Context: an optimization exercise on an open-source flow, tuned for small area, a short achievable clock period and few clock cycles per item. The choices shown serve that exercise and are no tape-out recipe. Function was checked by simulation only, so behaviour that the tests miss may differ from the original. Not every run is shown, and edits may drop behaviour that the tests do not exercise.

**flow/flow/run.sh**
```bash
#!/bin/bash
set -euo pipefail
echo "export SETUP_SLACK_MARGIN = 8.9" >> config.mk

bash standard.sh > standard.log 2>&1
```
**flow/standard.sh**
```bash
#!/bin/bash
# synth_recipe.tcl (not shown) runs the flow's synth.tcl, then flattens the netlist and writes it again
# the make line also repeats each setting of config.mk as NAME=value (left out here)
make -C /OpenROAD-flow-scripts/flow DESIGN_CONFIG=/design/flow/config.mk WORK_HOME=/design/flow/orfs CLKGATE_MAP_FILE= SYNTH_SCRIPT=/design/flow/synth_recipe.tcl "${@:-finish}"
```
**flow/config.mk**
```make
export PLATFORM = sky130hd
export DESIGN_NAME = mnist_head
export DESIGN_NICKNAME = mnist_head
export VERILOG_FILES = /design/flow/design.v
export SDC_FILE = /design/flow/constraint.sdc
export NUM_CORES = 4
export LEC_CHECK = 0
export CAP_MARGIN = 35
export CORE_MARGIN = 2
export CORE_UTILIZATION = 30
export SLEW_MARGIN = 20
export SYNTH_MEMORY_MAX_BITS = 32768
export SETUP_SLACK_MARGIN = 8.9
```
**flow/constraint.sdc**
```tcl
create_clock -name core_clock -period 12.5 [get_ports {clk}]
set_input_delay 2.5000 -clock core_clock [delete_from_list [all_inputs] [get_ports {clk}]]
set_output_delay 2.5000 -clock core_clock [all_outputs]
set_load 0.01 [all_outputs]
```
**flow/design.v**
```verilog
`timescale 1ns / 1ps
module neuron #(
    parameter W = 12,
    parameter HAS_COMB = 0
)(
    input clk,
    input [3:0] m1,
    input [5:0] m3,
    input [6:0] m5,
    input [6:0] m7,
    input [7:1] e,
    input s,
    input clr,
    input [W-1:0] ldv,
    input comb,
    input [W-1:0] other,
    input wb,                
    input [3:0] wbv,
    output reg [W-1:0] acc
);
    wire [6:0] p = ({7{e[1]}} & {3'd0, m1})
                 | ({7{e[2]}} & {2'd0, m1, 1'b0})
                 | ({7{e[3]}} & {1'd0, m3})
                 | ({7{e[4]}} & {1'd0, m1, 2'b0})
                 | ({7{e[5]}} & m5)
                 | ({7{e[6]}} & {m3, 1'b0})
                 | ({7{e[7]}} & m7);
    wire [W-1:0] px = {{(W-7){s}}, p ^ {7{s}}};
    wire [W-1:0] opb = HAS_COMB ? (px | (other & {W{comb}})) : px;
    wire [W-1:0] sum = acc + opb + {{(W-1){1'b0}}, s};
    always @(posedge clk) begin
        acc <= clr ? ldv : sum;
        if (wb) acc[9:6] <= wbv;
    end
endmodule
`timescale 1ns / 1ps
`timescale 1ns / 1ps
module weight_rom_l2 (
    input clk,
    input rd,
    input [6:0] addr,
    input sel,
    input [3:0] k,
    output reg e0_1,
    output reg e0_2,
    output reg e0_3,
    output reg e0_4,
    output reg s0,
    output reg e1_1,
    output reg e1_2,
    output reg e1_3,
    output reg e1_4,
    output reg e1_5,
    output reg s1,
    output reg e2_1,
    output reg e2_2,
    output reg e2_3,
    output reg s2,
    output reg e3_1,
    output reg e3_2,
    output reg e3_3,
    output reg e3_4,
    output reg s3,
    output reg e4_1,
    output reg e4_2,
    output reg e4_3,
    output reg e4_5,
    output reg s4,
    output reg e5_1,
    output reg e5_2,
    output reg e5_3,
    output reg e5_4,
    output reg e5_5,
    output reg s5,
    output reg e6_1,
    output reg e6_2,
    output reg e6_3,
    output reg e6_4,
    output reg s6,
    output reg e7_1,
    output reg e7_2,
    output reg e7_3,
    output reg e7_4,
    output reg s7,
    output reg e8_1,
    output reg e8_2,
    output reg e8_3,
    output reg e8_4,
    output reg e8_7,
    output reg s8,
    output reg e9_1,
    output reg e9_2,
    output reg e9_3,
    output reg e9_4,
    output reg s9,
    output reg e10_1,
    output reg e10_2,
    output reg e10_3,
    output reg e10_4,
    output reg e10_6,
    output reg s10,
    output reg e11_1,
    output reg e11_2,
    output reg e11_3,
    output reg s11,
    output reg e12_1,
    output reg s12,
    output reg e13_1,
    output reg e13_2,
    output reg e13_3,
    output reg e13_4,
    output reg s13,
    output reg e14_1,
    output reg e14_2,
    output reg e14_3,
    output reg e14_4,
    output reg s14,
    output reg e15_1,
    output reg s15,
    output reg e16_1,
    output reg e16_2,
    output reg e16_3,
    output reg e16_4,
    output reg e16_7,
    output reg s16,
    output reg e17_1,
    output reg e17_2,
    output reg e17_3,
    output reg e17_4,
    output reg s17,
    output reg e18_1,
    output reg e18_2,
    output reg e18_3,
    output reg e18_4,
    output reg e18_5,
    output reg s18,
    output reg e19_1,
    output reg e19_2,
    output reg e19_3,
    output reg e19_4,
    output reg e19_5,
    output reg s19,
    output reg e20_1,
    output reg e20_2,
    output reg e20_3,
    output reg e20_4,
    output reg s20,
    output reg e21_1,
    output reg e21_2,
    output reg e21_3,
    output reg e21_5,
    output reg s21,
    output reg e22_1,
    output reg e22_2,
    output reg e22_3,
    output reg e22_4,
    output reg s22,
    output reg e23_1,
    output reg e23_2,
    output reg e23_3,
    output reg e23_6,
    output reg e23_7,
    output reg s23,
    output reg e24_1,
    output reg e24_2,
    output reg e24_3,
    output reg e24_4,
    output reg s24,
    output reg e25_1,
    output reg e25_2,
    output reg e25_3,
    output reg e25_4,
    output reg e25_5,
    output reg s25,
    output reg e26_1,
    output reg e26_2,
    output reg e26_3,
    output reg e26_4,
    output reg s26,
    output reg e27_1,
    output reg e27_2,
    output reg e27_3,
    output reg e27_4,
    output reg e27_5,
    output reg s27,
    output reg e28_1,
    output reg e28_2,
    output reg e28_3,
    output reg e28_4,
    output reg s28,
    output reg e29_1,
    output reg e29_2,
    output reg e29_3,
    output reg e29_4,
    output reg e29_5,
    output reg s29,
    output reg e30_1,
    output reg e30_2,
    output reg e30_3,
    output reg e30_4,
    output reg s30,
    output reg e31_1,
    output reg e31_2,
    output reg e31_3,
    output reg e31_4,
    output reg s31
);
    wire [7:0] ah = rd ? (8'd1 << addr[6:4]) : 8'd0;
    wire [15:0] al = 16'd1 << addr[3:0];
    wire [127:0] d2;    
    wire [15:0] d3 = sel ? (16'd1 << k) : 16'd0;
    genvar i;
    generate
        for (i = 0; i < 128; i = i + 1) begin : dec
            assign d2[i] = ah[i >> 4] & al[i & 15];
        end
    endgenerate
    wire e0_1_d = d2[3] | d2[4] | d2[6] | d2[9] | d2[11] | d2[14] | d2[15] | d2[17] | d2[23] | d2[24] | d2[25] | d2[29] | d2[32] | d2[36] | d2[37] | d2[41] | d2[42] | d2[43] | d2[46] | d2[53] | d2[55] | d2[56] | d2[57] | d2[59] | d2[60] | d2[62] | d2[63] | d2[64] | d2[67] | d2[68] | d2[73] | d2[74] | d2[76] | d2[78] | d2[82] | d2[83] | d2[85] | d2[89] | d2[92] | d2[93] | d2[94] | d2[95] | d2[96] | d2[97] | d2[98] | d2[104] | d2[106] | d2[107] | d2[108] | d2[110] | d2[111] | d2[112] | d2[114] | d2[115] | d2[116] | d2[118] | d2[120] | d2[123] | d2[124] | d2[127] | d3[0] | d3[1] | d3[4] | d3[6] | d3[7] | d3[8];
    wire e0_2_d = d2[12] | d2[13] | d2[18] | d2[20] | d2[27] | d2[31] | d2[45] | d2[47] | d2[65] | d2[71] | d2[77] | d2[84] | d2[102] | d2[105] | d3[9];
    wire e0_3_d = d2[40] | d2[70] | d2[72] | d3[3] | d3[5] | d3[14];
    wire e0_4_d = d2[7] | d3[10] | d3[11] | d3[12] | d3[13];
    wire s0_d = d2[4] | d2[6] | d2[9] | d2[14] | d2[15] | d2[20] | d2[27] | d2[32] | d2[37] | d2[46] | d2[53] | d2[57] | d2[62] | d2[67] | d2[74] | d2[76] | d2[77] | d2[83] | d2[84] | d2[97] | d2[98] | d2[110] | d2[111] | d2[115] | d2[118] | d2[120] | d2[127] | d3[0] | d3[4] | d3[6] | d3[8] | d3[11] | d3[12] | d3[14];
    wire e1_1_d = d2[1] | d2[3] | d2[5] | d2[7] | d2[9] | d2[10] | d2[13] | d2[15] | d2[16] | d2[17] | d2[21] | d2[22] | d2[23] | d2[30] | d2[36] | d2[37] | d2[40] | d2[41] | d2[43] | d2[44] | d2[45] | d2[46] | d2[47] | d2[48] | d2[49] | d2[50] | d2[53] | d2[55] | d2[58] | d2[59] | d2[60] | d2[62] | d2[67] | d2[68] | d2[71] | d2[73] | d2[74] | d2[75] | d2[79] | d2[83] | d2[85] | d2[88] | d2[92] | d2[93] | d2[94] | d2[96] | d2[98] | d2[101] | d2[102] | d2[103] | d2[104] | d2[105] | d2[108] | d2[110] | d2[112] | d2[113] | d2[116] | d2[117] | d2[118] | d2[120] | d2[122] | d2[123] | d2[127] | d3[0] | d3[2] | d3[4] | d3[5] | d3[7] | d3[9] | d3[12] | d3[13] | d3[15];
    wire e1_2_d = d2[12] | d2[20] | d2[31] | d2[32] | d2[56] | d2[57] | d2[64] | d2[65] | d2[66] | d2[72] | d2[84] | d2[86] | d2[106] | d2[109] | d2[111] | d2[115] | d3[10];
    wire e1_3_d = d2[35] | d2[114] | d3[8];
    wire e1_4_d = d2[63] | d3[1] | d3[3] | d3[6];
    wire e1_5_d = d2[125] | d3[11];
    wire s1_d = d2[1] | d2[3] | d2[17] | d2[20] | d2[22] | d2[31] | d2[32] | d2[35] | d2[36] | d2[41] | d2[43] | d2[45] | d2[46] | d2[47] | d2[58] | d2[59] | d2[63] | d2[64] | d2[67] | d2[68] | d2[71] | d2[73] | d2[74] | d2[79] | d2[84] | d2[94] | d2[98] | d2[103] | d2[105] | d2[113] | d2[114] | d2[115] | d2[123] | d2[125] | d2[127] | d3[0] | d3[1] | d3[2] | d3[3] | d3[5] | d3[6] | d3[11] | d3[15];
    wire e2_1_d = d2[1] | d2[3] | d2[5] | d2[7] | d2[9] | d2[13] | d2[14] | d2[15] | d2[16] | d2[18] | d2[19] | d2[21] | d2[22] | d2[25] | d2[26] | d2[33] | d2[34] | d2[38] | d2[40] | d2[42] | d2[43] | d2[44] | d2[45] | d2[50] | d2[53] | d2[54] | d2[59] | d2[61] | d2[62] | d2[69] | d2[70] | d2[71] | d2[72] | d2[74] | d2[77] | d2[79] | d2[80] | d2[81] | d2[83] | d2[86] | d2[87] | d2[88] | d2[89] | d2[92] | d2[94] | d2[95] | d2[97] | d2[101] | d2[105] | d2[106] | d2[107] | d2[108] | d2[111] | d2[117] | d2[120] | d2[121] | d2[122] | d2[123] | d2[124] | d2[125] | d2[127] | d3[0] | d3[14] | d3[15];
    wire e2_2_d = d2[10] | d2[24] | d2[27] | d2[31] | d2[36] | d2[39] | d2[41] | d2[46] | d2[55] | d2[64] | d2[66] | d2[67] | d2[84] | d2[93] | d2[100] | d2[104] | d2[110] | d2[115] | d2[119] | d3[3] | d3[5] | d3[7] | d3[12];
    wire e2_3_d = d2[20] | d2[32] | d2[52] | d2[65] | d3[2] | d3[4] | d3[8] | d3[13];
    wire s2_d = d2[1] | d2[13] | d2[14] | d2[15] | d2[20] | d2[22] | d2[25] | d2[26] | d2[27] | d2[32] | d2[41] | d2[46] | d2[52] | d2[64] | d2[66] | d2[67] | d2[69] | d2[71] | d2[79] | d2[80] | d2[81] | d2[83] | d2[84] | d2[88] | d2[95] | d2[101] | d2[104] | d2[110] | d2[115] | d2[121] | d2[125] | d3[5] | d3[7] | d3[8] | d3[12] | d3[15];
    wire e3_1_d = d2[7] | d2[9] | d2[10] | d2[11] | d2[15] | d2[16] | d2[17] | d2[18] | d2[19] | d2[20] | d2[23] | d2[24] | d2[28] | d2[32] | d2[33] | d2[34] | d2[35] | d2[39] | d2[41] | d2[42] | d2[44] | d2[48] | d2[50] | d2[52] | d2[53] | d2[54] | d2[55] | d2[56] | d2[57] | d2[58] | d2[59] | d2[60] | d2[61] | d2[66] | d2[68] | d2[70] | d2[71] | d2[75] | d2[76] | d2[80] | d2[81] | d2[83] | d2[86] | d2[88] | d2[89] | d2[92] | d2[93] | d2[97] | d2[103] | d2[105] | d2[106] | d2[107] | d2[110] | d2[111] | d2[114] | d2[118] | d2[119] | d2[120] | d2[121] | d2[122] | d2[125] | d2[126] | d3[0] | d3[1] | d3[4] | d3[7];
    wire e3_2_d = d2[4] | d2[5] | d2[6] | d2[12] | d2[13] | d2[21] | d2[22] | d2[38] | d2[46] | d2[49] | d2[63] | d2[69] | d2[73] | d2[82] | d2[94] | d2[98] | d2[102] | d2[108] | d2[112] | d2[113] | d2[115] | d2[116] | d2[117] | d2[123] | d2[127] | d3[5] | d3[8] | d3[11] | d3[12] | d3[14];
    wire e3_3_d = d2[14] | d2[26] | d2[65] | d3[3] | d3[9] | d3[13];
    wire e3_4_d = d2[31] | d2[36] | d2[64] | d2[84] | d3[6];
    wire s3_d = d2[4] | d2[5] | d2[7] | d2[10] | d2[11] | d2[16] | d2[17] | d2[19] | d2[21] | d2[28] | d2[31] | d2[32] | d2[34] | d2[35] | d2[36] | d2[38] | d2[41] | d2[42] | d2[44] | d2[48] | d2[52] | d2[53] | d2[57] | d2[59] | d2[63] | d2[68] | d2[70] | d2[73] | d2[75] | d2[76] | d2[86] | d2[88] | d2[89] | d2[93] | d2[94] | d2[97] | d2[106] | d2[107] | d2[111] | d2[112] | d2[113] | d2[114] | d2[117] | d2[118] | d2[119] | d2[123] | d2[125] | d2[127] | d3[1] | d3[5] | d3[6] | d3[7] | d3[8] | d3[12] | d3[13] | d3[14];
    wire e4_1_d = d2[4] | d2[5] | d2[6] | d2[9] | d2[14] | d2[17] | d2[18] | d2[19] | d2[20] | d2[22] | d2[25] | d2[27] | d2[29] | d2[30] | d2[33] | d2[34] | d2[35] | d2[36] | d2[38] | d2[39] | d2[40] | d2[41] | d2[42] | d2[49] | d2[51] | d2[52] | d2[53] | d2[55] | d2[57] | d2[58] | d2[61] | d2[64] | d2[66] | d2[67] | d2[68] | d2[69] | d2[72] | d2[73] | d2[76] | d2[78] | d2[80] | d2[86] | d2[87] | d2[88] | d2[89] | d2[90] | d2[92] | d2[93] | d2[95] | d2[96] | d2[98] | d2[100] | d2[102] | d2[104] | d2[105] | d2[106] | d2[110] | d2[111] | d2[112] | d2[117] | d2[119] | d2[127] | d3[2] | d3[3] | d3[4] | d3[12] | d3[13] | d3[14];
    wire e4_2_d = d2[10] | d2[24] | d2[26] | d2[60] | d2[65] | d2[70] | d2[77] | d2[109] | d2[113] | d3[0] | d3[1] | d3[6] | d3[9] | d3[11];
    wire e4_3_d = d2[3] | d2[7] | d2[31] | d2[32] | d2[82] | d2[84] | d3[10] | d3[15];
    wire e4_5_d = d2[125] | d3[7];
    wire s4_d = d2[3] | d2[9] | d2[10] | d2[20] | d2[26] | d2[32] | d2[33] | d2[39] | d2[41] | d2[49] | d2[51] | d2[52] | d2[53] | d2[57] | d2[66] | d2[69] | d2[73] | d2[77] | d2[87] | d2[89] | d2[93] | d2[96] | d2[98] | d2[100] | d2[105] | d2[106] | d2[111] | d2[113] | d2[119] | d3[1] | d3[3] | d3[4] | d3[7] | d3[10] | d3[11] | d3[12] | d3[13] | d3[15];
    wire e5_1_d = d2[0] | d2[4] | d2[5] | d2[7] | d2[8] | d2[12] | d2[13] | d2[15] | d2[16] | d2[19] | d2[25] | d2[28] | d2[30] | d2[33] | d2[37] | d2[38] | d2[39] | d2[42] | d2[43] | d2[44] | d2[47] | d2[48] | d2[51] | d2[52] | d2[53] | d2[72] | d2[73] | d2[77] | d2[80] | d2[88] | d2[89] | d2[92] | d2[96] | d2[97] | d2[100] | d2[103] | d2[104] | d2[105] | d2[106] | d2[107] | d2[108] | d2[109] | d2[110] | d2[111] | d2[113] | d2[116] | d2[117] | d2[118] | d3[1] | d3[2] | d3[7] | d3[9] | d3[10] | d3[12];
    wire e5_2_d = d2[3] | d2[6] | d2[10] | d2[26] | d2[32] | d2[46] | d2[57] | d2[62] | d2[63] | d2[65] | d2[66] | d2[67] | d2[69] | d2[74] | d2[75] | d2[76] | d2[84] | d2[102] | d2[114] | d2[115] | d2[119] | d3[0] | d3[5] | d3[11];
    wire e5_3_d = d2[9] | d2[40] | d2[45] | d2[59] | d2[64] | d3[6] | d3[13] | d3[15];
    wire e5_4_d = d2[71] | d3[3] | d3[4];
    wire e5_5_d = d2[49] | d2[60];
    wire s5_d = d2[0] | d2[5] | d2[6] | d2[9] | d2[10] | d2[28] | d2[30] | d2[33] | d2[37] | d2[38] | d2[39] | d2[44] | d2[53] | d2[57] | d2[62] | d2[65] | d2[75] | d2[77] | d2[88] | d2[97] | d2[100] | d2[103] | d2[107] | d2[109] | d2[111] | d2[117] | d3[0] | d3[2] | d3[3] | d3[4] | d3[5] | d3[6] | d3[7] | d3[11] | d3[12];
    wire e6_1_d = d2[5] | d2[12] | d2[13] | d2[16] | d2[18] | d2[21] | d2[25] | d2[27] | d2[28] | d2[29] | d2[31] | d2[34] | d2[35] | d2[37] | d2[39] | d2[42] | d2[43] | d2[44] | d2[47] | d2[48] | d2[50] | d2[51] | d2[53] | d2[54] | d2[56] | d2[57] | d2[59] | d2[60] | d2[62] | d2[64] | d2[65] | d2[66] | d2[67] | d2[68] | d2[70] | d2[72] | d2[74] | d2[78] | d2[79] | d2[81] | d2[85] | d2[88] | d2[92] | d2[93] | d2[94] | d2[95] | d2[98] | d2[102] | d2[103] | d2[106] | d2[107] | d2[110] | d2[112] | d2[114] | d2[117] | d2[118] | d2[120] | d2[121] | d2[123] | d2[127] | d3[11] | d3[12] | d3[14];
    wire e6_2_d = d2[2] | d2[3] | d2[15] | d2[19] | d2[20] | d2[24] | d2[26] | d2[36] | d2[38] | d2[45] | d2[46] | d2[69] | d2[76] | d2[82] | d2[84] | d2[86] | d2[96] | d2[100] | d2[109] | d2[116] | d2[124] | d2[126] | d3[0] | d3[1] | d3[3] | d3[4] | d3[6] | d3[7] | d3[15];
    wire e6_3_d = d2[4] | d2[9] | d2[41] | d2[97] | d3[2] | d3[5] | d3[10] | d3[13];
    wire e6_4_d = d2[125] | d3[8] | d3[9];
    wire s6_d = d2[2] | d2[3] | d2[12] | d2[19] | d2[25] | d2[26] | d2[29] | d2[34] | d2[45] | d2[47] | d2[51] | d2[60] | d2[64] | d2[66] | d2[68] | d2[69] | d2[70] | d2[72] | d2[78] | d2[81] | d2[82] | d2[88] | d2[96] | d2[98] | d2[102] | d2[103] | d2[106] | d2[109] | d2[121] | d2[123] | d3[0] | d3[1] | d3[2] | d3[6] | d3[8] | d3[9] | d3[10] | d3[11] | d3[13];
    wire e7_1_d = d2[0] | d2[5] | d2[6] | d2[10] | d2[11] | d2[14] | d2[15] | d2[16] | d2[17] | d2[21] | d2[22] | d2[23] | d2[26] | d2[27] | d2[29] | d2[31] | d2[33] | d2[34] | d2[35] | d2[38] | d2[40] | d2[42] | d2[43] | d2[45] | d2[50] | d2[52] | d2[53] | d2[55] | d2[56] | d2[58] | d2[60] | d2[62] | d2[64] | d2[66] | d2[68] | d2[70] | d2[72] | d2[81] | d2[89] | d2[90] | d2[91] | d2[92] | d2[93] | d2[98] | d2[101] | d2[104] | d2[105] | d2[107] | d2[112] | d2[114] | d2[115] | d2[120] | d2[122] | d2[123] | d3[3] | d3[4] | d3[6] | d3[8] | d3[9] | d3[10] | d3[15];
    wire e7_2_d = d2[1] | d2[3] | d2[4] | d2[51] | d2[57] | d2[61] | d2[65] | d2[67] | d2[69] | d2[75] | d2[77] | d2[84] | d2[100] | d2[102] | d2[109] | d2[111] | d2[116] | d2[118] | d2[119] | d2[124] | d2[125] | d3[0] | d3[1] | d3[11] | d3[13] | d3[14];
    wire e7_3_d = d2[7] | d2[20] | d2[24] | d2[32] | d2[63] | d2[71] | d2[74] | d2[82] | d2[126] | d3[5] | d3[12];
    wire e7_4_d = d2[49] | d3[2];
    wire s7_d = d2[0] | d2[1] | d2[6] | d2[10] | d2[11] | d2[14] | d2[15] | d2[20] | d2[22] | d2[27] | d2[29] | d2[32] | d2[34] | d2[35] | d2[51] | d2[53] | d2[57] | d2[58] | d2[63] | d2[67] | d2[72] | d2[75] | d2[77] | d2[81] | d2[91] | d2[104] | d2[105] | d2[107] | d2[109] | d2[111] | d2[114] | d2[115] | d2[119] | d2[125] | d3[0] | d3[1] | d3[2] | d3[3] | d3[6] | d3[8] | d3[10] | d3[14] | d3[15];
    wire e8_1_d = d2[2] | d2[5] | d2[8] | d2[10] | d2[14] | d2[15] | d2[16] | d2[18] | d2[20] | d2[21] | d2[22] | d2[28] | d2[30] | d2[31] | d2[35] | d2[37] | d2[41] | d2[43] | d2[46] | d2[48] | d2[50] | d2[53] | d2[55] | d2[58] | d2[60] | d2[61] | d2[66] | d2[71] | d2[72] | d2[78] | d2[79] | d2[80] | d2[81] | d2[83] | d2[84] | d2[85] | d2[88] | d2[90] | d2[94] | d2[95] | d2[96] | d2[103] | d2[104] | d2[106] | d2[111] | d2[113] | d2[115] | d2[116] | d2[117] | d2[118] | d2[121] | d2[124] | d2[126] | d3[3] | d3[13];
    wire e8_2_d = d2[3] | d2[4] | d2[6] | d2[9] | d2[32] | d2[40] | d2[45] | d2[52] | d2[56] | d2[57] | d2[64] | d2[69] | d2[70] | d2[105] | d2[114] | d2[123] | d3[0] | d3[2] | d3[6] | d3[7] | d3[8] | d3[11] | d3[14];
    wire e8_3_d = d2[49] | d2[76] | d2[77] | d2[108] | d2[110] | d3[5];
    wire e8_4_d = d2[7] | d2[26] | d2[74] | d2[102] | d2[125] | d3[4] | d3[12];
    wire e8_7_d = d2[67] | d3[1];
    wire s8_d = d2[3] | d2[7] | d2[8] | d2[14] | d2[15] | d2[26] | d2[40] | d2[41] | d2[43] | d2[45] | d2[46] | d2[48] | d2[49] | d2[53] | d2[55] | d2[56] | d2[58] | d2[61] | d2[64] | d2[66] | d2[69] | d2[70] | d2[71] | d2[72] | d2[74] | d2[83] | d2[90] | d2[94] | d2[102] | d2[105] | d2[108] | d2[113] | d2[115] | d2[116] | d2[121] | d2[124] | d3[3] | d3[4] | d3[6] | d3[12] | d3[14];
    wire e9_1_d = d2[4] | d2[5] | d2[9] | d2[10] | d2[11] | d2[13] | d2[14] | d2[15] | d2[16] | d2[17] | d2[22] | d2[25] | d2[26] | d2[29] | d2[33] | d2[36] | d2[39] | d2[40] | d2[42] | d2[43] | d2[44] | d2[45] | d2[48] | d2[49] | d2[52] | d2[53] | d2[54] | d2[60] | d2[62] | d2[70] | d2[72] | d2[73] | d2[76] | d2[82] | d2[83] | d2[84] | d2[85] | d2[86] | d2[90] | d2[92] | d2[95] | d2[99] | d2[101] | d2[102] | d2[106] | d2[108] | d2[109] | d2[114] | d2[115] | d2[118] | d2[120] | d2[122] | d2[126] | d2[127] | d3[2] | d3[3] | d3[7] | d3[9] | d3[11] | d3[15];
    wire e9_2_d = d2[3] | d2[6] | d2[7] | d2[41] | d2[51] | d2[56] | d2[61] | d2[63] | d2[66] | d2[71] | d2[77] | d2[97] | d2[100] | d2[105] | d2[110] | d3[0] | d3[1] | d3[6] | d3[12];
    wire e9_3_d = d2[67] | d2[69] | d2[119] | d2[125] | d3[5] | d3[8];
    wire e9_4_d = d2[74] | d2[113] | d3[14];
    wire s9_d = d2[3] | d2[6] | d2[9] | d2[10] | d2[11] | d2[13] | d2[14] | d2[22] | d2[40] | d2[48] | d2[51] | d2[60] | d2[63] | d2[67] | d2[76] | d2[77] | d2[84] | d2[99] | d2[105] | d2[110] | d2[114] | d2[115] | d2[119] | d2[120] | d2[125] | d2[126] | d3[1] | d3[3] | d3[6] | d3[7] | d3[11] | d3[14] | d3[15];
    wire e10_1_d = d2[5] | d2[8] | d2[9] | d2[10] | d2[11] | d2[12] | d2[14] | d2[16] | d2[17] | d2[19] | d2[22] | d2[23] | d2[24] | d2[25] | d2[26] | d2[27] | d2[29] | d2[30] | d2[31] | d2[32] | d2[34] | d2[38] | d2[39] | d2[40] | d2[42] | d2[44] | d2[45] | d2[51] | d2[55] | d2[56] | d2[57] | d2[59] | d2[62] | d2[66] | d2[69] | d2[73] | d2[76] | d2[77] | d2[78] | d2[80] | d2[81] | d2[82] | d2[83] | d2[86] | d2[87] | d2[88] | d2[90] | d2[91] | d2[93] | d2[94] | d2[96] | d2[98] | d2[102] | d2[103] | d2[104] | d2[108] | d2[110] | d2[112] | d2[114] | d2[120] | d2[122] | d2[123] | d2[124] | d2[125] | d2[127] | d3[0] | d3[3] | d3[5];
    wire e10_2_d = d2[3] | d2[15] | d2[18] | d2[20] | d2[46] | d2[52] | d2[61] | d2[63] | d2[64] | d2[67] | d2[70] | d2[74] | d2[100] | d2[113] | d2[118] | d2[126] | d3[1] | d3[11] | d3[13];
    wire e10_3_d = d2[4] | d2[41] | d2[49] | d2[72] | d2[109] | d2[111] | d3[2] | d3[7] | d3[10];
    wire e10_4_d = d2[71] | d3[4] | d3[9] | d3[12] | d3[14];
    wire e10_6_d = d3[15];
    wire s10_d = d2[5] | d2[8] | d2[9] | d2[10] | d2[11] | d2[12] | d2[18] | d2[19] | d2[23] | d2[26] | d2[29] | d2[31] | d2[34] | d2[39] | d2[40] | d2[45] | d2[51] | d2[55] | d2[63] | d2[70] | d2[72] | d2[77] | d2[78] | d2[80] | d2[81] | d2[82] | d2[86] | d2[87] | d2[93] | d2[94] | d2[96] | d2[102] | d2[104] | d2[109] | d2[111] | d2[122] | d2[123] | d3[2] | d3[3] | d3[4] | d3[5] | d3[9] | d3[10] | d3[12] | d3[13] | d3[14] | d3[15];
    wire e11_1_d = d2[1] | d2[3] | d2[5] | d2[6] | d2[7] | d2[8] | d2[10] | d2[12] | d2[13] | d2[14] | d2[15] | d2[16] | d2[18] | d2[20] | d2[22] | d2[24] | d2[26] | d2[28] | d2[29] | d2[31] | d2[34] | d2[37] | d2[38] | d2[39] | d2[40] | d2[43] | d2[45] | d2[47] | d2[48] | d2[49] | d2[50] | d2[54] | d2[56] | d2[58] | d2[61] | d2[65] | d2[66] | d2[68] | d2[70] | d2[71] | d2[73] | d2[74] | d2[76] | d2[77] | d2[78] | d2[79] | d2[80] | d2[82] | d2[83] | d2[85] | d2[86] | d2[89] | d2[90] | d2[94] | d2[95] | d2[96] | d2[99] | d2[102] | d2[103] | d2[104] | d2[105] | d2[106] | d2[107] | d2[111] | d2[113] | d2[115] | d2[117] | d2[122] | d2[123] | d2[127] | d3[3] | d3[6] | d3[9] | d3[10] | d3[12] | d3[13];
    wire e11_2_d = d2[19] | d2[32] | d2[36] | d2[52] | d2[53] | d2[57] | d2[59] | d2[60] | d2[63] | d2[67] | d2[72] | d2[98] | d2[109] | d2[110] | d2[114] | d2[119] | d2[126] | d3[0] | d3[2] | d3[4] | d3[14] | d3[15];
    wire e11_3_d = d2[84] | d2[118] | d3[5] | d3[8] | d3[11];
    wire s11_d = d2[1] | d2[3] | d2[7] | d2[8] | d2[19] | d2[28] | d2[29] | d2[31] | d2[34] | d2[36] | d2[38] | d2[39] | d2[40] | d2[45] | d2[49] | d2[53] | d2[56] | d2[58] | d2[59] | d2[63] | d2[65] | d2[70] | d2[71] | d2[72] | d2[74] | d2[79] | d2[86] | d2[94] | d2[96] | d2[102] | d2[105] | d2[106] | d2[107] | d2[109] | d2[113] | d2[115] | d2[117] | d2[119] | d2[127] | d3[0] | d3[4] | d3[5] | d3[9] | d3[11] | d3[13] | d3[14];
    wire e12_1_d = d2[1] | d2[3] | d2[6] | d2[12] | d2[13] | d2[15] | d2[16] | d2[18] | d2[19] | d2[22] | d2[24] | d2[25] | d2[28] | d2[32] | d2[33] | d2[35] | d2[39] | d2[40] | d2[42] | d2[45] | d2[49] | d2[51] | d2[52] | d2[55] | d2[59] | d2[62] | d2[66] | d2[67] | d2[68] | d2[70] | d2[71] | d2[73] | d2[74] | d2[75] | d2[77] | d2[78] | d2[79] | d2[85] | d2[89] | d2[92] | d2[93] | d2[94] | d2[96] | d2[97] | d2[98] | d2[101] | d2[102] | d2[103] | d2[104] | d2[107] | d2[111] | d2[117] | d2[119] | d2[122];
    wire s12_d = d2[1] | d2[3] | d2[12] | d2[13] | d2[16] | d2[18] | d2[19] | d2[22] | d2[24] | d2[25] | d2[28] | d2[33] | d2[35] | d2[39] | d2[40] | d2[42] | d2[45] | d2[49] | d2[51] | d2[55] | d2[59] | d2[62] | d2[68] | d2[70] | d2[73] | d2[74] | d2[75] | d2[78] | d2[85] | d2[89] | d2[93] | d2[94] | d2[98] | d2[101] | d2[102] | d2[104] | d2[107] | d2[111] | d2[117] | d2[122];
    wire e13_1_d = d2[0] | d2[1] | d2[5] | d2[13] | d2[16] | d2[17] | d2[19] | d2[20] | d2[21] | d2[25] | d2[26] | d2[27] | d2[30] | d2[31] | d2[32] | d2[35] | d2[38] | d2[39] | d2[41] | d2[42] | d2[43] | d2[44] | d2[47] | d2[50] | d2[58] | d2[59] | d2[60] | d2[61] | d2[62] | d2[63] | d2[64] | d2[66] | d2[69] | d2[77] | d2[79] | d2[80] | d2[83] | d2[84] | d2[89] | d2[90] | d2[91] | d2[92] | d2[96] | d2[97] | d2[100] | d2[102] | d2[105] | d2[106] | d2[107] | d2[108] | d2[112] | d2[114] | d2[117] | d2[118] | d2[120] | d2[121] | d2[122] | d2[123] | d2[124] | d2[125] | d2[126] | d2[127] | d3[6] | d3[7] | d3[12];
    wire e13_2_d = d2[14] | d2[24] | d2[45] | d2[52] | d2[53] | d2[57] | d2[70] | d2[72] | d2[73] | d2[74] | d2[75] | d2[76] | d2[82] | d2[86] | d2[98] | d2[109] | d2[110] | d2[113] | d3[5] | d3[9] | d3[13] | d3[15];
    wire e13_3_d = d2[3] | d2[6] | d2[7] | d2[37] | d2[111] | d3[1] | d3[2] | d3[3] | d3[10] | d3[11];
    wire e13_4_d = d2[9] | d2[71] | d3[4];
    wire s13_d = d2[0] | d2[1] | d2[6] | d2[9] | d2[14] | d2[20] | d2[27] | d2[30] | d2[37] | d2[38] | d2[39] | d2[53] | d2[57] | d2[62] | d2[63] | d2[66] | d2[72] | d2[75] | d2[77] | d2[79] | d2[83] | d2[86] | d2[96] | d2[97] | d2[106] | d2[109] | d2[110] | d2[111] | d2[117] | d2[120] | d2[125] | d2[127] | d3[1] | d3[2] | d3[3] | d3[5] | d3[6] | d3[11];
    wire e14_1_d = d2[2] | d2[4] | d2[8] | d2[9] | d2[10] | d2[13] | d2[16] | d2[17] | d2[18] | d2[22] | d2[25] | d2[27] | d2[28] | d2[30] | d2[33] | d2[37] | d2[38] | d2[40] | d2[45] | d2[50] | d2[51] | d2[52] | d2[53] | d2[55] | d2[56] | d2[59] | d2[61] | d2[62] | d2[63] | d2[67] | d2[68] | d2[69] | d2[70] | d2[71] | d2[73] | d2[74] | d2[81] | d2[82] | d2[84] | d2[87] | d2[92] | d2[94] | d2[95] | d2[96] | d2[97] | d2[98] | d2[100] | d2[102] | d2[103] | d2[108] | d2[111] | d2[113] | d2[114] | d2[117] | d2[118] | d2[121] | d2[123] | d2[127] | d3[6] | d3[11] | d3[12] | d3[14];
    wire e14_2_d = d2[7] | d2[15] | d2[20] | d2[26] | d2[31] | d2[32] | d2[39] | d2[41] | d2[49] | d2[57] | d2[65] | d2[72] | d2[75] | d2[105] | d2[106] | d2[115] | d2[125] | d3[0] | d3[3] | d3[4] | d3[7] | d3[13] | d3[15];
    wire e14_3_d = d2[77] | d3[8] | d3[10];
    wire e14_4_d = d2[3] | d3[2] | d3[9];
    wire s14_d = d2[4] | d2[7] | d2[13] | d2[16] | d2[17] | d2[18] | d2[25] | d2[31] | d2[40] | d2[41] | d2[52] | d2[56] | d2[59] | d2[63] | d2[65] | d2[67] | d2[68] | d2[70] | d2[71] | d2[72] | d2[73] | d2[82] | d2[84] | d2[87] | d2[92] | d2[94] | d2[95] | d2[97] | d2[102] | d2[114] | d2[121] | d2[123] | d2[125] | d2[127] | d3[2] | d3[6] | d3[8] | d3[9] | d3[10] | d3[11] | d3[12] | d3[15];
    wire e15_1_d = d2[1] | d2[5] | d2[10] | d2[12] | d2[13] | d2[14] | d2[15] | d2[16] | d2[17] | d2[19] | d2[22] | d2[24] | d2[25] | d2[27] | d2[30] | d2[31] | d2[32] | d2[35] | d2[36] | d2[37] | d2[40] | d2[41] | d2[42] | d2[44] | d2[50] | d2[55] | d2[60] | d2[67] | d2[73] | d2[74] | d2[77] | d2[78] | d2[82] | d2[85] | d2[86] | d2[94] | d2[96] | d2[98] | d2[100] | d2[105] | d2[108] | d2[111] | d2[113] | d2[114] | d2[115] | d2[116] | d2[118] | d2[122] | d2[126];
    wire s15_d = d2[1] | d2[5] | d2[14] | d2[15] | d2[16] | d2[17] | d2[19] | d2[22] | d2[24] | d2[25] | d2[30] | d2[31] | d2[35] | d2[36] | d2[41] | d2[42] | d2[44] | d2[50] | d2[67] | d2[73] | d2[74] | d2[78] | d2[82] | d2[85] | d2[86] | d2[94] | d2[96] | d2[98] | d2[100] | d2[108] | d2[113] | d2[114] | d2[115] | d2[116] | d2[118] | d2[122];
    wire e16_1_d = d2[0] | d2[2] | d2[8] | d2[11] | d2[14] | d2[17] | d2[18] | d2[19] | d2[22] | d2[24] | d2[25] | d2[27] | d2[34] | d2[38] | d2[44] | d2[45] | d2[53] | d2[54] | d2[55] | d2[56] | d2[58] | d2[59] | d2[61] | d2[65] | d2[66] | d2[67] | d2[75] | d2[77] | d2[78] | d2[79] | d2[80] | d2[81] | d2[83] | d2[84] | d2[85] | d2[86] | d2[87] | d2[88] | d2[90] | d2[93] | d2[94] | d2[95] | d2[96] | d2[100] | d2[111] | d2[112] | d2[113] | d2[120] | d2[121] | d3[3];
    wire e16_2_d = d2[3] | d2[4] | d2[9] | d2[15] | d2[20] | d2[26] | d2[32] | d2[40] | d2[49] | d2[60] | d2[70] | d2[71] | d2[102] | d2[105] | d2[114] | d2[118] | d2[125] | d3[0] | d3[1] | d3[5] | d3[10] | d3[11];
    wire e16_3_d = d2[10] | d2[51] | d2[57] | d2[63] | d2[64] | d2[69] | d2[74] | d2[76] | d2[82] | d2[97] | d2[110] | d2[119] | d3[2] | d3[12] | d3[14] | d3[15];
    wire e16_4_d = d2[7] | d3[13];
    wire e16_7_d = d3[4];
    wire s16_d = d2[4] | d2[8] | d2[9] | d2[10] | d2[11] | d2[14] | d2[15] | d2[17] | d2[20] | d2[22] | d2[27] | d2[32] | d2[40] | d2[51] | d2[57] | d2[59] | d2[63] | d2[66] | d2[67] | d2[75] | d2[76] | d2[77] | d2[79] | d2[86] | d2[88] | d2[93] | d2[97] | d2[105] | d2[110] | d2[111] | d2[114] | d2[118] | d2[119] | d2[125] | d3[1] | d3[2] | d3[3] | d3[4] | d3[5] | d3[10] | d3[11] | d3[13];
    wire e17_1_d = d2[2] | d2[7] | d2[9] | d2[13] | d2[17] | d2[19] | d2[23] | d2[24] | d2[27] | d2[28] | d2[29] | d2[31] | d2[33] | d2[34] | d2[37] | d2[44] | d2[53] | d2[55] | d2[56] | d2[59] | d2[62] | d2[68] | d2[75] | d2[77] | d2[80] | d2[81] | d2[84] | d2[85] | d2[86] | d2[87] | d2[90] | d2[91] | d2[96] | d2[98] | d2[101] | d2[102] | d2[103] | d2[104] | d2[106] | d2[107] | d2[110] | d2[111] | d2[112] | d2[113] | d2[114] | d2[117] | d2[120] | d3[0] | d3[2] | d3[7] | d3[8] | d3[10];
    wire e17_2_d = d2[4] | d2[10] | d2[12] | d2[14] | d2[15] | d2[18] | d2[22] | d2[32] | d2[40] | d2[45] | d2[46] | d2[52] | d2[63] | d2[64] | d2[65] | d2[73] | d2[74] | d2[76] | d2[92] | d2[108] | d2[116] | d2[119] | d2[125] | d2[126] | d3[6] | d3[12] | d3[15];
    wire e17_3_d = d2[26] | d2[51] | d2[60] | d2[67] | d2[71] | d2[72] | d2[105] | d2[109] | d2[115] | d2[118] | d3[3] | d3[5] | d3[9] | d3[13] | d3[14];
    wire e17_4_d = d2[41] | d3[1];
    wire s17_d = d2[4] | d2[7] | d2[9] | d2[13] | d2[18] | d2[23] | d2[24] | d2[27] | d2[28] | d2[37] | d2[41] | d2[44] | d2[52] | d2[53] | d2[56] | d2[62] | d2[64] | d2[65] | d2[67] | d2[71] | d2[73] | d2[74] | d2[75] | d2[80] | d2[86] | d2[92] | d2[103] | d2[110] | d2[113] | d2[116] | d2[117] | d2[120] | d2[125] | d2[126] | d3[0] | d3[1] | d3[3] | d3[5] | d3[6] | d3[9] | d3[13] | d3[15];
    wire e18_1_d = d2[4] | d2[5] | d2[7] | d2[8] | d2[10] | d2[12] | d2[15] | d2[18] | d2[20] | d2[22] | d2[23] | d2[27] | d2[29] | d2[30] | d2[31] | d2[32] | d2[34] | d2[37] | d2[40] | d2[41] | d2[43] | d2[44] | d2[45] | d2[50] | d2[51] | d2[52] | d2[53] | d2[55] | d2[56] | d2[57] | d2[58] | d2[59] | d2[63] | d2[68] | d2[71] | d2[73] | d2[75] | d2[77] | d2[78] | d2[81] | d2[85] | d2[89] | d2[90] | d2[91] | d2[93] | d2[95] | d2[96] | d2[100] | d2[101] | d2[104] | d2[106] | d2[107] | d2[111] | d2[116] | d2[120] | d2[121] | d2[123] | d3[3] | d3[4] | d3[5] | d3[6] | d3[7];
    wire e18_2_d = d2[9] | d2[14] | d2[24] | d2[26] | d2[46] | d2[62] | d2[64] | d2[66] | d2[70] | d2[83] | d2[102] | d2[109] | d2[110] | d2[119] | d2[125] | d3[8];
    wire e18_3_d = d2[3] | d2[72] | d2[84] | d2[115] | d2[118] | d3[0] | d3[1] | d3[2] | d3[9] | d3[10] | d3[11] | d3[12];
    wire e18_4_d = d2[60] | d3[13] | d3[15];
    wire e18_5_d = d2[49] | d3[14];
    wire s18_d = d2[3] | d2[4] | d2[5] | d2[8] | d2[9] | d2[10] | d2[18] | d2[24] | d2[30] | d2[34] | d2[41] | d2[44] | d2[50] | d2[53] | d2[55] | d2[57] | d2[58] | d2[62] | d2[68] | d2[70] | d2[71] | d2[73] | d2[75] | d2[77] | d2[89] | d2[93] | d2[100] | d2[106] | d2[120] | d2[123] | d3[0] | d3[1] | d3[9] | d3[12] | d3[13] | d3[14] | d3[15];
    wire e19_1_d = d2[0] | d2[1] | d2[2] | d2[8] | d2[10] | d2[12] | d2[14] | d2[15] | d2[17] | d2[19] | d2[21] | d2[22] | d2[26] | d2[30] | d2[34] | d2[35] | d2[36] | d2[37] | d2[38] | d2[39] | d2[40] | d2[44] | d2[46] | d2[47] | d2[49] | d2[51] | d2[52] | d2[54] | d2[55] | d2[57] | d2[58] | d2[59] | d2[60] | d2[63] | d2[65] | d2[68] | d2[70] | d2[78] | d2[80] | d2[83] | d2[86] | d2[91] | d2[92] | d2[95] | d2[98] | d2[99] | d2[100] | d2[102] | d2[104] | d2[105] | d2[107] | d2[112] | d2[114] | d2[119] | d2[121] | d2[122] | d2[124] | d2[127] | d3[3] | d3[6] | d3[7] | d3[13];
    wire e19_2_d = d2[3] | d2[4] | d2[6] | d2[9] | d2[20] | d2[23] | d2[27] | d2[41] | d2[53] | d2[74] | d2[81] | d2[96] | d2[97] | d2[109] | d2[111] | d2[113] | d2[115] | d2[120] | d2[125] | d2[126] | d3[1] | d3[12];
    wire e19_3_d = d2[64] | d2[84] | d3[2] | d3[8] | d3[10] | d3[11] | d3[14] | d3[15];
    wire e19_4_d = d2[72] | d2[110] | d2[118] | d3[9];
    wire e19_5_d = d2[67] | d2[71] | d3[0];
    wire s19_d = d2[2] | d2[10] | d2[12] | d2[15] | d2[21] | d2[34] | d2[36] | d2[37] | d2[39] | d2[40] | d2[47] | d2[51] | d2[55] | d2[57] | d2[63] | d2[70] | d2[72] | d2[78] | d2[81] | d2[86] | d2[91] | d2[96] | d2[97] | d2[98] | d2[104] | d2[105] | d2[107] | d2[109] | d2[111] | d2[112] | d2[118] | d2[119] | d2[122] | d2[127] | d3[0] | d3[7] | d3[8] | d3[10] | d3[11] | d3[15];
    wire e20_1_d = d2[1] | d2[3] | d2[6] | d2[7] | d2[9] | d2[16] | d2[19] | d2[20] | d2[21] | d2[23] | d2[25] | d2[28] | d2[30] | d2[31] | d2[32] | d2[35] | d2[36] | d2[37] | d2[38] | d2[39] | d2[40] | d2[42] | d2[43] | d2[45] | d2[46] | d2[50] | d2[52] | d2[54] | d2[56] | d2[61] | d2[65] | d2[68] | d2[71] | d2[72] | d2[76] | d2[78] | d2[83] | d2[86] | d2[88] | d2[89] | d2[90] | d2[91] | d2[94] | d2[95] | d2[97] | d2[100] | d2[101] | d2[107] | d2[111] | d2[112] | d2[114] | d2[116] | d2[117] | d2[119] | d2[120] | d2[121] | d2[123] | d2[126];
    wire e20_2_d = d2[10] | d2[15] | d2[18] | d2[24] | d2[26] | d2[27] | d2[44] | d2[60] | d2[64] | d2[66] | d2[67] | d2[82] | d2[102] | d2[109] | d2[110] | d2[113] | d2[118];
    wire e20_3_d = d2[14] | d2[63] | d2[70] | d2[84] | d2[115];
    wire e20_4_d = d2[41] | d2[49] | d2[73];
    wire s20_d = d2[1] | d2[3] | d2[7] | d2[10] | d2[16] | d2[18] | d2[21] | d2[24] | d2[25] | d2[32] | d2[35] | d2[36] | d2[41] | d2[42] | d2[43] | d2[44] | d2[52] | d2[54] | d2[56] | d2[61] | d2[63] | d2[68] | d2[70] | d2[73] | d2[89] | d2[94] | d2[95] | d2[100] | d2[107] | d2[112] | d2[113] | d2[114] | d2[116] | d2[121] | d2[123];
    wire e21_1_d = d2[0] | d2[2] | d2[8] | d2[10] | d2[11] | d2[13] | d2[15] | d2[16] | d2[17] | d2[18] | d2[23] | d2[24] | d2[26] | d2[29] | d2[30] | d2[32] | d2[35] | d2[41] | d2[45] | d2[47] | d2[48] | d2[49] | d2[52] | d2[54] | d2[62] | d2[65] | d2[66] | d2[67] | d2[73] | d2[75] | d2[77] | d2[80] | d2[81] | d2[82] | d2[84] | d2[92] | d2[98] | d2[106] | d2[107] | d2[108] | d2[111] | d2[112] | d2[113] | d2[117] | d2[120] | d2[121] | d2[122] | d2[123] | d2[126] | d3[1] | d3[2] | d3[5] | d3[6] | d3[10] | d3[11] | d3[12] | d3[13] | d3[15];
    wire e21_2_d = d2[3] | d2[6] | d2[12] | d2[14] | d2[19] | d2[20] | d2[22] | d2[31] | d2[51] | d2[64] | d2[69] | d2[76] | d2[97] | d2[102] | d2[105] | d2[114] | d3[0] | d3[4] | d3[8];
    wire e21_3_d = d2[40] | d2[46] | d2[59] | d2[60] | d2[63] | d2[74] | d2[109] | d2[115] | d2[118] | d2[119] | d3[14];
    wire e21_5_d = d2[71] | d2[72] | d3[9];
    wire s21_d = d2[3] | d2[6] | d2[13] | d2[18] | d2[23] | d2[24] | d2[30] | d2[41] | d2[48] | d2[52] | d2[62] | d2[64] | d2[65] | d2[67] | d2[69] | d2[71] | d2[73] | d2[74] | d2[80] | d2[92] | d2[98] | d2[106] | d2[113] | d2[117] | d2[120] | d2[121] | d2[122] | d2[126] | d3[4] | d3[5] | d3[6] | d3[9] | d3[10] | d3[13] | d3[15];
    wire e22_1_d = d2[1] | d2[5] | d2[6] | d2[9] | d2[14] | d2[17] | d2[19] | d2[21] | d2[22] | d2[23] | d2[25] | d2[28] | d2[29] | d2[31] | d2[38] | d2[39] | d2[40] | d2[42] | d2[44] | d2[47] | d2[48] | d2[50] | d2[53] | d2[54] | d2[55] | d2[61] | d2[64] | d2[65] | d2[68] | d2[70] | d2[74] | d2[76] | d2[78] | d2[80] | d2[83] | d2[84] | d2[86] | d2[90] | d2[93] | d2[94] | d2[96] | d2[100] | d2[101] | d2[102] | d2[105] | d2[107] | d2[109] | d2[111] | d2[112] | d2[114] | d2[115] | d2[119] | d2[120] | d2[123] | d2[124] | d2[127];
    wire e22_2_d = d2[2] | d2[3] | d2[18] | d2[24] | d2[30] | d2[32] | d2[33] | d2[34] | d2[46] | d2[56] | d2[58] | d2[59] | d2[60] | d2[62] | d2[66] | d2[72] | d2[75] | d2[82] | d2[92] | d2[97] | d2[98] | d2[106] | d2[117];
    wire e22_3_d = d2[4] | d2[35] | d2[41] | d2[52] | d2[67] | d2[69] | d2[77] | d2[110] | d2[116] | d2[118];
    wire e22_4_d = d2[49] | d2[71];
    wire s22_d = d2[4] | d2[9] | d2[18] | d2[23] | d2[32] | d2[40] | d2[41] | d2[46] | d2[47] | d2[49] | d2[52] | d2[56] | d2[59] | d2[60] | d2[61] | d2[64] | d2[66] | d2[67] | d2[71] | d2[72] | d2[76] | d2[78] | d2[83] | d2[86] | d2[92] | d2[97] | d2[110] | d2[114] | d2[116] | d2[118] | d2[119] | d2[124];
    wire e23_1_d = d2[1] | d2[3] | d2[4] | d2[6] | d2[7] | d2[8] | d2[10] | d2[11] | d2[12] | d2[13] | d2[15] | d2[19] | d2[20] | d2[22] | d2[23] | d2[24] | d2[26] | d2[29] | d2[31] | d2[32] | d2[33] | d2[34] | d2[35] | d2[36] | d2[38] | d2[40] | d2[41] | d2[43] | d2[47] | d2[48] | d2[51] | d2[53] | d2[55] | d2[58] | d2[59] | d2[64] | d2[66] | d2[67] | d2[68] | d2[71] | d2[72] | d2[73] | d2[74] | d2[80] | d2[81] | d2[82] | d2[83] | d2[85] | d2[86] | d2[87] | d2[88] | d2[90] | d2[91] | d2[93] | d2[95] | d2[100] | d2[101] | d2[103] | d2[108] | d2[111] | d2[113] | d2[115] | d2[116] | d2[117] | d2[122] | d2[123] | d2[126] | d3[4];
    wire e23_2_d = d2[18] | d2[46] | d2[49] | d2[56] | d2[57] | d2[61] | d2[69] | d2[75] | d2[76] | d2[92] | d2[110] | d2[114] | d2[120] | d2[125] | d3[0] | d3[1] | d3[2] | d3[6] | d3[7] | d3[8] | d3[9] | d3[10] | d3[12] | d3[14] | d3[15];
    wire e23_3_d = d2[52] | d2[60] | d2[84] | d2[97] | d3[3] | d3[11];
    wire e23_6_d = d2[118] | d3[13];
    wire e23_7_d = d3[5];
    wire s23_d = d2[1] | d2[3] | d2[6] | d2[19] | d2[22] | d2[24] | d2[29] | d2[31] | d2[33] | d2[34] | d2[35] | d2[36] | d2[38] | d2[48] | d2[53] | d2[58] | d2[59] | d2[64] | d2[68] | d2[69] | d2[71] | d2[74] | d2[75] | d2[81] | d2[87] | d2[88] | d2[100] | d2[103] | d2[108] | d2[111] | d2[114] | d2[115] | d2[117] | d2[120] | d2[123] | d2[125] | d3[0] | d3[1] | d3[3] | d3[4] | d3[5] | d3[6] | d3[12] | d3[13] | d3[14] | d3[15];
    wire e24_1_d = d2[0] | d2[1] | d2[2] | d2[3] | d2[10] | d2[12] | d2[15] | d2[17] | d2[21] | d2[23] | d2[24] | d2[27] | d2[28] | d2[29] | d2[31] | d2[33] | d2[35] | d2[37] | d2[38] | d2[39] | d2[40] | d2[43] | d2[45] | d2[48] | d2[50] | d2[53] | d2[58] | d2[59] | d2[62] | d2[63] | d2[68] | d2[71] | d2[72] | d2[74] | d2[75] | d2[77] | d2[78] | d2[81] | d2[85] | d2[87] | d2[88] | d2[89] | d2[90] | d2[91] | d2[94] | d2[95] | d2[96] | d2[97] | d2[98] | d2[99] | d2[100] | d2[101] | d2[102] | d2[104] | d2[105] | d2[107] | d2[112] | d2[114] | d2[115] | d2[117] | d2[122] | d2[123] | d2[124] | d2[125] | d2[126] | d2[127];
    wire e24_2_d = d2[6] | d2[13] | d2[14] | d2[18] | d2[25] | d2[49] | d2[56] | d2[64] | d2[65] | d2[66] | d2[69] | d2[80] | d2[83] | d2[92] | d2[113] | d2[118] | d2[119];
    wire e24_3_d = d2[52] | d2[60] | d2[73] | d2[76] | d2[82] | d2[84];
    wire e24_4_d = d2[32] | d2[41];
    wire s24_d = d2[12] | d2[14] | d2[15] | d2[17] | d2[24] | d2[31] | d2[35] | d2[38] | d2[40] | d2[45] | d2[49] | d2[50] | d2[58] | d2[59] | d2[60] | d2[62] | d2[63] | d2[65] | d2[72] | d2[76] | d2[77] | d2[82] | d2[84] | d2[88] | d2[97] | d2[98] | d2[100] | d2[102] | d2[105] | d2[107] | d2[112] | d2[114] | d2[115] | d2[118] | d2[119] | d2[125] | d2[126] | d2[127];
    wire e25_1_d = d2[0] | d2[5] | d2[6] | d2[8] | d2[9] | d2[10] | d2[14] | d2[16] | d2[17] | d2[21] | d2[22] | d2[24] | d2[25] | d2[31] | d2[32] | d2[34] | d2[37] | d2[38] | d2[43] | d2[45] | d2[47] | d2[55] | d2[56] | d2[57] | d2[62] | d2[67] | d2[68] | d2[71] | d2[75] | d2[77] | d2[79] | d2[80] | d2[81] | d2[83] | d2[85] | d2[90] | d2[91] | d2[92] | d2[93] | d2[94] | d2[98] | d2[99] | d2[100] | d2[103] | d2[105] | d2[106] | d2[111] | d2[112] | d2[115] | d2[117] | d2[120] | d2[121] | d2[124];
    wire e25_2_d = d2[1] | d2[7] | d2[12] | d2[27] | d2[33] | d2[35] | d2[36] | d2[41] | d2[44] | d2[52] | d2[53] | d2[58] | d2[63] | d2[65] | d2[72] | d2[76] | d2[102] | d2[109] | d2[110] | d2[114] | d2[127];
    wire e25_3_d = d2[20] | d2[40] | d2[49] | d2[64] | d2[69] | d2[73] | d2[82] | d2[84];
    wire e25_4_d = d2[60] | d2[74] | d2[113];
    wire e25_5_d = d2[3] | d2[118];
    wire s25_d = d2[6] | d2[7] | d2[8] | d2[9] | d2[12] | d2[14] | d2[24] | d2[31] | d2[40] | d2[47] | d2[49] | d2[55] | d2[56] | d2[57] | d2[60] | d2[65] | d2[67] | d2[72] | d2[76] | d2[79] | d2[82] | d2[84] | d2[85] | d2[92] | d2[102] | d2[103] | d2[105] | d2[109] | d2[110] | d2[111] | d2[118];
    wire e26_1_d = d2[1] | d2[4] | d2[10] | d2[14] | d2[15] | d2[17] | d2[18] | d2[20] | d2[21] | d2[22] | d2[27] | d2[28] | d2[34] | d2[35] | d2[38] | d2[39] | d2[41] | d2[42] | d2[43] | d2[44] | d2[48] | d2[50] | d2[51] | d2[54] | d2[58] | d2[61] | d2[64] | d2[66] | d2[68] | d2[74] | d2[78] | d2[81] | d2[83] | d2[89] | d2[90] | d2[91] | d2[92] | d2[93] | d2[96] | d2[100] | d2[102] | d2[106] | d2[107] | d2[109] | d2[112] | d2[116] | d2[118] | d2[120] | d2[122] | d2[127];
    wire e26_2_d = d2[7] | d2[19] | d2[30] | d2[31] | d2[32] | d2[36] | d2[40] | d2[45] | d2[59] | d2[63] | d2[67] | d2[70] | d2[71] | d2[76] | d2[111] | d2[119];
    wire e26_3_d = d2[3] | d2[6] | d2[9] | d2[26] | d2[49] | d2[60] | d2[65] | d2[69] | d2[73] | d2[98] | d2[110] | d2[113] | d2[125] | d2[126];
    wire e26_4_d = d2[82] | d2[84];
    wire s26_d = d2[1] | d2[3] | d2[10] | d2[15] | d2[20] | d2[22] | d2[26] | d2[27] | d2[32] | d2[34] | d2[35] | d2[41] | d2[43] | d2[44] | d2[45] | d2[58] | d2[61] | d2[63] | d2[64] | d2[66] | d2[68] | d2[69] | d2[70] | d2[73] | d2[74] | d2[78] | d2[81] | d2[83] | d2[90] | d2[91] | d2[96] | d2[98] | d2[113] | d2[116] | d2[122] | d2[127];
    wire e27_1_d = d2[0] | d2[3] | d2[5] | d2[7] | d2[16] | d2[18] | d2[20] | d2[21] | d2[22] | d2[26] | d2[28] | d2[29] | d2[31] | d2[33] | d2[35] | d2[36] | d2[38] | d2[42] | d2[43] | d2[44] | d2[46] | d2[47] | d2[50] | d2[51] | d2[52] | d2[54] | d2[55] | d2[56] | d2[58] | d2[65] | d2[66] | d2[68] | d2[70] | d2[71] | d2[74] | d2[77] | d2[81] | d2[84] | d2[86] | d2[89] | d2[90] | d2[91] | d2[92] | d2[93] | d2[97] | d2[98] | d2[100] | d2[102] | d2[103] | d2[106] | d2[107] | d2[109] | d2[111] | d2[115] | d2[117] | d2[122] | d2[123] | d2[127];
    wire e27_2_d = d2[1] | d2[9] | d2[14] | d2[23] | d2[24] | d2[25] | d2[27] | d2[30] | d2[45] | d2[57] | d2[59] | d2[61] | d2[72] | d2[75] | d2[80] | d2[95] | d2[104] | d2[105] | d2[110] | d2[113] | d2[116] | d2[118] | d2[119] | d2[120] | d2[126];
    wire e27_3_d = d2[6] | d2[60] | d2[63];
    wire e27_4_d = d2[67];
    wire e27_5_d = d2[49];
    wire s27_d = d2[0] | d2[3] | d2[7] | d2[26] | d2[31] | d2[33] | d2[36] | d2[45] | d2[46] | d2[47] | d2[49] | d2[51] | d2[56] | d2[59] | d2[60] | d2[61] | d2[63] | d2[66] | d2[70] | d2[71] | d2[72] | d2[74] | d2[81] | d2[84] | d2[91] | d2[92] | d2[93] | d2[97] | d2[98] | d2[100] | d2[102] | d2[103] | d2[105] | d2[107] | d2[109] | d2[113] | d2[115] | d2[116] | d2[118] | d2[119] | d2[122] | d2[127];
    wire e28_1_d = d2[0] | d2[2] | d2[4] | d2[5] | d2[6] | d2[7] | d2[9] | d2[11] | d2[12] | d2[13] | d2[15] | d2[16] | d2[18] | d2[21] | d2[22] | d2[23] | d2[25] | d2[27] | d2[29] | d2[31] | d2[36] | d2[38] | d2[39] | d2[40] | d2[41] | d2[42] | d2[43] | d2[46] | d2[47] | d2[50] | d2[52] | d2[54] | d2[55] | d2[58] | d2[59] | d2[61] | d2[62] | d2[63] | d2[66] | d2[67] | d2[69] | d2[73] | d2[76] | d2[78] | d2[80] | d2[81] | d2[87] | d2[89] | d2[90] | d2[93] | d2[96] | d2[98] | d2[99] | d2[103] | d2[104] | d2[107] | d2[108] | d2[112] | d2[113] | d2[114] | d2[117] | d2[119] | d2[120] | d2[123] | d2[124] | d2[125] | d2[126];
    wire e28_2_d = d2[1] | d2[14] | d2[19] | d2[20] | d2[26] | d2[28] | d2[32] | d2[37] | d2[45] | d2[57] | d2[74] | d2[77] | d2[82] | d2[85] | d2[92] | d2[95] | d2[100] | d2[101] | d2[110] | d2[111] | d2[116];
    wire e28_3_d = d2[10] | d2[49] | d2[56] | d2[60] | d2[64] | d2[71] | d2[72] | d2[84] | d2[86] | d2[109];
    wire e28_4_d = d2[3] | d2[97] | d2[115];
    wire s28_d = d2[0] | d2[3] | d2[7] | d2[11] | d2[14] | d2[19] | d2[20] | d2[22] | d2[26] | d2[27] | d2[31] | d2[36] | d2[38] | d2[45] | d2[46] | d2[49] | d2[50] | d2[58] | d2[59] | d2[60] | d2[62] | d2[64] | d2[67] | d2[69] | d2[71] | d2[74] | d2[76] | d2[77] | d2[82] | d2[84] | d2[87] | d2[98] | d2[99] | d2[100] | d2[103] | d2[108] | d2[110] | d2[113] | d2[114] | d2[115] | d2[119] | d2[120] | d2[125] | d2[126];
    wire e29_1_d = d2[2] | d2[4] | d2[6] | d2[9] | d2[10] | d2[12] | d2[15] | d2[19] | d2[20] | d2[22] | d2[23] | d2[26] | d2[30] | d2[33] | d2[35] | d2[36] | d2[37] | d2[38] | d2[41] | d2[42] | d2[50] | d2[51] | d2[52] | d2[54] | d2[55] | d2[56] | d2[58] | d2[60] | d2[66] | d2[70] | d2[73] | d2[81] | d2[82] | d2[88] | d2[91] | d2[97] | d2[98] | d2[99] | d2[100] | d2[102] | d2[103] | d2[104] | d2[106] | d2[108] | d2[111] | d2[114] | d2[115] | d2[117] | d2[121] | d2[123] | d2[124] | d2[125];
    wire e29_2_d = d2[1] | d2[3] | d2[24] | d2[29] | d2[49] | d2[53] | d2[65] | d2[67] | d2[69] | d2[75] | d2[77] | d2[110] | d2[113] | d2[120];
    wire e29_3_d = d2[57] | d2[71] | d2[74];
    wire e29_4_d = d2[64];
    wire e29_5_d = d2[76] | d2[84] | d2[118];
    wire s29_d = d2[4] | d2[9] | d2[10] | d2[12] | d2[15] | d2[22] | d2[24] | d2[26] | d2[35] | d2[50] | d2[51] | d2[55] | d2[57] | d2[60] | d2[65] | d2[67] | d2[76] | d2[77] | d2[82] | d2[84] | d2[91] | d2[97] | d2[98] | d2[99] | d2[102] | d2[108] | d2[110] | d2[111] | d2[114] | d2[118];
    wire e30_1_d = d2[5] | d2[10] | d2[11] | d2[13] | d2[16] | d2[17] | d2[18] | d2[19] | d2[22] | d2[25] | d2[28] | d2[29] | d2[30] | d2[31] | d2[33] | d2[34] | d2[35] | d2[36] | d2[38] | d2[40] | d2[42] | d2[44] | d2[45] | d2[46] | d2[47] | d2[48] | d2[51] | d2[55] | d2[56] | d2[58] | d2[59] | d2[60] | d2[61] | d2[64] | d2[66] | d2[68] | d2[71] | d2[76] | d2[80] | d2[85] | d2[87] | d2[88] | d2[89] | d2[90] | d2[94] | d2[96] | d2[101] | d2[103] | d2[104] | d2[106] | d2[107] | d2[108] | d2[109] | d2[111] | d2[112] | d2[113] | d2[116] | d2[121] | d2[122] | d2[123] | d2[127];
    wire e30_2_d = d2[1] | d2[6] | d2[9] | d2[20] | d2[23] | d2[24] | d2[27] | d2[37] | d2[39] | d2[49] | d2[52] | d2[53] | d2[57] | d2[65] | d2[67] | d2[70] | d2[75] | d2[77] | d2[83] | d2[86] | d2[97] | d2[102] | d2[110] | d2[119] | d2[120] | d2[124];
    wire e30_3_d = d2[32] | d2[41] | d2[84];
    wire e30_4_d = d2[7] | d2[82];
    wire s30_d = d2[5] | d2[7] | d2[11] | d2[17] | d2[19] | d2[22] | d2[24] | d2[31] | d2[34] | d2[35] | d2[40] | d2[44] | d2[45] | d2[47] | d2[58] | d2[60] | d2[61] | d2[65] | d2[68] | d2[70] | d2[76] | d2[82] | d2[84] | d2[87] | d2[88] | d2[94] | d2[102] | d2[109] | d2[121] | d2[123] | d2[127];
    wire e31_1_d = d2[1] | d2[2] | d2[3] | d2[4] | d2[5] | d2[6] | d2[10] | d2[13] | d2[14] | d2[16] | d2[17] | d2[19] | d2[20] | d2[21] | d2[23] | d2[25] | d2[29] | d2[30] | d2[31] | d2[33] | d2[35] | d2[36] | d2[37] | d2[39] | d2[44] | d2[48] | d2[49] | d2[55] | d2[57] | d2[59] | d2[61] | d2[62] | d2[63] | d2[68] | d2[72] | d2[73] | d2[78] | d2[79] | d2[84] | d2[86] | d2[89] | d2[90] | d2[92] | d2[93] | d2[94] | d2[96] | d2[99] | d2[102] | d2[104] | d2[106] | d2[109] | d2[112] | d2[114] | d2[115] | d2[116] | d2[117] | d2[123] | d2[126] | d2[127];
    wire e31_2_d = d2[7] | d2[24] | d2[26] | d2[32] | d2[38] | d2[40] | d2[41] | d2[50] | d2[51] | d2[52] | d2[53] | d2[56] | d2[65] | d2[75] | d2[76] | d2[83] | d2[101] | d2[105] | d2[110] | d2[111] | d2[120];
    wire e31_3_d = d2[9] | d2[64] | d2[66] | d2[67] | d2[71] | d2[74] | d2[113] | d2[119] | d2[125];
    wire e31_4_d = d2[69] | d2[77];
    wire s31_d = d2[7] | d2[13] | d2[25] | d2[26] | d2[29] | d2[31] | d2[32] | d2[37] | d2[41] | d2[49] | d2[52] | d2[56] | d2[61] | d2[64] | d2[66] | d2[69] | d2[71] | d2[73] | d2[74] | d2[78] | d2[79] | d2[83] | d2[90] | d2[92] | d2[96] | d2[99] | d2[101] | d2[102] | d2[104] | d2[113] | d2[116];
    always @(posedge clk) begin
        e0_1 <= e0_1_d;
        e0_2 <= e0_2_d;
        e0_3 <= e0_3_d;
        e0_4 <= e0_4_d;
        s0 <= s0_d;
        e1_1 <= e1_1_d;
        e1_2 <= e1_2_d;
        e1_3 <= e1_3_d;
        e1_4 <= e1_4_d;
        e1_5 <= e1_5_d;
        s1 <= s1_d;
        e2_1 <= e2_1_d;
        e2_2 <= e2_2_d;
        e2_3 <= e2_3_d;
        s2 <= s2_d;
        e3_1 <= e3_1_d;
        e3_2 <= e3_2_d;
        e3_3 <= e3_3_d;
        e3_4 <= e3_4_d;
        s3 <= s3_d;
        e4_1 <= e4_1_d;
        e4_2 <= e4_2_d;
        e4_3 <= e4_3_d;
        e4_5 <= e4_5_d;
        s4 <= s4_d;
        e5_1 <= e5_1_d;
        e5_2 <= e5_2_d;
        e5_3 <= e5_3_d;
        e5_4 <= e5_4_d;
        e5_5 <= e5_5_d;
        s5 <= s5_d;
        e6_1 <= e6_1_d;
        e6_2 <= e6_2_d;
        e6_3 <= e6_3_d;
        e6_4 <= e6_4_d;
        s6 <= s6_d;
        e7_1 <= e7_1_d;
        e7_2 <= e7_2_d;
        e7_3 <= e7_3_d;
        e7_4 <= e7_4_d;
        s7 <= s7_d;
        e8_1 <= e8_1_d;
        e8_2 <= e8_2_d;
        e8_3 <= e8_3_d;
        e8_4 <= e8_4_d;
        e8_7 <= e8_7_d;
        s8 <= s8_d;
        e9_1 <= e9_1_d;
        e9_2 <= e9_2_d;
        e9_3 <= e9_3_d;
        e9_4 <= e9_4_d;
        s9 <= s9_d;
        e10_1 <= e10_1_d;
        e10_2 <= e10_2_d;
        e10_3 <= e10_3_d;
        e10_4 <= e10_4_d;
        e10_6 <= e10_6_d;
        s10 <= s10_d;
        e11_1 <= e11_1_d;
        e11_2 <= e11_2_d;
        e11_3 <= e11_3_d;
        s11 <= s11_d;
        e12_1 <= e12_1_d;
        s12 <= s12_d;
        e13_1 <= e13_1_d;
        e13_2 <= e13_2_d;
        e13_3 <= e13_3_d;
        e13_4 <= e13_4_d;
        s13 <= s13_d;
        e14_1 <= e14_1_d;
        e14_2 <= e14_2_d;
        e14_3 <= e14_3_d;
        e14_4 <= e14_4_d;
        s14 <= s14_d;
        e15_1 <= e15_1_d;
        s15 <= s15_d;
        e16_1 <= e16_1_d;
        e16_2 <= e16_2_d;
        e16_3 <= e16_3_d;
        e16_4 <= e16_4_d;
        e16_7 <= e16_7_d;
        s16 <= s16_d;
        e17_1 <= e17_1_d;
        e17_2 <= e17_2_d;
        e17_3 <= e17_3_d;
        e17_4 <= e17_4_d;
        s17 <= s17_d;
        e18_1 <= e18_1_d;
        e18_2 <= e18_2_d;
        e18_3 <= e18_3_d;
        e18_4 <= e18_4_d;
        e18_5 <= e18_5_d;
        s18 <= s18_d;
        e19_1 <= e19_1_d;
        e19_2 <= e19_2_d;
        e19_3 <= e19_3_d;
        e19_4 <= e19_4_d;
        e19_5 <= e19_5_d;
        s19 <= s19_d;
        e20_1 <= e20_1_d;
        e20_2 <= e20_2_d;
        e20_3 <= e20_3_d;
        e20_4 <= e20_4_d;
        s20 <= s20_d;
        e21_1 <= e21_1_d;
        e21_2 <= e21_2_d;
        e21_3 <= e21_3_d;
        e21_5 <= e21_5_d;
        s21 <= s21_d;
        e22_1 <= e22_1_d;
        e22_2 <= e22_2_d;
        e22_3 <= e22_3_d;
        e22_4 <= e22_4_d;
        s22 <= s22_d;
        e23_1 <= e23_1_d;
        e23_2 <= e23_2_d;
        e23_3 <= e23_3_d;
        e23_6 <= e23_6_d;
        e23_7 <= e23_7_d;
        s23 <= s23_d;
        e24_1 <= e24_1_d;
        e24_2 <= e24_2_d;
        e24_3 <= e24_3_d;
        e24_4 <= e24_4_d;
        s24 <= s24_d;
        e25_1 <= e25_1_d;
        e25_2 <= e25_2_d;
        e25_3 <= e25_3_d;
        e25_4 <= e25_4_d;
        e25_5 <= e25_5_d;
        s25 <= s25_d;
        e26_1 <= e26_1_d;
        e26_2 <= e26_2_d;
        e26_3 <= e26_3_d;
        e26_4 <= e26_4_d;
        s26 <= s26_d;
        e27_1 <= e27_1_d;
        e27_2 <= e27_2_d;
        e27_3 <= e27_3_d;
        e27_4 <= e27_4_d;
        e27_5 <= e27_5_d;
        s27 <= s27_d;
        e28_1 <= e28_1_d;
        e28_2 <= e28_2_d;
        e28_3 <= e28_3_d;
        e28_4 <= e28_4_d;
        s28 <= s28_d;
        e29_1 <= e29_1_d;
        e29_2 <= e29_2_d;
        e29_3 <= e29_3_d;
        e29_4 <= e29_4_d;
        e29_5 <= e29_5_d;
        s29 <= s29_d;
        e30_1 <= e30_1_d;
        e30_2 <= e30_2_d;
        e30_3 <= e30_3_d;
        e30_4 <= e30_4_d;
        s30 <= s30_d;
        e31_1 <= e31_1_d;
        e31_2 <= e31_2_d;
        e31_3 <= e31_3_d;
        e31_4 <= e31_4_d;
        s31 <= s31_d;
    end
endmodule
`timescale 1ns / 1ps
`timescale 1ns / 1ps
module argmax_unit #(
    parameter OMAX = 15
)(
    input [10*4-1:0] v,
    output reg [3:0] idx
);
    reg [OMAX:1] t [0:9];
    reg [OMAX:1] mx;
    reg [9:0] c;
    integer i, k;
    always @(*) begin
        mx = {OMAX{1'b0}};
        for (i = 0; i < 10; i = i + 1) begin
            for (k = 1; k <= OMAX; k = k + 1)
                t[i][k] = (v[i*4 +: 4] >= k);
            mx = mx | t[i];
        end
        for (i = 0; i < 10; i = i + 1)
            c[i] = &(t[i] | ~mx);
        idx = 4'd0;
        for (i = 9; i >= 0; i = i - 1)
            if (c[i]) idx = i[3:0];
    end
endmodule
`timescale 1ns / 1ps
module global_controller (
    input clk,
    input rst,
    input start,
    output reg [6:0] addr,
    output reg rd,           
    output reg clr,
    output reg l2fin,
    output reg sel,
    output reg [3:0] k,
    output reg comb,
    output reg fin,
    output reg done
);
    reg v2, seld;
    always @(posedge clk) begin
        if (rst) begin
            addr <= 7'd0;
            rd <= 1'b0; v2 <= 1'b0; clr <= 1'b0; l2fin <= 1'b0;
            sel <= 1'b0; k <= 4'd0; seld <= 1'b0;
            comb <= 1'b0; fin <= 1'b0; done <= 1'b0;
        end else begin
            if (start || addr != 7'd0) addr <= addr + 7'd1;
            rd <= start || addr != 7'd0;
            v2 <= rd;
            l2fin <= v2 && !rd;
            clr <= start || (v2 && !rd);
            if (v2 && !rd) begin
                sel <= 1'b1;
                k <= 4'd0;
            end else if (sel) begin
                k <= k + 4'd1;
                if (k == 4'd15) sel <= 1'b0;
            end
            seld <= sel;
            comb <= seld && !sel;
            fin <= comb;
            done <= fin;
        end
    end
endmodule
`timescale 1ns / 1ps
module mnist_head (
    input clk,
    input rst,
    input start,
    output [6:0] act_addr,
    input [3:0] act_data,
    output [3:0] predicted_class,
    output [39:0] logits,
    output [127:0] hidden,
    output done
);
    wire rd, clr, l2fin, sel, comb, fin;
    wire [3:0] k;
    global_controller ctrl (
        .clk(clk), .rst(rst), .start(start), .addr(act_addr), .rd(rd),
        .clr(clr), .l2fin(l2fin), .sel(sel), .k(k), .comb(comb),
        .fin(fin), .done(done)
    );
    wire e0_1;
    wire e0_2;
    wire e0_3;
    wire e0_4;
    wire s0;
    wire e1_1;
    wire e1_2;
    wire e1_3;
    wire e1_4;
    wire e1_5;
    wire s1;
    wire e2_1;
    wire e2_2;
    wire e2_3;
    wire s2;
    wire e3_1;
    wire e3_2;
    wire e3_3;
    wire e3_4;
    wire s3;
    wire e4_1;
    wire e4_2;
    wire e4_3;
    wire e4_5;
    wire s4;
    wire e5_1;
    wire e5_2;
    wire e5_3;
    wire e5_4;
    wire e5_5;
    wire s5;
    wire e6_1;
    wire e6_2;
    wire e6_3;
    wire e6_4;
    wire s6;
    wire e7_1;
    wire e7_2;
    wire e7_3;
    wire e7_4;
    wire s7;
    wire e8_1;
    wire e8_2;
    wire e8_3;
    wire e8_4;
    wire e8_7;
    wire s8;
    wire e9_1;
    wire e9_2;
    wire e9_3;
    wire e9_4;
    wire s9;
    wire e10_1;
    wire e10_2;
    wire e10_3;
    wire e10_4;
    wire e10_6;
    wire s10;
    wire e11_1;
    wire e11_2;
    wire e11_3;
    wire s11;
    wire e12_1;
    wire s12;
    wire e13_1;
    wire e13_2;
    wire e13_3;
    wire e13_4;
    wire s13;
    wire e14_1;
    wire e14_2;
    wire e14_3;
    wire e14_4;
    wire s14;
    wire e15_1;
    wire s15;
    wire e16_1;
    wire e16_2;
    wire e16_3;
    wire e16_4;
    wire e16_7;
    wire s16;
    wire e17_1;
    wire e17_2;
    wire e17_3;
    wire e17_4;
    wire s17;
    wire e18_1;
    wire e18_2;
    wire e18_3;
    wire e18_4;
    wire e18_5;
    wire s18;
    wire e19_1;
    wire e19_2;
    wire e19_3;
    wire e19_4;
    wire e19_5;
    wire s19;
    wire e20_1;
    wire e20_2;
    wire e20_3;
    wire e20_4;
    wire s20;
    wire e21_1;
    wire e21_2;
    wire e21_3;
    wire e21_5;
    wire s21;
    wire e22_1;
    wire e22_2;
    wire e22_3;
    wire e22_4;
    wire s22;
    wire e23_1;
    wire e23_2;
    wire e23_3;
    wire e23_6;
    wire e23_7;
    wire s23;
    wire e24_1;
    wire e24_2;
    wire e24_3;
    wire e24_4;
    wire s24;
    wire e25_1;
    wire e25_2;
    wire e25_3;
    wire e25_4;
    wire e25_5;
    wire s25;
    wire e26_1;
    wire e26_2;
    wire e26_3;
    wire e26_4;
    wire s26;
    wire e27_1;
    wire e27_2;
    wire e27_3;
    wire e27_4;
    wire e27_5;
    wire s27;
    wire e28_1;
    wire e28_2;
    wire e28_3;
    wire e28_4;
    wire s28;
    wire e29_1;
    wire e29_2;
    wire e29_3;
    wire e29_4;
    wire e29_5;
    wire s29;
    wire e30_1;
    wire e30_2;
    wire e30_3;
    wire e30_4;
    wire s30;
    wire e31_1;
    wire e31_2;
    wire e31_3;
    wire e31_4;
    wire s31;
    weight_rom_l2 rom (.clk(clk), .rd(rd), .addr(act_addr), .sel(sel), .k(k),
        .e0_1(e0_1), .e0_2(e0_2), .e0_3(e0_3), .e0_4(e0_4), .s0(s0), .e1_1(e1_1), .e1_2(e1_2), .e1_3(e1_3), .e1_4(e1_4), .e1_5(e1_5), .s1(s1), .e2_1(e2_1), .e2_2(e2_2), .e2_3(e2_3), .s2(s2), .e3_1(e3_1), .e3_2(e3_2), .e3_3(e3_3), .e3_4(e3_4), .s3(s3), .e4_1(e4_1), .e4_2(e4_2), .e4_3(e4_3), .e4_5(e4_5), .s4(s4), .e5_1(e5_1), .e5_2(e5_2), .e5_3(e5_3), .e5_4(e5_4), .e5_5(e5_5), .s5(s5), .e6_1(e6_1), .e6_2(e6_2), .e6_3(e6_3), .e6_4(e6_4), .s6(s6), .e7_1(e7_1), .e7_2(e7_2), .e7_3(e7_3), .e7_4(e7_4), .s7(s7), .e8_1(e8_1), .e8_2(e8_2), .e8_3(e8_3), .e8_4(e8_4), .e8_7(e8_7), .s8(s8), .e9_1(e9_1), .e9_2(e9_2), .e9_3(e9_3), .e9_4(e9_4), .s9(s9), .e10_1(e10_1), .e10_2(e10_2), .e10_3(e10_3), .e10_4(e10_4), .e10_6(e10_6), .s10(s10), .e11_1(e11_1), .e11_2(e11_2), .e11_3(e11_3), .s11(s11), .e12_1(e12_1), .s12(s12), .e13_1(e13_1), .e13_2(e13_2), .e13_3(e13_3), .e13_4(e13_4), .s13(s13), .e14_1(e14_1), .e14_2(e14_2), .e14_3(e14_3), .e14_4(e14_4), .s14(s14), .e15_1(e15_1), .s15(s15), .e16_1(e16_1), .e16_2(e16_2), .e16_3(e16_3), .e16_4(e16_4), .e16_7(e16_7), .s16(s16), .e17_1(e17_1), .e17_2(e17_2), .e17_3(e17_3), .e17_4(e17_4), .s17(s17), .e18_1(e18_1), .e18_2(e18_2), .e18_3(e18_3), .e18_4(e18_4), .e18_5(e18_5), .s18(s18), .e19_1(e19_1), .e19_2(e19_2), .e19_3(e19_3), .e19_4(e19_4), .e19_5(e19_5), .s19(s19), .e20_1(e20_1), .e20_2(e20_2), .e20_3(e20_3), .e20_4(e20_4), .s20(s20), .e21_1(e21_1), .e21_2(e21_2), .e21_3(e21_3), .e21_5(e21_5), .s21(s21), .e22_1(e22_1), .e22_2(e22_2), .e22_3(e22_3), .e22_4(e22_4), .s22(s22), .e23_1(e23_1), .e23_2(e23_2), .e23_3(e23_3), .e23_6(e23_6), .e23_7(e23_7), .s23(s23), .e24_1(e24_1), .e24_2(e24_2), .e24_3(e24_3), .e24_4(e24_4), .s24(s24), .e25_1(e25_1), .e25_2(e25_2), .e25_3(e25_3), .e25_4(e25_4), .e25_5(e25_5), .s25(s25), .e26_1(e26_1), .e26_2(e26_2), .e26_3(e26_3), .e26_4(e26_4), .s26(s26), .e27_1(e27_1), .e27_2(e27_2), .e27_3(e27_3), .e27_4(e27_4), .e27_5(e27_5), .s27(s27), .e28_1(e28_1), .e28_2(e28_2), .e28_3(e28_3), .e28_4(e28_4), .s28(s28), .e29_1(e29_1), .e29_2(e29_2), .e29_3(e29_3), .e29_4(e29_4), .e29_5(e29_5), .s29(s29), .e30_1(e30_1), .e30_2(e30_2), .e30_3(e30_3), .e30_4(e30_4), .s30(s30), .e31_1(e31_1), .e31_2(e31_2), .e31_3(e31_3), .e31_4(e31_4), .s31(s31));
    wire [127:0] hd;
    wire [127:0] hq;
    reg [3:0] x0, x1;
    always @(*) begin
        case (k)
            4'd0: begin x0 = hd[0 +: 4]; x1 = hd[4 +: 4]; end
            4'd1: begin x0 = hq[8 +: 4]; x1 = hq[12 +: 4]; end
            4'd2: begin x0 = hq[16 +: 4]; x1 = hq[20 +: 4]; end
            4'd3: begin x0 = hq[24 +: 4]; x1 = hq[28 +: 4]; end
            4'd4: begin x0 = hq[32 +: 4]; x1 = hq[36 +: 4]; end
            4'd5: begin x0 = hq[40 +: 4]; x1 = hq[44 +: 4]; end
            4'd6: begin x0 = hq[48 +: 4]; x1 = hq[52 +: 4]; end
            4'd7: begin x0 = hq[56 +: 4]; x1 = hq[60 +: 4]; end
            4'd8: begin x0 = hq[64 +: 4]; x1 = hq[68 +: 4]; end
            4'd9: begin x0 = hq[72 +: 4]; x1 = hq[76 +: 4]; end
            4'd10: begin x0 = hq[80 +: 4]; x1 = hq[84 +: 4]; end
            4'd11: begin x0 = hq[88 +: 4]; x1 = hq[92 +: 4]; end
            4'd12: begin x0 = hq[96 +: 4]; x1 = hq[100 +: 4]; end
            4'd13: begin x0 = hq[104 +: 4]; x1 = hq[108 +: 4]; end
            4'd14: begin x0 = hq[112 +: 4]; x1 = hq[116 +: 4]; end
            4'd15: begin x0 = hq[120 +: 4]; x1 = hq[124 +: 4]; end
            default: begin x0 = 4'd0; x1 = 4'd0; end
        endcase
    end
    wire [3:0] v0 = sel ? x0 : act_data;
    wire [3:0] v1 = sel ? x1 : act_data;
    reg [3:0] b0_m1;
    reg [5:0] b0_m3;
    reg [6:0] b0_m5, b0_m7;
    reg [3:0] b1_m1;
    reg [5:0] b1_m3;
    reg [6:0] b1_m5, b1_m7;
    always @(posedge clk) begin
        b0_m1 <= v0;
        b0_m3 <= {2'd0, v0} + {1'd0, v0, 1'b0};
        b0_m5 <= {3'd0, v0} + {1'd0, v0, 2'b0};
        b0_m7 <= {v0, 3'b0} - {3'd0, v0};
        b1_m1 <= v1;
        b1_m3 <= {2'd0, v1} + {1'd0, v1, 1'b0};
        b1_m5 <= {3'd0, v1} + {1'd0, v1, 2'b0};
        b1_m7 <= {v1, 3'b0} - {3'd0, v1};
    end
    wire [3:0] o [0:9];    
    wire [10:0] acc0;
    wire [10:0] acc1;
    wire [10:0] acc2;
    wire [11:0] acc3;
    wire [10:0] acc4;
    wire [10:0] acc5;
    wire [10:0] acc6;
    wire [10:0] acc7;
    wire [10:0] acc8;
    wire [10:0] acc9;
    wire [10:0] acc10;
    wire [10:0] acc11;
    wire [9:0] acc12;
    wire [10:0] acc13;
    wire [10:0] acc14;
    wire [9:0] acc15;
    wire [10:0] acc16;
    wire [10:0] acc17;
    wire [10:0] acc18;
    wire [10:0] acc19;
    wire [10:0] acc20;
    wire [10:0] acc21;
    wire [11:0] acc22;
    wire [10:0] acc23;
    wire [10:0] acc24;
    wire [11:0] acc25;
    wire [10:0] acc26;
    wire [10:0] acc27;
    wire [11:0] acc28;
    wire [10:0] acc29;
    wire [10:0] acc30;
    wire [11:0] acc31;
    neuron #(.W(11), .HAS_COMB(0)) u0 (.clk(clk),
        .m1(b0_m1), .m3(b0_m3), .m5(b0_m5), .m7(b0_m7),
        .e({1'b0, 1'b0, 1'b0, e0_4, e0_3, e0_2, e0_1}), .s(s0),
        .clr(clr), .ldv({11{1'b0}}),
        .comb(1'b0), .other({11{1'b0}}), .wb(1'b0), .wbv(4'd0), .acc(acc0));
    wire [4:0] t0 = acc0[10:6];
    assign hd[0 +: 4] = (t0[3:0] | {4{t0 >= 5'd16}}) & {4{t0 < 5'd24}};
    neuron #(.W(11), .HAS_COMB(0)) u1 (.clk(clk),
        .m1(b1_m1), .m3(b1_m3), .m5(b1_m5), .m7(b1_m7),
        .e({1'b0, 1'b0, e1_5, e1_4, e1_3, e1_2, e1_1}), .s(s1),
        .clr(clr), .ldv({11{1'b0}}),
        .comb(1'b0), .other({11{1'b0}}), .wb(1'b0), .wbv(4'd0), .acc(acc1));
    wire [4:0] t1 = acc1[10:6];
    assign hd[4 +: 4] = t1[3:0] & {4{t1 < 5'd16}};
    neuron #(.W(11), .HAS_COMB(1)) u2 (.clk(clk),
        .m1(b0_m1), .m3(b0_m3), .m5(b0_m5), .m7(b0_m7),
        .e({1'b0, 1'b0, 1'b0, 1'b0, e2_3, e2_2, e2_1}), .s(s2),
        .clr(clr), .ldv({11{1'b0}}),
        .comb(comb), .other(acc5), .wb(fin), .wbv(o[2]), .acc(acc2));
    wire [4:0] t2 = acc2[10:6];
    assign hd[8 +: 4] = t2[3:0] & {4{t2 < 5'd16}};
    assign o[2] = acc2[9:6] & {4{~acc2[10]}};
    assign logits[8 +: 4] = acc2[9:6];
    neuron #(.W(12), .HAS_COMB(1)) u3 (.clk(clk),
        .m1(b1_m1), .m3(b1_m3), .m5(b1_m5), .m7(b1_m7),
        .e({1'b0, 1'b0, 1'b0, e3_4, e3_3, e3_2, e3_1}), .s(s3),
        .clr(clr), .ldv({12{1'b0}}),
        .comb(comb), .other({{1{acc0[10]}}, acc0}), .wb(fin), .wbv(o[1]), .acc(acc3));
    wire [5:0] t3 = acc3[11:6];
    assign hd[12 +: 4] = (t3[3:0] | {4{t3 >= 6'd16}}) & {4{t3 < 6'd32}};
    assign o[1] = acc3[9:6] & {4{~acc3[11]}};
    assign logits[4 +: 4] = acc3[9:6];
    neuron #(.W(11), .HAS_COMB(1)) u4 (.clk(clk),
        .m1(b0_m1), .m3(b0_m3), .m5(b0_m5), .m7(b0_m7),
        .e({1'b0, 1'b0, e4_5, 1'b0, e4_3, e4_2, e4_1}), .s(s4),
        .clr(clr), .ldv({11{1'b0}}),
        .comb(comb), .other(acc18), .wb(fin), .wbv(o[4]), .acc(acc4));
    wire [4:0] t4 = acc4[10:6];
    assign hd[16 +: 4] = t4[3:0] & {4{t4 < 5'd16}};
    assign o[4] = acc4[9:6] & {4{~acc4[10]}};
    assign logits[16 +: 4] = acc4[9:6];
    neuron #(.W(11), .HAS_COMB(0)) u5 (.clk(clk),
        .m1(b1_m1), .m3(b1_m3), .m5(b1_m5), .m7(b1_m7),
        .e({1'b0, 1'b0, e5_5, e5_4, e5_3, e5_2, e5_1}), .s(s5),
        .clr(clr), .ldv({11{1'b0}}),
        .comb(1'b0), .other({11{1'b0}}), .wb(1'b0), .wbv(4'd0), .acc(acc5));
    wire [4:0] t5 = acc5[10:6];
    assign hd[20 +: 4] = (t5[3:0] | {4{t5 >= 5'd16}}) & {4{t5 < 5'd24}};
    neuron #(.W(11), .HAS_COMB(1)) u6 (.clk(clk),
        .m1(b0_m1), .m3(b0_m3), .m5(b0_m5), .m7(b0_m7),
        .e({1'b0, 1'b0, 1'b0, e6_4, e6_3, e6_2, e6_1}), .s(s6),
        .clr(clr), .ldv({11{1'b0}}),
        .comb(comb), .other(acc7), .wb(fin), .wbv(o[3]), .acc(acc6));
    wire [4:0] t6 = acc6[10:6];
    assign hd[24 +: 4] = (t6[3:0] | {4{t6 >= 5'd16}}) & {4{t6 < 5'd20}};
    assign o[3] = acc6[9:6] & {4{~acc6[10]}};
    assign logits[12 +: 4] = acc6[9:6];
    neuron #(.W(11), .HAS_COMB(0)) u7 (.clk(clk),
        .m1(b1_m1), .m3(b1_m3), .m5(b1_m5), .m7(b1_m7),
        .e({1'b0, 1'b0, 1'b0, e7_4, e7_3, e7_2, e7_1}), .s(s7),
        .clr(clr), .ldv({11{1'b0}}),
        .comb(1'b0), .other({11{1'b0}}), .wb(1'b0), .wbv(4'd0), .acc(acc7));
    wire [4:0] t7 = acc7[10:6];
    assign hd[28 +: 4] = (t7[3:0] | {4{t7 >= 5'd16}}) & {4{t7 < 5'd20}};
    neuron #(.W(11), .HAS_COMB(0)) u8 (.clk(clk),
        .m1(b1_m1), .m3(b1_m3), .m5(b1_m5), .m7(b1_m7),
        .e({e8_7, 1'b0, 1'b0, e8_4, e8_3, e8_2, e8_1}), .s(s8),
        .clr(clr), .ldv({11{1'b0}}),
        .comb(1'b0), .other({11{1'b0}}), .wb(1'b0), .wbv(4'd0), .acc(acc8));
    wire [4:0] t8 = acc8[10:6];
    assign hd[32 +: 4] = t8[3:0] & {4{t8 < 5'd16}};
    neuron #(.W(11), .HAS_COMB(1)) u9 (.clk(clk),
        .m1(b0_m1), .m3(b0_m3), .m5(b0_m5), .m7(b0_m7),
        .e({1'b0, 1'b0, 1'b0, e9_4, e9_3, e9_2, e9_1}), .s(s9),
        .clr(clr), .ldv({11{1'b0}}),
        .comb(comb), .other(acc19), .wb(fin), .wbv(o[5]), .acc(acc9));
    wire [4:0] t9 = acc9[10:6];
    assign hd[36 +: 4] = t9[3:0] & {4{t9 < 5'd16}};
    assign o[5] = acc9[9:6] & {4{~acc9[10]}};
    assign logits[20 +: 4] = acc9[9:6];
    neuron #(.W(11), .HAS_COMB(1)) u10 (.clk(clk),
        .m1(b0_m1), .m3(b0_m3), .m5(b0_m5), .m7(b0_m7),
        .e({1'b0, e10_6, 1'b0, e10_4, e10_3, e10_2, e10_1}), .s(s10),
        .clr(clr), .ldv({11{1'b0}}),
        .comb(comb), .other(acc11), .wb(fin), .wbv(o[6]), .acc(acc10));
    wire [4:0] t10 = acc10[10:6];
    assign hd[40 +: 4] = (t10[3:0] | {4{t10 >= 5'd16}}) & {4{t10 < 5'd20}};
    assign o[6] = acc10[9:6] & {4{~acc10[10]}};
    assign logits[24 +: 4] = acc10[9:6];
    neuron #(.W(11), .HAS_COMB(0)) u11 (.clk(clk),
        .m1(b1_m1), .m3(b1_m3), .m5(b1_m5), .m7(b1_m7),
        .e({1'b0, 1'b0, 1'b0, 1'b0, e11_3, e11_2, e11_1}), .s(s11),
        .clr(clr), .ldv({11{1'b0}}),
        .comb(1'b0), .other({11{1'b0}}), .wb(1'b0), .wbv(4'd0), .acc(acc11));
    wire [4:0] t11 = acc11[10:6];
    assign hd[44 +: 4] = t11[3:0] & {4{t11 < 5'd16}};
    wire [9:0] ld12 = {hd[51], hd[50], hd[49], hd[48], hd[5], hd[4], hd[3], hd[2], hd[1], hd[0]} & {10{l2fin}};
    neuron #(.W(10), .HAS_COMB(0)) u12 (.clk(clk),
        .m1(b0_m1), .m3(b0_m3), .m5(b0_m5), .m7(b0_m7),
        .e({1'b0, 1'b0, 1'b0, 1'b0, 1'b0, 1'b0, e12_1}), .s(s12),
        .clr(clr), .ldv(ld12),
        .comb(1'b0), .other({10{1'b0}}), .wb(1'b0), .wbv(4'd0), .acc(acc12));
    wire [3:0] t12 = acc12[9:6];
    assign hd[48 +: 4] = t12[3:0] & {4{t12 < 4'd4}};
    neuron #(.W(11), .HAS_COMB(1)) u13 (.clk(clk),
        .m1(b0_m1), .m3(b0_m3), .m5(b0_m5), .m7(b0_m7),
        .e({1'b0, 1'b0, 1'b0, e13_4, e13_3, e13_2, e13_1}), .s(s13),
        .clr(clr), .ldv({11{1'b0}}),
        .comb(comb), .other(acc8), .wb(fin), .wbv(o[7]), .acc(acc13));
    wire [4:0] t13 = acc13[10:6];
    assign hd[52 +: 4] = (t13[3:0] | {4{t13 >= 5'd16}}) & {4{t13 < 5'd20}};
    assign o[7] = acc13[9:6] & {4{~acc13[10]}};
    assign logits[28 +: 4] = acc13[9:6];
    neuron #(.W(11), .HAS_COMB(0)) u14 (.clk(clk),
        .m1(b1_m1), .m3(b1_m3), .m5(b1_m5), .m7(b1_m7),
        .e({1'b0, 1'b0, 1'b0, e14_4, e14_3, e14_2, e14_1}), .s(s14),
        .clr(clr), .ldv({11{1'b0}}),
        .comb(1'b0), .other({11{1'b0}}), .wb(1'b0), .wbv(4'd0), .acc(acc14));
    wire [4:0] t14 = acc14[10:6];
    assign hd[56 +: 4] = t14[3:0] & {4{t14 < 5'd16}};
    wire [9:0] ld15 = {hd[63], hd[62], hd[61], hd[60], hd[11], hd[10], hd[9], hd[8], hd[7], hd[6]} & {10{l2fin}};
    neuron #(.W(10), .HAS_COMB(0)) u15 (.clk(clk),
        .m1(b0_m1), .m3(b0_m3), .m5(b0_m5), .m7(b0_m7),
        .e({1'b0, 1'b0, 1'b0, 1'b0, 1'b0, 1'b0, e15_1}), .s(s15),
        .clr(clr), .ldv(ld15),
        .comb(1'b0), .other({10{1'b0}}), .wb(1'b0), .wbv(4'd0), .acc(acc15));
    wire [3:0] t15 = acc15[9:6];
    assign hd[60 +: 4] = t15[3:0] & {4{t15 < 4'd4}};
    neuron #(.W(11), .HAS_COMB(1)) u16 (.clk(clk),
        .m1(b0_m1), .m3(b0_m3), .m5(b0_m5), .m7(b0_m7),
        .e({e16_7, 1'b0, 1'b0, e16_4, e16_3, e16_2, e16_1}), .s(s16),
        .clr(clr), .ldv({11{1'b0}}),
        .comb(comb), .other(acc17), .wb(fin), .wbv(o[9]), .acc(acc16));
    wire [4:0] t16 = acc16[10:6];
    assign hd[64 +: 4] = t16[3:0] & {4{t16 < 5'd16}};
    assign o[9] = acc16[9:6] & {4{~acc16[10]}};
    assign logits[36 +: 4] = acc16[9:6];
    neuron #(.W(11), .HAS_COMB(0)) u17 (.clk(clk),
        .m1(b1_m1), .m3(b1_m3), .m5(b1_m5), .m7(b1_m7),
        .e({1'b0, 1'b0, 1'b0, e17_4, e17_3, e17_2, e17_1}), .s(s17),
        .clr(clr), .ldv({11{1'b0}}),
        .comb(1'b0), .other({11{1'b0}}), .wb(1'b0), .wbv(4'd0), .acc(acc17));
    wire [4:0] t17 = acc17[10:6];
    assign hd[68 +: 4] = (t17[3:0] | {4{t17 >= 5'd16}}) & {4{t17 < 5'd19}};
    neuron #(.W(11), .HAS_COMB(0)) u18 (.clk(clk),
        .m1(b1_m1), .m3(b1_m3), .m5(b1_m5), .m7(b1_m7),
        .e({1'b0, 1'b0, e18_5, e18_4, e18_3, e18_2, e18_1}), .s(s18),
        .clr(clr), .ldv({11{1'b0}}),
        .comb(1'b0), .other({11{1'b0}}), .wb(1'b0), .wbv(4'd0), .acc(acc18));
    wire [4:0] t18 = acc18[10:6];
    assign hd[72 +: 4] = (t18[3:0] | {4{t18 >= 5'd16}}) & {4{t18 < 5'd20}};
    neuron #(.W(11), .HAS_COMB(0)) u19 (.clk(clk),
        .m1(b1_m1), .m3(b1_m3), .m5(b1_m5), .m7(b1_m7),
        .e({1'b0, 1'b0, e19_5, e19_4, e19_3, e19_2, e19_1}), .s(s19),
        .clr(clr), .ldv({11{1'b0}}),
        .comb(1'b0), .other({11{1'b0}}), .wb(1'b0), .wbv(4'd0), .acc(acc19));
    wire [4:0] t19 = acc19[10:6];
    assign hd[76 +: 4] = (t19[3:0] | {4{t19 >= 5'd16}}) & {4{t19 < 5'd20}};
    wire [10:0] ld20 = {hd[18], hd[83], hd[82], hd[81], hd[80], hd[17], hd[16], hd[15], hd[14], hd[13], hd[12]} & {11{l2fin}};
    neuron #(.W(11), .HAS_COMB(0)) u20 (.clk(clk),
        .m1(b0_m1), .m3(b0_m3), .m5(b0_m5), .m7(b0_m7),
        .e({1'b0, 1'b0, 1'b0, e20_4, e20_3, e20_2, e20_1}), .s(s20),
        .clr(clr), .ldv(ld20),
        .comb(1'b0), .other({11{1'b0}}), .wb(1'b0), .wbv(4'd0), .acc(acc20));
    wire [4:0] t20 = acc20[10:6];
    assign hd[80 +: 4] = (t20[3:0] | {4{t20 >= 5'd16}}) & {4{t20 < 5'd20}};
    neuron #(.W(11), .HAS_COMB(1)) u21 (.clk(clk),
        .m1(b0_m1), .m3(b0_m3), .m5(b0_m5), .m7(b0_m7),
        .e({1'b0, 1'b0, e21_5, 1'b0, e21_3, e21_2, e21_1}), .s(s21),
        .clr(clr), .ldv({11{1'b0}}),
        .comb(comb), .other(acc14), .wb(fin), .wbv(o[8]), .acc(acc21));
    wire [4:0] t21 = acc21[10:6];
    assign hd[84 +: 4] = (t21[3:0] | {4{t21 >= 5'd16}}) & {4{t21 < 5'd20}};
    assign o[8] = acc21[9:6] & {4{~acc21[10]}};
    assign logits[32 +: 4] = acc21[9:6];
    wire [11:0] ld22 = {hd[26], hd[25], hd[91], hd[90], hd[89], hd[88], hd[24], hd[23], hd[22], hd[21], hd[20], hd[19]} & {12{l2fin}};
    neuron #(.W(12), .HAS_COMB(0)) u22 (.clk(clk),
        .m1(b0_m1), .m3(b0_m3), .m5(b0_m5), .m7(b0_m7),
        .e({1'b0, 1'b0, 1'b0, e22_4, e22_3, e22_2, e22_1}), .s(s22),
        .clr(clr), .ldv(ld22),
        .comb(1'b0), .other({12{1'b0}}), .wb(1'b0), .wbv(4'd0), .acc(acc22));
    wire [5:0] t22 = acc22[11:6];
    assign hd[88 +: 4] = (t22[3:0] | {4{t22 >= 6'd16}}) & {4{t22 < 6'd32}};
    neuron #(.W(11), .HAS_COMB(1)) u23 (.clk(clk),
        .m1(b0_m1), .m3(b0_m3), .m5(b0_m5), .m7(b0_m7),
        .e({e23_7, e23_6, 1'b0, 1'b0, e23_3, e23_2, e23_1}), .s(s23),
        .clr(clr), .ldv({11{1'b0}}),
        .comb(comb), .other(acc1), .wb(fin), .wbv(o[0]), .acc(acc23));
    wire [4:0] t23 = acc23[10:6];
    assign hd[92 +: 4] = (t23[3:0] | {4{t23 >= 5'd16}}) & {4{t23 < 5'd20}};
    assign o[0] = acc23[9:6] & {4{~acc23[10]}};
    assign logits[0 +: 4] = acc23[9:6];
    wire [10:0] ld24 = {hd[33], hd[99], hd[98], hd[97], hd[96], hd[32], hd[31], hd[30], hd[29], hd[28], hd[27]} & {11{l2fin}};
    neuron #(.W(11), .HAS_COMB(0)) u24 (.clk(clk),
        .m1(b0_m1), .m3(b0_m3), .m5(b0_m5), .m7(b0_m7),
        .e({1'b0, 1'b0, 1'b0, e24_4, e24_3, e24_2, e24_1}), .s(s24),
        .clr(clr), .ldv(ld24),
        .comb(1'b0), .other({11{1'b0}}), .wb(1'b0), .wbv(4'd0), .acc(acc24));
    wire [4:0] t24 = acc24[10:6];
    assign hd[96 +: 4] = (t24[3:0] | {4{t24 >= 5'd16}}) & {4{t24 < 5'd20}};
    wire [11:0] ld25 = {hd[41], hd[40], hd[103], hd[102], hd[101], hd[100], hd[39], hd[38], hd[37], hd[36], hd[35], hd[34]} & {12{l2fin}};
    neuron #(.W(12), .HAS_COMB(0)) u25 (.clk(clk),
        .m1(b0_m1), .m3(b0_m3), .m5(b0_m5), .m7(b0_m7),
        .e({1'b0, 1'b0, e25_5, e25_4, e25_3, e25_2, e25_1}), .s(s25),
        .clr(clr), .ldv(ld25),
        .comb(1'b0), .other({12{1'b0}}), .wb(1'b0), .wbv(4'd0), .acc(acc25));
    wire [5:0] t25 = acc25[11:6];
    assign hd[100 +: 4] = (t25[3:0] | {4{t25 >= 6'd16}}) & {4{t25 < 6'd32}};
    wire [10:0] ld26 = {hd[52], hd[107], hd[106], hd[105], hd[104], hd[47], hd[46], hd[45], hd[44], hd[43], hd[42]} & {11{l2fin}};
    neuron #(.W(11), .HAS_COMB(0)) u26 (.clk(clk),
        .m1(b0_m1), .m3(b0_m3), .m5(b0_m5), .m7(b0_m7),
        .e({1'b0, 1'b0, 1'b0, e26_4, e26_3, e26_2, e26_1}), .s(s26),
        .clr(clr), .ldv(ld26),
        .comb(1'b0), .other({11{1'b0}}), .wb(1'b0), .wbv(4'd0), .acc(acc26));
    wire [4:0] t26 = acc26[10:6];
    assign hd[104 +: 4] = (t26[3:0] | {4{t26 >= 5'd16}}) & {4{t26 < 5'd19}};
    wire [10:0] ld27 = {hd[59], hd[111], hd[110], hd[109], hd[108], hd[58], hd[57], hd[56], hd[55], hd[54], hd[53]} & {11{l2fin}};
    neuron #(.W(11), .HAS_COMB(0)) u27 (.clk(clk),
        .m1(b0_m1), .m3(b0_m3), .m5(b0_m5), .m7(b0_m7),
        .e({1'b0, 1'b0, e27_5, e27_4, e27_3, e27_2, e27_1}), .s(s27),
        .clr(clr), .ldv(ld27),
        .comb(1'b0), .other({11{1'b0}}), .wb(1'b0), .wbv(4'd0), .acc(acc27));
    wire [4:0] t27 = acc27[10:6];
    assign hd[108 +: 4] = t27[3:0] & {4{t27 < 5'd16}};
    wire [11:0] ld28 = {hd[71], hd[70], hd[115], hd[114], hd[113], hd[112], hd[69], hd[68], hd[67], hd[66], hd[65], hd[64]} & {12{l2fin}};
    neuron #(.W(12), .HAS_COMB(0)) u28 (.clk(clk),
        .m1(b0_m1), .m3(b0_m3), .m5(b0_m5), .m7(b0_m7),
        .e({1'b0, 1'b0, 1'b0, e28_4, e28_3, e28_2, e28_1}), .s(s28),
        .clr(clr), .ldv(ld28),
        .comb(1'b0), .other({12{1'b0}}), .wb(1'b0), .wbv(4'd0), .acc(acc28));
    wire [5:0] t28 = acc28[11:6];
    assign hd[112 +: 4] = (t28[3:0] | {4{t28 >= 6'd16}}) & {4{t28 < 6'd32}};
    wire [10:0] ld29 = {hd[78], hd[119], hd[118], hd[117], hd[116], hd[77], hd[76], hd[75], hd[74], hd[73], hd[72]} & {11{l2fin}};
    neuron #(.W(11), .HAS_COMB(0)) u29 (.clk(clk),
        .m1(b0_m1), .m3(b0_m3), .m5(b0_m5), .m7(b0_m7),
        .e({1'b0, 1'b0, e29_5, e29_4, e29_3, e29_2, e29_1}), .s(s29),
        .clr(clr), .ldv(ld29),
        .comb(1'b0), .other({11{1'b0}}), .wb(1'b0), .wbv(4'd0), .acc(acc29));
    wire [4:0] t29 = acc29[10:6];
    assign hd[116 +: 4] = t29[3:0] & {4{t29 < 5'd16}};
    wire [10:0] ld30 = {hd[93], hd[123], hd[122], hd[121], hd[120], hd[92], hd[87], hd[86], hd[85], hd[84], hd[79]} & {11{l2fin}};
    neuron #(.W(11), .HAS_COMB(0)) u30 (.clk(clk),
        .m1(b0_m1), .m3(b0_m3), .m5(b0_m5), .m7(b0_m7),
        .e({1'b0, 1'b0, 1'b0, e30_4, e30_3, e30_2, e30_1}), .s(s30),
        .clr(clr), .ldv(ld30),
        .comb(1'b0), .other({11{1'b0}}), .wb(1'b0), .wbv(4'd0), .acc(acc30));
    wire [4:0] t30 = acc30[10:6];
    assign hd[120 +: 4] = (t30[3:0] | {4{t30 >= 5'd16}}) & {4{t30 < 5'd21}};
    wire [11:0] ld31 = {1'b0, 1'b0, hd[127], hd[126], hd[125], hd[124], 1'b0, 1'b0, 1'b0, 1'b0, hd[95], hd[94]} & {12{l2fin}};
    neuron #(.W(12), .HAS_COMB(0)) u31 (.clk(clk),
        .m1(b0_m1), .m3(b0_m3), .m5(b0_m5), .m7(b0_m7),
        .e({1'b0, 1'b0, 1'b0, e31_4, e31_3, e31_2, e31_1}), .s(s31),
        .clr(clr), .ldv(ld31),
        .comb(1'b0), .other({12{1'b0}}), .wb(1'b0), .wbv(4'd0), .acc(acc31));
    wire [5:0] t31 = acc31[11:6];
    assign hd[124 +: 4] = (t31[3:0] | {4{t31 >= 6'd16}}) & {4{t31 < 6'd32}};
    assign hq[0 +: 4] = {acc12[3], acc12[2], acc12[1], acc12[0]};
    assign hq[4 +: 4] = {acc15[1], acc15[0], acc12[5], acc12[4]};
    assign hq[8 +: 4] = {acc15[5], acc15[4], acc15[3], acc15[2]};
    assign hq[12 +: 4] = {acc20[3], acc20[2], acc20[1], acc20[0]};
    assign hq[16 +: 4] = {acc22[0], acc20[10], acc20[5], acc20[4]};
    assign hq[20 +: 4] = {acc22[4], acc22[3], acc22[2], acc22[1]};
    assign hq[24 +: 4] = {acc24[0], acc22[11], acc22[10], acc22[5]};
    assign hq[28 +: 4] = {acc24[4], acc24[3], acc24[2], acc24[1]};
    assign hq[32 +: 4] = {acc25[1], acc25[0], acc24[10], acc24[5]};
    assign hq[36 +: 4] = {acc25[5], acc25[4], acc25[3], acc25[2]};
    assign hq[40 +: 4] = {acc26[1], acc26[0], acc25[11], acc25[10]};
    assign hq[44 +: 4] = {acc26[5], acc26[4], acc26[3], acc26[2]};
    assign hq[48 +: 4] = acc12[9:6];
    assign hq[52 +: 4] = {acc27[2], acc27[1], acc27[0], acc26[10]};
    assign hq[56 +: 4] = {acc27[10], acc27[5], acc27[4], acc27[3]};
    assign hq[60 +: 4] = acc15[9:6];
    assign hq[64 +: 4] = {acc28[3], acc28[2], acc28[1], acc28[0]};
    assign hq[68 +: 4] = {acc28[11], acc28[10], acc28[5], acc28[4]};
    assign hq[72 +: 4] = {acc29[3], acc29[2], acc29[1], acc29[0]};
    assign hq[76 +: 4] = {acc30[0], acc29[10], acc29[5], acc29[4]};
    assign hq[80 +: 4] = acc20[9:6];
    assign hq[84 +: 4] = {acc30[4], acc30[3], acc30[2], acc30[1]};
    assign hq[88 +: 4] = acc22[9:6];
    assign hq[92 +: 4] = {acc31[1], acc31[0], acc30[10], acc30[5]};
    assign hq[96 +: 4] = acc24[9:6];
    assign hq[100 +: 4] = acc25[9:6];
    assign hq[104 +: 4] = acc26[9:6];
    assign hq[108 +: 4] = acc27[9:6];
    assign hq[112 +: 4] = acc28[9:6];
    assign hq[116 +: 4] = acc29[9:6];
    assign hq[120 +: 4] = acc30[9:6];
    assign hq[124 +: 4] = acc31[9:6];
    wire [39:0] ov = {o[9], o[8], o[7], o[6], o[5], o[4], o[3], o[2], o[1], o[0]};
    wire [3:0] best;
    argmax_unit #(.OMAX(8)) am (.v(ov), .idx(best));
    assign hidden = hq;
    reg [3:0] cls;           
    always @(posedge clk) cls <= best;
    assign predicted_class = cls;
endmodule
```
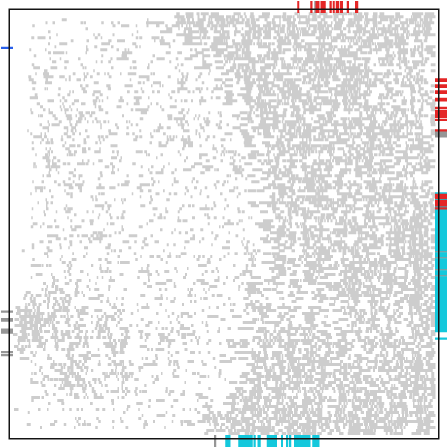
*Pin map, run 1*
Pins as bars across the die edge, other pins in gray.
color	port	pins	direction	edge
red	`logits`	40	output	24 right, 16 top
blue	`clk`	1	input	left
cyan	`hidden`	128	output	82 right, 46 bottom
all pins by edge	114 right, 47 bottom, 17 top, 9 left

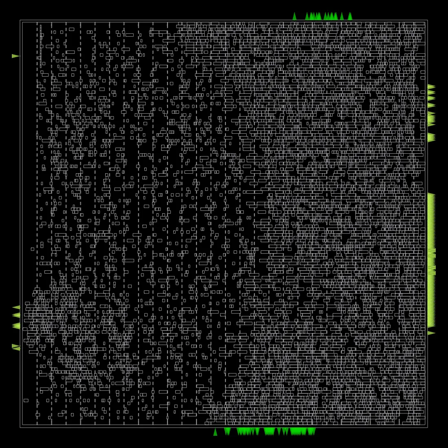
*Placement view, run 1*
core area: 147,100 um^2
final core occ: 39.39%
Fill cells: 15,060
sequential share of cell area: 21.25%

==> flow_summary.json, run 1 <==
{
  "hpwl_mm": 304.5,
  "ys_seq_area_share_pct": 26.20,
  "cts_max_path_buffers": 3,
  "status": "timing/DRC/antenna clean",
  "crit_required_ns": 12.90,
  "finalNetCount": 6743,
  "wl_per_cell_um": 46.97,
  "synth_edf_count": 0,
  "synth_top_area_cell": "dfxtp_1",
  "totalWireLength_mm": 396.2,
  "h-tree-depth": 3,
  "synth_common_cells": "nand2_1, nor2_1, dfxtp_1, o21ai_0, ha_1",
  "startpoint_type": "register",
  "grt_usage_pct": 51.59,
  "setup_violations": 0,
  "synth_top_area_share_pct": 26.20,
  "worst_pin_slew_ns": 1.133,
  "synthMostInstantiatedCell": "nand2_1",
  "async_flop_share_pct": 0,
  "placed_area_um2": 50400,
  "relSlewSlack_pct": 24.49,
  "post-route-drc-count": 0,
  "route.detailed.vias_per_inst": 6.617,
  "critPathKind": "reg -> reg",
  "cts_tree": "done",
  "syn_area_um2": 44310,
  "first_pass_iters": 9,
  "crit_fanout": 8,
  "antenna_found_initial": 68,
  "grt_pass1_wl_mm": 516.3,
  "cts.sinks": 580,
  "synth_flop_cell": "dfxtp_1",
  "layout_min_cycle_time_ns": 3.985,
  "multi_input_area_um2": 32450,
  "final_area_um2": 57960,
  "synth.area.top_cells": "dfxtp_1, ha_1, nand2_1",
  "initial_utilization_pct": 30.12,
  "drv_cap": 0,
  "area.growth.synth_to_final_pct": 30.80,
  "yosysUniqueCellTypes": 93,
  "syn_avg_cell_area_um2": 7.586
}
Testbench counts for the RTL of run 1, summed over its fixed seeds: cycles 47,688, inferences 320.
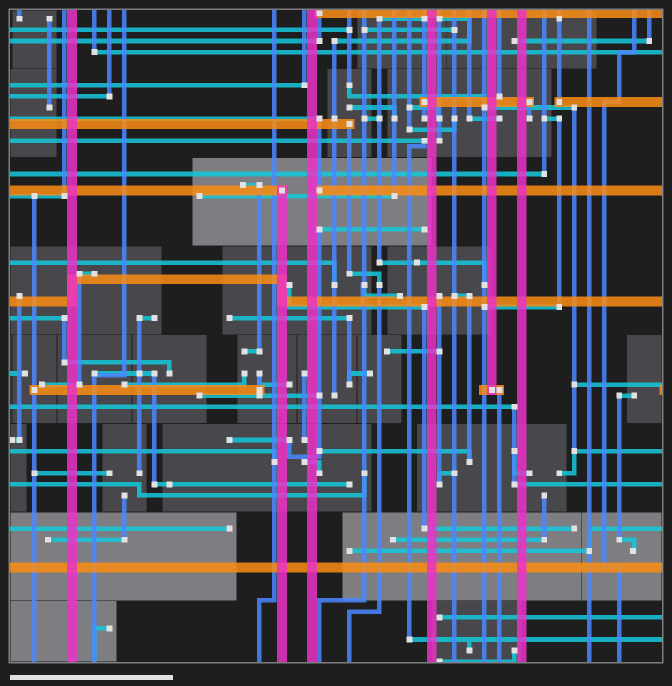
*Layout detail, run 1*
The bar under the picture is 5 um long. Region (281, 281) to (301, 301) um. Cells in gray, sequential cells in the stronger gray; small squares are vias.
color	layer
magenta	M4
orange	M3
cyan	M1
blue	M2
cells with their middle in the window	26
sequential cells in the window	3
netlist names of flops here include	`u4.acc` (3)

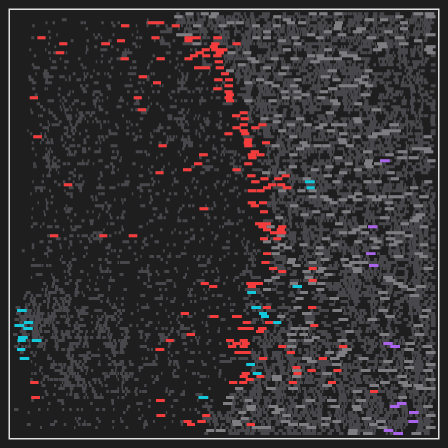
*Hierarchy map of the flops, run 1*
color	scope	sequential cells
red	`rom`	163
purple	`u25`	12
cyan	`ctrl`	20
not colored	385

==> run 1: path summary, 6_finish.rpt <==
path	startpoint	endpoint	slack (ns)	depth (start not counted)
max	ctrl.addr[1]$_SDFFE_PP0P_	rom.s0$_DFF_P_	8.51	9
min	ctrl.fin$_SDFF_PP0_	ctrl.done$_SDFF_PP0_	0.46	1
max reg2reg	ctrl.addr[1]$_SDFFE_PP0P_	rom.s0$_DFF_P_	8.51	9
min reg2reg	ctrl.fin$_SDFF_PP0_	ctrl.done$_SDFF_PP0_	0.46	1
==> run 1: flip-flops by register name (all words and copies together), names as in the netlist, 12 cells and up <==
signal and cells:
u22.acc 12, u25.acc 12, u28.acc 12, u3.acc 12, u31.acc 12
==> run 1: final cells by class <==
| cell class | instances | area share [%] |
|---|---|---|
| diodes | 76 | 0.3282 |
| well taps | 1930 | 4.167 |
| flip-flops and latches | 580 | 21.25 |
| multi-input cells | 4705 | 55.99 |
| inverters | 234 | 1.546 |
| repair buffers | 771 | 12.05 |
| clock buffers | 105 | 3.851 |
| clock inverters | 34 | 0.8182 |
==> run 1: stage by stage <==
stage | std cells | setup slack [ns] | utilization [%]
detailed placement | 7961 | 7.361 | 34.25
global route | 8383 | 8.632 | 39.30
finish | 8435 | 8.515 | 39.39
floorplan | 5841 | 8.839 | -
global placement | 7891 | 7.202 | 33.78
CTS | 8296 | 8.713 | 38.29
==> run 1: worst max-delay path: stages, from the launching register on <==
cell and delay (ns):
dfxtp_4 0.39, buf_4 0.12, inv_1 0.05, ha_2 0.22
and2_1 0.25, buf_4 0.22, nand2_1 0.55, nand3_2 0.28
nor4_4 0.96, nand4_1 0.55
==> run 1: cell families (layout without fill, tap and decap cells) <==
kind of cell,Yosys count,count (layout),share of synthesized area (%)
fa+ha+maj,368,368,11.17
buf+inv,556,1144,5.266
compound gates,1356,1356,20.48
other cells,0,76,0
mux,41,41,1.045
simple gates,2476,2476,26.66
xor+xnor,464,464,9.172
flops,580,580,26.20
==> run 1: layer usage <==
| layer | track usage (%) | vias up | share of wire (%) |
|---|---|---|---|
| met4 | 56.87 | 30 | 13 |
| met3 | 21.70 | 1796 | 11 |
| met2 | 72.13 | 4683 | 40 |
| li1 | - | 22350 | - |
| met5 | 1.627 | - | 0.080 |
| met1 | 55.56 | 26960 | 35 |
==> run 1: placed cells by master, fill, tap and decap left out, types with 26 or more instances in the layout <==
cell and count:
nor3_1 203, a22oi_1 61, inv_1 218, nor4_1 121
a221oi_1 53, o21ai_0 292, nor4_2 53, ha_1 310
dfxtp_2 51, nand2_1 692, o22ai_1 48, clkbuf_16 77
o211ai_1 29, nor2b_1 100, buf_6 207, a211oi_1 27
nor2_1 499, a22o_1 53, o21ai_1 46, a222oi_1 86
nand4_1 204, xor2_1 190, nand3_1 142, diode_2 76
nand2b_1 28, nand2_2 53, a21oi_1 252, a21o_1 114
fa_1 40, dfxtp_1 359, o21bai_1 58, dfxtp_4 170
xnor2_1 274, nor2_2 77, buf_4 495, or4_1 26
==> run 1: what timing repair did <==
item / CTS / global route
pin swaps: 22 / 45
resized for setup: 1509 / 248
hold buffers: 0 / 0
setup buffers: 194 / 34
endpoints found under the setup margin: 331 / 310
cloned: 2 / 0
==> run 2, diff against run 1 <==
--- a/flow/design.v
+++ b/flow/design.v
@@ -39,7 +39,7 @@
     input clk,
     input rd,
-    input [6:0] addr,
-    input sel,
-    input [3:0] k,
+    input [7:0] ahr,
+    input [15:0] alr,
+    input [15:0] kr,
     output reg e0_1,
     output reg e0_2,
@@ -206,8 +206,8 @@
     output reg s31
 );
-    wire [7:0] ah = rd ? (8'd1 << addr[6:4]) : 8'd0;
-    wire [15:0] al = 16'd1 << addr[3:0];
+    wire [7:0] ah = ahr & {8{rd}};
+    wire [15:0] al = alr;
     wire [127:0] d2;    
-    wire [15:0] d3 = sel ? (16'd1 << k) : 16'd0;
+    wire [15:0] d3 = kr;
     genvar i;
     generate
@@ -577,9 +577,10 @@
     input start,
     output reg [6:0] addr,
+    output reg [7:0] ahr,    
+    output reg [15:0] alr,   
     output reg rd,           
     output reg clr,
     output reg l2fin,
-    output reg sel,
-    output reg [3:0] k,
+    output reg [15:0] kr,    
     output reg comb,
     output reg fin,
@@ -587,23 +588,23 @@
 );
     reg v2, seld;
+    wire run = start || addr != 7'd0;
+    wire sel = |kr;
     always @(posedge clk) begin
         if (rst) begin
-            addr <= 7'd0;
+            addr <= 7'd0; ahr <= 8'd1; alr <= 16'd1;
             rd <= 1'b0; v2 <= 1'b0; clr <= 1'b0; l2fin <= 1'b0;
-            sel <= 1'b0; k <= 4'd0; seld <= 1'b0;
+            kr <= 16'd0; seld <= 1'b0;
             comb <= 1'b0; fin <= 1'b0; done <= 1'b0;
         end else begin
-            if (start || addr != 7'd0) addr <= addr + 7'd1;
-            rd <= start || addr != 7'd0;
+            if (run) begin
+                addr <= addr + 7'd1;
+                alr <= {alr[14:0], alr[15]};
+                if (alr[15]) ahr <= {ahr[6:0], ahr[7]};
+            end
+            rd <= run;
             v2 <= rd;
             l2fin <= v2 && !rd;
             clr <= start || (v2 && !rd);
-            if (v2 && !rd) begin
-                sel <= 1'b1;
-                k <= 4'd0;
-            end else if (sel) begin
-                k <= k + 4'd1;
-                if (k == 4'd15) sel <= 1'b0;
-            end
+            kr <= (v2 && !rd) ? 16'd1 : {kr[14:0], 1'b0};
             seld <= sel;
             comb <= seld && !sel;
@@ -625,9 +626,11 @@
     output done
 );
-    wire rd, clr, l2fin, sel, comb, fin;
-    wire [3:0] k;
+    wire rd, clr, l2fin, comb, fin;
+    wire [7:0] ahr;
+    wire [15:0] alr, kr;
+    wire sel = |kr;
     global_controller ctrl (
-        .clk(clk), .rst(rst), .start(start), .addr(act_addr), .rd(rd),
-        .clr(clr), .l2fin(l2fin), .sel(sel), .k(k), .comb(comb),
+        .clk(clk), .rst(rst), .start(start), .addr(act_addr), .ahr(ahr),
+        .alr(alr), .rd(rd), .clr(clr), .l2fin(l2fin), .kr(kr), .comb(comb),
         .fin(fin), .done(done)
     );
@@ -795,30 +798,41 @@
     wire e31_4;
     wire s31;
-    weight_rom_l2 rom (.clk(clk), .rd(rd), .addr(act_addr), .sel(sel), .k(k),
+    weight_rom_l2 rom (.clk(clk), .rd(rd), .ahr(ahr), .alr(alr), .kr(kr),
         .e0_1(e0_1), .e0_2(e0_2), .e0_3(e0_3), .e0_4(e0_4), .s0(s0), .e1_1(e1_1), .e1_2(e1_2), .e1_3(e1_3), .e1_4(e1_4), .e1_5(e1_5), .s1(s1), .e2_1(e2_1), .e2_2(e2_2), .e2_3(e2_3), .s2(s2), .e3_1(e3_1), .e3_2(e3_2), .e3_3(e3_3), .e3_4(e3_4), .s3(s3), .e4_1(e4_1), .e4_2(e4_2), .e4_3(e4_3), .e4_5(e4_5), .s4(s4), .e5_1(e5_1), .e5_2(e5_2), .e5_3(e5_3), .e5_4(e5_4), .e5_5(e5_5), .s5(s5), .e6_1(e6_1), .e6_2(e6_2), .e6_3(e6_3), .e6_4(e6_4), .s6(s6), .e7_1(e7_1), .e7_2(e7_2), .e7_3(e7_3), .e7_4(e7_4), .s7(s7), .e8_1(e8_1), .e8_2(e8_2), .e8_3(e8_3), .e8_4(e8_4), .e8_7(e8_7), .s8(s8), .e9_1(e9_1), .e9_2(e9_2), .e9_3(e9_3), .e9_4(e9_4), .s9(s9), .e10_1(e10_1), .e10_2(e10_2), .e10_3(e10_3), .e10_4(e10_4), .e10_6(e10_6), .s10(s10), .e11_1(e11_1), .e11_2(e11_2), .e11_3(e11_3), .s11(s11), .e12_1(e12_1), .s12(s12), .e13_1(e13_1), .e13_2(e13_2), .e13_3(e13_3), .e13_4(e13_4), .s13(s13), .e14_1(e14_1), .e14_2(e14_2), .e14_3(e14_3), .e14_4(e14_4), .s14(s14), .e15_1(e15_1), .s15(s15), .e16_1(e16_1), .e16_2(e16_2), .e16_3(e16_3), .e16_4(e16_4), .e16_7(e16_7), .s16(s16), .e17_1(e17_1), .e17_2(e17_2), .e17_3(e17_3), .e17_4(e17_4), .s17(s17), .e18_1(e18_1), .e18_2(e18_2), .e18_3(e18_3), .e18_4(e18_4), .e18_5(e18_5), .s18(s18), .e19_1(e19_1), .e19_2(e19_2), .e19_3(e19_3), .e19_4(e19_4), .e19_5(e19_5), .s19(s19), .e20_1(e20_1), .e20_2(e20_2), .e20_3(e20_3), .e20_4(e20_4), .s20(s20), .e21_1(e21_1), .e21_2(e21_2), .e21_3(e21_3), .e21_5(e21_5), .s21(s21), .e22_1(e22_1), .e22_2(e22_2), .e22_3(e22_3), .e22_4(e22_4), .s22(s22), .e23_1(e23_1), .e23_2(e23_2), .e23_3(e23_3), .e23_6(e23_6), .e23_7(e23_7), .s23(s23), .e24_1(e24_1), .e24_2(e24_2), .e24_3(e24_3), .e24_4(e24_4), .s24(s24), .e25_1(e25_1), .e25_2(e25_2), .e25_3(e25_3), .e25_4(e25_4), .e25_5(e25_5), .s25(s25), .e26_1(e26_1), .e26_2(e26_2), .e26_3(e26_3), .e26_4(e26_4), .s26(s26), .e27_1(e27_1), .e27_2(e27_2), .e27_3(e27_3), .e27_4(e27_4), .e27_5(e27_5), .s27(s27), .e28_1(e28_1), .e28_2(e28_2), .e28_3(e28_3), .e28_4(e28_4), .s28(s28), .e29_1(e29_1), .e29_2(e29_2), .e29_3(e29_3), .e29_4(e29_4), .e29_5(e29_5), .s29(s29), .e30_1(e30_1), .e30_2(e30_2), .e30_3(e30_3), .e30_4(e30_4), .s30(s30), .e31_1(e31_1), .e31_2(e31_2), .e31_3(e31_3), .e31_4(e31_4), .s31(s31));
     wire [127:0] hd;
     wire [127:0] hq;
-    reg [3:0] x0, x1;
-    always @(*) begin
-        case (k)
-            4'd0: begin x0 = hd[0 +: 4]; x1 = hd[4 +: 4]; end
-            4'd1: begin x0 = hq[8 +: 4]; x1 = hq[12 +: 4]; end
-            4'd2: begin x0 = hq[16 +: 4]; x1 = hq[20 +: 4]; end
-            4'd3: begin x0 = hq[24 +: 4]; x1 = hq[28 +: 4]; end
-            4'd4: begin x0 = hq[32 +: 4]; x1 = hq[36 +: 4]; end
-            4'd5: begin x0 = hq[40 +: 4]; x1 = hq[44 +: 4]; end
-            4'd6: begin x0 = hq[48 +: 4]; x1 = hq[52 +: 4]; end
-            4'd7: begin x0 = hq[56 +: 4]; x1 = hq[60 +: 4]; end
-            4'd8: begin x0 = hq[64 +: 4]; x1 = hq[68 +: 4]; end
-            4'd9: begin x0 = hq[72 +: 4]; x1 = hq[76 +: 4]; end
-            4'd10: begin x0 = hq[80 +: 4]; x1 = hq[84 +: 4]; end
-            4'd11: begin x0 = hq[88 +: 4]; x1 = hq[92 +: 4]; end
-            4'd12: begin x0 = hq[96 +: 4]; x1 = hq[100 +: 4]; end
-            4'd13: begin x0 = hq[104 +: 4]; x1 = hq[108 +: 4]; end
-            4'd14: begin x0 = hq[112 +: 4]; x1 = hq[116 +: 4]; end
-            4'd15: begin x0 = hq[120 +: 4]; x1 = hq[124 +: 4]; end
-            default: begin x0 = 4'd0; x1 = 4'd0; end
-        endcase
-    end
+    wire [3:0] x0, x1;
+    assign x0 = ({4{kr[0]}} & hd[0 +: 4])
+        | ({4{kr[1]}} & hq[8 +: 4])
+        | ({4{kr[2]}} & hq[16 +: 4])
+        | ({4{kr[3]}} & hq[24 +: 4])
+        | ({4{kr[4]}} & hq[32 +: 4])
+        | ({4{kr[5]}} & hq[40 +: 4])
+        | ({4{kr[6]}} & hq[48 +: 4])
+        | ({4{kr[7]}} & hq[56 +: 4])
+        | ({4{kr[8]}} & hq[64 +: 4])
+        | ({4{kr[9]}} & hq[72 +: 4])
+        | ({4{kr[10]}} & hq[80 +: 4])
+        | ({4{kr[11]}} & hq[88 +: 4])
+        | ({4{kr[12]}} & hq[96 +: 4])
+        | ({4{kr[13]}} & hq[104 +: 4])
+        | ({4{kr[14]}} & hq[112 +: 4])
+        | ({4{kr[15]}} & hq[120 +: 4]);
+    assign x1 = ({4{kr[0]}} & hd[4 +: 4])
+        | ({4{kr[1]}} & hq[12 +: 4])
+        | ({4{kr[2]}} & hq[20 +: 4])
+        | ({4{kr[3]}} & hq[28 +: 4])
+        | ({4{kr[4]}} & hq[36 +: 4])
+        | ({4{kr[5]}} & hq[44 +: 4])
+        | ({4{kr[6]}} & hq[52 +: 4])
+        | ({4{kr[7]}} & hq[60 +: 4])
+        | ({4{kr[8]}} & hq[68 +: 4])
+        | ({4{kr[9]}} & hq[76 +: 4])
+        | ({4{kr[10]}} & hq[84 +: 4])
+        | ({4{kr[11]}} & hq[92 +: 4])
+        | ({4{kr[12]}} & hq[100 +: 4])
+        | ({4{kr[13]}} & hq[108 +: 4])
+        | ({4{kr[14]}} & hq[116 +: 4])
+        | ({4{kr[15]}} & hq[124 +: 4]);
     wire [3:0] v0 = sel ? x0 : act_data;
     wire [3:0] v1 = sel ? x1 : act_data;
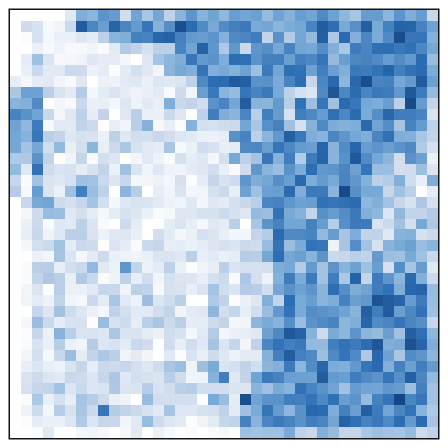
*Cell density map, run 2*
39 x 39 tiles, from white (low) to dark blue (high), 0 to 100% covered.
mean over tiles	36%
fullest tile	91%
tiles over 75% full	5.3%
nearly empty tiles	5.0%

==> flow_summary.json, run 2 <==
{
  "die_area_um2": 153400,
  "reg2regPathDepth": 10,
  "h-tree-depth": 3,
  "drv_slew": 0,
  "cts_buffers": 80,
  "drive_above_1_share_pct": 21.83,
  "cts.sinks": 614,
  "wl_per_cell_um": 47.64,
  "setup_ws_ns": 8.573,
  "syn_avg_cell_area_um2": 7.660,
  "layout.area.seq_um2": 13010,
  "startpoint_type": "register",
  "arrival_ns": 4.36,
  "ant_nets": 0,
  "relSlewSlack_pct": 23.85,
  "crit_path_end": "rom.e4_1$_DFF_P_",
  "syn_inst": 5884,
  "layout_min_cycle_time_ns": 3.927,
  "fp.dieW_um": 391.6,
  "ys_ff_latch": 614,
  "dpl_worst_slack_ns": 7.310,
  "r2r-end": "rom.e4_1$_DFF_P_",
  "mostFrequentLayoutCells": "nand2_1, nor2_1, buf_4",
  "root_buffer": "clkbuf_16",
  "synth_top_area_share_pct": 27.27,
  "synth_flop_cell": "dfxtp_1",
  "grt_max_degree": 160,
  "worst_pin_slew_ns": 1.138,
  "area.growth.synth_to_final_pct": 27.09,
  "critPathLaunch": "ctrl.rd$_SDFF_PP0_",
  "multi_input_area_um2": 31540,
  "pin_count": 187,
  "cts_tree": "done",
  "io_buffers": 186,
  "fin_crit_sh_pct": 31.42,
  "die_h_um": 391.6,
  "slowest_stage": "nor4_1",
  "top_regs": "ctrl.alr (16), ctrl.kr (16)",
  "worstPathCellList": "buf_12 > and2_2 > buf_4 > nand2_1 > buf_4 > nand2_1 > nor2_1 > nand3_1 > nor4_1 > nand4_1",
  "synth.area.top_cells": "dfxtp_1, ha_1, nand2_1",
  "max_freq_mhz": 254.6,
  "hold_path_class": "reg -> reg",
  "ys_seq_area_share_pct": 27.27,
  "hpwl_mm": 294.6,
  "rr_startpoint": "ctrl.rd$_SDFF_PP0_",
  "totalWireLength_mm": 400.1,
  "syn_area_um2": 45070,
  "syn_nets": 6251,
  "antenna_found_initial": 66,
  "post-route-drc-count": 0,
  "fin_tns_setup_ns": 0,
  "yosysUniqueCellTypes": 85,
  "first_pass_iters": 9,
  "place_inst": 7951,
  "critPathMaxStageDelay_ns": 0.53,
  "synth_common_cells": "nand2_1, dfxtp_1, nor2_1, o21ai_0",
  "drtIter0Drc": 8354,
  "route.detailed.vias_per_inst": 6.651,
  "layout_commonest_cell": "nand2_1",
  "setup_violations": 0,
  "critPathKind": "reg -> reg",
  "finClkSkew_ns": 0.05069,
  "synth_warnings": 10,
  "num_rows": 142,
  "fillCellCount": 15480,
  "synth_top_area_cell": "dfxtp_1",
  "status": "timing/DRC/antenna clean",
  "initial_utilization_pct": 30.17,
  "async_flop_share_pct": 0,
  "rsz0062_at_grt": "yes",
  "synthMostInstantiatedCell": "nand2_1",
  "clk_latency_ns": 0.74,
  "crit_required_ns": 12.93,
  "grt_pass1_wl_mm": 515.0,
  "grt_overflow": 0,
  "cts_max_path_buffers": 3,
  "grt_usage_pct": 50.94,
  "r2r_slack_ns": 8.57,
  "vias": 55870,
  "crit_fanout": 71,
  "finalNetCount": 6632,
  "drv_cap": 0,
  "cp-end-kind": "register",
  "synth_edf_count": 0,
  "path_clk_slew_ns": 0.06,
  "grt_pass1_vias": 51430,
  "hold_viol": 0,
  "gp_congestion": 1.139
}
Testbench counts for the RTL of run 2, summed over its fixed seeds: cycles 47,688, inferences 320.
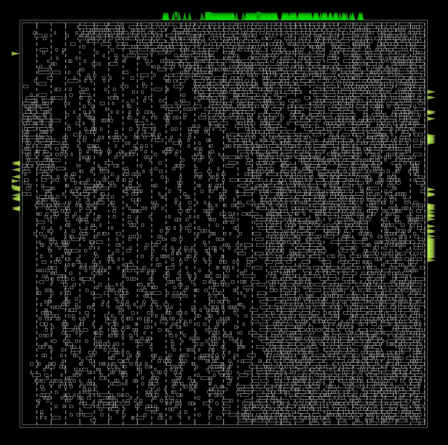
*Placement view, run 2*
sequential share of cell area: 22.70%
n_taps: 2,016
FFs & Latches: 614
Non-Filler Instances: 8,399
core area: 149,400 um^2

-- run 2: cell types whose count changed in the layout (fill, tap and decap cells not counted), moves of 23 or more --
| cell | change |
|---|---|
| dfxtp_1 | +27 |
| nor3_1 | -25 |
| diode_2 | -23 |
| nor4_2 | -27 |
| nor2_2 | -67 |
| inv_1 | -24 |
| o21ai_0 | +57 |
| nor2_1 | -55 |
| buf_4 | -65 |
| and3_1 | +64 |
| nand3_1 | +48 |
-- run 2: how the worst min path moves through the flow --
stage	from	to	cells after the start
after floorplan	ctrl.kr[15]$_SDFF_PP0_	rom.e10_6$_DFF_P_	0
after global placement	ctrl.seld$_SDFF_PP0_	ctrl.comb$_SDFF_PP0_	1
after detailed placement	ctrl.seld$_SDFF_PP0_	ctrl.comb$_SDFF_PP0_	1
after CTS	ctrl.seld$_SDFF_PP0_	ctrl.comb$_SDFF_PP0_	1
after global routing	ctrl.seld$_SDFF_PP0_	ctrl.comb$_SDFF_PP0_	1
final	ctrl.seld$_SDFF_PP0_	ctrl.comb$_SDFF_PP0_	1
-- run 2: layout make-up --
class / instances / area share [%]
well taps: 2016 / 4.403
multi-input cells: 4666 / 55.06
inverters: 203 / 1.332
clock inverters: 42 / 1.064
flip-flops and latches: 614 / 22.70
diodes: 53 / 0.2315
repair buffers: 700 / 11.29
clock buffers: 105 / 3.921
-- run 2: logic make-up (layout without fill, tap and decap cells) --
kind of cell / Yosys count / count (layout) / synth area share [%]
xor+xnor: 472 / 472 / 9.172
compound gates: 1463 / 1463 / 21.33
fa+ha+maj: 360 / 360 / 10.76
buf+inv: 605 / 1050 / 5.496
other cells: 0 / 53 / 0
flops: 614 / 614 / 27.27
simple gates: 2342 / 2343 / 25.29
mux: 28 / 28 / 0.6857
-- run 2: stage by stage --
step,hold slack [ns],utilization (%),instance area (um^2)
after global routing,0.5084,38.27,57180
after detailed placement,0.4866,33.64,50270
final,0.4929,38.34,57280
after CTS,0.4847,37.55,56100
after floorplan,0.3290,-,45260
after global placement,0.4841,33.39,49890
-- run 2: timing repair --
action	CTS	global route
cloned	4	0
pin swaps	27	67
setup buffers	197	30
resized for setup	1413	188
hold buffers	0	0
setup endpoints to repair	352	287
-- run 2: worst max-delay path, delay by kind of cell (launching register included) --
family,cells,cell delay [ns]
DFF,1,0.33
buffers and inverters,3,0.81
and+or+nand+nor,7,2.37
-- run 2: layer usage --
metal | wire length, um | track usage (%) | vias to the layer above | share of wire [%]
met2 | 162000 | 72.53 | 4480 | 41
li1 | - | - | 22240 | -
met5 | 301 | 0.8293 | - | 0.075
met4 | 48030 | 49.83 | 28 | 12
met3 | 48610 | 23.59 | 1679 | 12
met1 | 141100 | 54.82 | 27440 | 35
==> run 3, diff against run 2 <==
--- a/flow/config.mk
+++ b/flow/config.mk
@@ -9,4 +9,5 @@
 export CORE_MARGIN = 2
 export CORE_UTILIZATION = 30
+export PLACE_DENSITY = 0.5
 export SLEW_MARGIN = 20
 export SYNTH_MEMORY_MAX_BITS = 32768
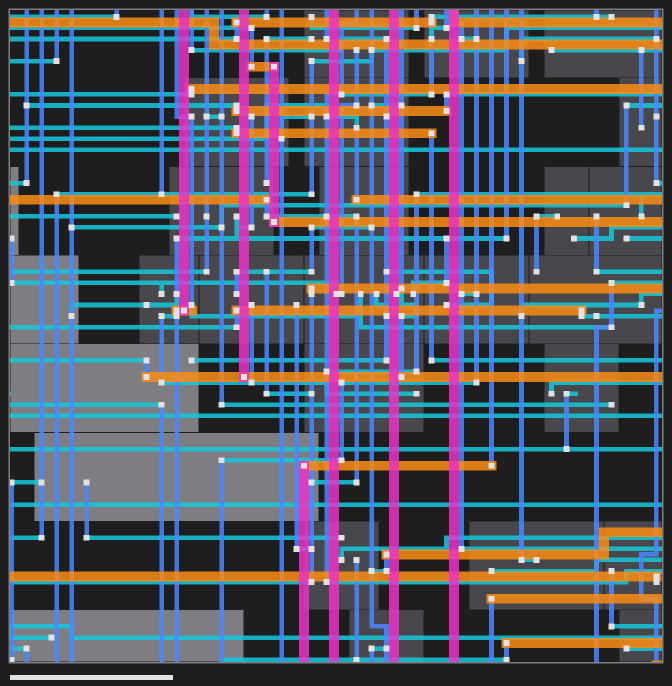
*Layout detail, run 3*
The bar under the picture is 5 um long. Region (284, 284) to (304, 304) um. Cells in gray, sequential cells in the stronger gray; small squares are vias.
color	layer
orange	M3
cyan	M1
magenta	M4
blue	M2
sequential cells in the window	3
cells with their middle in the window	23

==> flow_summary.json, run 3 <==
{
  "critPathLaunch": "ctrl.alr[10]$_SDFFE_PP0N_",
  "rr_startpoint": "ctrl.alr[10]$_SDFFE_PP0N_",
  "cp-end-kind": "register",
  "grt_overflow": 0,
  "grt_usage_pct": 50.89,
  "synth_warnings": 10,
  "path_clk_slew_ns": 0.06,
  "async_flop_share_pct": 0,
  "grt_pass1_wl_mm": 514.1,
  "synth_top_area_share_pct": 27.27,
  "hold_viol": 0,
  "finClkSkew_ns": 0.05737,
  "drtIter0Drc": 8248,
  "crit_fanout": 20,
  "max_freq_mhz": 246.5,
  "ys_seq_area_share_pct": 27.27,
  "synth_top_area_cell": "dfxtp_1",
  "synth_edf_count": 0,
  "r2r-end": "rom.e26_1$_DFF_P_",
  "layout_min_cycle_time_ns": 4.057,
  "syn_inst": 5884,
  "synth_common_cells": "nand2_1, dfxtp_1, nor2_1, o21ai_0",
  "totalWireLength_mm": 401.5,
  "startpoint_type": "register",
  "worst_pin_slew_ns": 1.190,
  "ant_nets": 0,
  "core_area_um2": 149400,
  "status": "timing/DRC/antenna clean",
  "io_buffers": 186,
  "final_area_um2": 57450,
  "multi_input_area_um2": 31550,
  "grt_pass1_vias": 51050,
  "ys_ff_latch": 614,
  "hold_path_class": "reg -> reg",
  "relSlewSlack_pct": 20.47,
  "fin_crit_sh_pct": 32.46,
  "arrival_ns": 4.44,
  "antenna_found_initial": 77,
  "rsz0062_at_grt": "yes",
  "clk_latency_ns": 0.74,
  "die_h_um": 391.6,
  "syn_area_um2": 45070,
  "cts_buffers": 81,
  "route.detailed.vias_per_inst": 6.664,
  "first_pass_iters": 10,
  "area.growth.synth_to_final_pct": 27.45,
  "gp_congestion": 1.189,
  "drv_cap": 0,
  "top_regs": "ctrl.alr (16), ctrl.kr (16)",
  "synth.area.top_cells": "dfxtp_1, ha_1, nand2_1",
  "mostFrequentLayoutCells": "nand2_1, nor2_1, buf_4",
  "drv_slew": 0,
  "syn_avg_cell_area_um2": 7.660,
  "hpwl_mm": 293.6,
  "synth_flop_cell": "dfxtp_1",
  "yosysUniqueCellTypes": 85,
  "vias": 56110,
  "placed_area_um2": 50430,
  "drive_above_1_share_pct": 21.88,
  "wl_per_cell_um": 47.69,
  "reg2regPathDepth": 5,
  "synthMostInstantiatedCell": "nand2_1",
  "grt_max_degree": 147,
  "r2r_slack_ns": 8.44,
  "fin_tns_setup_ns": 0,
  "layout_commonest_cell": "nand2_1",
  "root_buffer": "clkbuf_16"
}
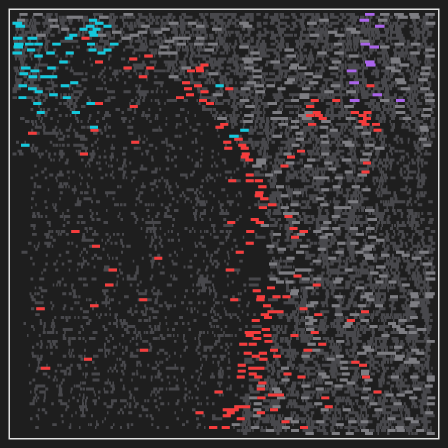
*Hierarchy map of the flops, run 3*
final core occ: 38.45%
Non-Filler Instances: 8,420
die area: 153,400 um^2

[run 3: cell counts after synthesis]
No cell type changed its count.
[run 3: how the worst min path moves through the flow]
stage                                         from                  endpoint  cells past startpoint
final                     ctrl.ahr[1]$_SDFFE_PP0P_  ctrl.ahr[1]$_SDFFE_PP0P_                      2
after global routing      ctrl.ahr[5]$_SDFFE_PP0P_  ctrl.ahr[6]$_SDFFE_PP0P_                      2
after CTS                 ctrl.ahr[2]$_SDFFE_PP0P_  ctrl.ahr[2]$_SDFFE_PP0P_                      2
after detailed placement  ctrl.ahr[2]$_SDFFE_PP0P_  ctrl.ahr[2]$_SDFFE_PP0P_                      2
after global placement    ctrl.ahr[2]$_SDFFE_PP0P_  ctrl.ahr[2]$_SDFFE_PP0P_                      2
after floorplan             ctrl.kr[15]$_SDFF_PP0_         rom.e10_6$_DFF_P_                      0
[run 3: logic make-up after synthesis]
group | synth area share [%]
and+or+nand+nor | 25.29
AOI/OAI and AO/OA | 21.33
DFF | 27.27
buffers and inverters | 5.496
xor gates and xnor gates | 9.172
adders and majority gates | 10.76
muxes | 0.6857
[run 3: repair_timing]
item                                     CTS  global route
buffers inserted                         189            27
pin swaps                                 13            47
endpoints found under the setup margin   342           323
resized for setup                       1379           220
cloned                                     2             7
hold buffers                               0             0
[run 3: through the flow]
stage	setup slack [ns]	std cells	util [%]
6_report	8.443	8420	38.45
5_1_grt	8.649	8382	38.38
4_1_cts	8.657	8311	37.43
3_5_place_dp	7.753	7972	33.75
3_3_place_gp	7.712	7930	33.45
2_1_floorplan	8.834	5884	-
[run 3: area by class of cell]
cell class,count,share of cell area (%)
Antenna cell,47,0.2047
Multi-Input combinational cell,4666,54.92
Clock inverter,44,0.8734
Inverter,203,1.335
Sequential cell,614,22.61
Clock buffer,104,3.905
Timing Repair Buffer,726,11.76
Tap cell,2016,4.391
[run 3: per-layer routing]
layer	vias to the layer above	global-route usage (%)	routed length [um]
li1	22240	-	-
met3	1773	24.52	50160
met5	-	1.467	448
met4	48	47.70	46900
met1	27610	55.68	142300
met2	4436	71.51	161700
[run 3: critical path, stage by stage, from the launching register on]
cell and delay [ns]:
dfxtp_2 0.53, buf_4 0.37, o21ai_0 0.93, nand3_1 0.78, nor2_1 0.44, nand4_1 0.55
==> run 4, diff against run 3 <==
--- a/flow/design.v
+++ b/flow/design.v
@@ -206,5 +206,5 @@
     output reg s31
 );
-    wire [7:0] ah = ahr & {8{rd}};
+    wire [7:0] ah = ahr;
     wire [15:0] al = alr;
     wire [127:0] d2;    
@@ -588,9 +588,11 @@
 );
     reg v2, seld;
+    reg [7:0] ahp;           
     wire run = start || addr != 7'd0;
+    wire [7:0] ahn = (run && alr[15]) ? {ahp[6:0], ahp[7]} : ahp;
     wire sel = |kr;
     always @(posedge clk) begin
         if (rst) begin
-            addr <= 7'd0; ahr <= 8'd1; alr <= 16'd1;
+            addr <= 7'd0; ahp <= 8'd1; ahr <= 8'd0; alr <= 16'd1;
             rd <= 1'b0; v2 <= 1'b0; clr <= 1'b0; l2fin <= 1'b0;
             kr <= 16'd0; seld <= 1'b0;
@@ -600,6 +602,7 @@
                 addr <= addr + 7'd1;
                 alr <= {alr[14:0], alr[15]};
-                if (alr[15]) ahr <= {ahr[6:0], ahr[7]};
             end
+            ahp <= ahn;
+            ahr <= ahn & {8{run}};
             rd <= run;
             v2 <= rd;
--- a/flow/config.mk
+++ b/flow/config.mk
@@ -9,5 +9,4 @@
 export CORE_MARGIN = 2
 export CORE_UTILIZATION = 30
-export PLACE_DENSITY = 0.5
 export SLEW_MARGIN = 20
 export SYNTH_MEMORY_MAX_BITS = 32768
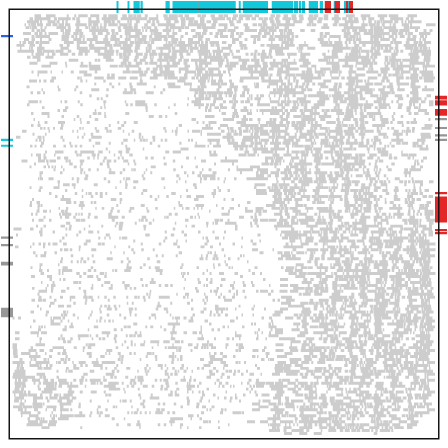
*Pin map, run 4*
Pins as bars across the die edge, other pins in gray.
color	port	pins	direction	edge
red	`logits`	40	output	29 right, 11 top
blue	`clk`	1	input	left
cyan	`hidden`	128	output	126 top, 2 left
all pins by edge	141 top, 33 right, 13 left

==> flow_summary.json, run 4 <==
{
  "grt_max_degree": 122,
  "arrival_ns": 4.50,
  "synth.area.top_cells": "dfxtp_1, ha_1, nand2_1",
  "status": "timing/DRC/antenna clean",
  "syn_area_um2": 45370,
  "yosysUniqueCellTypes": 87,
  "synth_flop_cell": "dfxtp_1",
  "die_h_um": 392.9,
  "ctsHoldBuffers": 0,
  "startpoint_type": "register",
  "die_area_um2": 154400,
  "antenna_found_initial": 59,
  "critPathLaunch": "ctrl.alr[11]$_SDFFE_PP0P_",
  "grt_usage_pct": 48.78,
  "async_flop_share_pct": 0,
  "dr_wl_met3_mm": 48.16,
  "fin_crit_sh_pct": 31.85,
  "synth_warnings": 10,
  "synth_top_area_share_pct": 27.44,
  "cp-end-kind": "register",
  "synth_top_area_cell": "dfxtp_1",
  "crit_fanout": 19,
  "route.detailed.vias_per_inst": 6.597,
  "highest_layer": "met5",
  "rr_startpoint": "ctrl.alr[11]$_SDFFE_PP0P_",
  "max_freq_mhz": 251.2,
  "io_buffers": 186,
  "fin_tns_setup_ns": 0,
  "grt_pass1_wl_mm": 497.0,
  "root_buffer": "clkbuf_16",
  "syn_inst": 5879,
  "worstHoldPathCells": 1,
  "relSlewSlack_pct": 13.81,
  "drive_above_1_share_pct": 20.05,
  "grt_pass1_vias": 50600,
  "r2r-end": "rom.s6$_DFF_P_",
  "path_clk_slew_ns": 0.06,
  "drv_cap": 0,
  "drv_slew": 0,
  "syn_avg_cell_area_um2": 7.717,
  "ant_nets": 0,
  "reg2regPathDepth": 6,
  "drtIter0Drc": 8016,
  "ys_seq_area_share_pct": 27.44,
  "vias": 55080,
  "hold-worst-slack_ns": 0.4593,
  "worst_pin_slew_ns": 1.293,
  "wl_met2_mm": 156.5,
  "totalWireLength_mm": 388.5,
  "hpwl_mm": 287.9,
  "layout_commonest_cell": "nand2_1",
  "rsz0062_at_grt": "yes",
  "top_regs": "ctrl.alr (16), ctrl.kr (16)",
  "wl_met1_mm": 140.2,
  "gp_congestion": 1.170,
  "grt_overflow": 0,
  "synth_common_cells": "nand2_1, dfxtp_1, nor2_1, o21ai_0, clkbuf_1",
  "hold_path_class": "reg -> reg",
  "cts_buffers": 78,
  "first_pass_iters": 11,
  "layout_min_cycle_time_ns": 3.982,
  "dpl_worst_slack_ns": 7.923,
  "synthMostInstantiatedCell": "nand2_1",
  "clk_latency_ns": 0.74,
  "mostFrequentLayoutCells": "nand2_1, nor2_1, buf_4",
  "r2r_slack_ns": 8.52,
  "setup_ws_ns": 8.518,
  "wl_per_cell_um": 46.54,
  "finClkSkew_ns": 0.03798,
  "ys_ff_latch": 622,
  "synth_edf_count": 0
}
Testbench counts for the RTL of run 4, summed over its fixed seeds: cycles 47,688, inferences 320.
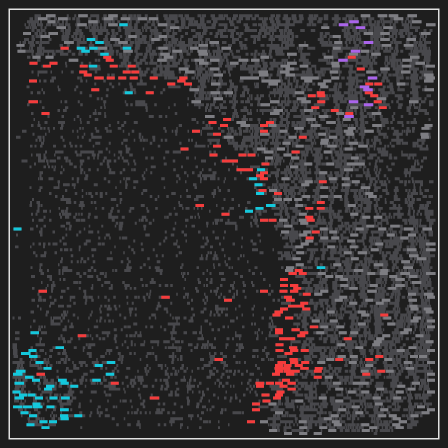
*Hierarchy map of the flops, run 4*
color	scope	sequential cells
purple	`u25`	12
cyan	`ctrl`	62
red	`rom`	163
not colored	385

## run 4: cell count changes after synthesis, moves of 13 or more
cell,delta
nand3_1,+32
nand2b_1,+19
nand2_1,-73
or4_1,-13
nor3_1,-26
and3_1,-31
and2_1,+47
nor4_1,-19
a21oi_1,+16
## run 4: worst min-delay path by stage
stage,start,to,slack (ns)
global route,ctrl.seld$_SDFF_PP0_,ctrl.comb$_SDFF_PP0_,0.47
CTS,ctrl.seld$_SDFF_PP0_,ctrl.comb$_SDFF_PP0_,0.46
detailed placement,ctrl.seld$_SDFF_PP0_,ctrl.comb$_SDFF_PP0_,0.44
floorplan,ctrl.kr[15]$_SDFF_PP0_,rom.e10_6$_DFF_P_,0.33
global placement,ctrl.seld$_SDFF_PP0_,ctrl.comb$_SDFF_PP0_,0.45
finish,ctrl.seld$_SDFF_PP0_,ctrl.comb$_SDFF_PP0_,0.46
## run 4: per-stage QoR
stage	utilization (%)	std cells	cell area, um^2
final	37.90	8349	56840
after global routing	37.86	8321	56770
after CTS	37.25	8280	55860
after detailed placement	33.79	7961	50670
after global placement	33.48	7915	50210
after floorplan	-	5879	45580
## run 4: layout make-up
type	count	area [um^2]	area share (%)
diodes	30	75.07	0.1321
clock buffers	109	2198	3.868
clock inverters	28	452.9	0.7969
inverters	212	795.8	1.400
multi-input cells	4641	31220	54.94
flip-flops and latches	622	13150	23.13
well taps	2016	2522	4.438
repair buffers	691	6421	11.30
## run 4: per-layer routing
| metal | up-vias | global-route usage (%) |
|---|---|---|
| met5 | - | 0 |
| met4 | 34 | 44.06 |
| met2 | 4201 | 69.34 |
| li1 | 22120 | - |
| met3 | 1511 | 20.64 |
| met1 | 27220 | 55.18 |
## run 4: worst max-delay path, stage by stage (launching register included)
cell	delay, ns
dfxtp_2	0.45
buf_4	0.31
and2_1	0.39
a21oi_1	0.65
nand4_1	0.77
nor4b_1	0.86
nand4_1	0.32
## run 4: what timing repair did
action / CTS / global route
pin swaps: 7 / 60
gates resized for setup: 1326 / 162
buffers inserted: 182 / 20
cloned: 0 / 5
setup endpoints to repair: 327 / 269
## run 4: cell families (layout without fill, tap and decap cells)
logic type	after synthesis	count (layout)	synth area share, %
buf+inv	616	1040	5.587
xor+xnor	470	470	9.073
fa+ha+maj	357	357	10.61
simple gates	2281	2281	24.86
mux	29	29	0.7032
other cells	0	30	0
flops	622	622	27.44
compound gates	1504	1504	21.73
==> run 5, diff against run 4 <==
==> flow/flow/run.sh (replaced) <==
#!/bin/bash
set -euo pipefail
echo "export SETUP_SLACK_MARGIN = 9.2" >> config.mk

bash standard.sh > standard.log 2>&1
--- a/flow/config.mk
+++ b/flow/config.mk
@@ -11,3 +11,3 @@
 export SLEW_MARGIN = 20
 export SYNTH_MEMORY_MAX_BITS = 32768
-export SETUP_SLACK_MARGIN = 8.9
+export SETUP_SLACK_MARGIN = 9.2
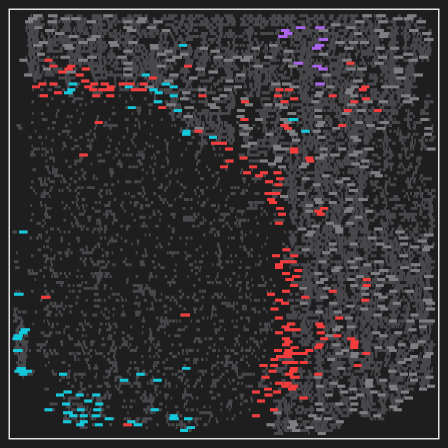
*Hierarchy map of the flops, run 5*
die area: 154,400 um^2
final core occ: 40.42%

==> flow_summary.json, run 5 <==
{
  "arrival_ns": 1.37,
  "crit_fanout": 2,
  "drive_above_1_share_pct": 27.43,
  "critPathMaxStageDelay_ns": 0.32,
  "synth_flop_cell": "dfxtp_1",
  "r2r_slack_ns": 8.87,
  "io_buffers": 186,
  "reg2regPathDepth": 7,
  "first_pass_iters": 10,
  "fin_tns_setup_ns": 0,
  "path_clk_slew_ns": 0.06,
  "crit_buf_inv": 2,
  "use_met2_pct": 67.54,
  "status": "timing/DRC/antenna clean",
  "ant_nets": 0,
  "rsz0062_at_grt": "yes",
  "worst_pin_slew_ns": 1.330,
  "layout_commonest_cell": "nand2_1",
  "critPathLaunch": "u13.acc[7]$_DFF_P_",
  "syn_area_um2": 45370,
  "max_freq_mhz": 258.7,
  "synth_warnings": 10,
  "crit_path_frequent_cell": "buf_6",
  "top_regs": "ctrl.alr (16), ctrl.kr (16)",
  "rr_startpoint": "ctrl.ahr[3]$_SDFF_PP0_",
  "syn_inst": 5879,
  "globalRouteMet1Util_pct": 54.84,
  "cp-end-kind": "output port",
  "grt_usage_pct": 48.57,
  "hold_end": "ctrl.v2$_SDFF_PP0_",
  "relSlewSlack_pct": 10.54,
  "finClkSkew_ns": 0.08260,
  "gr-max-usage-layer": "met2",
  "root_buffer": "clkbuf_16",
  "hold_path_class": "reg -> reg",
  "hold-worst-slack_ns": 0.4654,
  "slowest_stage": "dfxtp_2",
  "drv_cap": 0,
  "gp_congestion": 1.165,
  "layout_min_cycle_time_ns": 3.865,
  "die_h_um": 392.9,
  "drtIter0Drc": 8371,
  "vias": 56630,
  "worstHoldPathCells": 1,
  "hpwl_mm": 280.7,
  "grt_pass1_vias": 51860
}
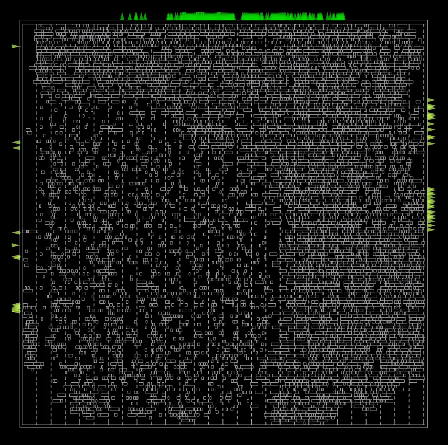
*Placement view, run 5*
core area: 150,000 um^2
sequential share of cell area: 21.70%
Non-Filler Instances: 8,564

run 5: cell counts after synthesis:
Identical to the previous run, type by type.
run 5: per-layer routing:
metal	vias to the layer above	share of wire, %
met5	-	0.15
met4	52	11
met3	1657	13
met2	4600	39
met1	27790	36
li1	22530	-
run 5: kinds of logic (layout without fill, tap and decap cells):
group,Yosys count,count (layout),synth area share [%]
AO/OA/AOI/OAI,1504,1504,21.73
flip-flops,622,622,27.44
AND/OR/NAND/NOR,2281,2282,24.86
other,0,41,0
adder cells (fa/ha/maj),357,357,10.61
XOR/XNOR,470,470,9.073
buffers and inverters,616,1243,5.587
multiplexers,29,29,0.7032
run 5: cell type report:
class / instances / area [um^2]
Clock buffer: 114 / 2341
Fill cell: 15330 / 89340
Clock inverter: 36 / 490.5
Sequential cell: 622 / 13150
Timing Repair Buffer: 881 / 8224
Inverter: 212 / 819.5
Antenna cell: 41 / 102.6
Tap cell: 2016 / 2522
Multi-Input combinational cell: 4642 / 32960
run 5: how the worst max path moves through the flow:
stage / to / slack [ns] / cells past startpoint
after floorplan: b0_m3[2]$_DFF_P_ / 8.76 / 7
after global placement: ctrl.ahr[5]$_SDFF_PP0_ / 7.80 / 7
after detailed placement: ctrl.ahr[3]$_SDFF_PP0_ / 7.82 / 7
after CTS: logits[29] / 8.62 / 2
after global routing: logits[29] / 8.62 / 2
final: logits[29] / 8.63 / 2
run 5: stage by stage:
stage               area, um^2  setup slack, ns  cells
CTS                      57620            8.617   8394
floorplan                45700            8.761   5879
global placement         50270            7.803   7920
finish                   60610            8.635   8564
detailed placement       50670            7.816   7965
global route             60520            8.621   8527
run 5: timing repair:
item	4_1_cts	5_1_grt
setup buffers	273	110
gates resized for setup	1564	412
pin swaps	114	314
endpoints found under the setup margin	391	357
cloned	6	5
hold endpoints to repair	0	0
==> run 6, diff against run 5 <==
==> flow/run.sh (new file) <==
#!/bin/bash
# synth_recipe.tcl (not shown) runs the flow's synth.tcl, then flattens the netlist and writes it again
# the make line also repeats each setting of config.mk as NAME=value (left out here)
make -C /OpenROAD-flow-scripts/flow DESIGN_CONFIG=/design/flow/config.mk WORK_HOME=/design/flow/orfs CLKGATE_MAP_FILE= SYNTH_SCRIPT=/design/flow/synth_recipe.tcl finish
--- a/flow/config.mk
+++ b/flow/config.mk
@@ -8,6 +8,6 @@
 export CAP_MARGIN = 35
 export CORE_MARGIN = 2
-export CORE_UTILIZATION = 30
+export CORE_UTILIZATION = 35
+export SETUP_SLACK_MARGIN = 5
 export SLEW_MARGIN = 20
 export SYNTH_MEMORY_MAX_BITS = 32768
-export SETUP_SLACK_MARGIN = 9.2
removed: flow/flow/run.sh
removed: flow/standard.sh
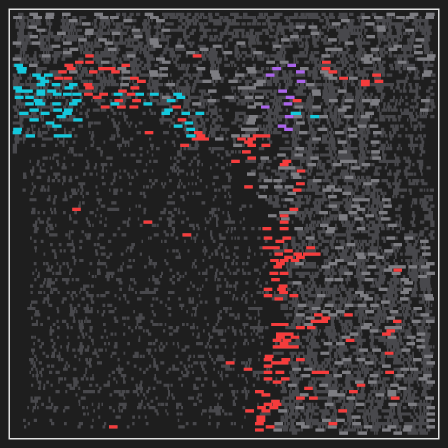
*Hierarchy map of the flops, run 6*
color	scope	sequential cells
red	`rom`	163
cyan	`ctrl`	62
purple	`u25`	12

==> flow_summary.json, run 6 <==
{
  "antenna_found_initial": 80,
  "layout_min_cycle_time_ns": 4.989,
  "final_core_util_pct": 40.70,
  "slowest_stage": "dfxtp_2",
  "top_regs": "ctrl.alr (16), ctrl.kr (16)",
  "hold_start": "ctrl.alr[8]$_SDFFE_PP0P_",
  "synth_warnings": 10,
  "rsz0062_at_grt": "no",
  "die_h_um": 364.0,
  "async_flop_share_pct": 0,
  "cp-end-kind": "register",
  "grt_usage_pct": 50.06,
  "rr_startpoint": "b0_m7[0]$_DFF_P_",
  "initial_utilization_pct": 35.13,
  "worst_pin_slew_ns": 1.182,
  "hold-worst-slack_ns": 0.4585,
  "max_freq_mhz": 200.5,
  "vias": 53780,
  "post-route-drc-count": 0,
  "path_clk_slew_ns": 0.07,
  "setup_ws_ns": 7.511,
  "drv_slew": 0,
  "relSlewSlack_pct": 20.62,
  "synth_edf_count": 0,
  "critPathLaunch": "b0_m7[0]$_DFF_P_",
  "die_area_um2": 132500,
  "root_buffer": "clkbuf_16",
  "drv_cap": 0,
  "syn_inst": 5879,
  "status": "timing/DRC/antenna clean",
  "fillCellCount": 13380,
  "ys_ff_latch": 622,
  "finClkSkew_ns": 0.04542,
  "cts_buffers": 77,
  "layout_commonest_cell": "nand2_1",
  "syn_avg_cell_area_um2": 7.717,
  "gp_congestion": 1.186,
  "postCtsSetupRepairBufs": 0,
  "drive_above_1_share_pct": 8.238,
  "cts.repair.resized": 0,
  "hold_viol": 0,
  "synth_top_area_share_pct": 27.44,
  "worstPathCellList": "buf_4 > o21ai_0 > xor2_1 > nand2_1 > fa_1 > inv_1 > fa_1 > nor2b_1 > o21ai_0 > a21boi_0 > o21ai_0 > a21boi_0 > o21ai_0 > a21oi_1 > or3_1 > a21oi_1",
  "grt_max_degree": 123,
  "h-tree-depth": 3,
  "ys_seq_area_share_pct": 27.44,
  "synthMostInstantiatedCell": "nand2_1",
  "clk_latency_ns": 0.73,
  "ctsHoldBuffers": 0,
  "crit_path_frequent_cell": "o21ai_0",
  "synth_flop_cell": "dfxtp_1",
  "setup_violations": 0,
  "crit_required_ns": 13.12,
  "wl_per_cell_um": 43.20,
  "fp.dieW_um": 364.0,
  "num_rows": 132,
  "route.detailed.vias_per_inst": 6.843,
  "crit_fanout": 32,
  "ant_nets": 0,
  "core_area_um2": 129200,
  "pin_count": 187,
  "grt_pass1_vias": 49300,
  "fin_crit_sh_pct": 39.91,
  "arrival_ns": 5.61,
  "first_pass_iters": 12,
  "crit_buf_inv": 2,
  "yosysUniqueCellTypes": 87,
  "cts.sinks": 622,
  "grt_overflow": 0,
  "grt_pass1_wl_mm": 448.2,
  "synth.area.top_cells": "dfxtp_1, ha_1, nand2_1",
  "synth_top_area_cell": "dfxtp_1",
  "finalNetCount": 6361,
  "syn_area_um2": 45370,
  "mostFrequentLayoutCells": "nand2_1, dfxtp_1, nor2_1",
  "critPathMaxStageDelay_ns": 0.83,
  "hpwl_mm": 259.3,
  "drtIter0Drc": 8482,
  "critPathKind": "reg -> reg",
  "dpl_worst_slack_ns": 7.558,
  "fin_tns_setup_ns": 0,
  "io_buffers": 186,
  "crit_family": "compound AO/OA/AOI/OAI gates",
  "area.growth.synth_to_final_pct": 15.85,
  "syn_nets": 6243,
  "hold_path_class": "reg -> reg",
  "startpoint_type": "register",
  "cts_tree": "done",
  "cts_max_path_buffers": 3,
  "synth_common_cells": "nand2_1, dfxtp_1, nor2_1, o21ai_0, clkbuf_1",
  "totalWireLength_mm": 339.5
}
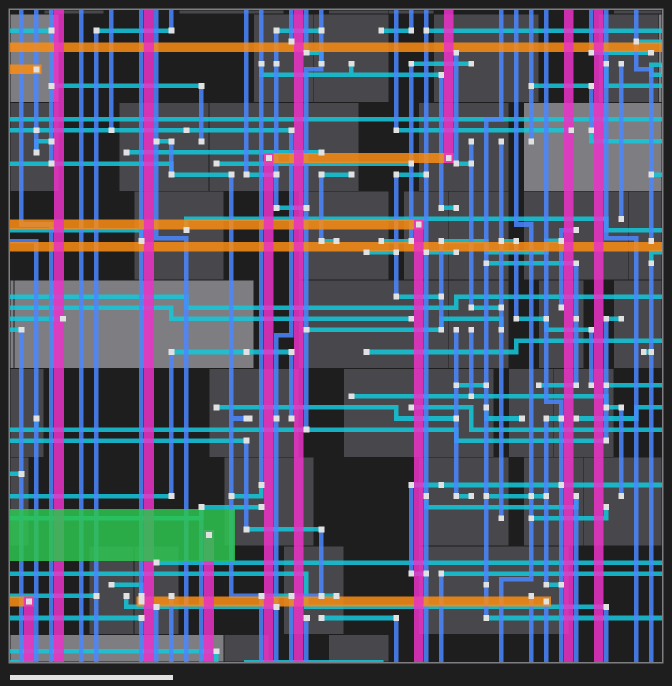
*Layout detail, run 6*
The bar under the picture is 5 um long. Region (263, 263) to (283, 283) um. Cells in gray, sequential cells in the stronger gray; small squares are vias.
color	layer
blue	M2
cyan	M1
green	M5
magenta	M4
orange	M3
sequential cells in the window	2
netlist names of flops here include	`u1.acc` (1), `u14.acc` (1)
cells with their middle in the window	32

==> run 6: cell counts after synthesis <==
Identical to the previous run, type by type.
==> run 6: stage by stage <==
step	cell area, um^2	std cells
floorplan	45370	5879
global placement	49330	7608
detailed placement	49630	7645
CTS	52210	7784
global route	52430	7805
finish	52560	7859
==> run 6: final cells by class <==
| class | instances | area, um^2 | share of cell area, % |
|---|---|---|---|
| multi-input combinational | 4641 | 30500 | 58.03 |
| sequential | 622 | 12490 | 23.76 |
| timing repair buffer | 443 | 3861 | 7.346 |
| clock buffer | 114 | 2268 | 4.316 |
| tap | 1742 | 2180 | 4.147 |
| inverter | 212 | 795.8 | 1.514 |
| clock inverter | 25 | 312.8 | 0.5951 |
| antenna | 60 | 150.1 | 0.2856 |
==> run 6: layer usage <==
layer | routed length (um) | track usage (%) | vias up | part of all wire, %
met5 | 573 | 0.4357 | - | 0.17
met4 | 34340 | 41.27 | 38 | 10
met3 | 44230 | 24.09 | 1499 | 13
met2 | 135000 | 69.61 | 4350 | 40
met1 | 125300 | 57.65 | 26230 | 37
li1 | - | - | 21670 | -
==> run 6: cells by family after synthesis <==
| group | Yosys count | synth area share (%) |
|---|---|---|
| adder cells (fa/ha/maj) | 357 | 10.61 |
| multiplexers | 29 | 0.7032 |
| flip-flops | 622 | 27.44 |
| AND/OR/NAND/NOR | 2281 | 24.86 |
| AO/OA/AOI/OAI | 1504 | 21.73 |
| buffers and inverters | 616 | 5.587 |
| XOR/XNOR | 470 | 9.073 |
==> run 6: tightest hold or removal path: stages, from the launching register on <==
cell and delay (ns):
dfxtp_1 0.31, nand2_1 0.05, a21oi_1 0.06
==> run 6: path summary, 6_finish.rpt <==
kind | endpoint | slack, ns | cells past startpoint
setup / recovery | u13.acc[10]$_SDFF_PP0_ | 7.51 | 16
hold / removal | ctrl.alr[9]$_SDFFE_PP0P_ | 0.46 | 2
setup reg to reg | u13.acc[10]$_SDFF_PP0_ | 7.51 | 16
hold reg to reg | ctrl.alr[9]$_SDFFE_PP0P_ | 0.46 | 2

## Gallery

Layout detail.
shot_01.png
The bar under the picture is 5 um long. Region (285, 285) to (305, 305) um. Cells in gray, sequential cells in the stronger gray; small squares are vias.
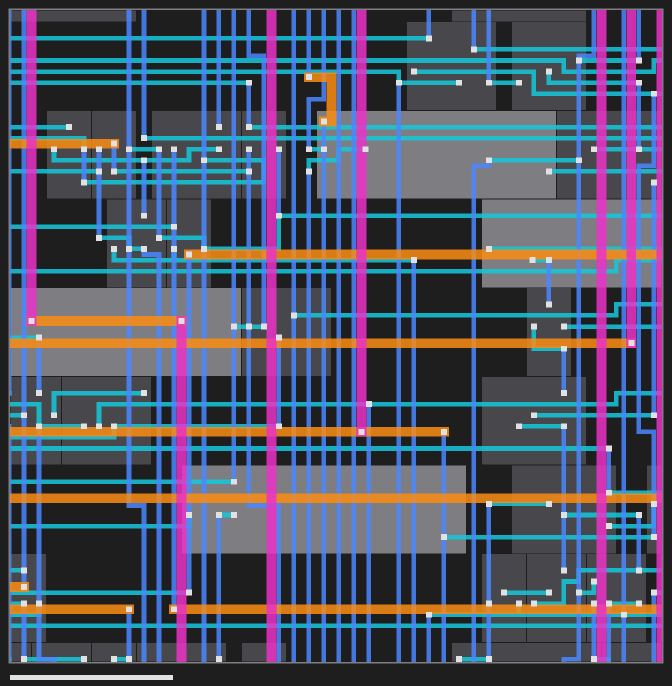
shot_02.png
The bar under the picture is 5 um long. Region (285, 285) to (305, 305) um. Cells in gray, sequential cells in the stronger gray; small squares are vias.
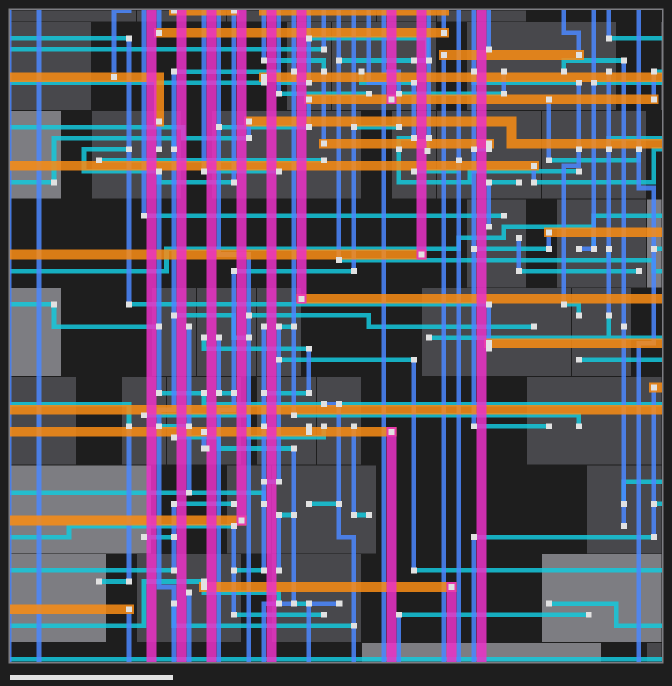
shot_03.png
The bar under the picture is 5 um long. Region (284, 284) to (304, 304) um. Cells in gray, sequential cells in the stronger gray; small squares are vias.
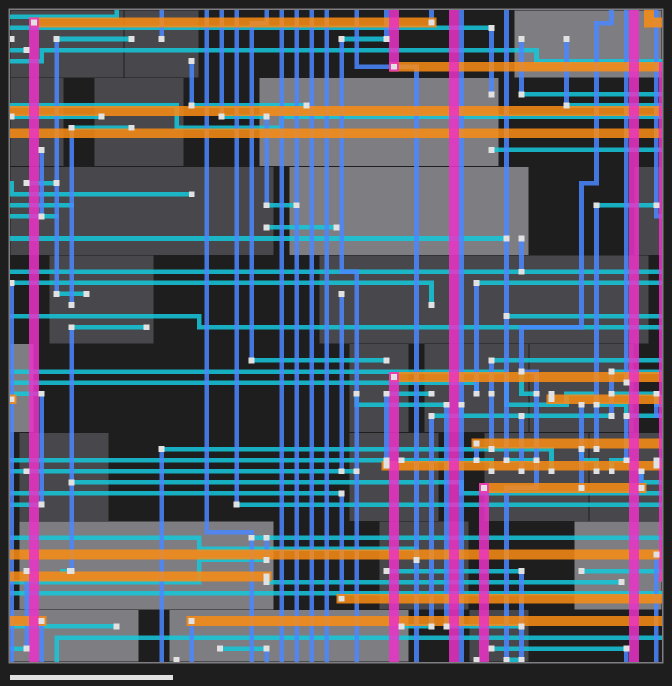
run 5: shot_02.png
run 4: shot_01.png
run 2: shot_03.png

Key to shot_01.png:
color	layer
cyan	M1
blue	M2
magenta	M4
orange	M3
most frequent	nor2_1 (4), o21ai_0 (3), nand2_1 (3)
sequential cells in the window	4
netlist names of flops here include	`u21.acc` (2)
cells with their middle in the window	23

afterwards: timing with drivers on the ports:
In the flow no input, the clock included, has a driving cell. The finished layouts below were timed again as built, in two steps. Step 1 sets driving cells, clkbuf_16 on the clock port and buf_2 on the other inputs (assumed; they add their load-dependent delay and slew). Step 2, shift: input delay + t, output delay - t, t = (earliest + latest rising clock arrival at the registers) / 2. This alone moves slack from input paths to output paths. a / b / c = ideal ports / drivers / drivers and shift; a / b = the first two.
run | t (ns) | setup WS [ns] | worst data-port slew with drivers (ns) | pins driven straight from the clock port
run 1 | 0.814 | 8.515 / 8.515 / 8.187 | 0.12 | 1
run 2 | 0.807 | 8.573 / 8.573 / 8.167 | 0.03 | 1
run 3 | 0.812 | 8.443 / 8.443 / 8.157 | 0.08 | 1
run 4 | 0.810 | 8.518 / 8.518 / 8.269 | 0.07 | 1
run 5 | 0.823 | 8.635 / 8.551 / 8.424 | 0.07 | 1
run 6 | 0.789 | 7.511 / 7.511 / 7.501 | 0.06 | 1
After both steps setup and hold are still met in every run listed. For run 2, which loses most, drivers alone change the setup slack by 0.000 ns; drivers and shift together by -0.406 ns.
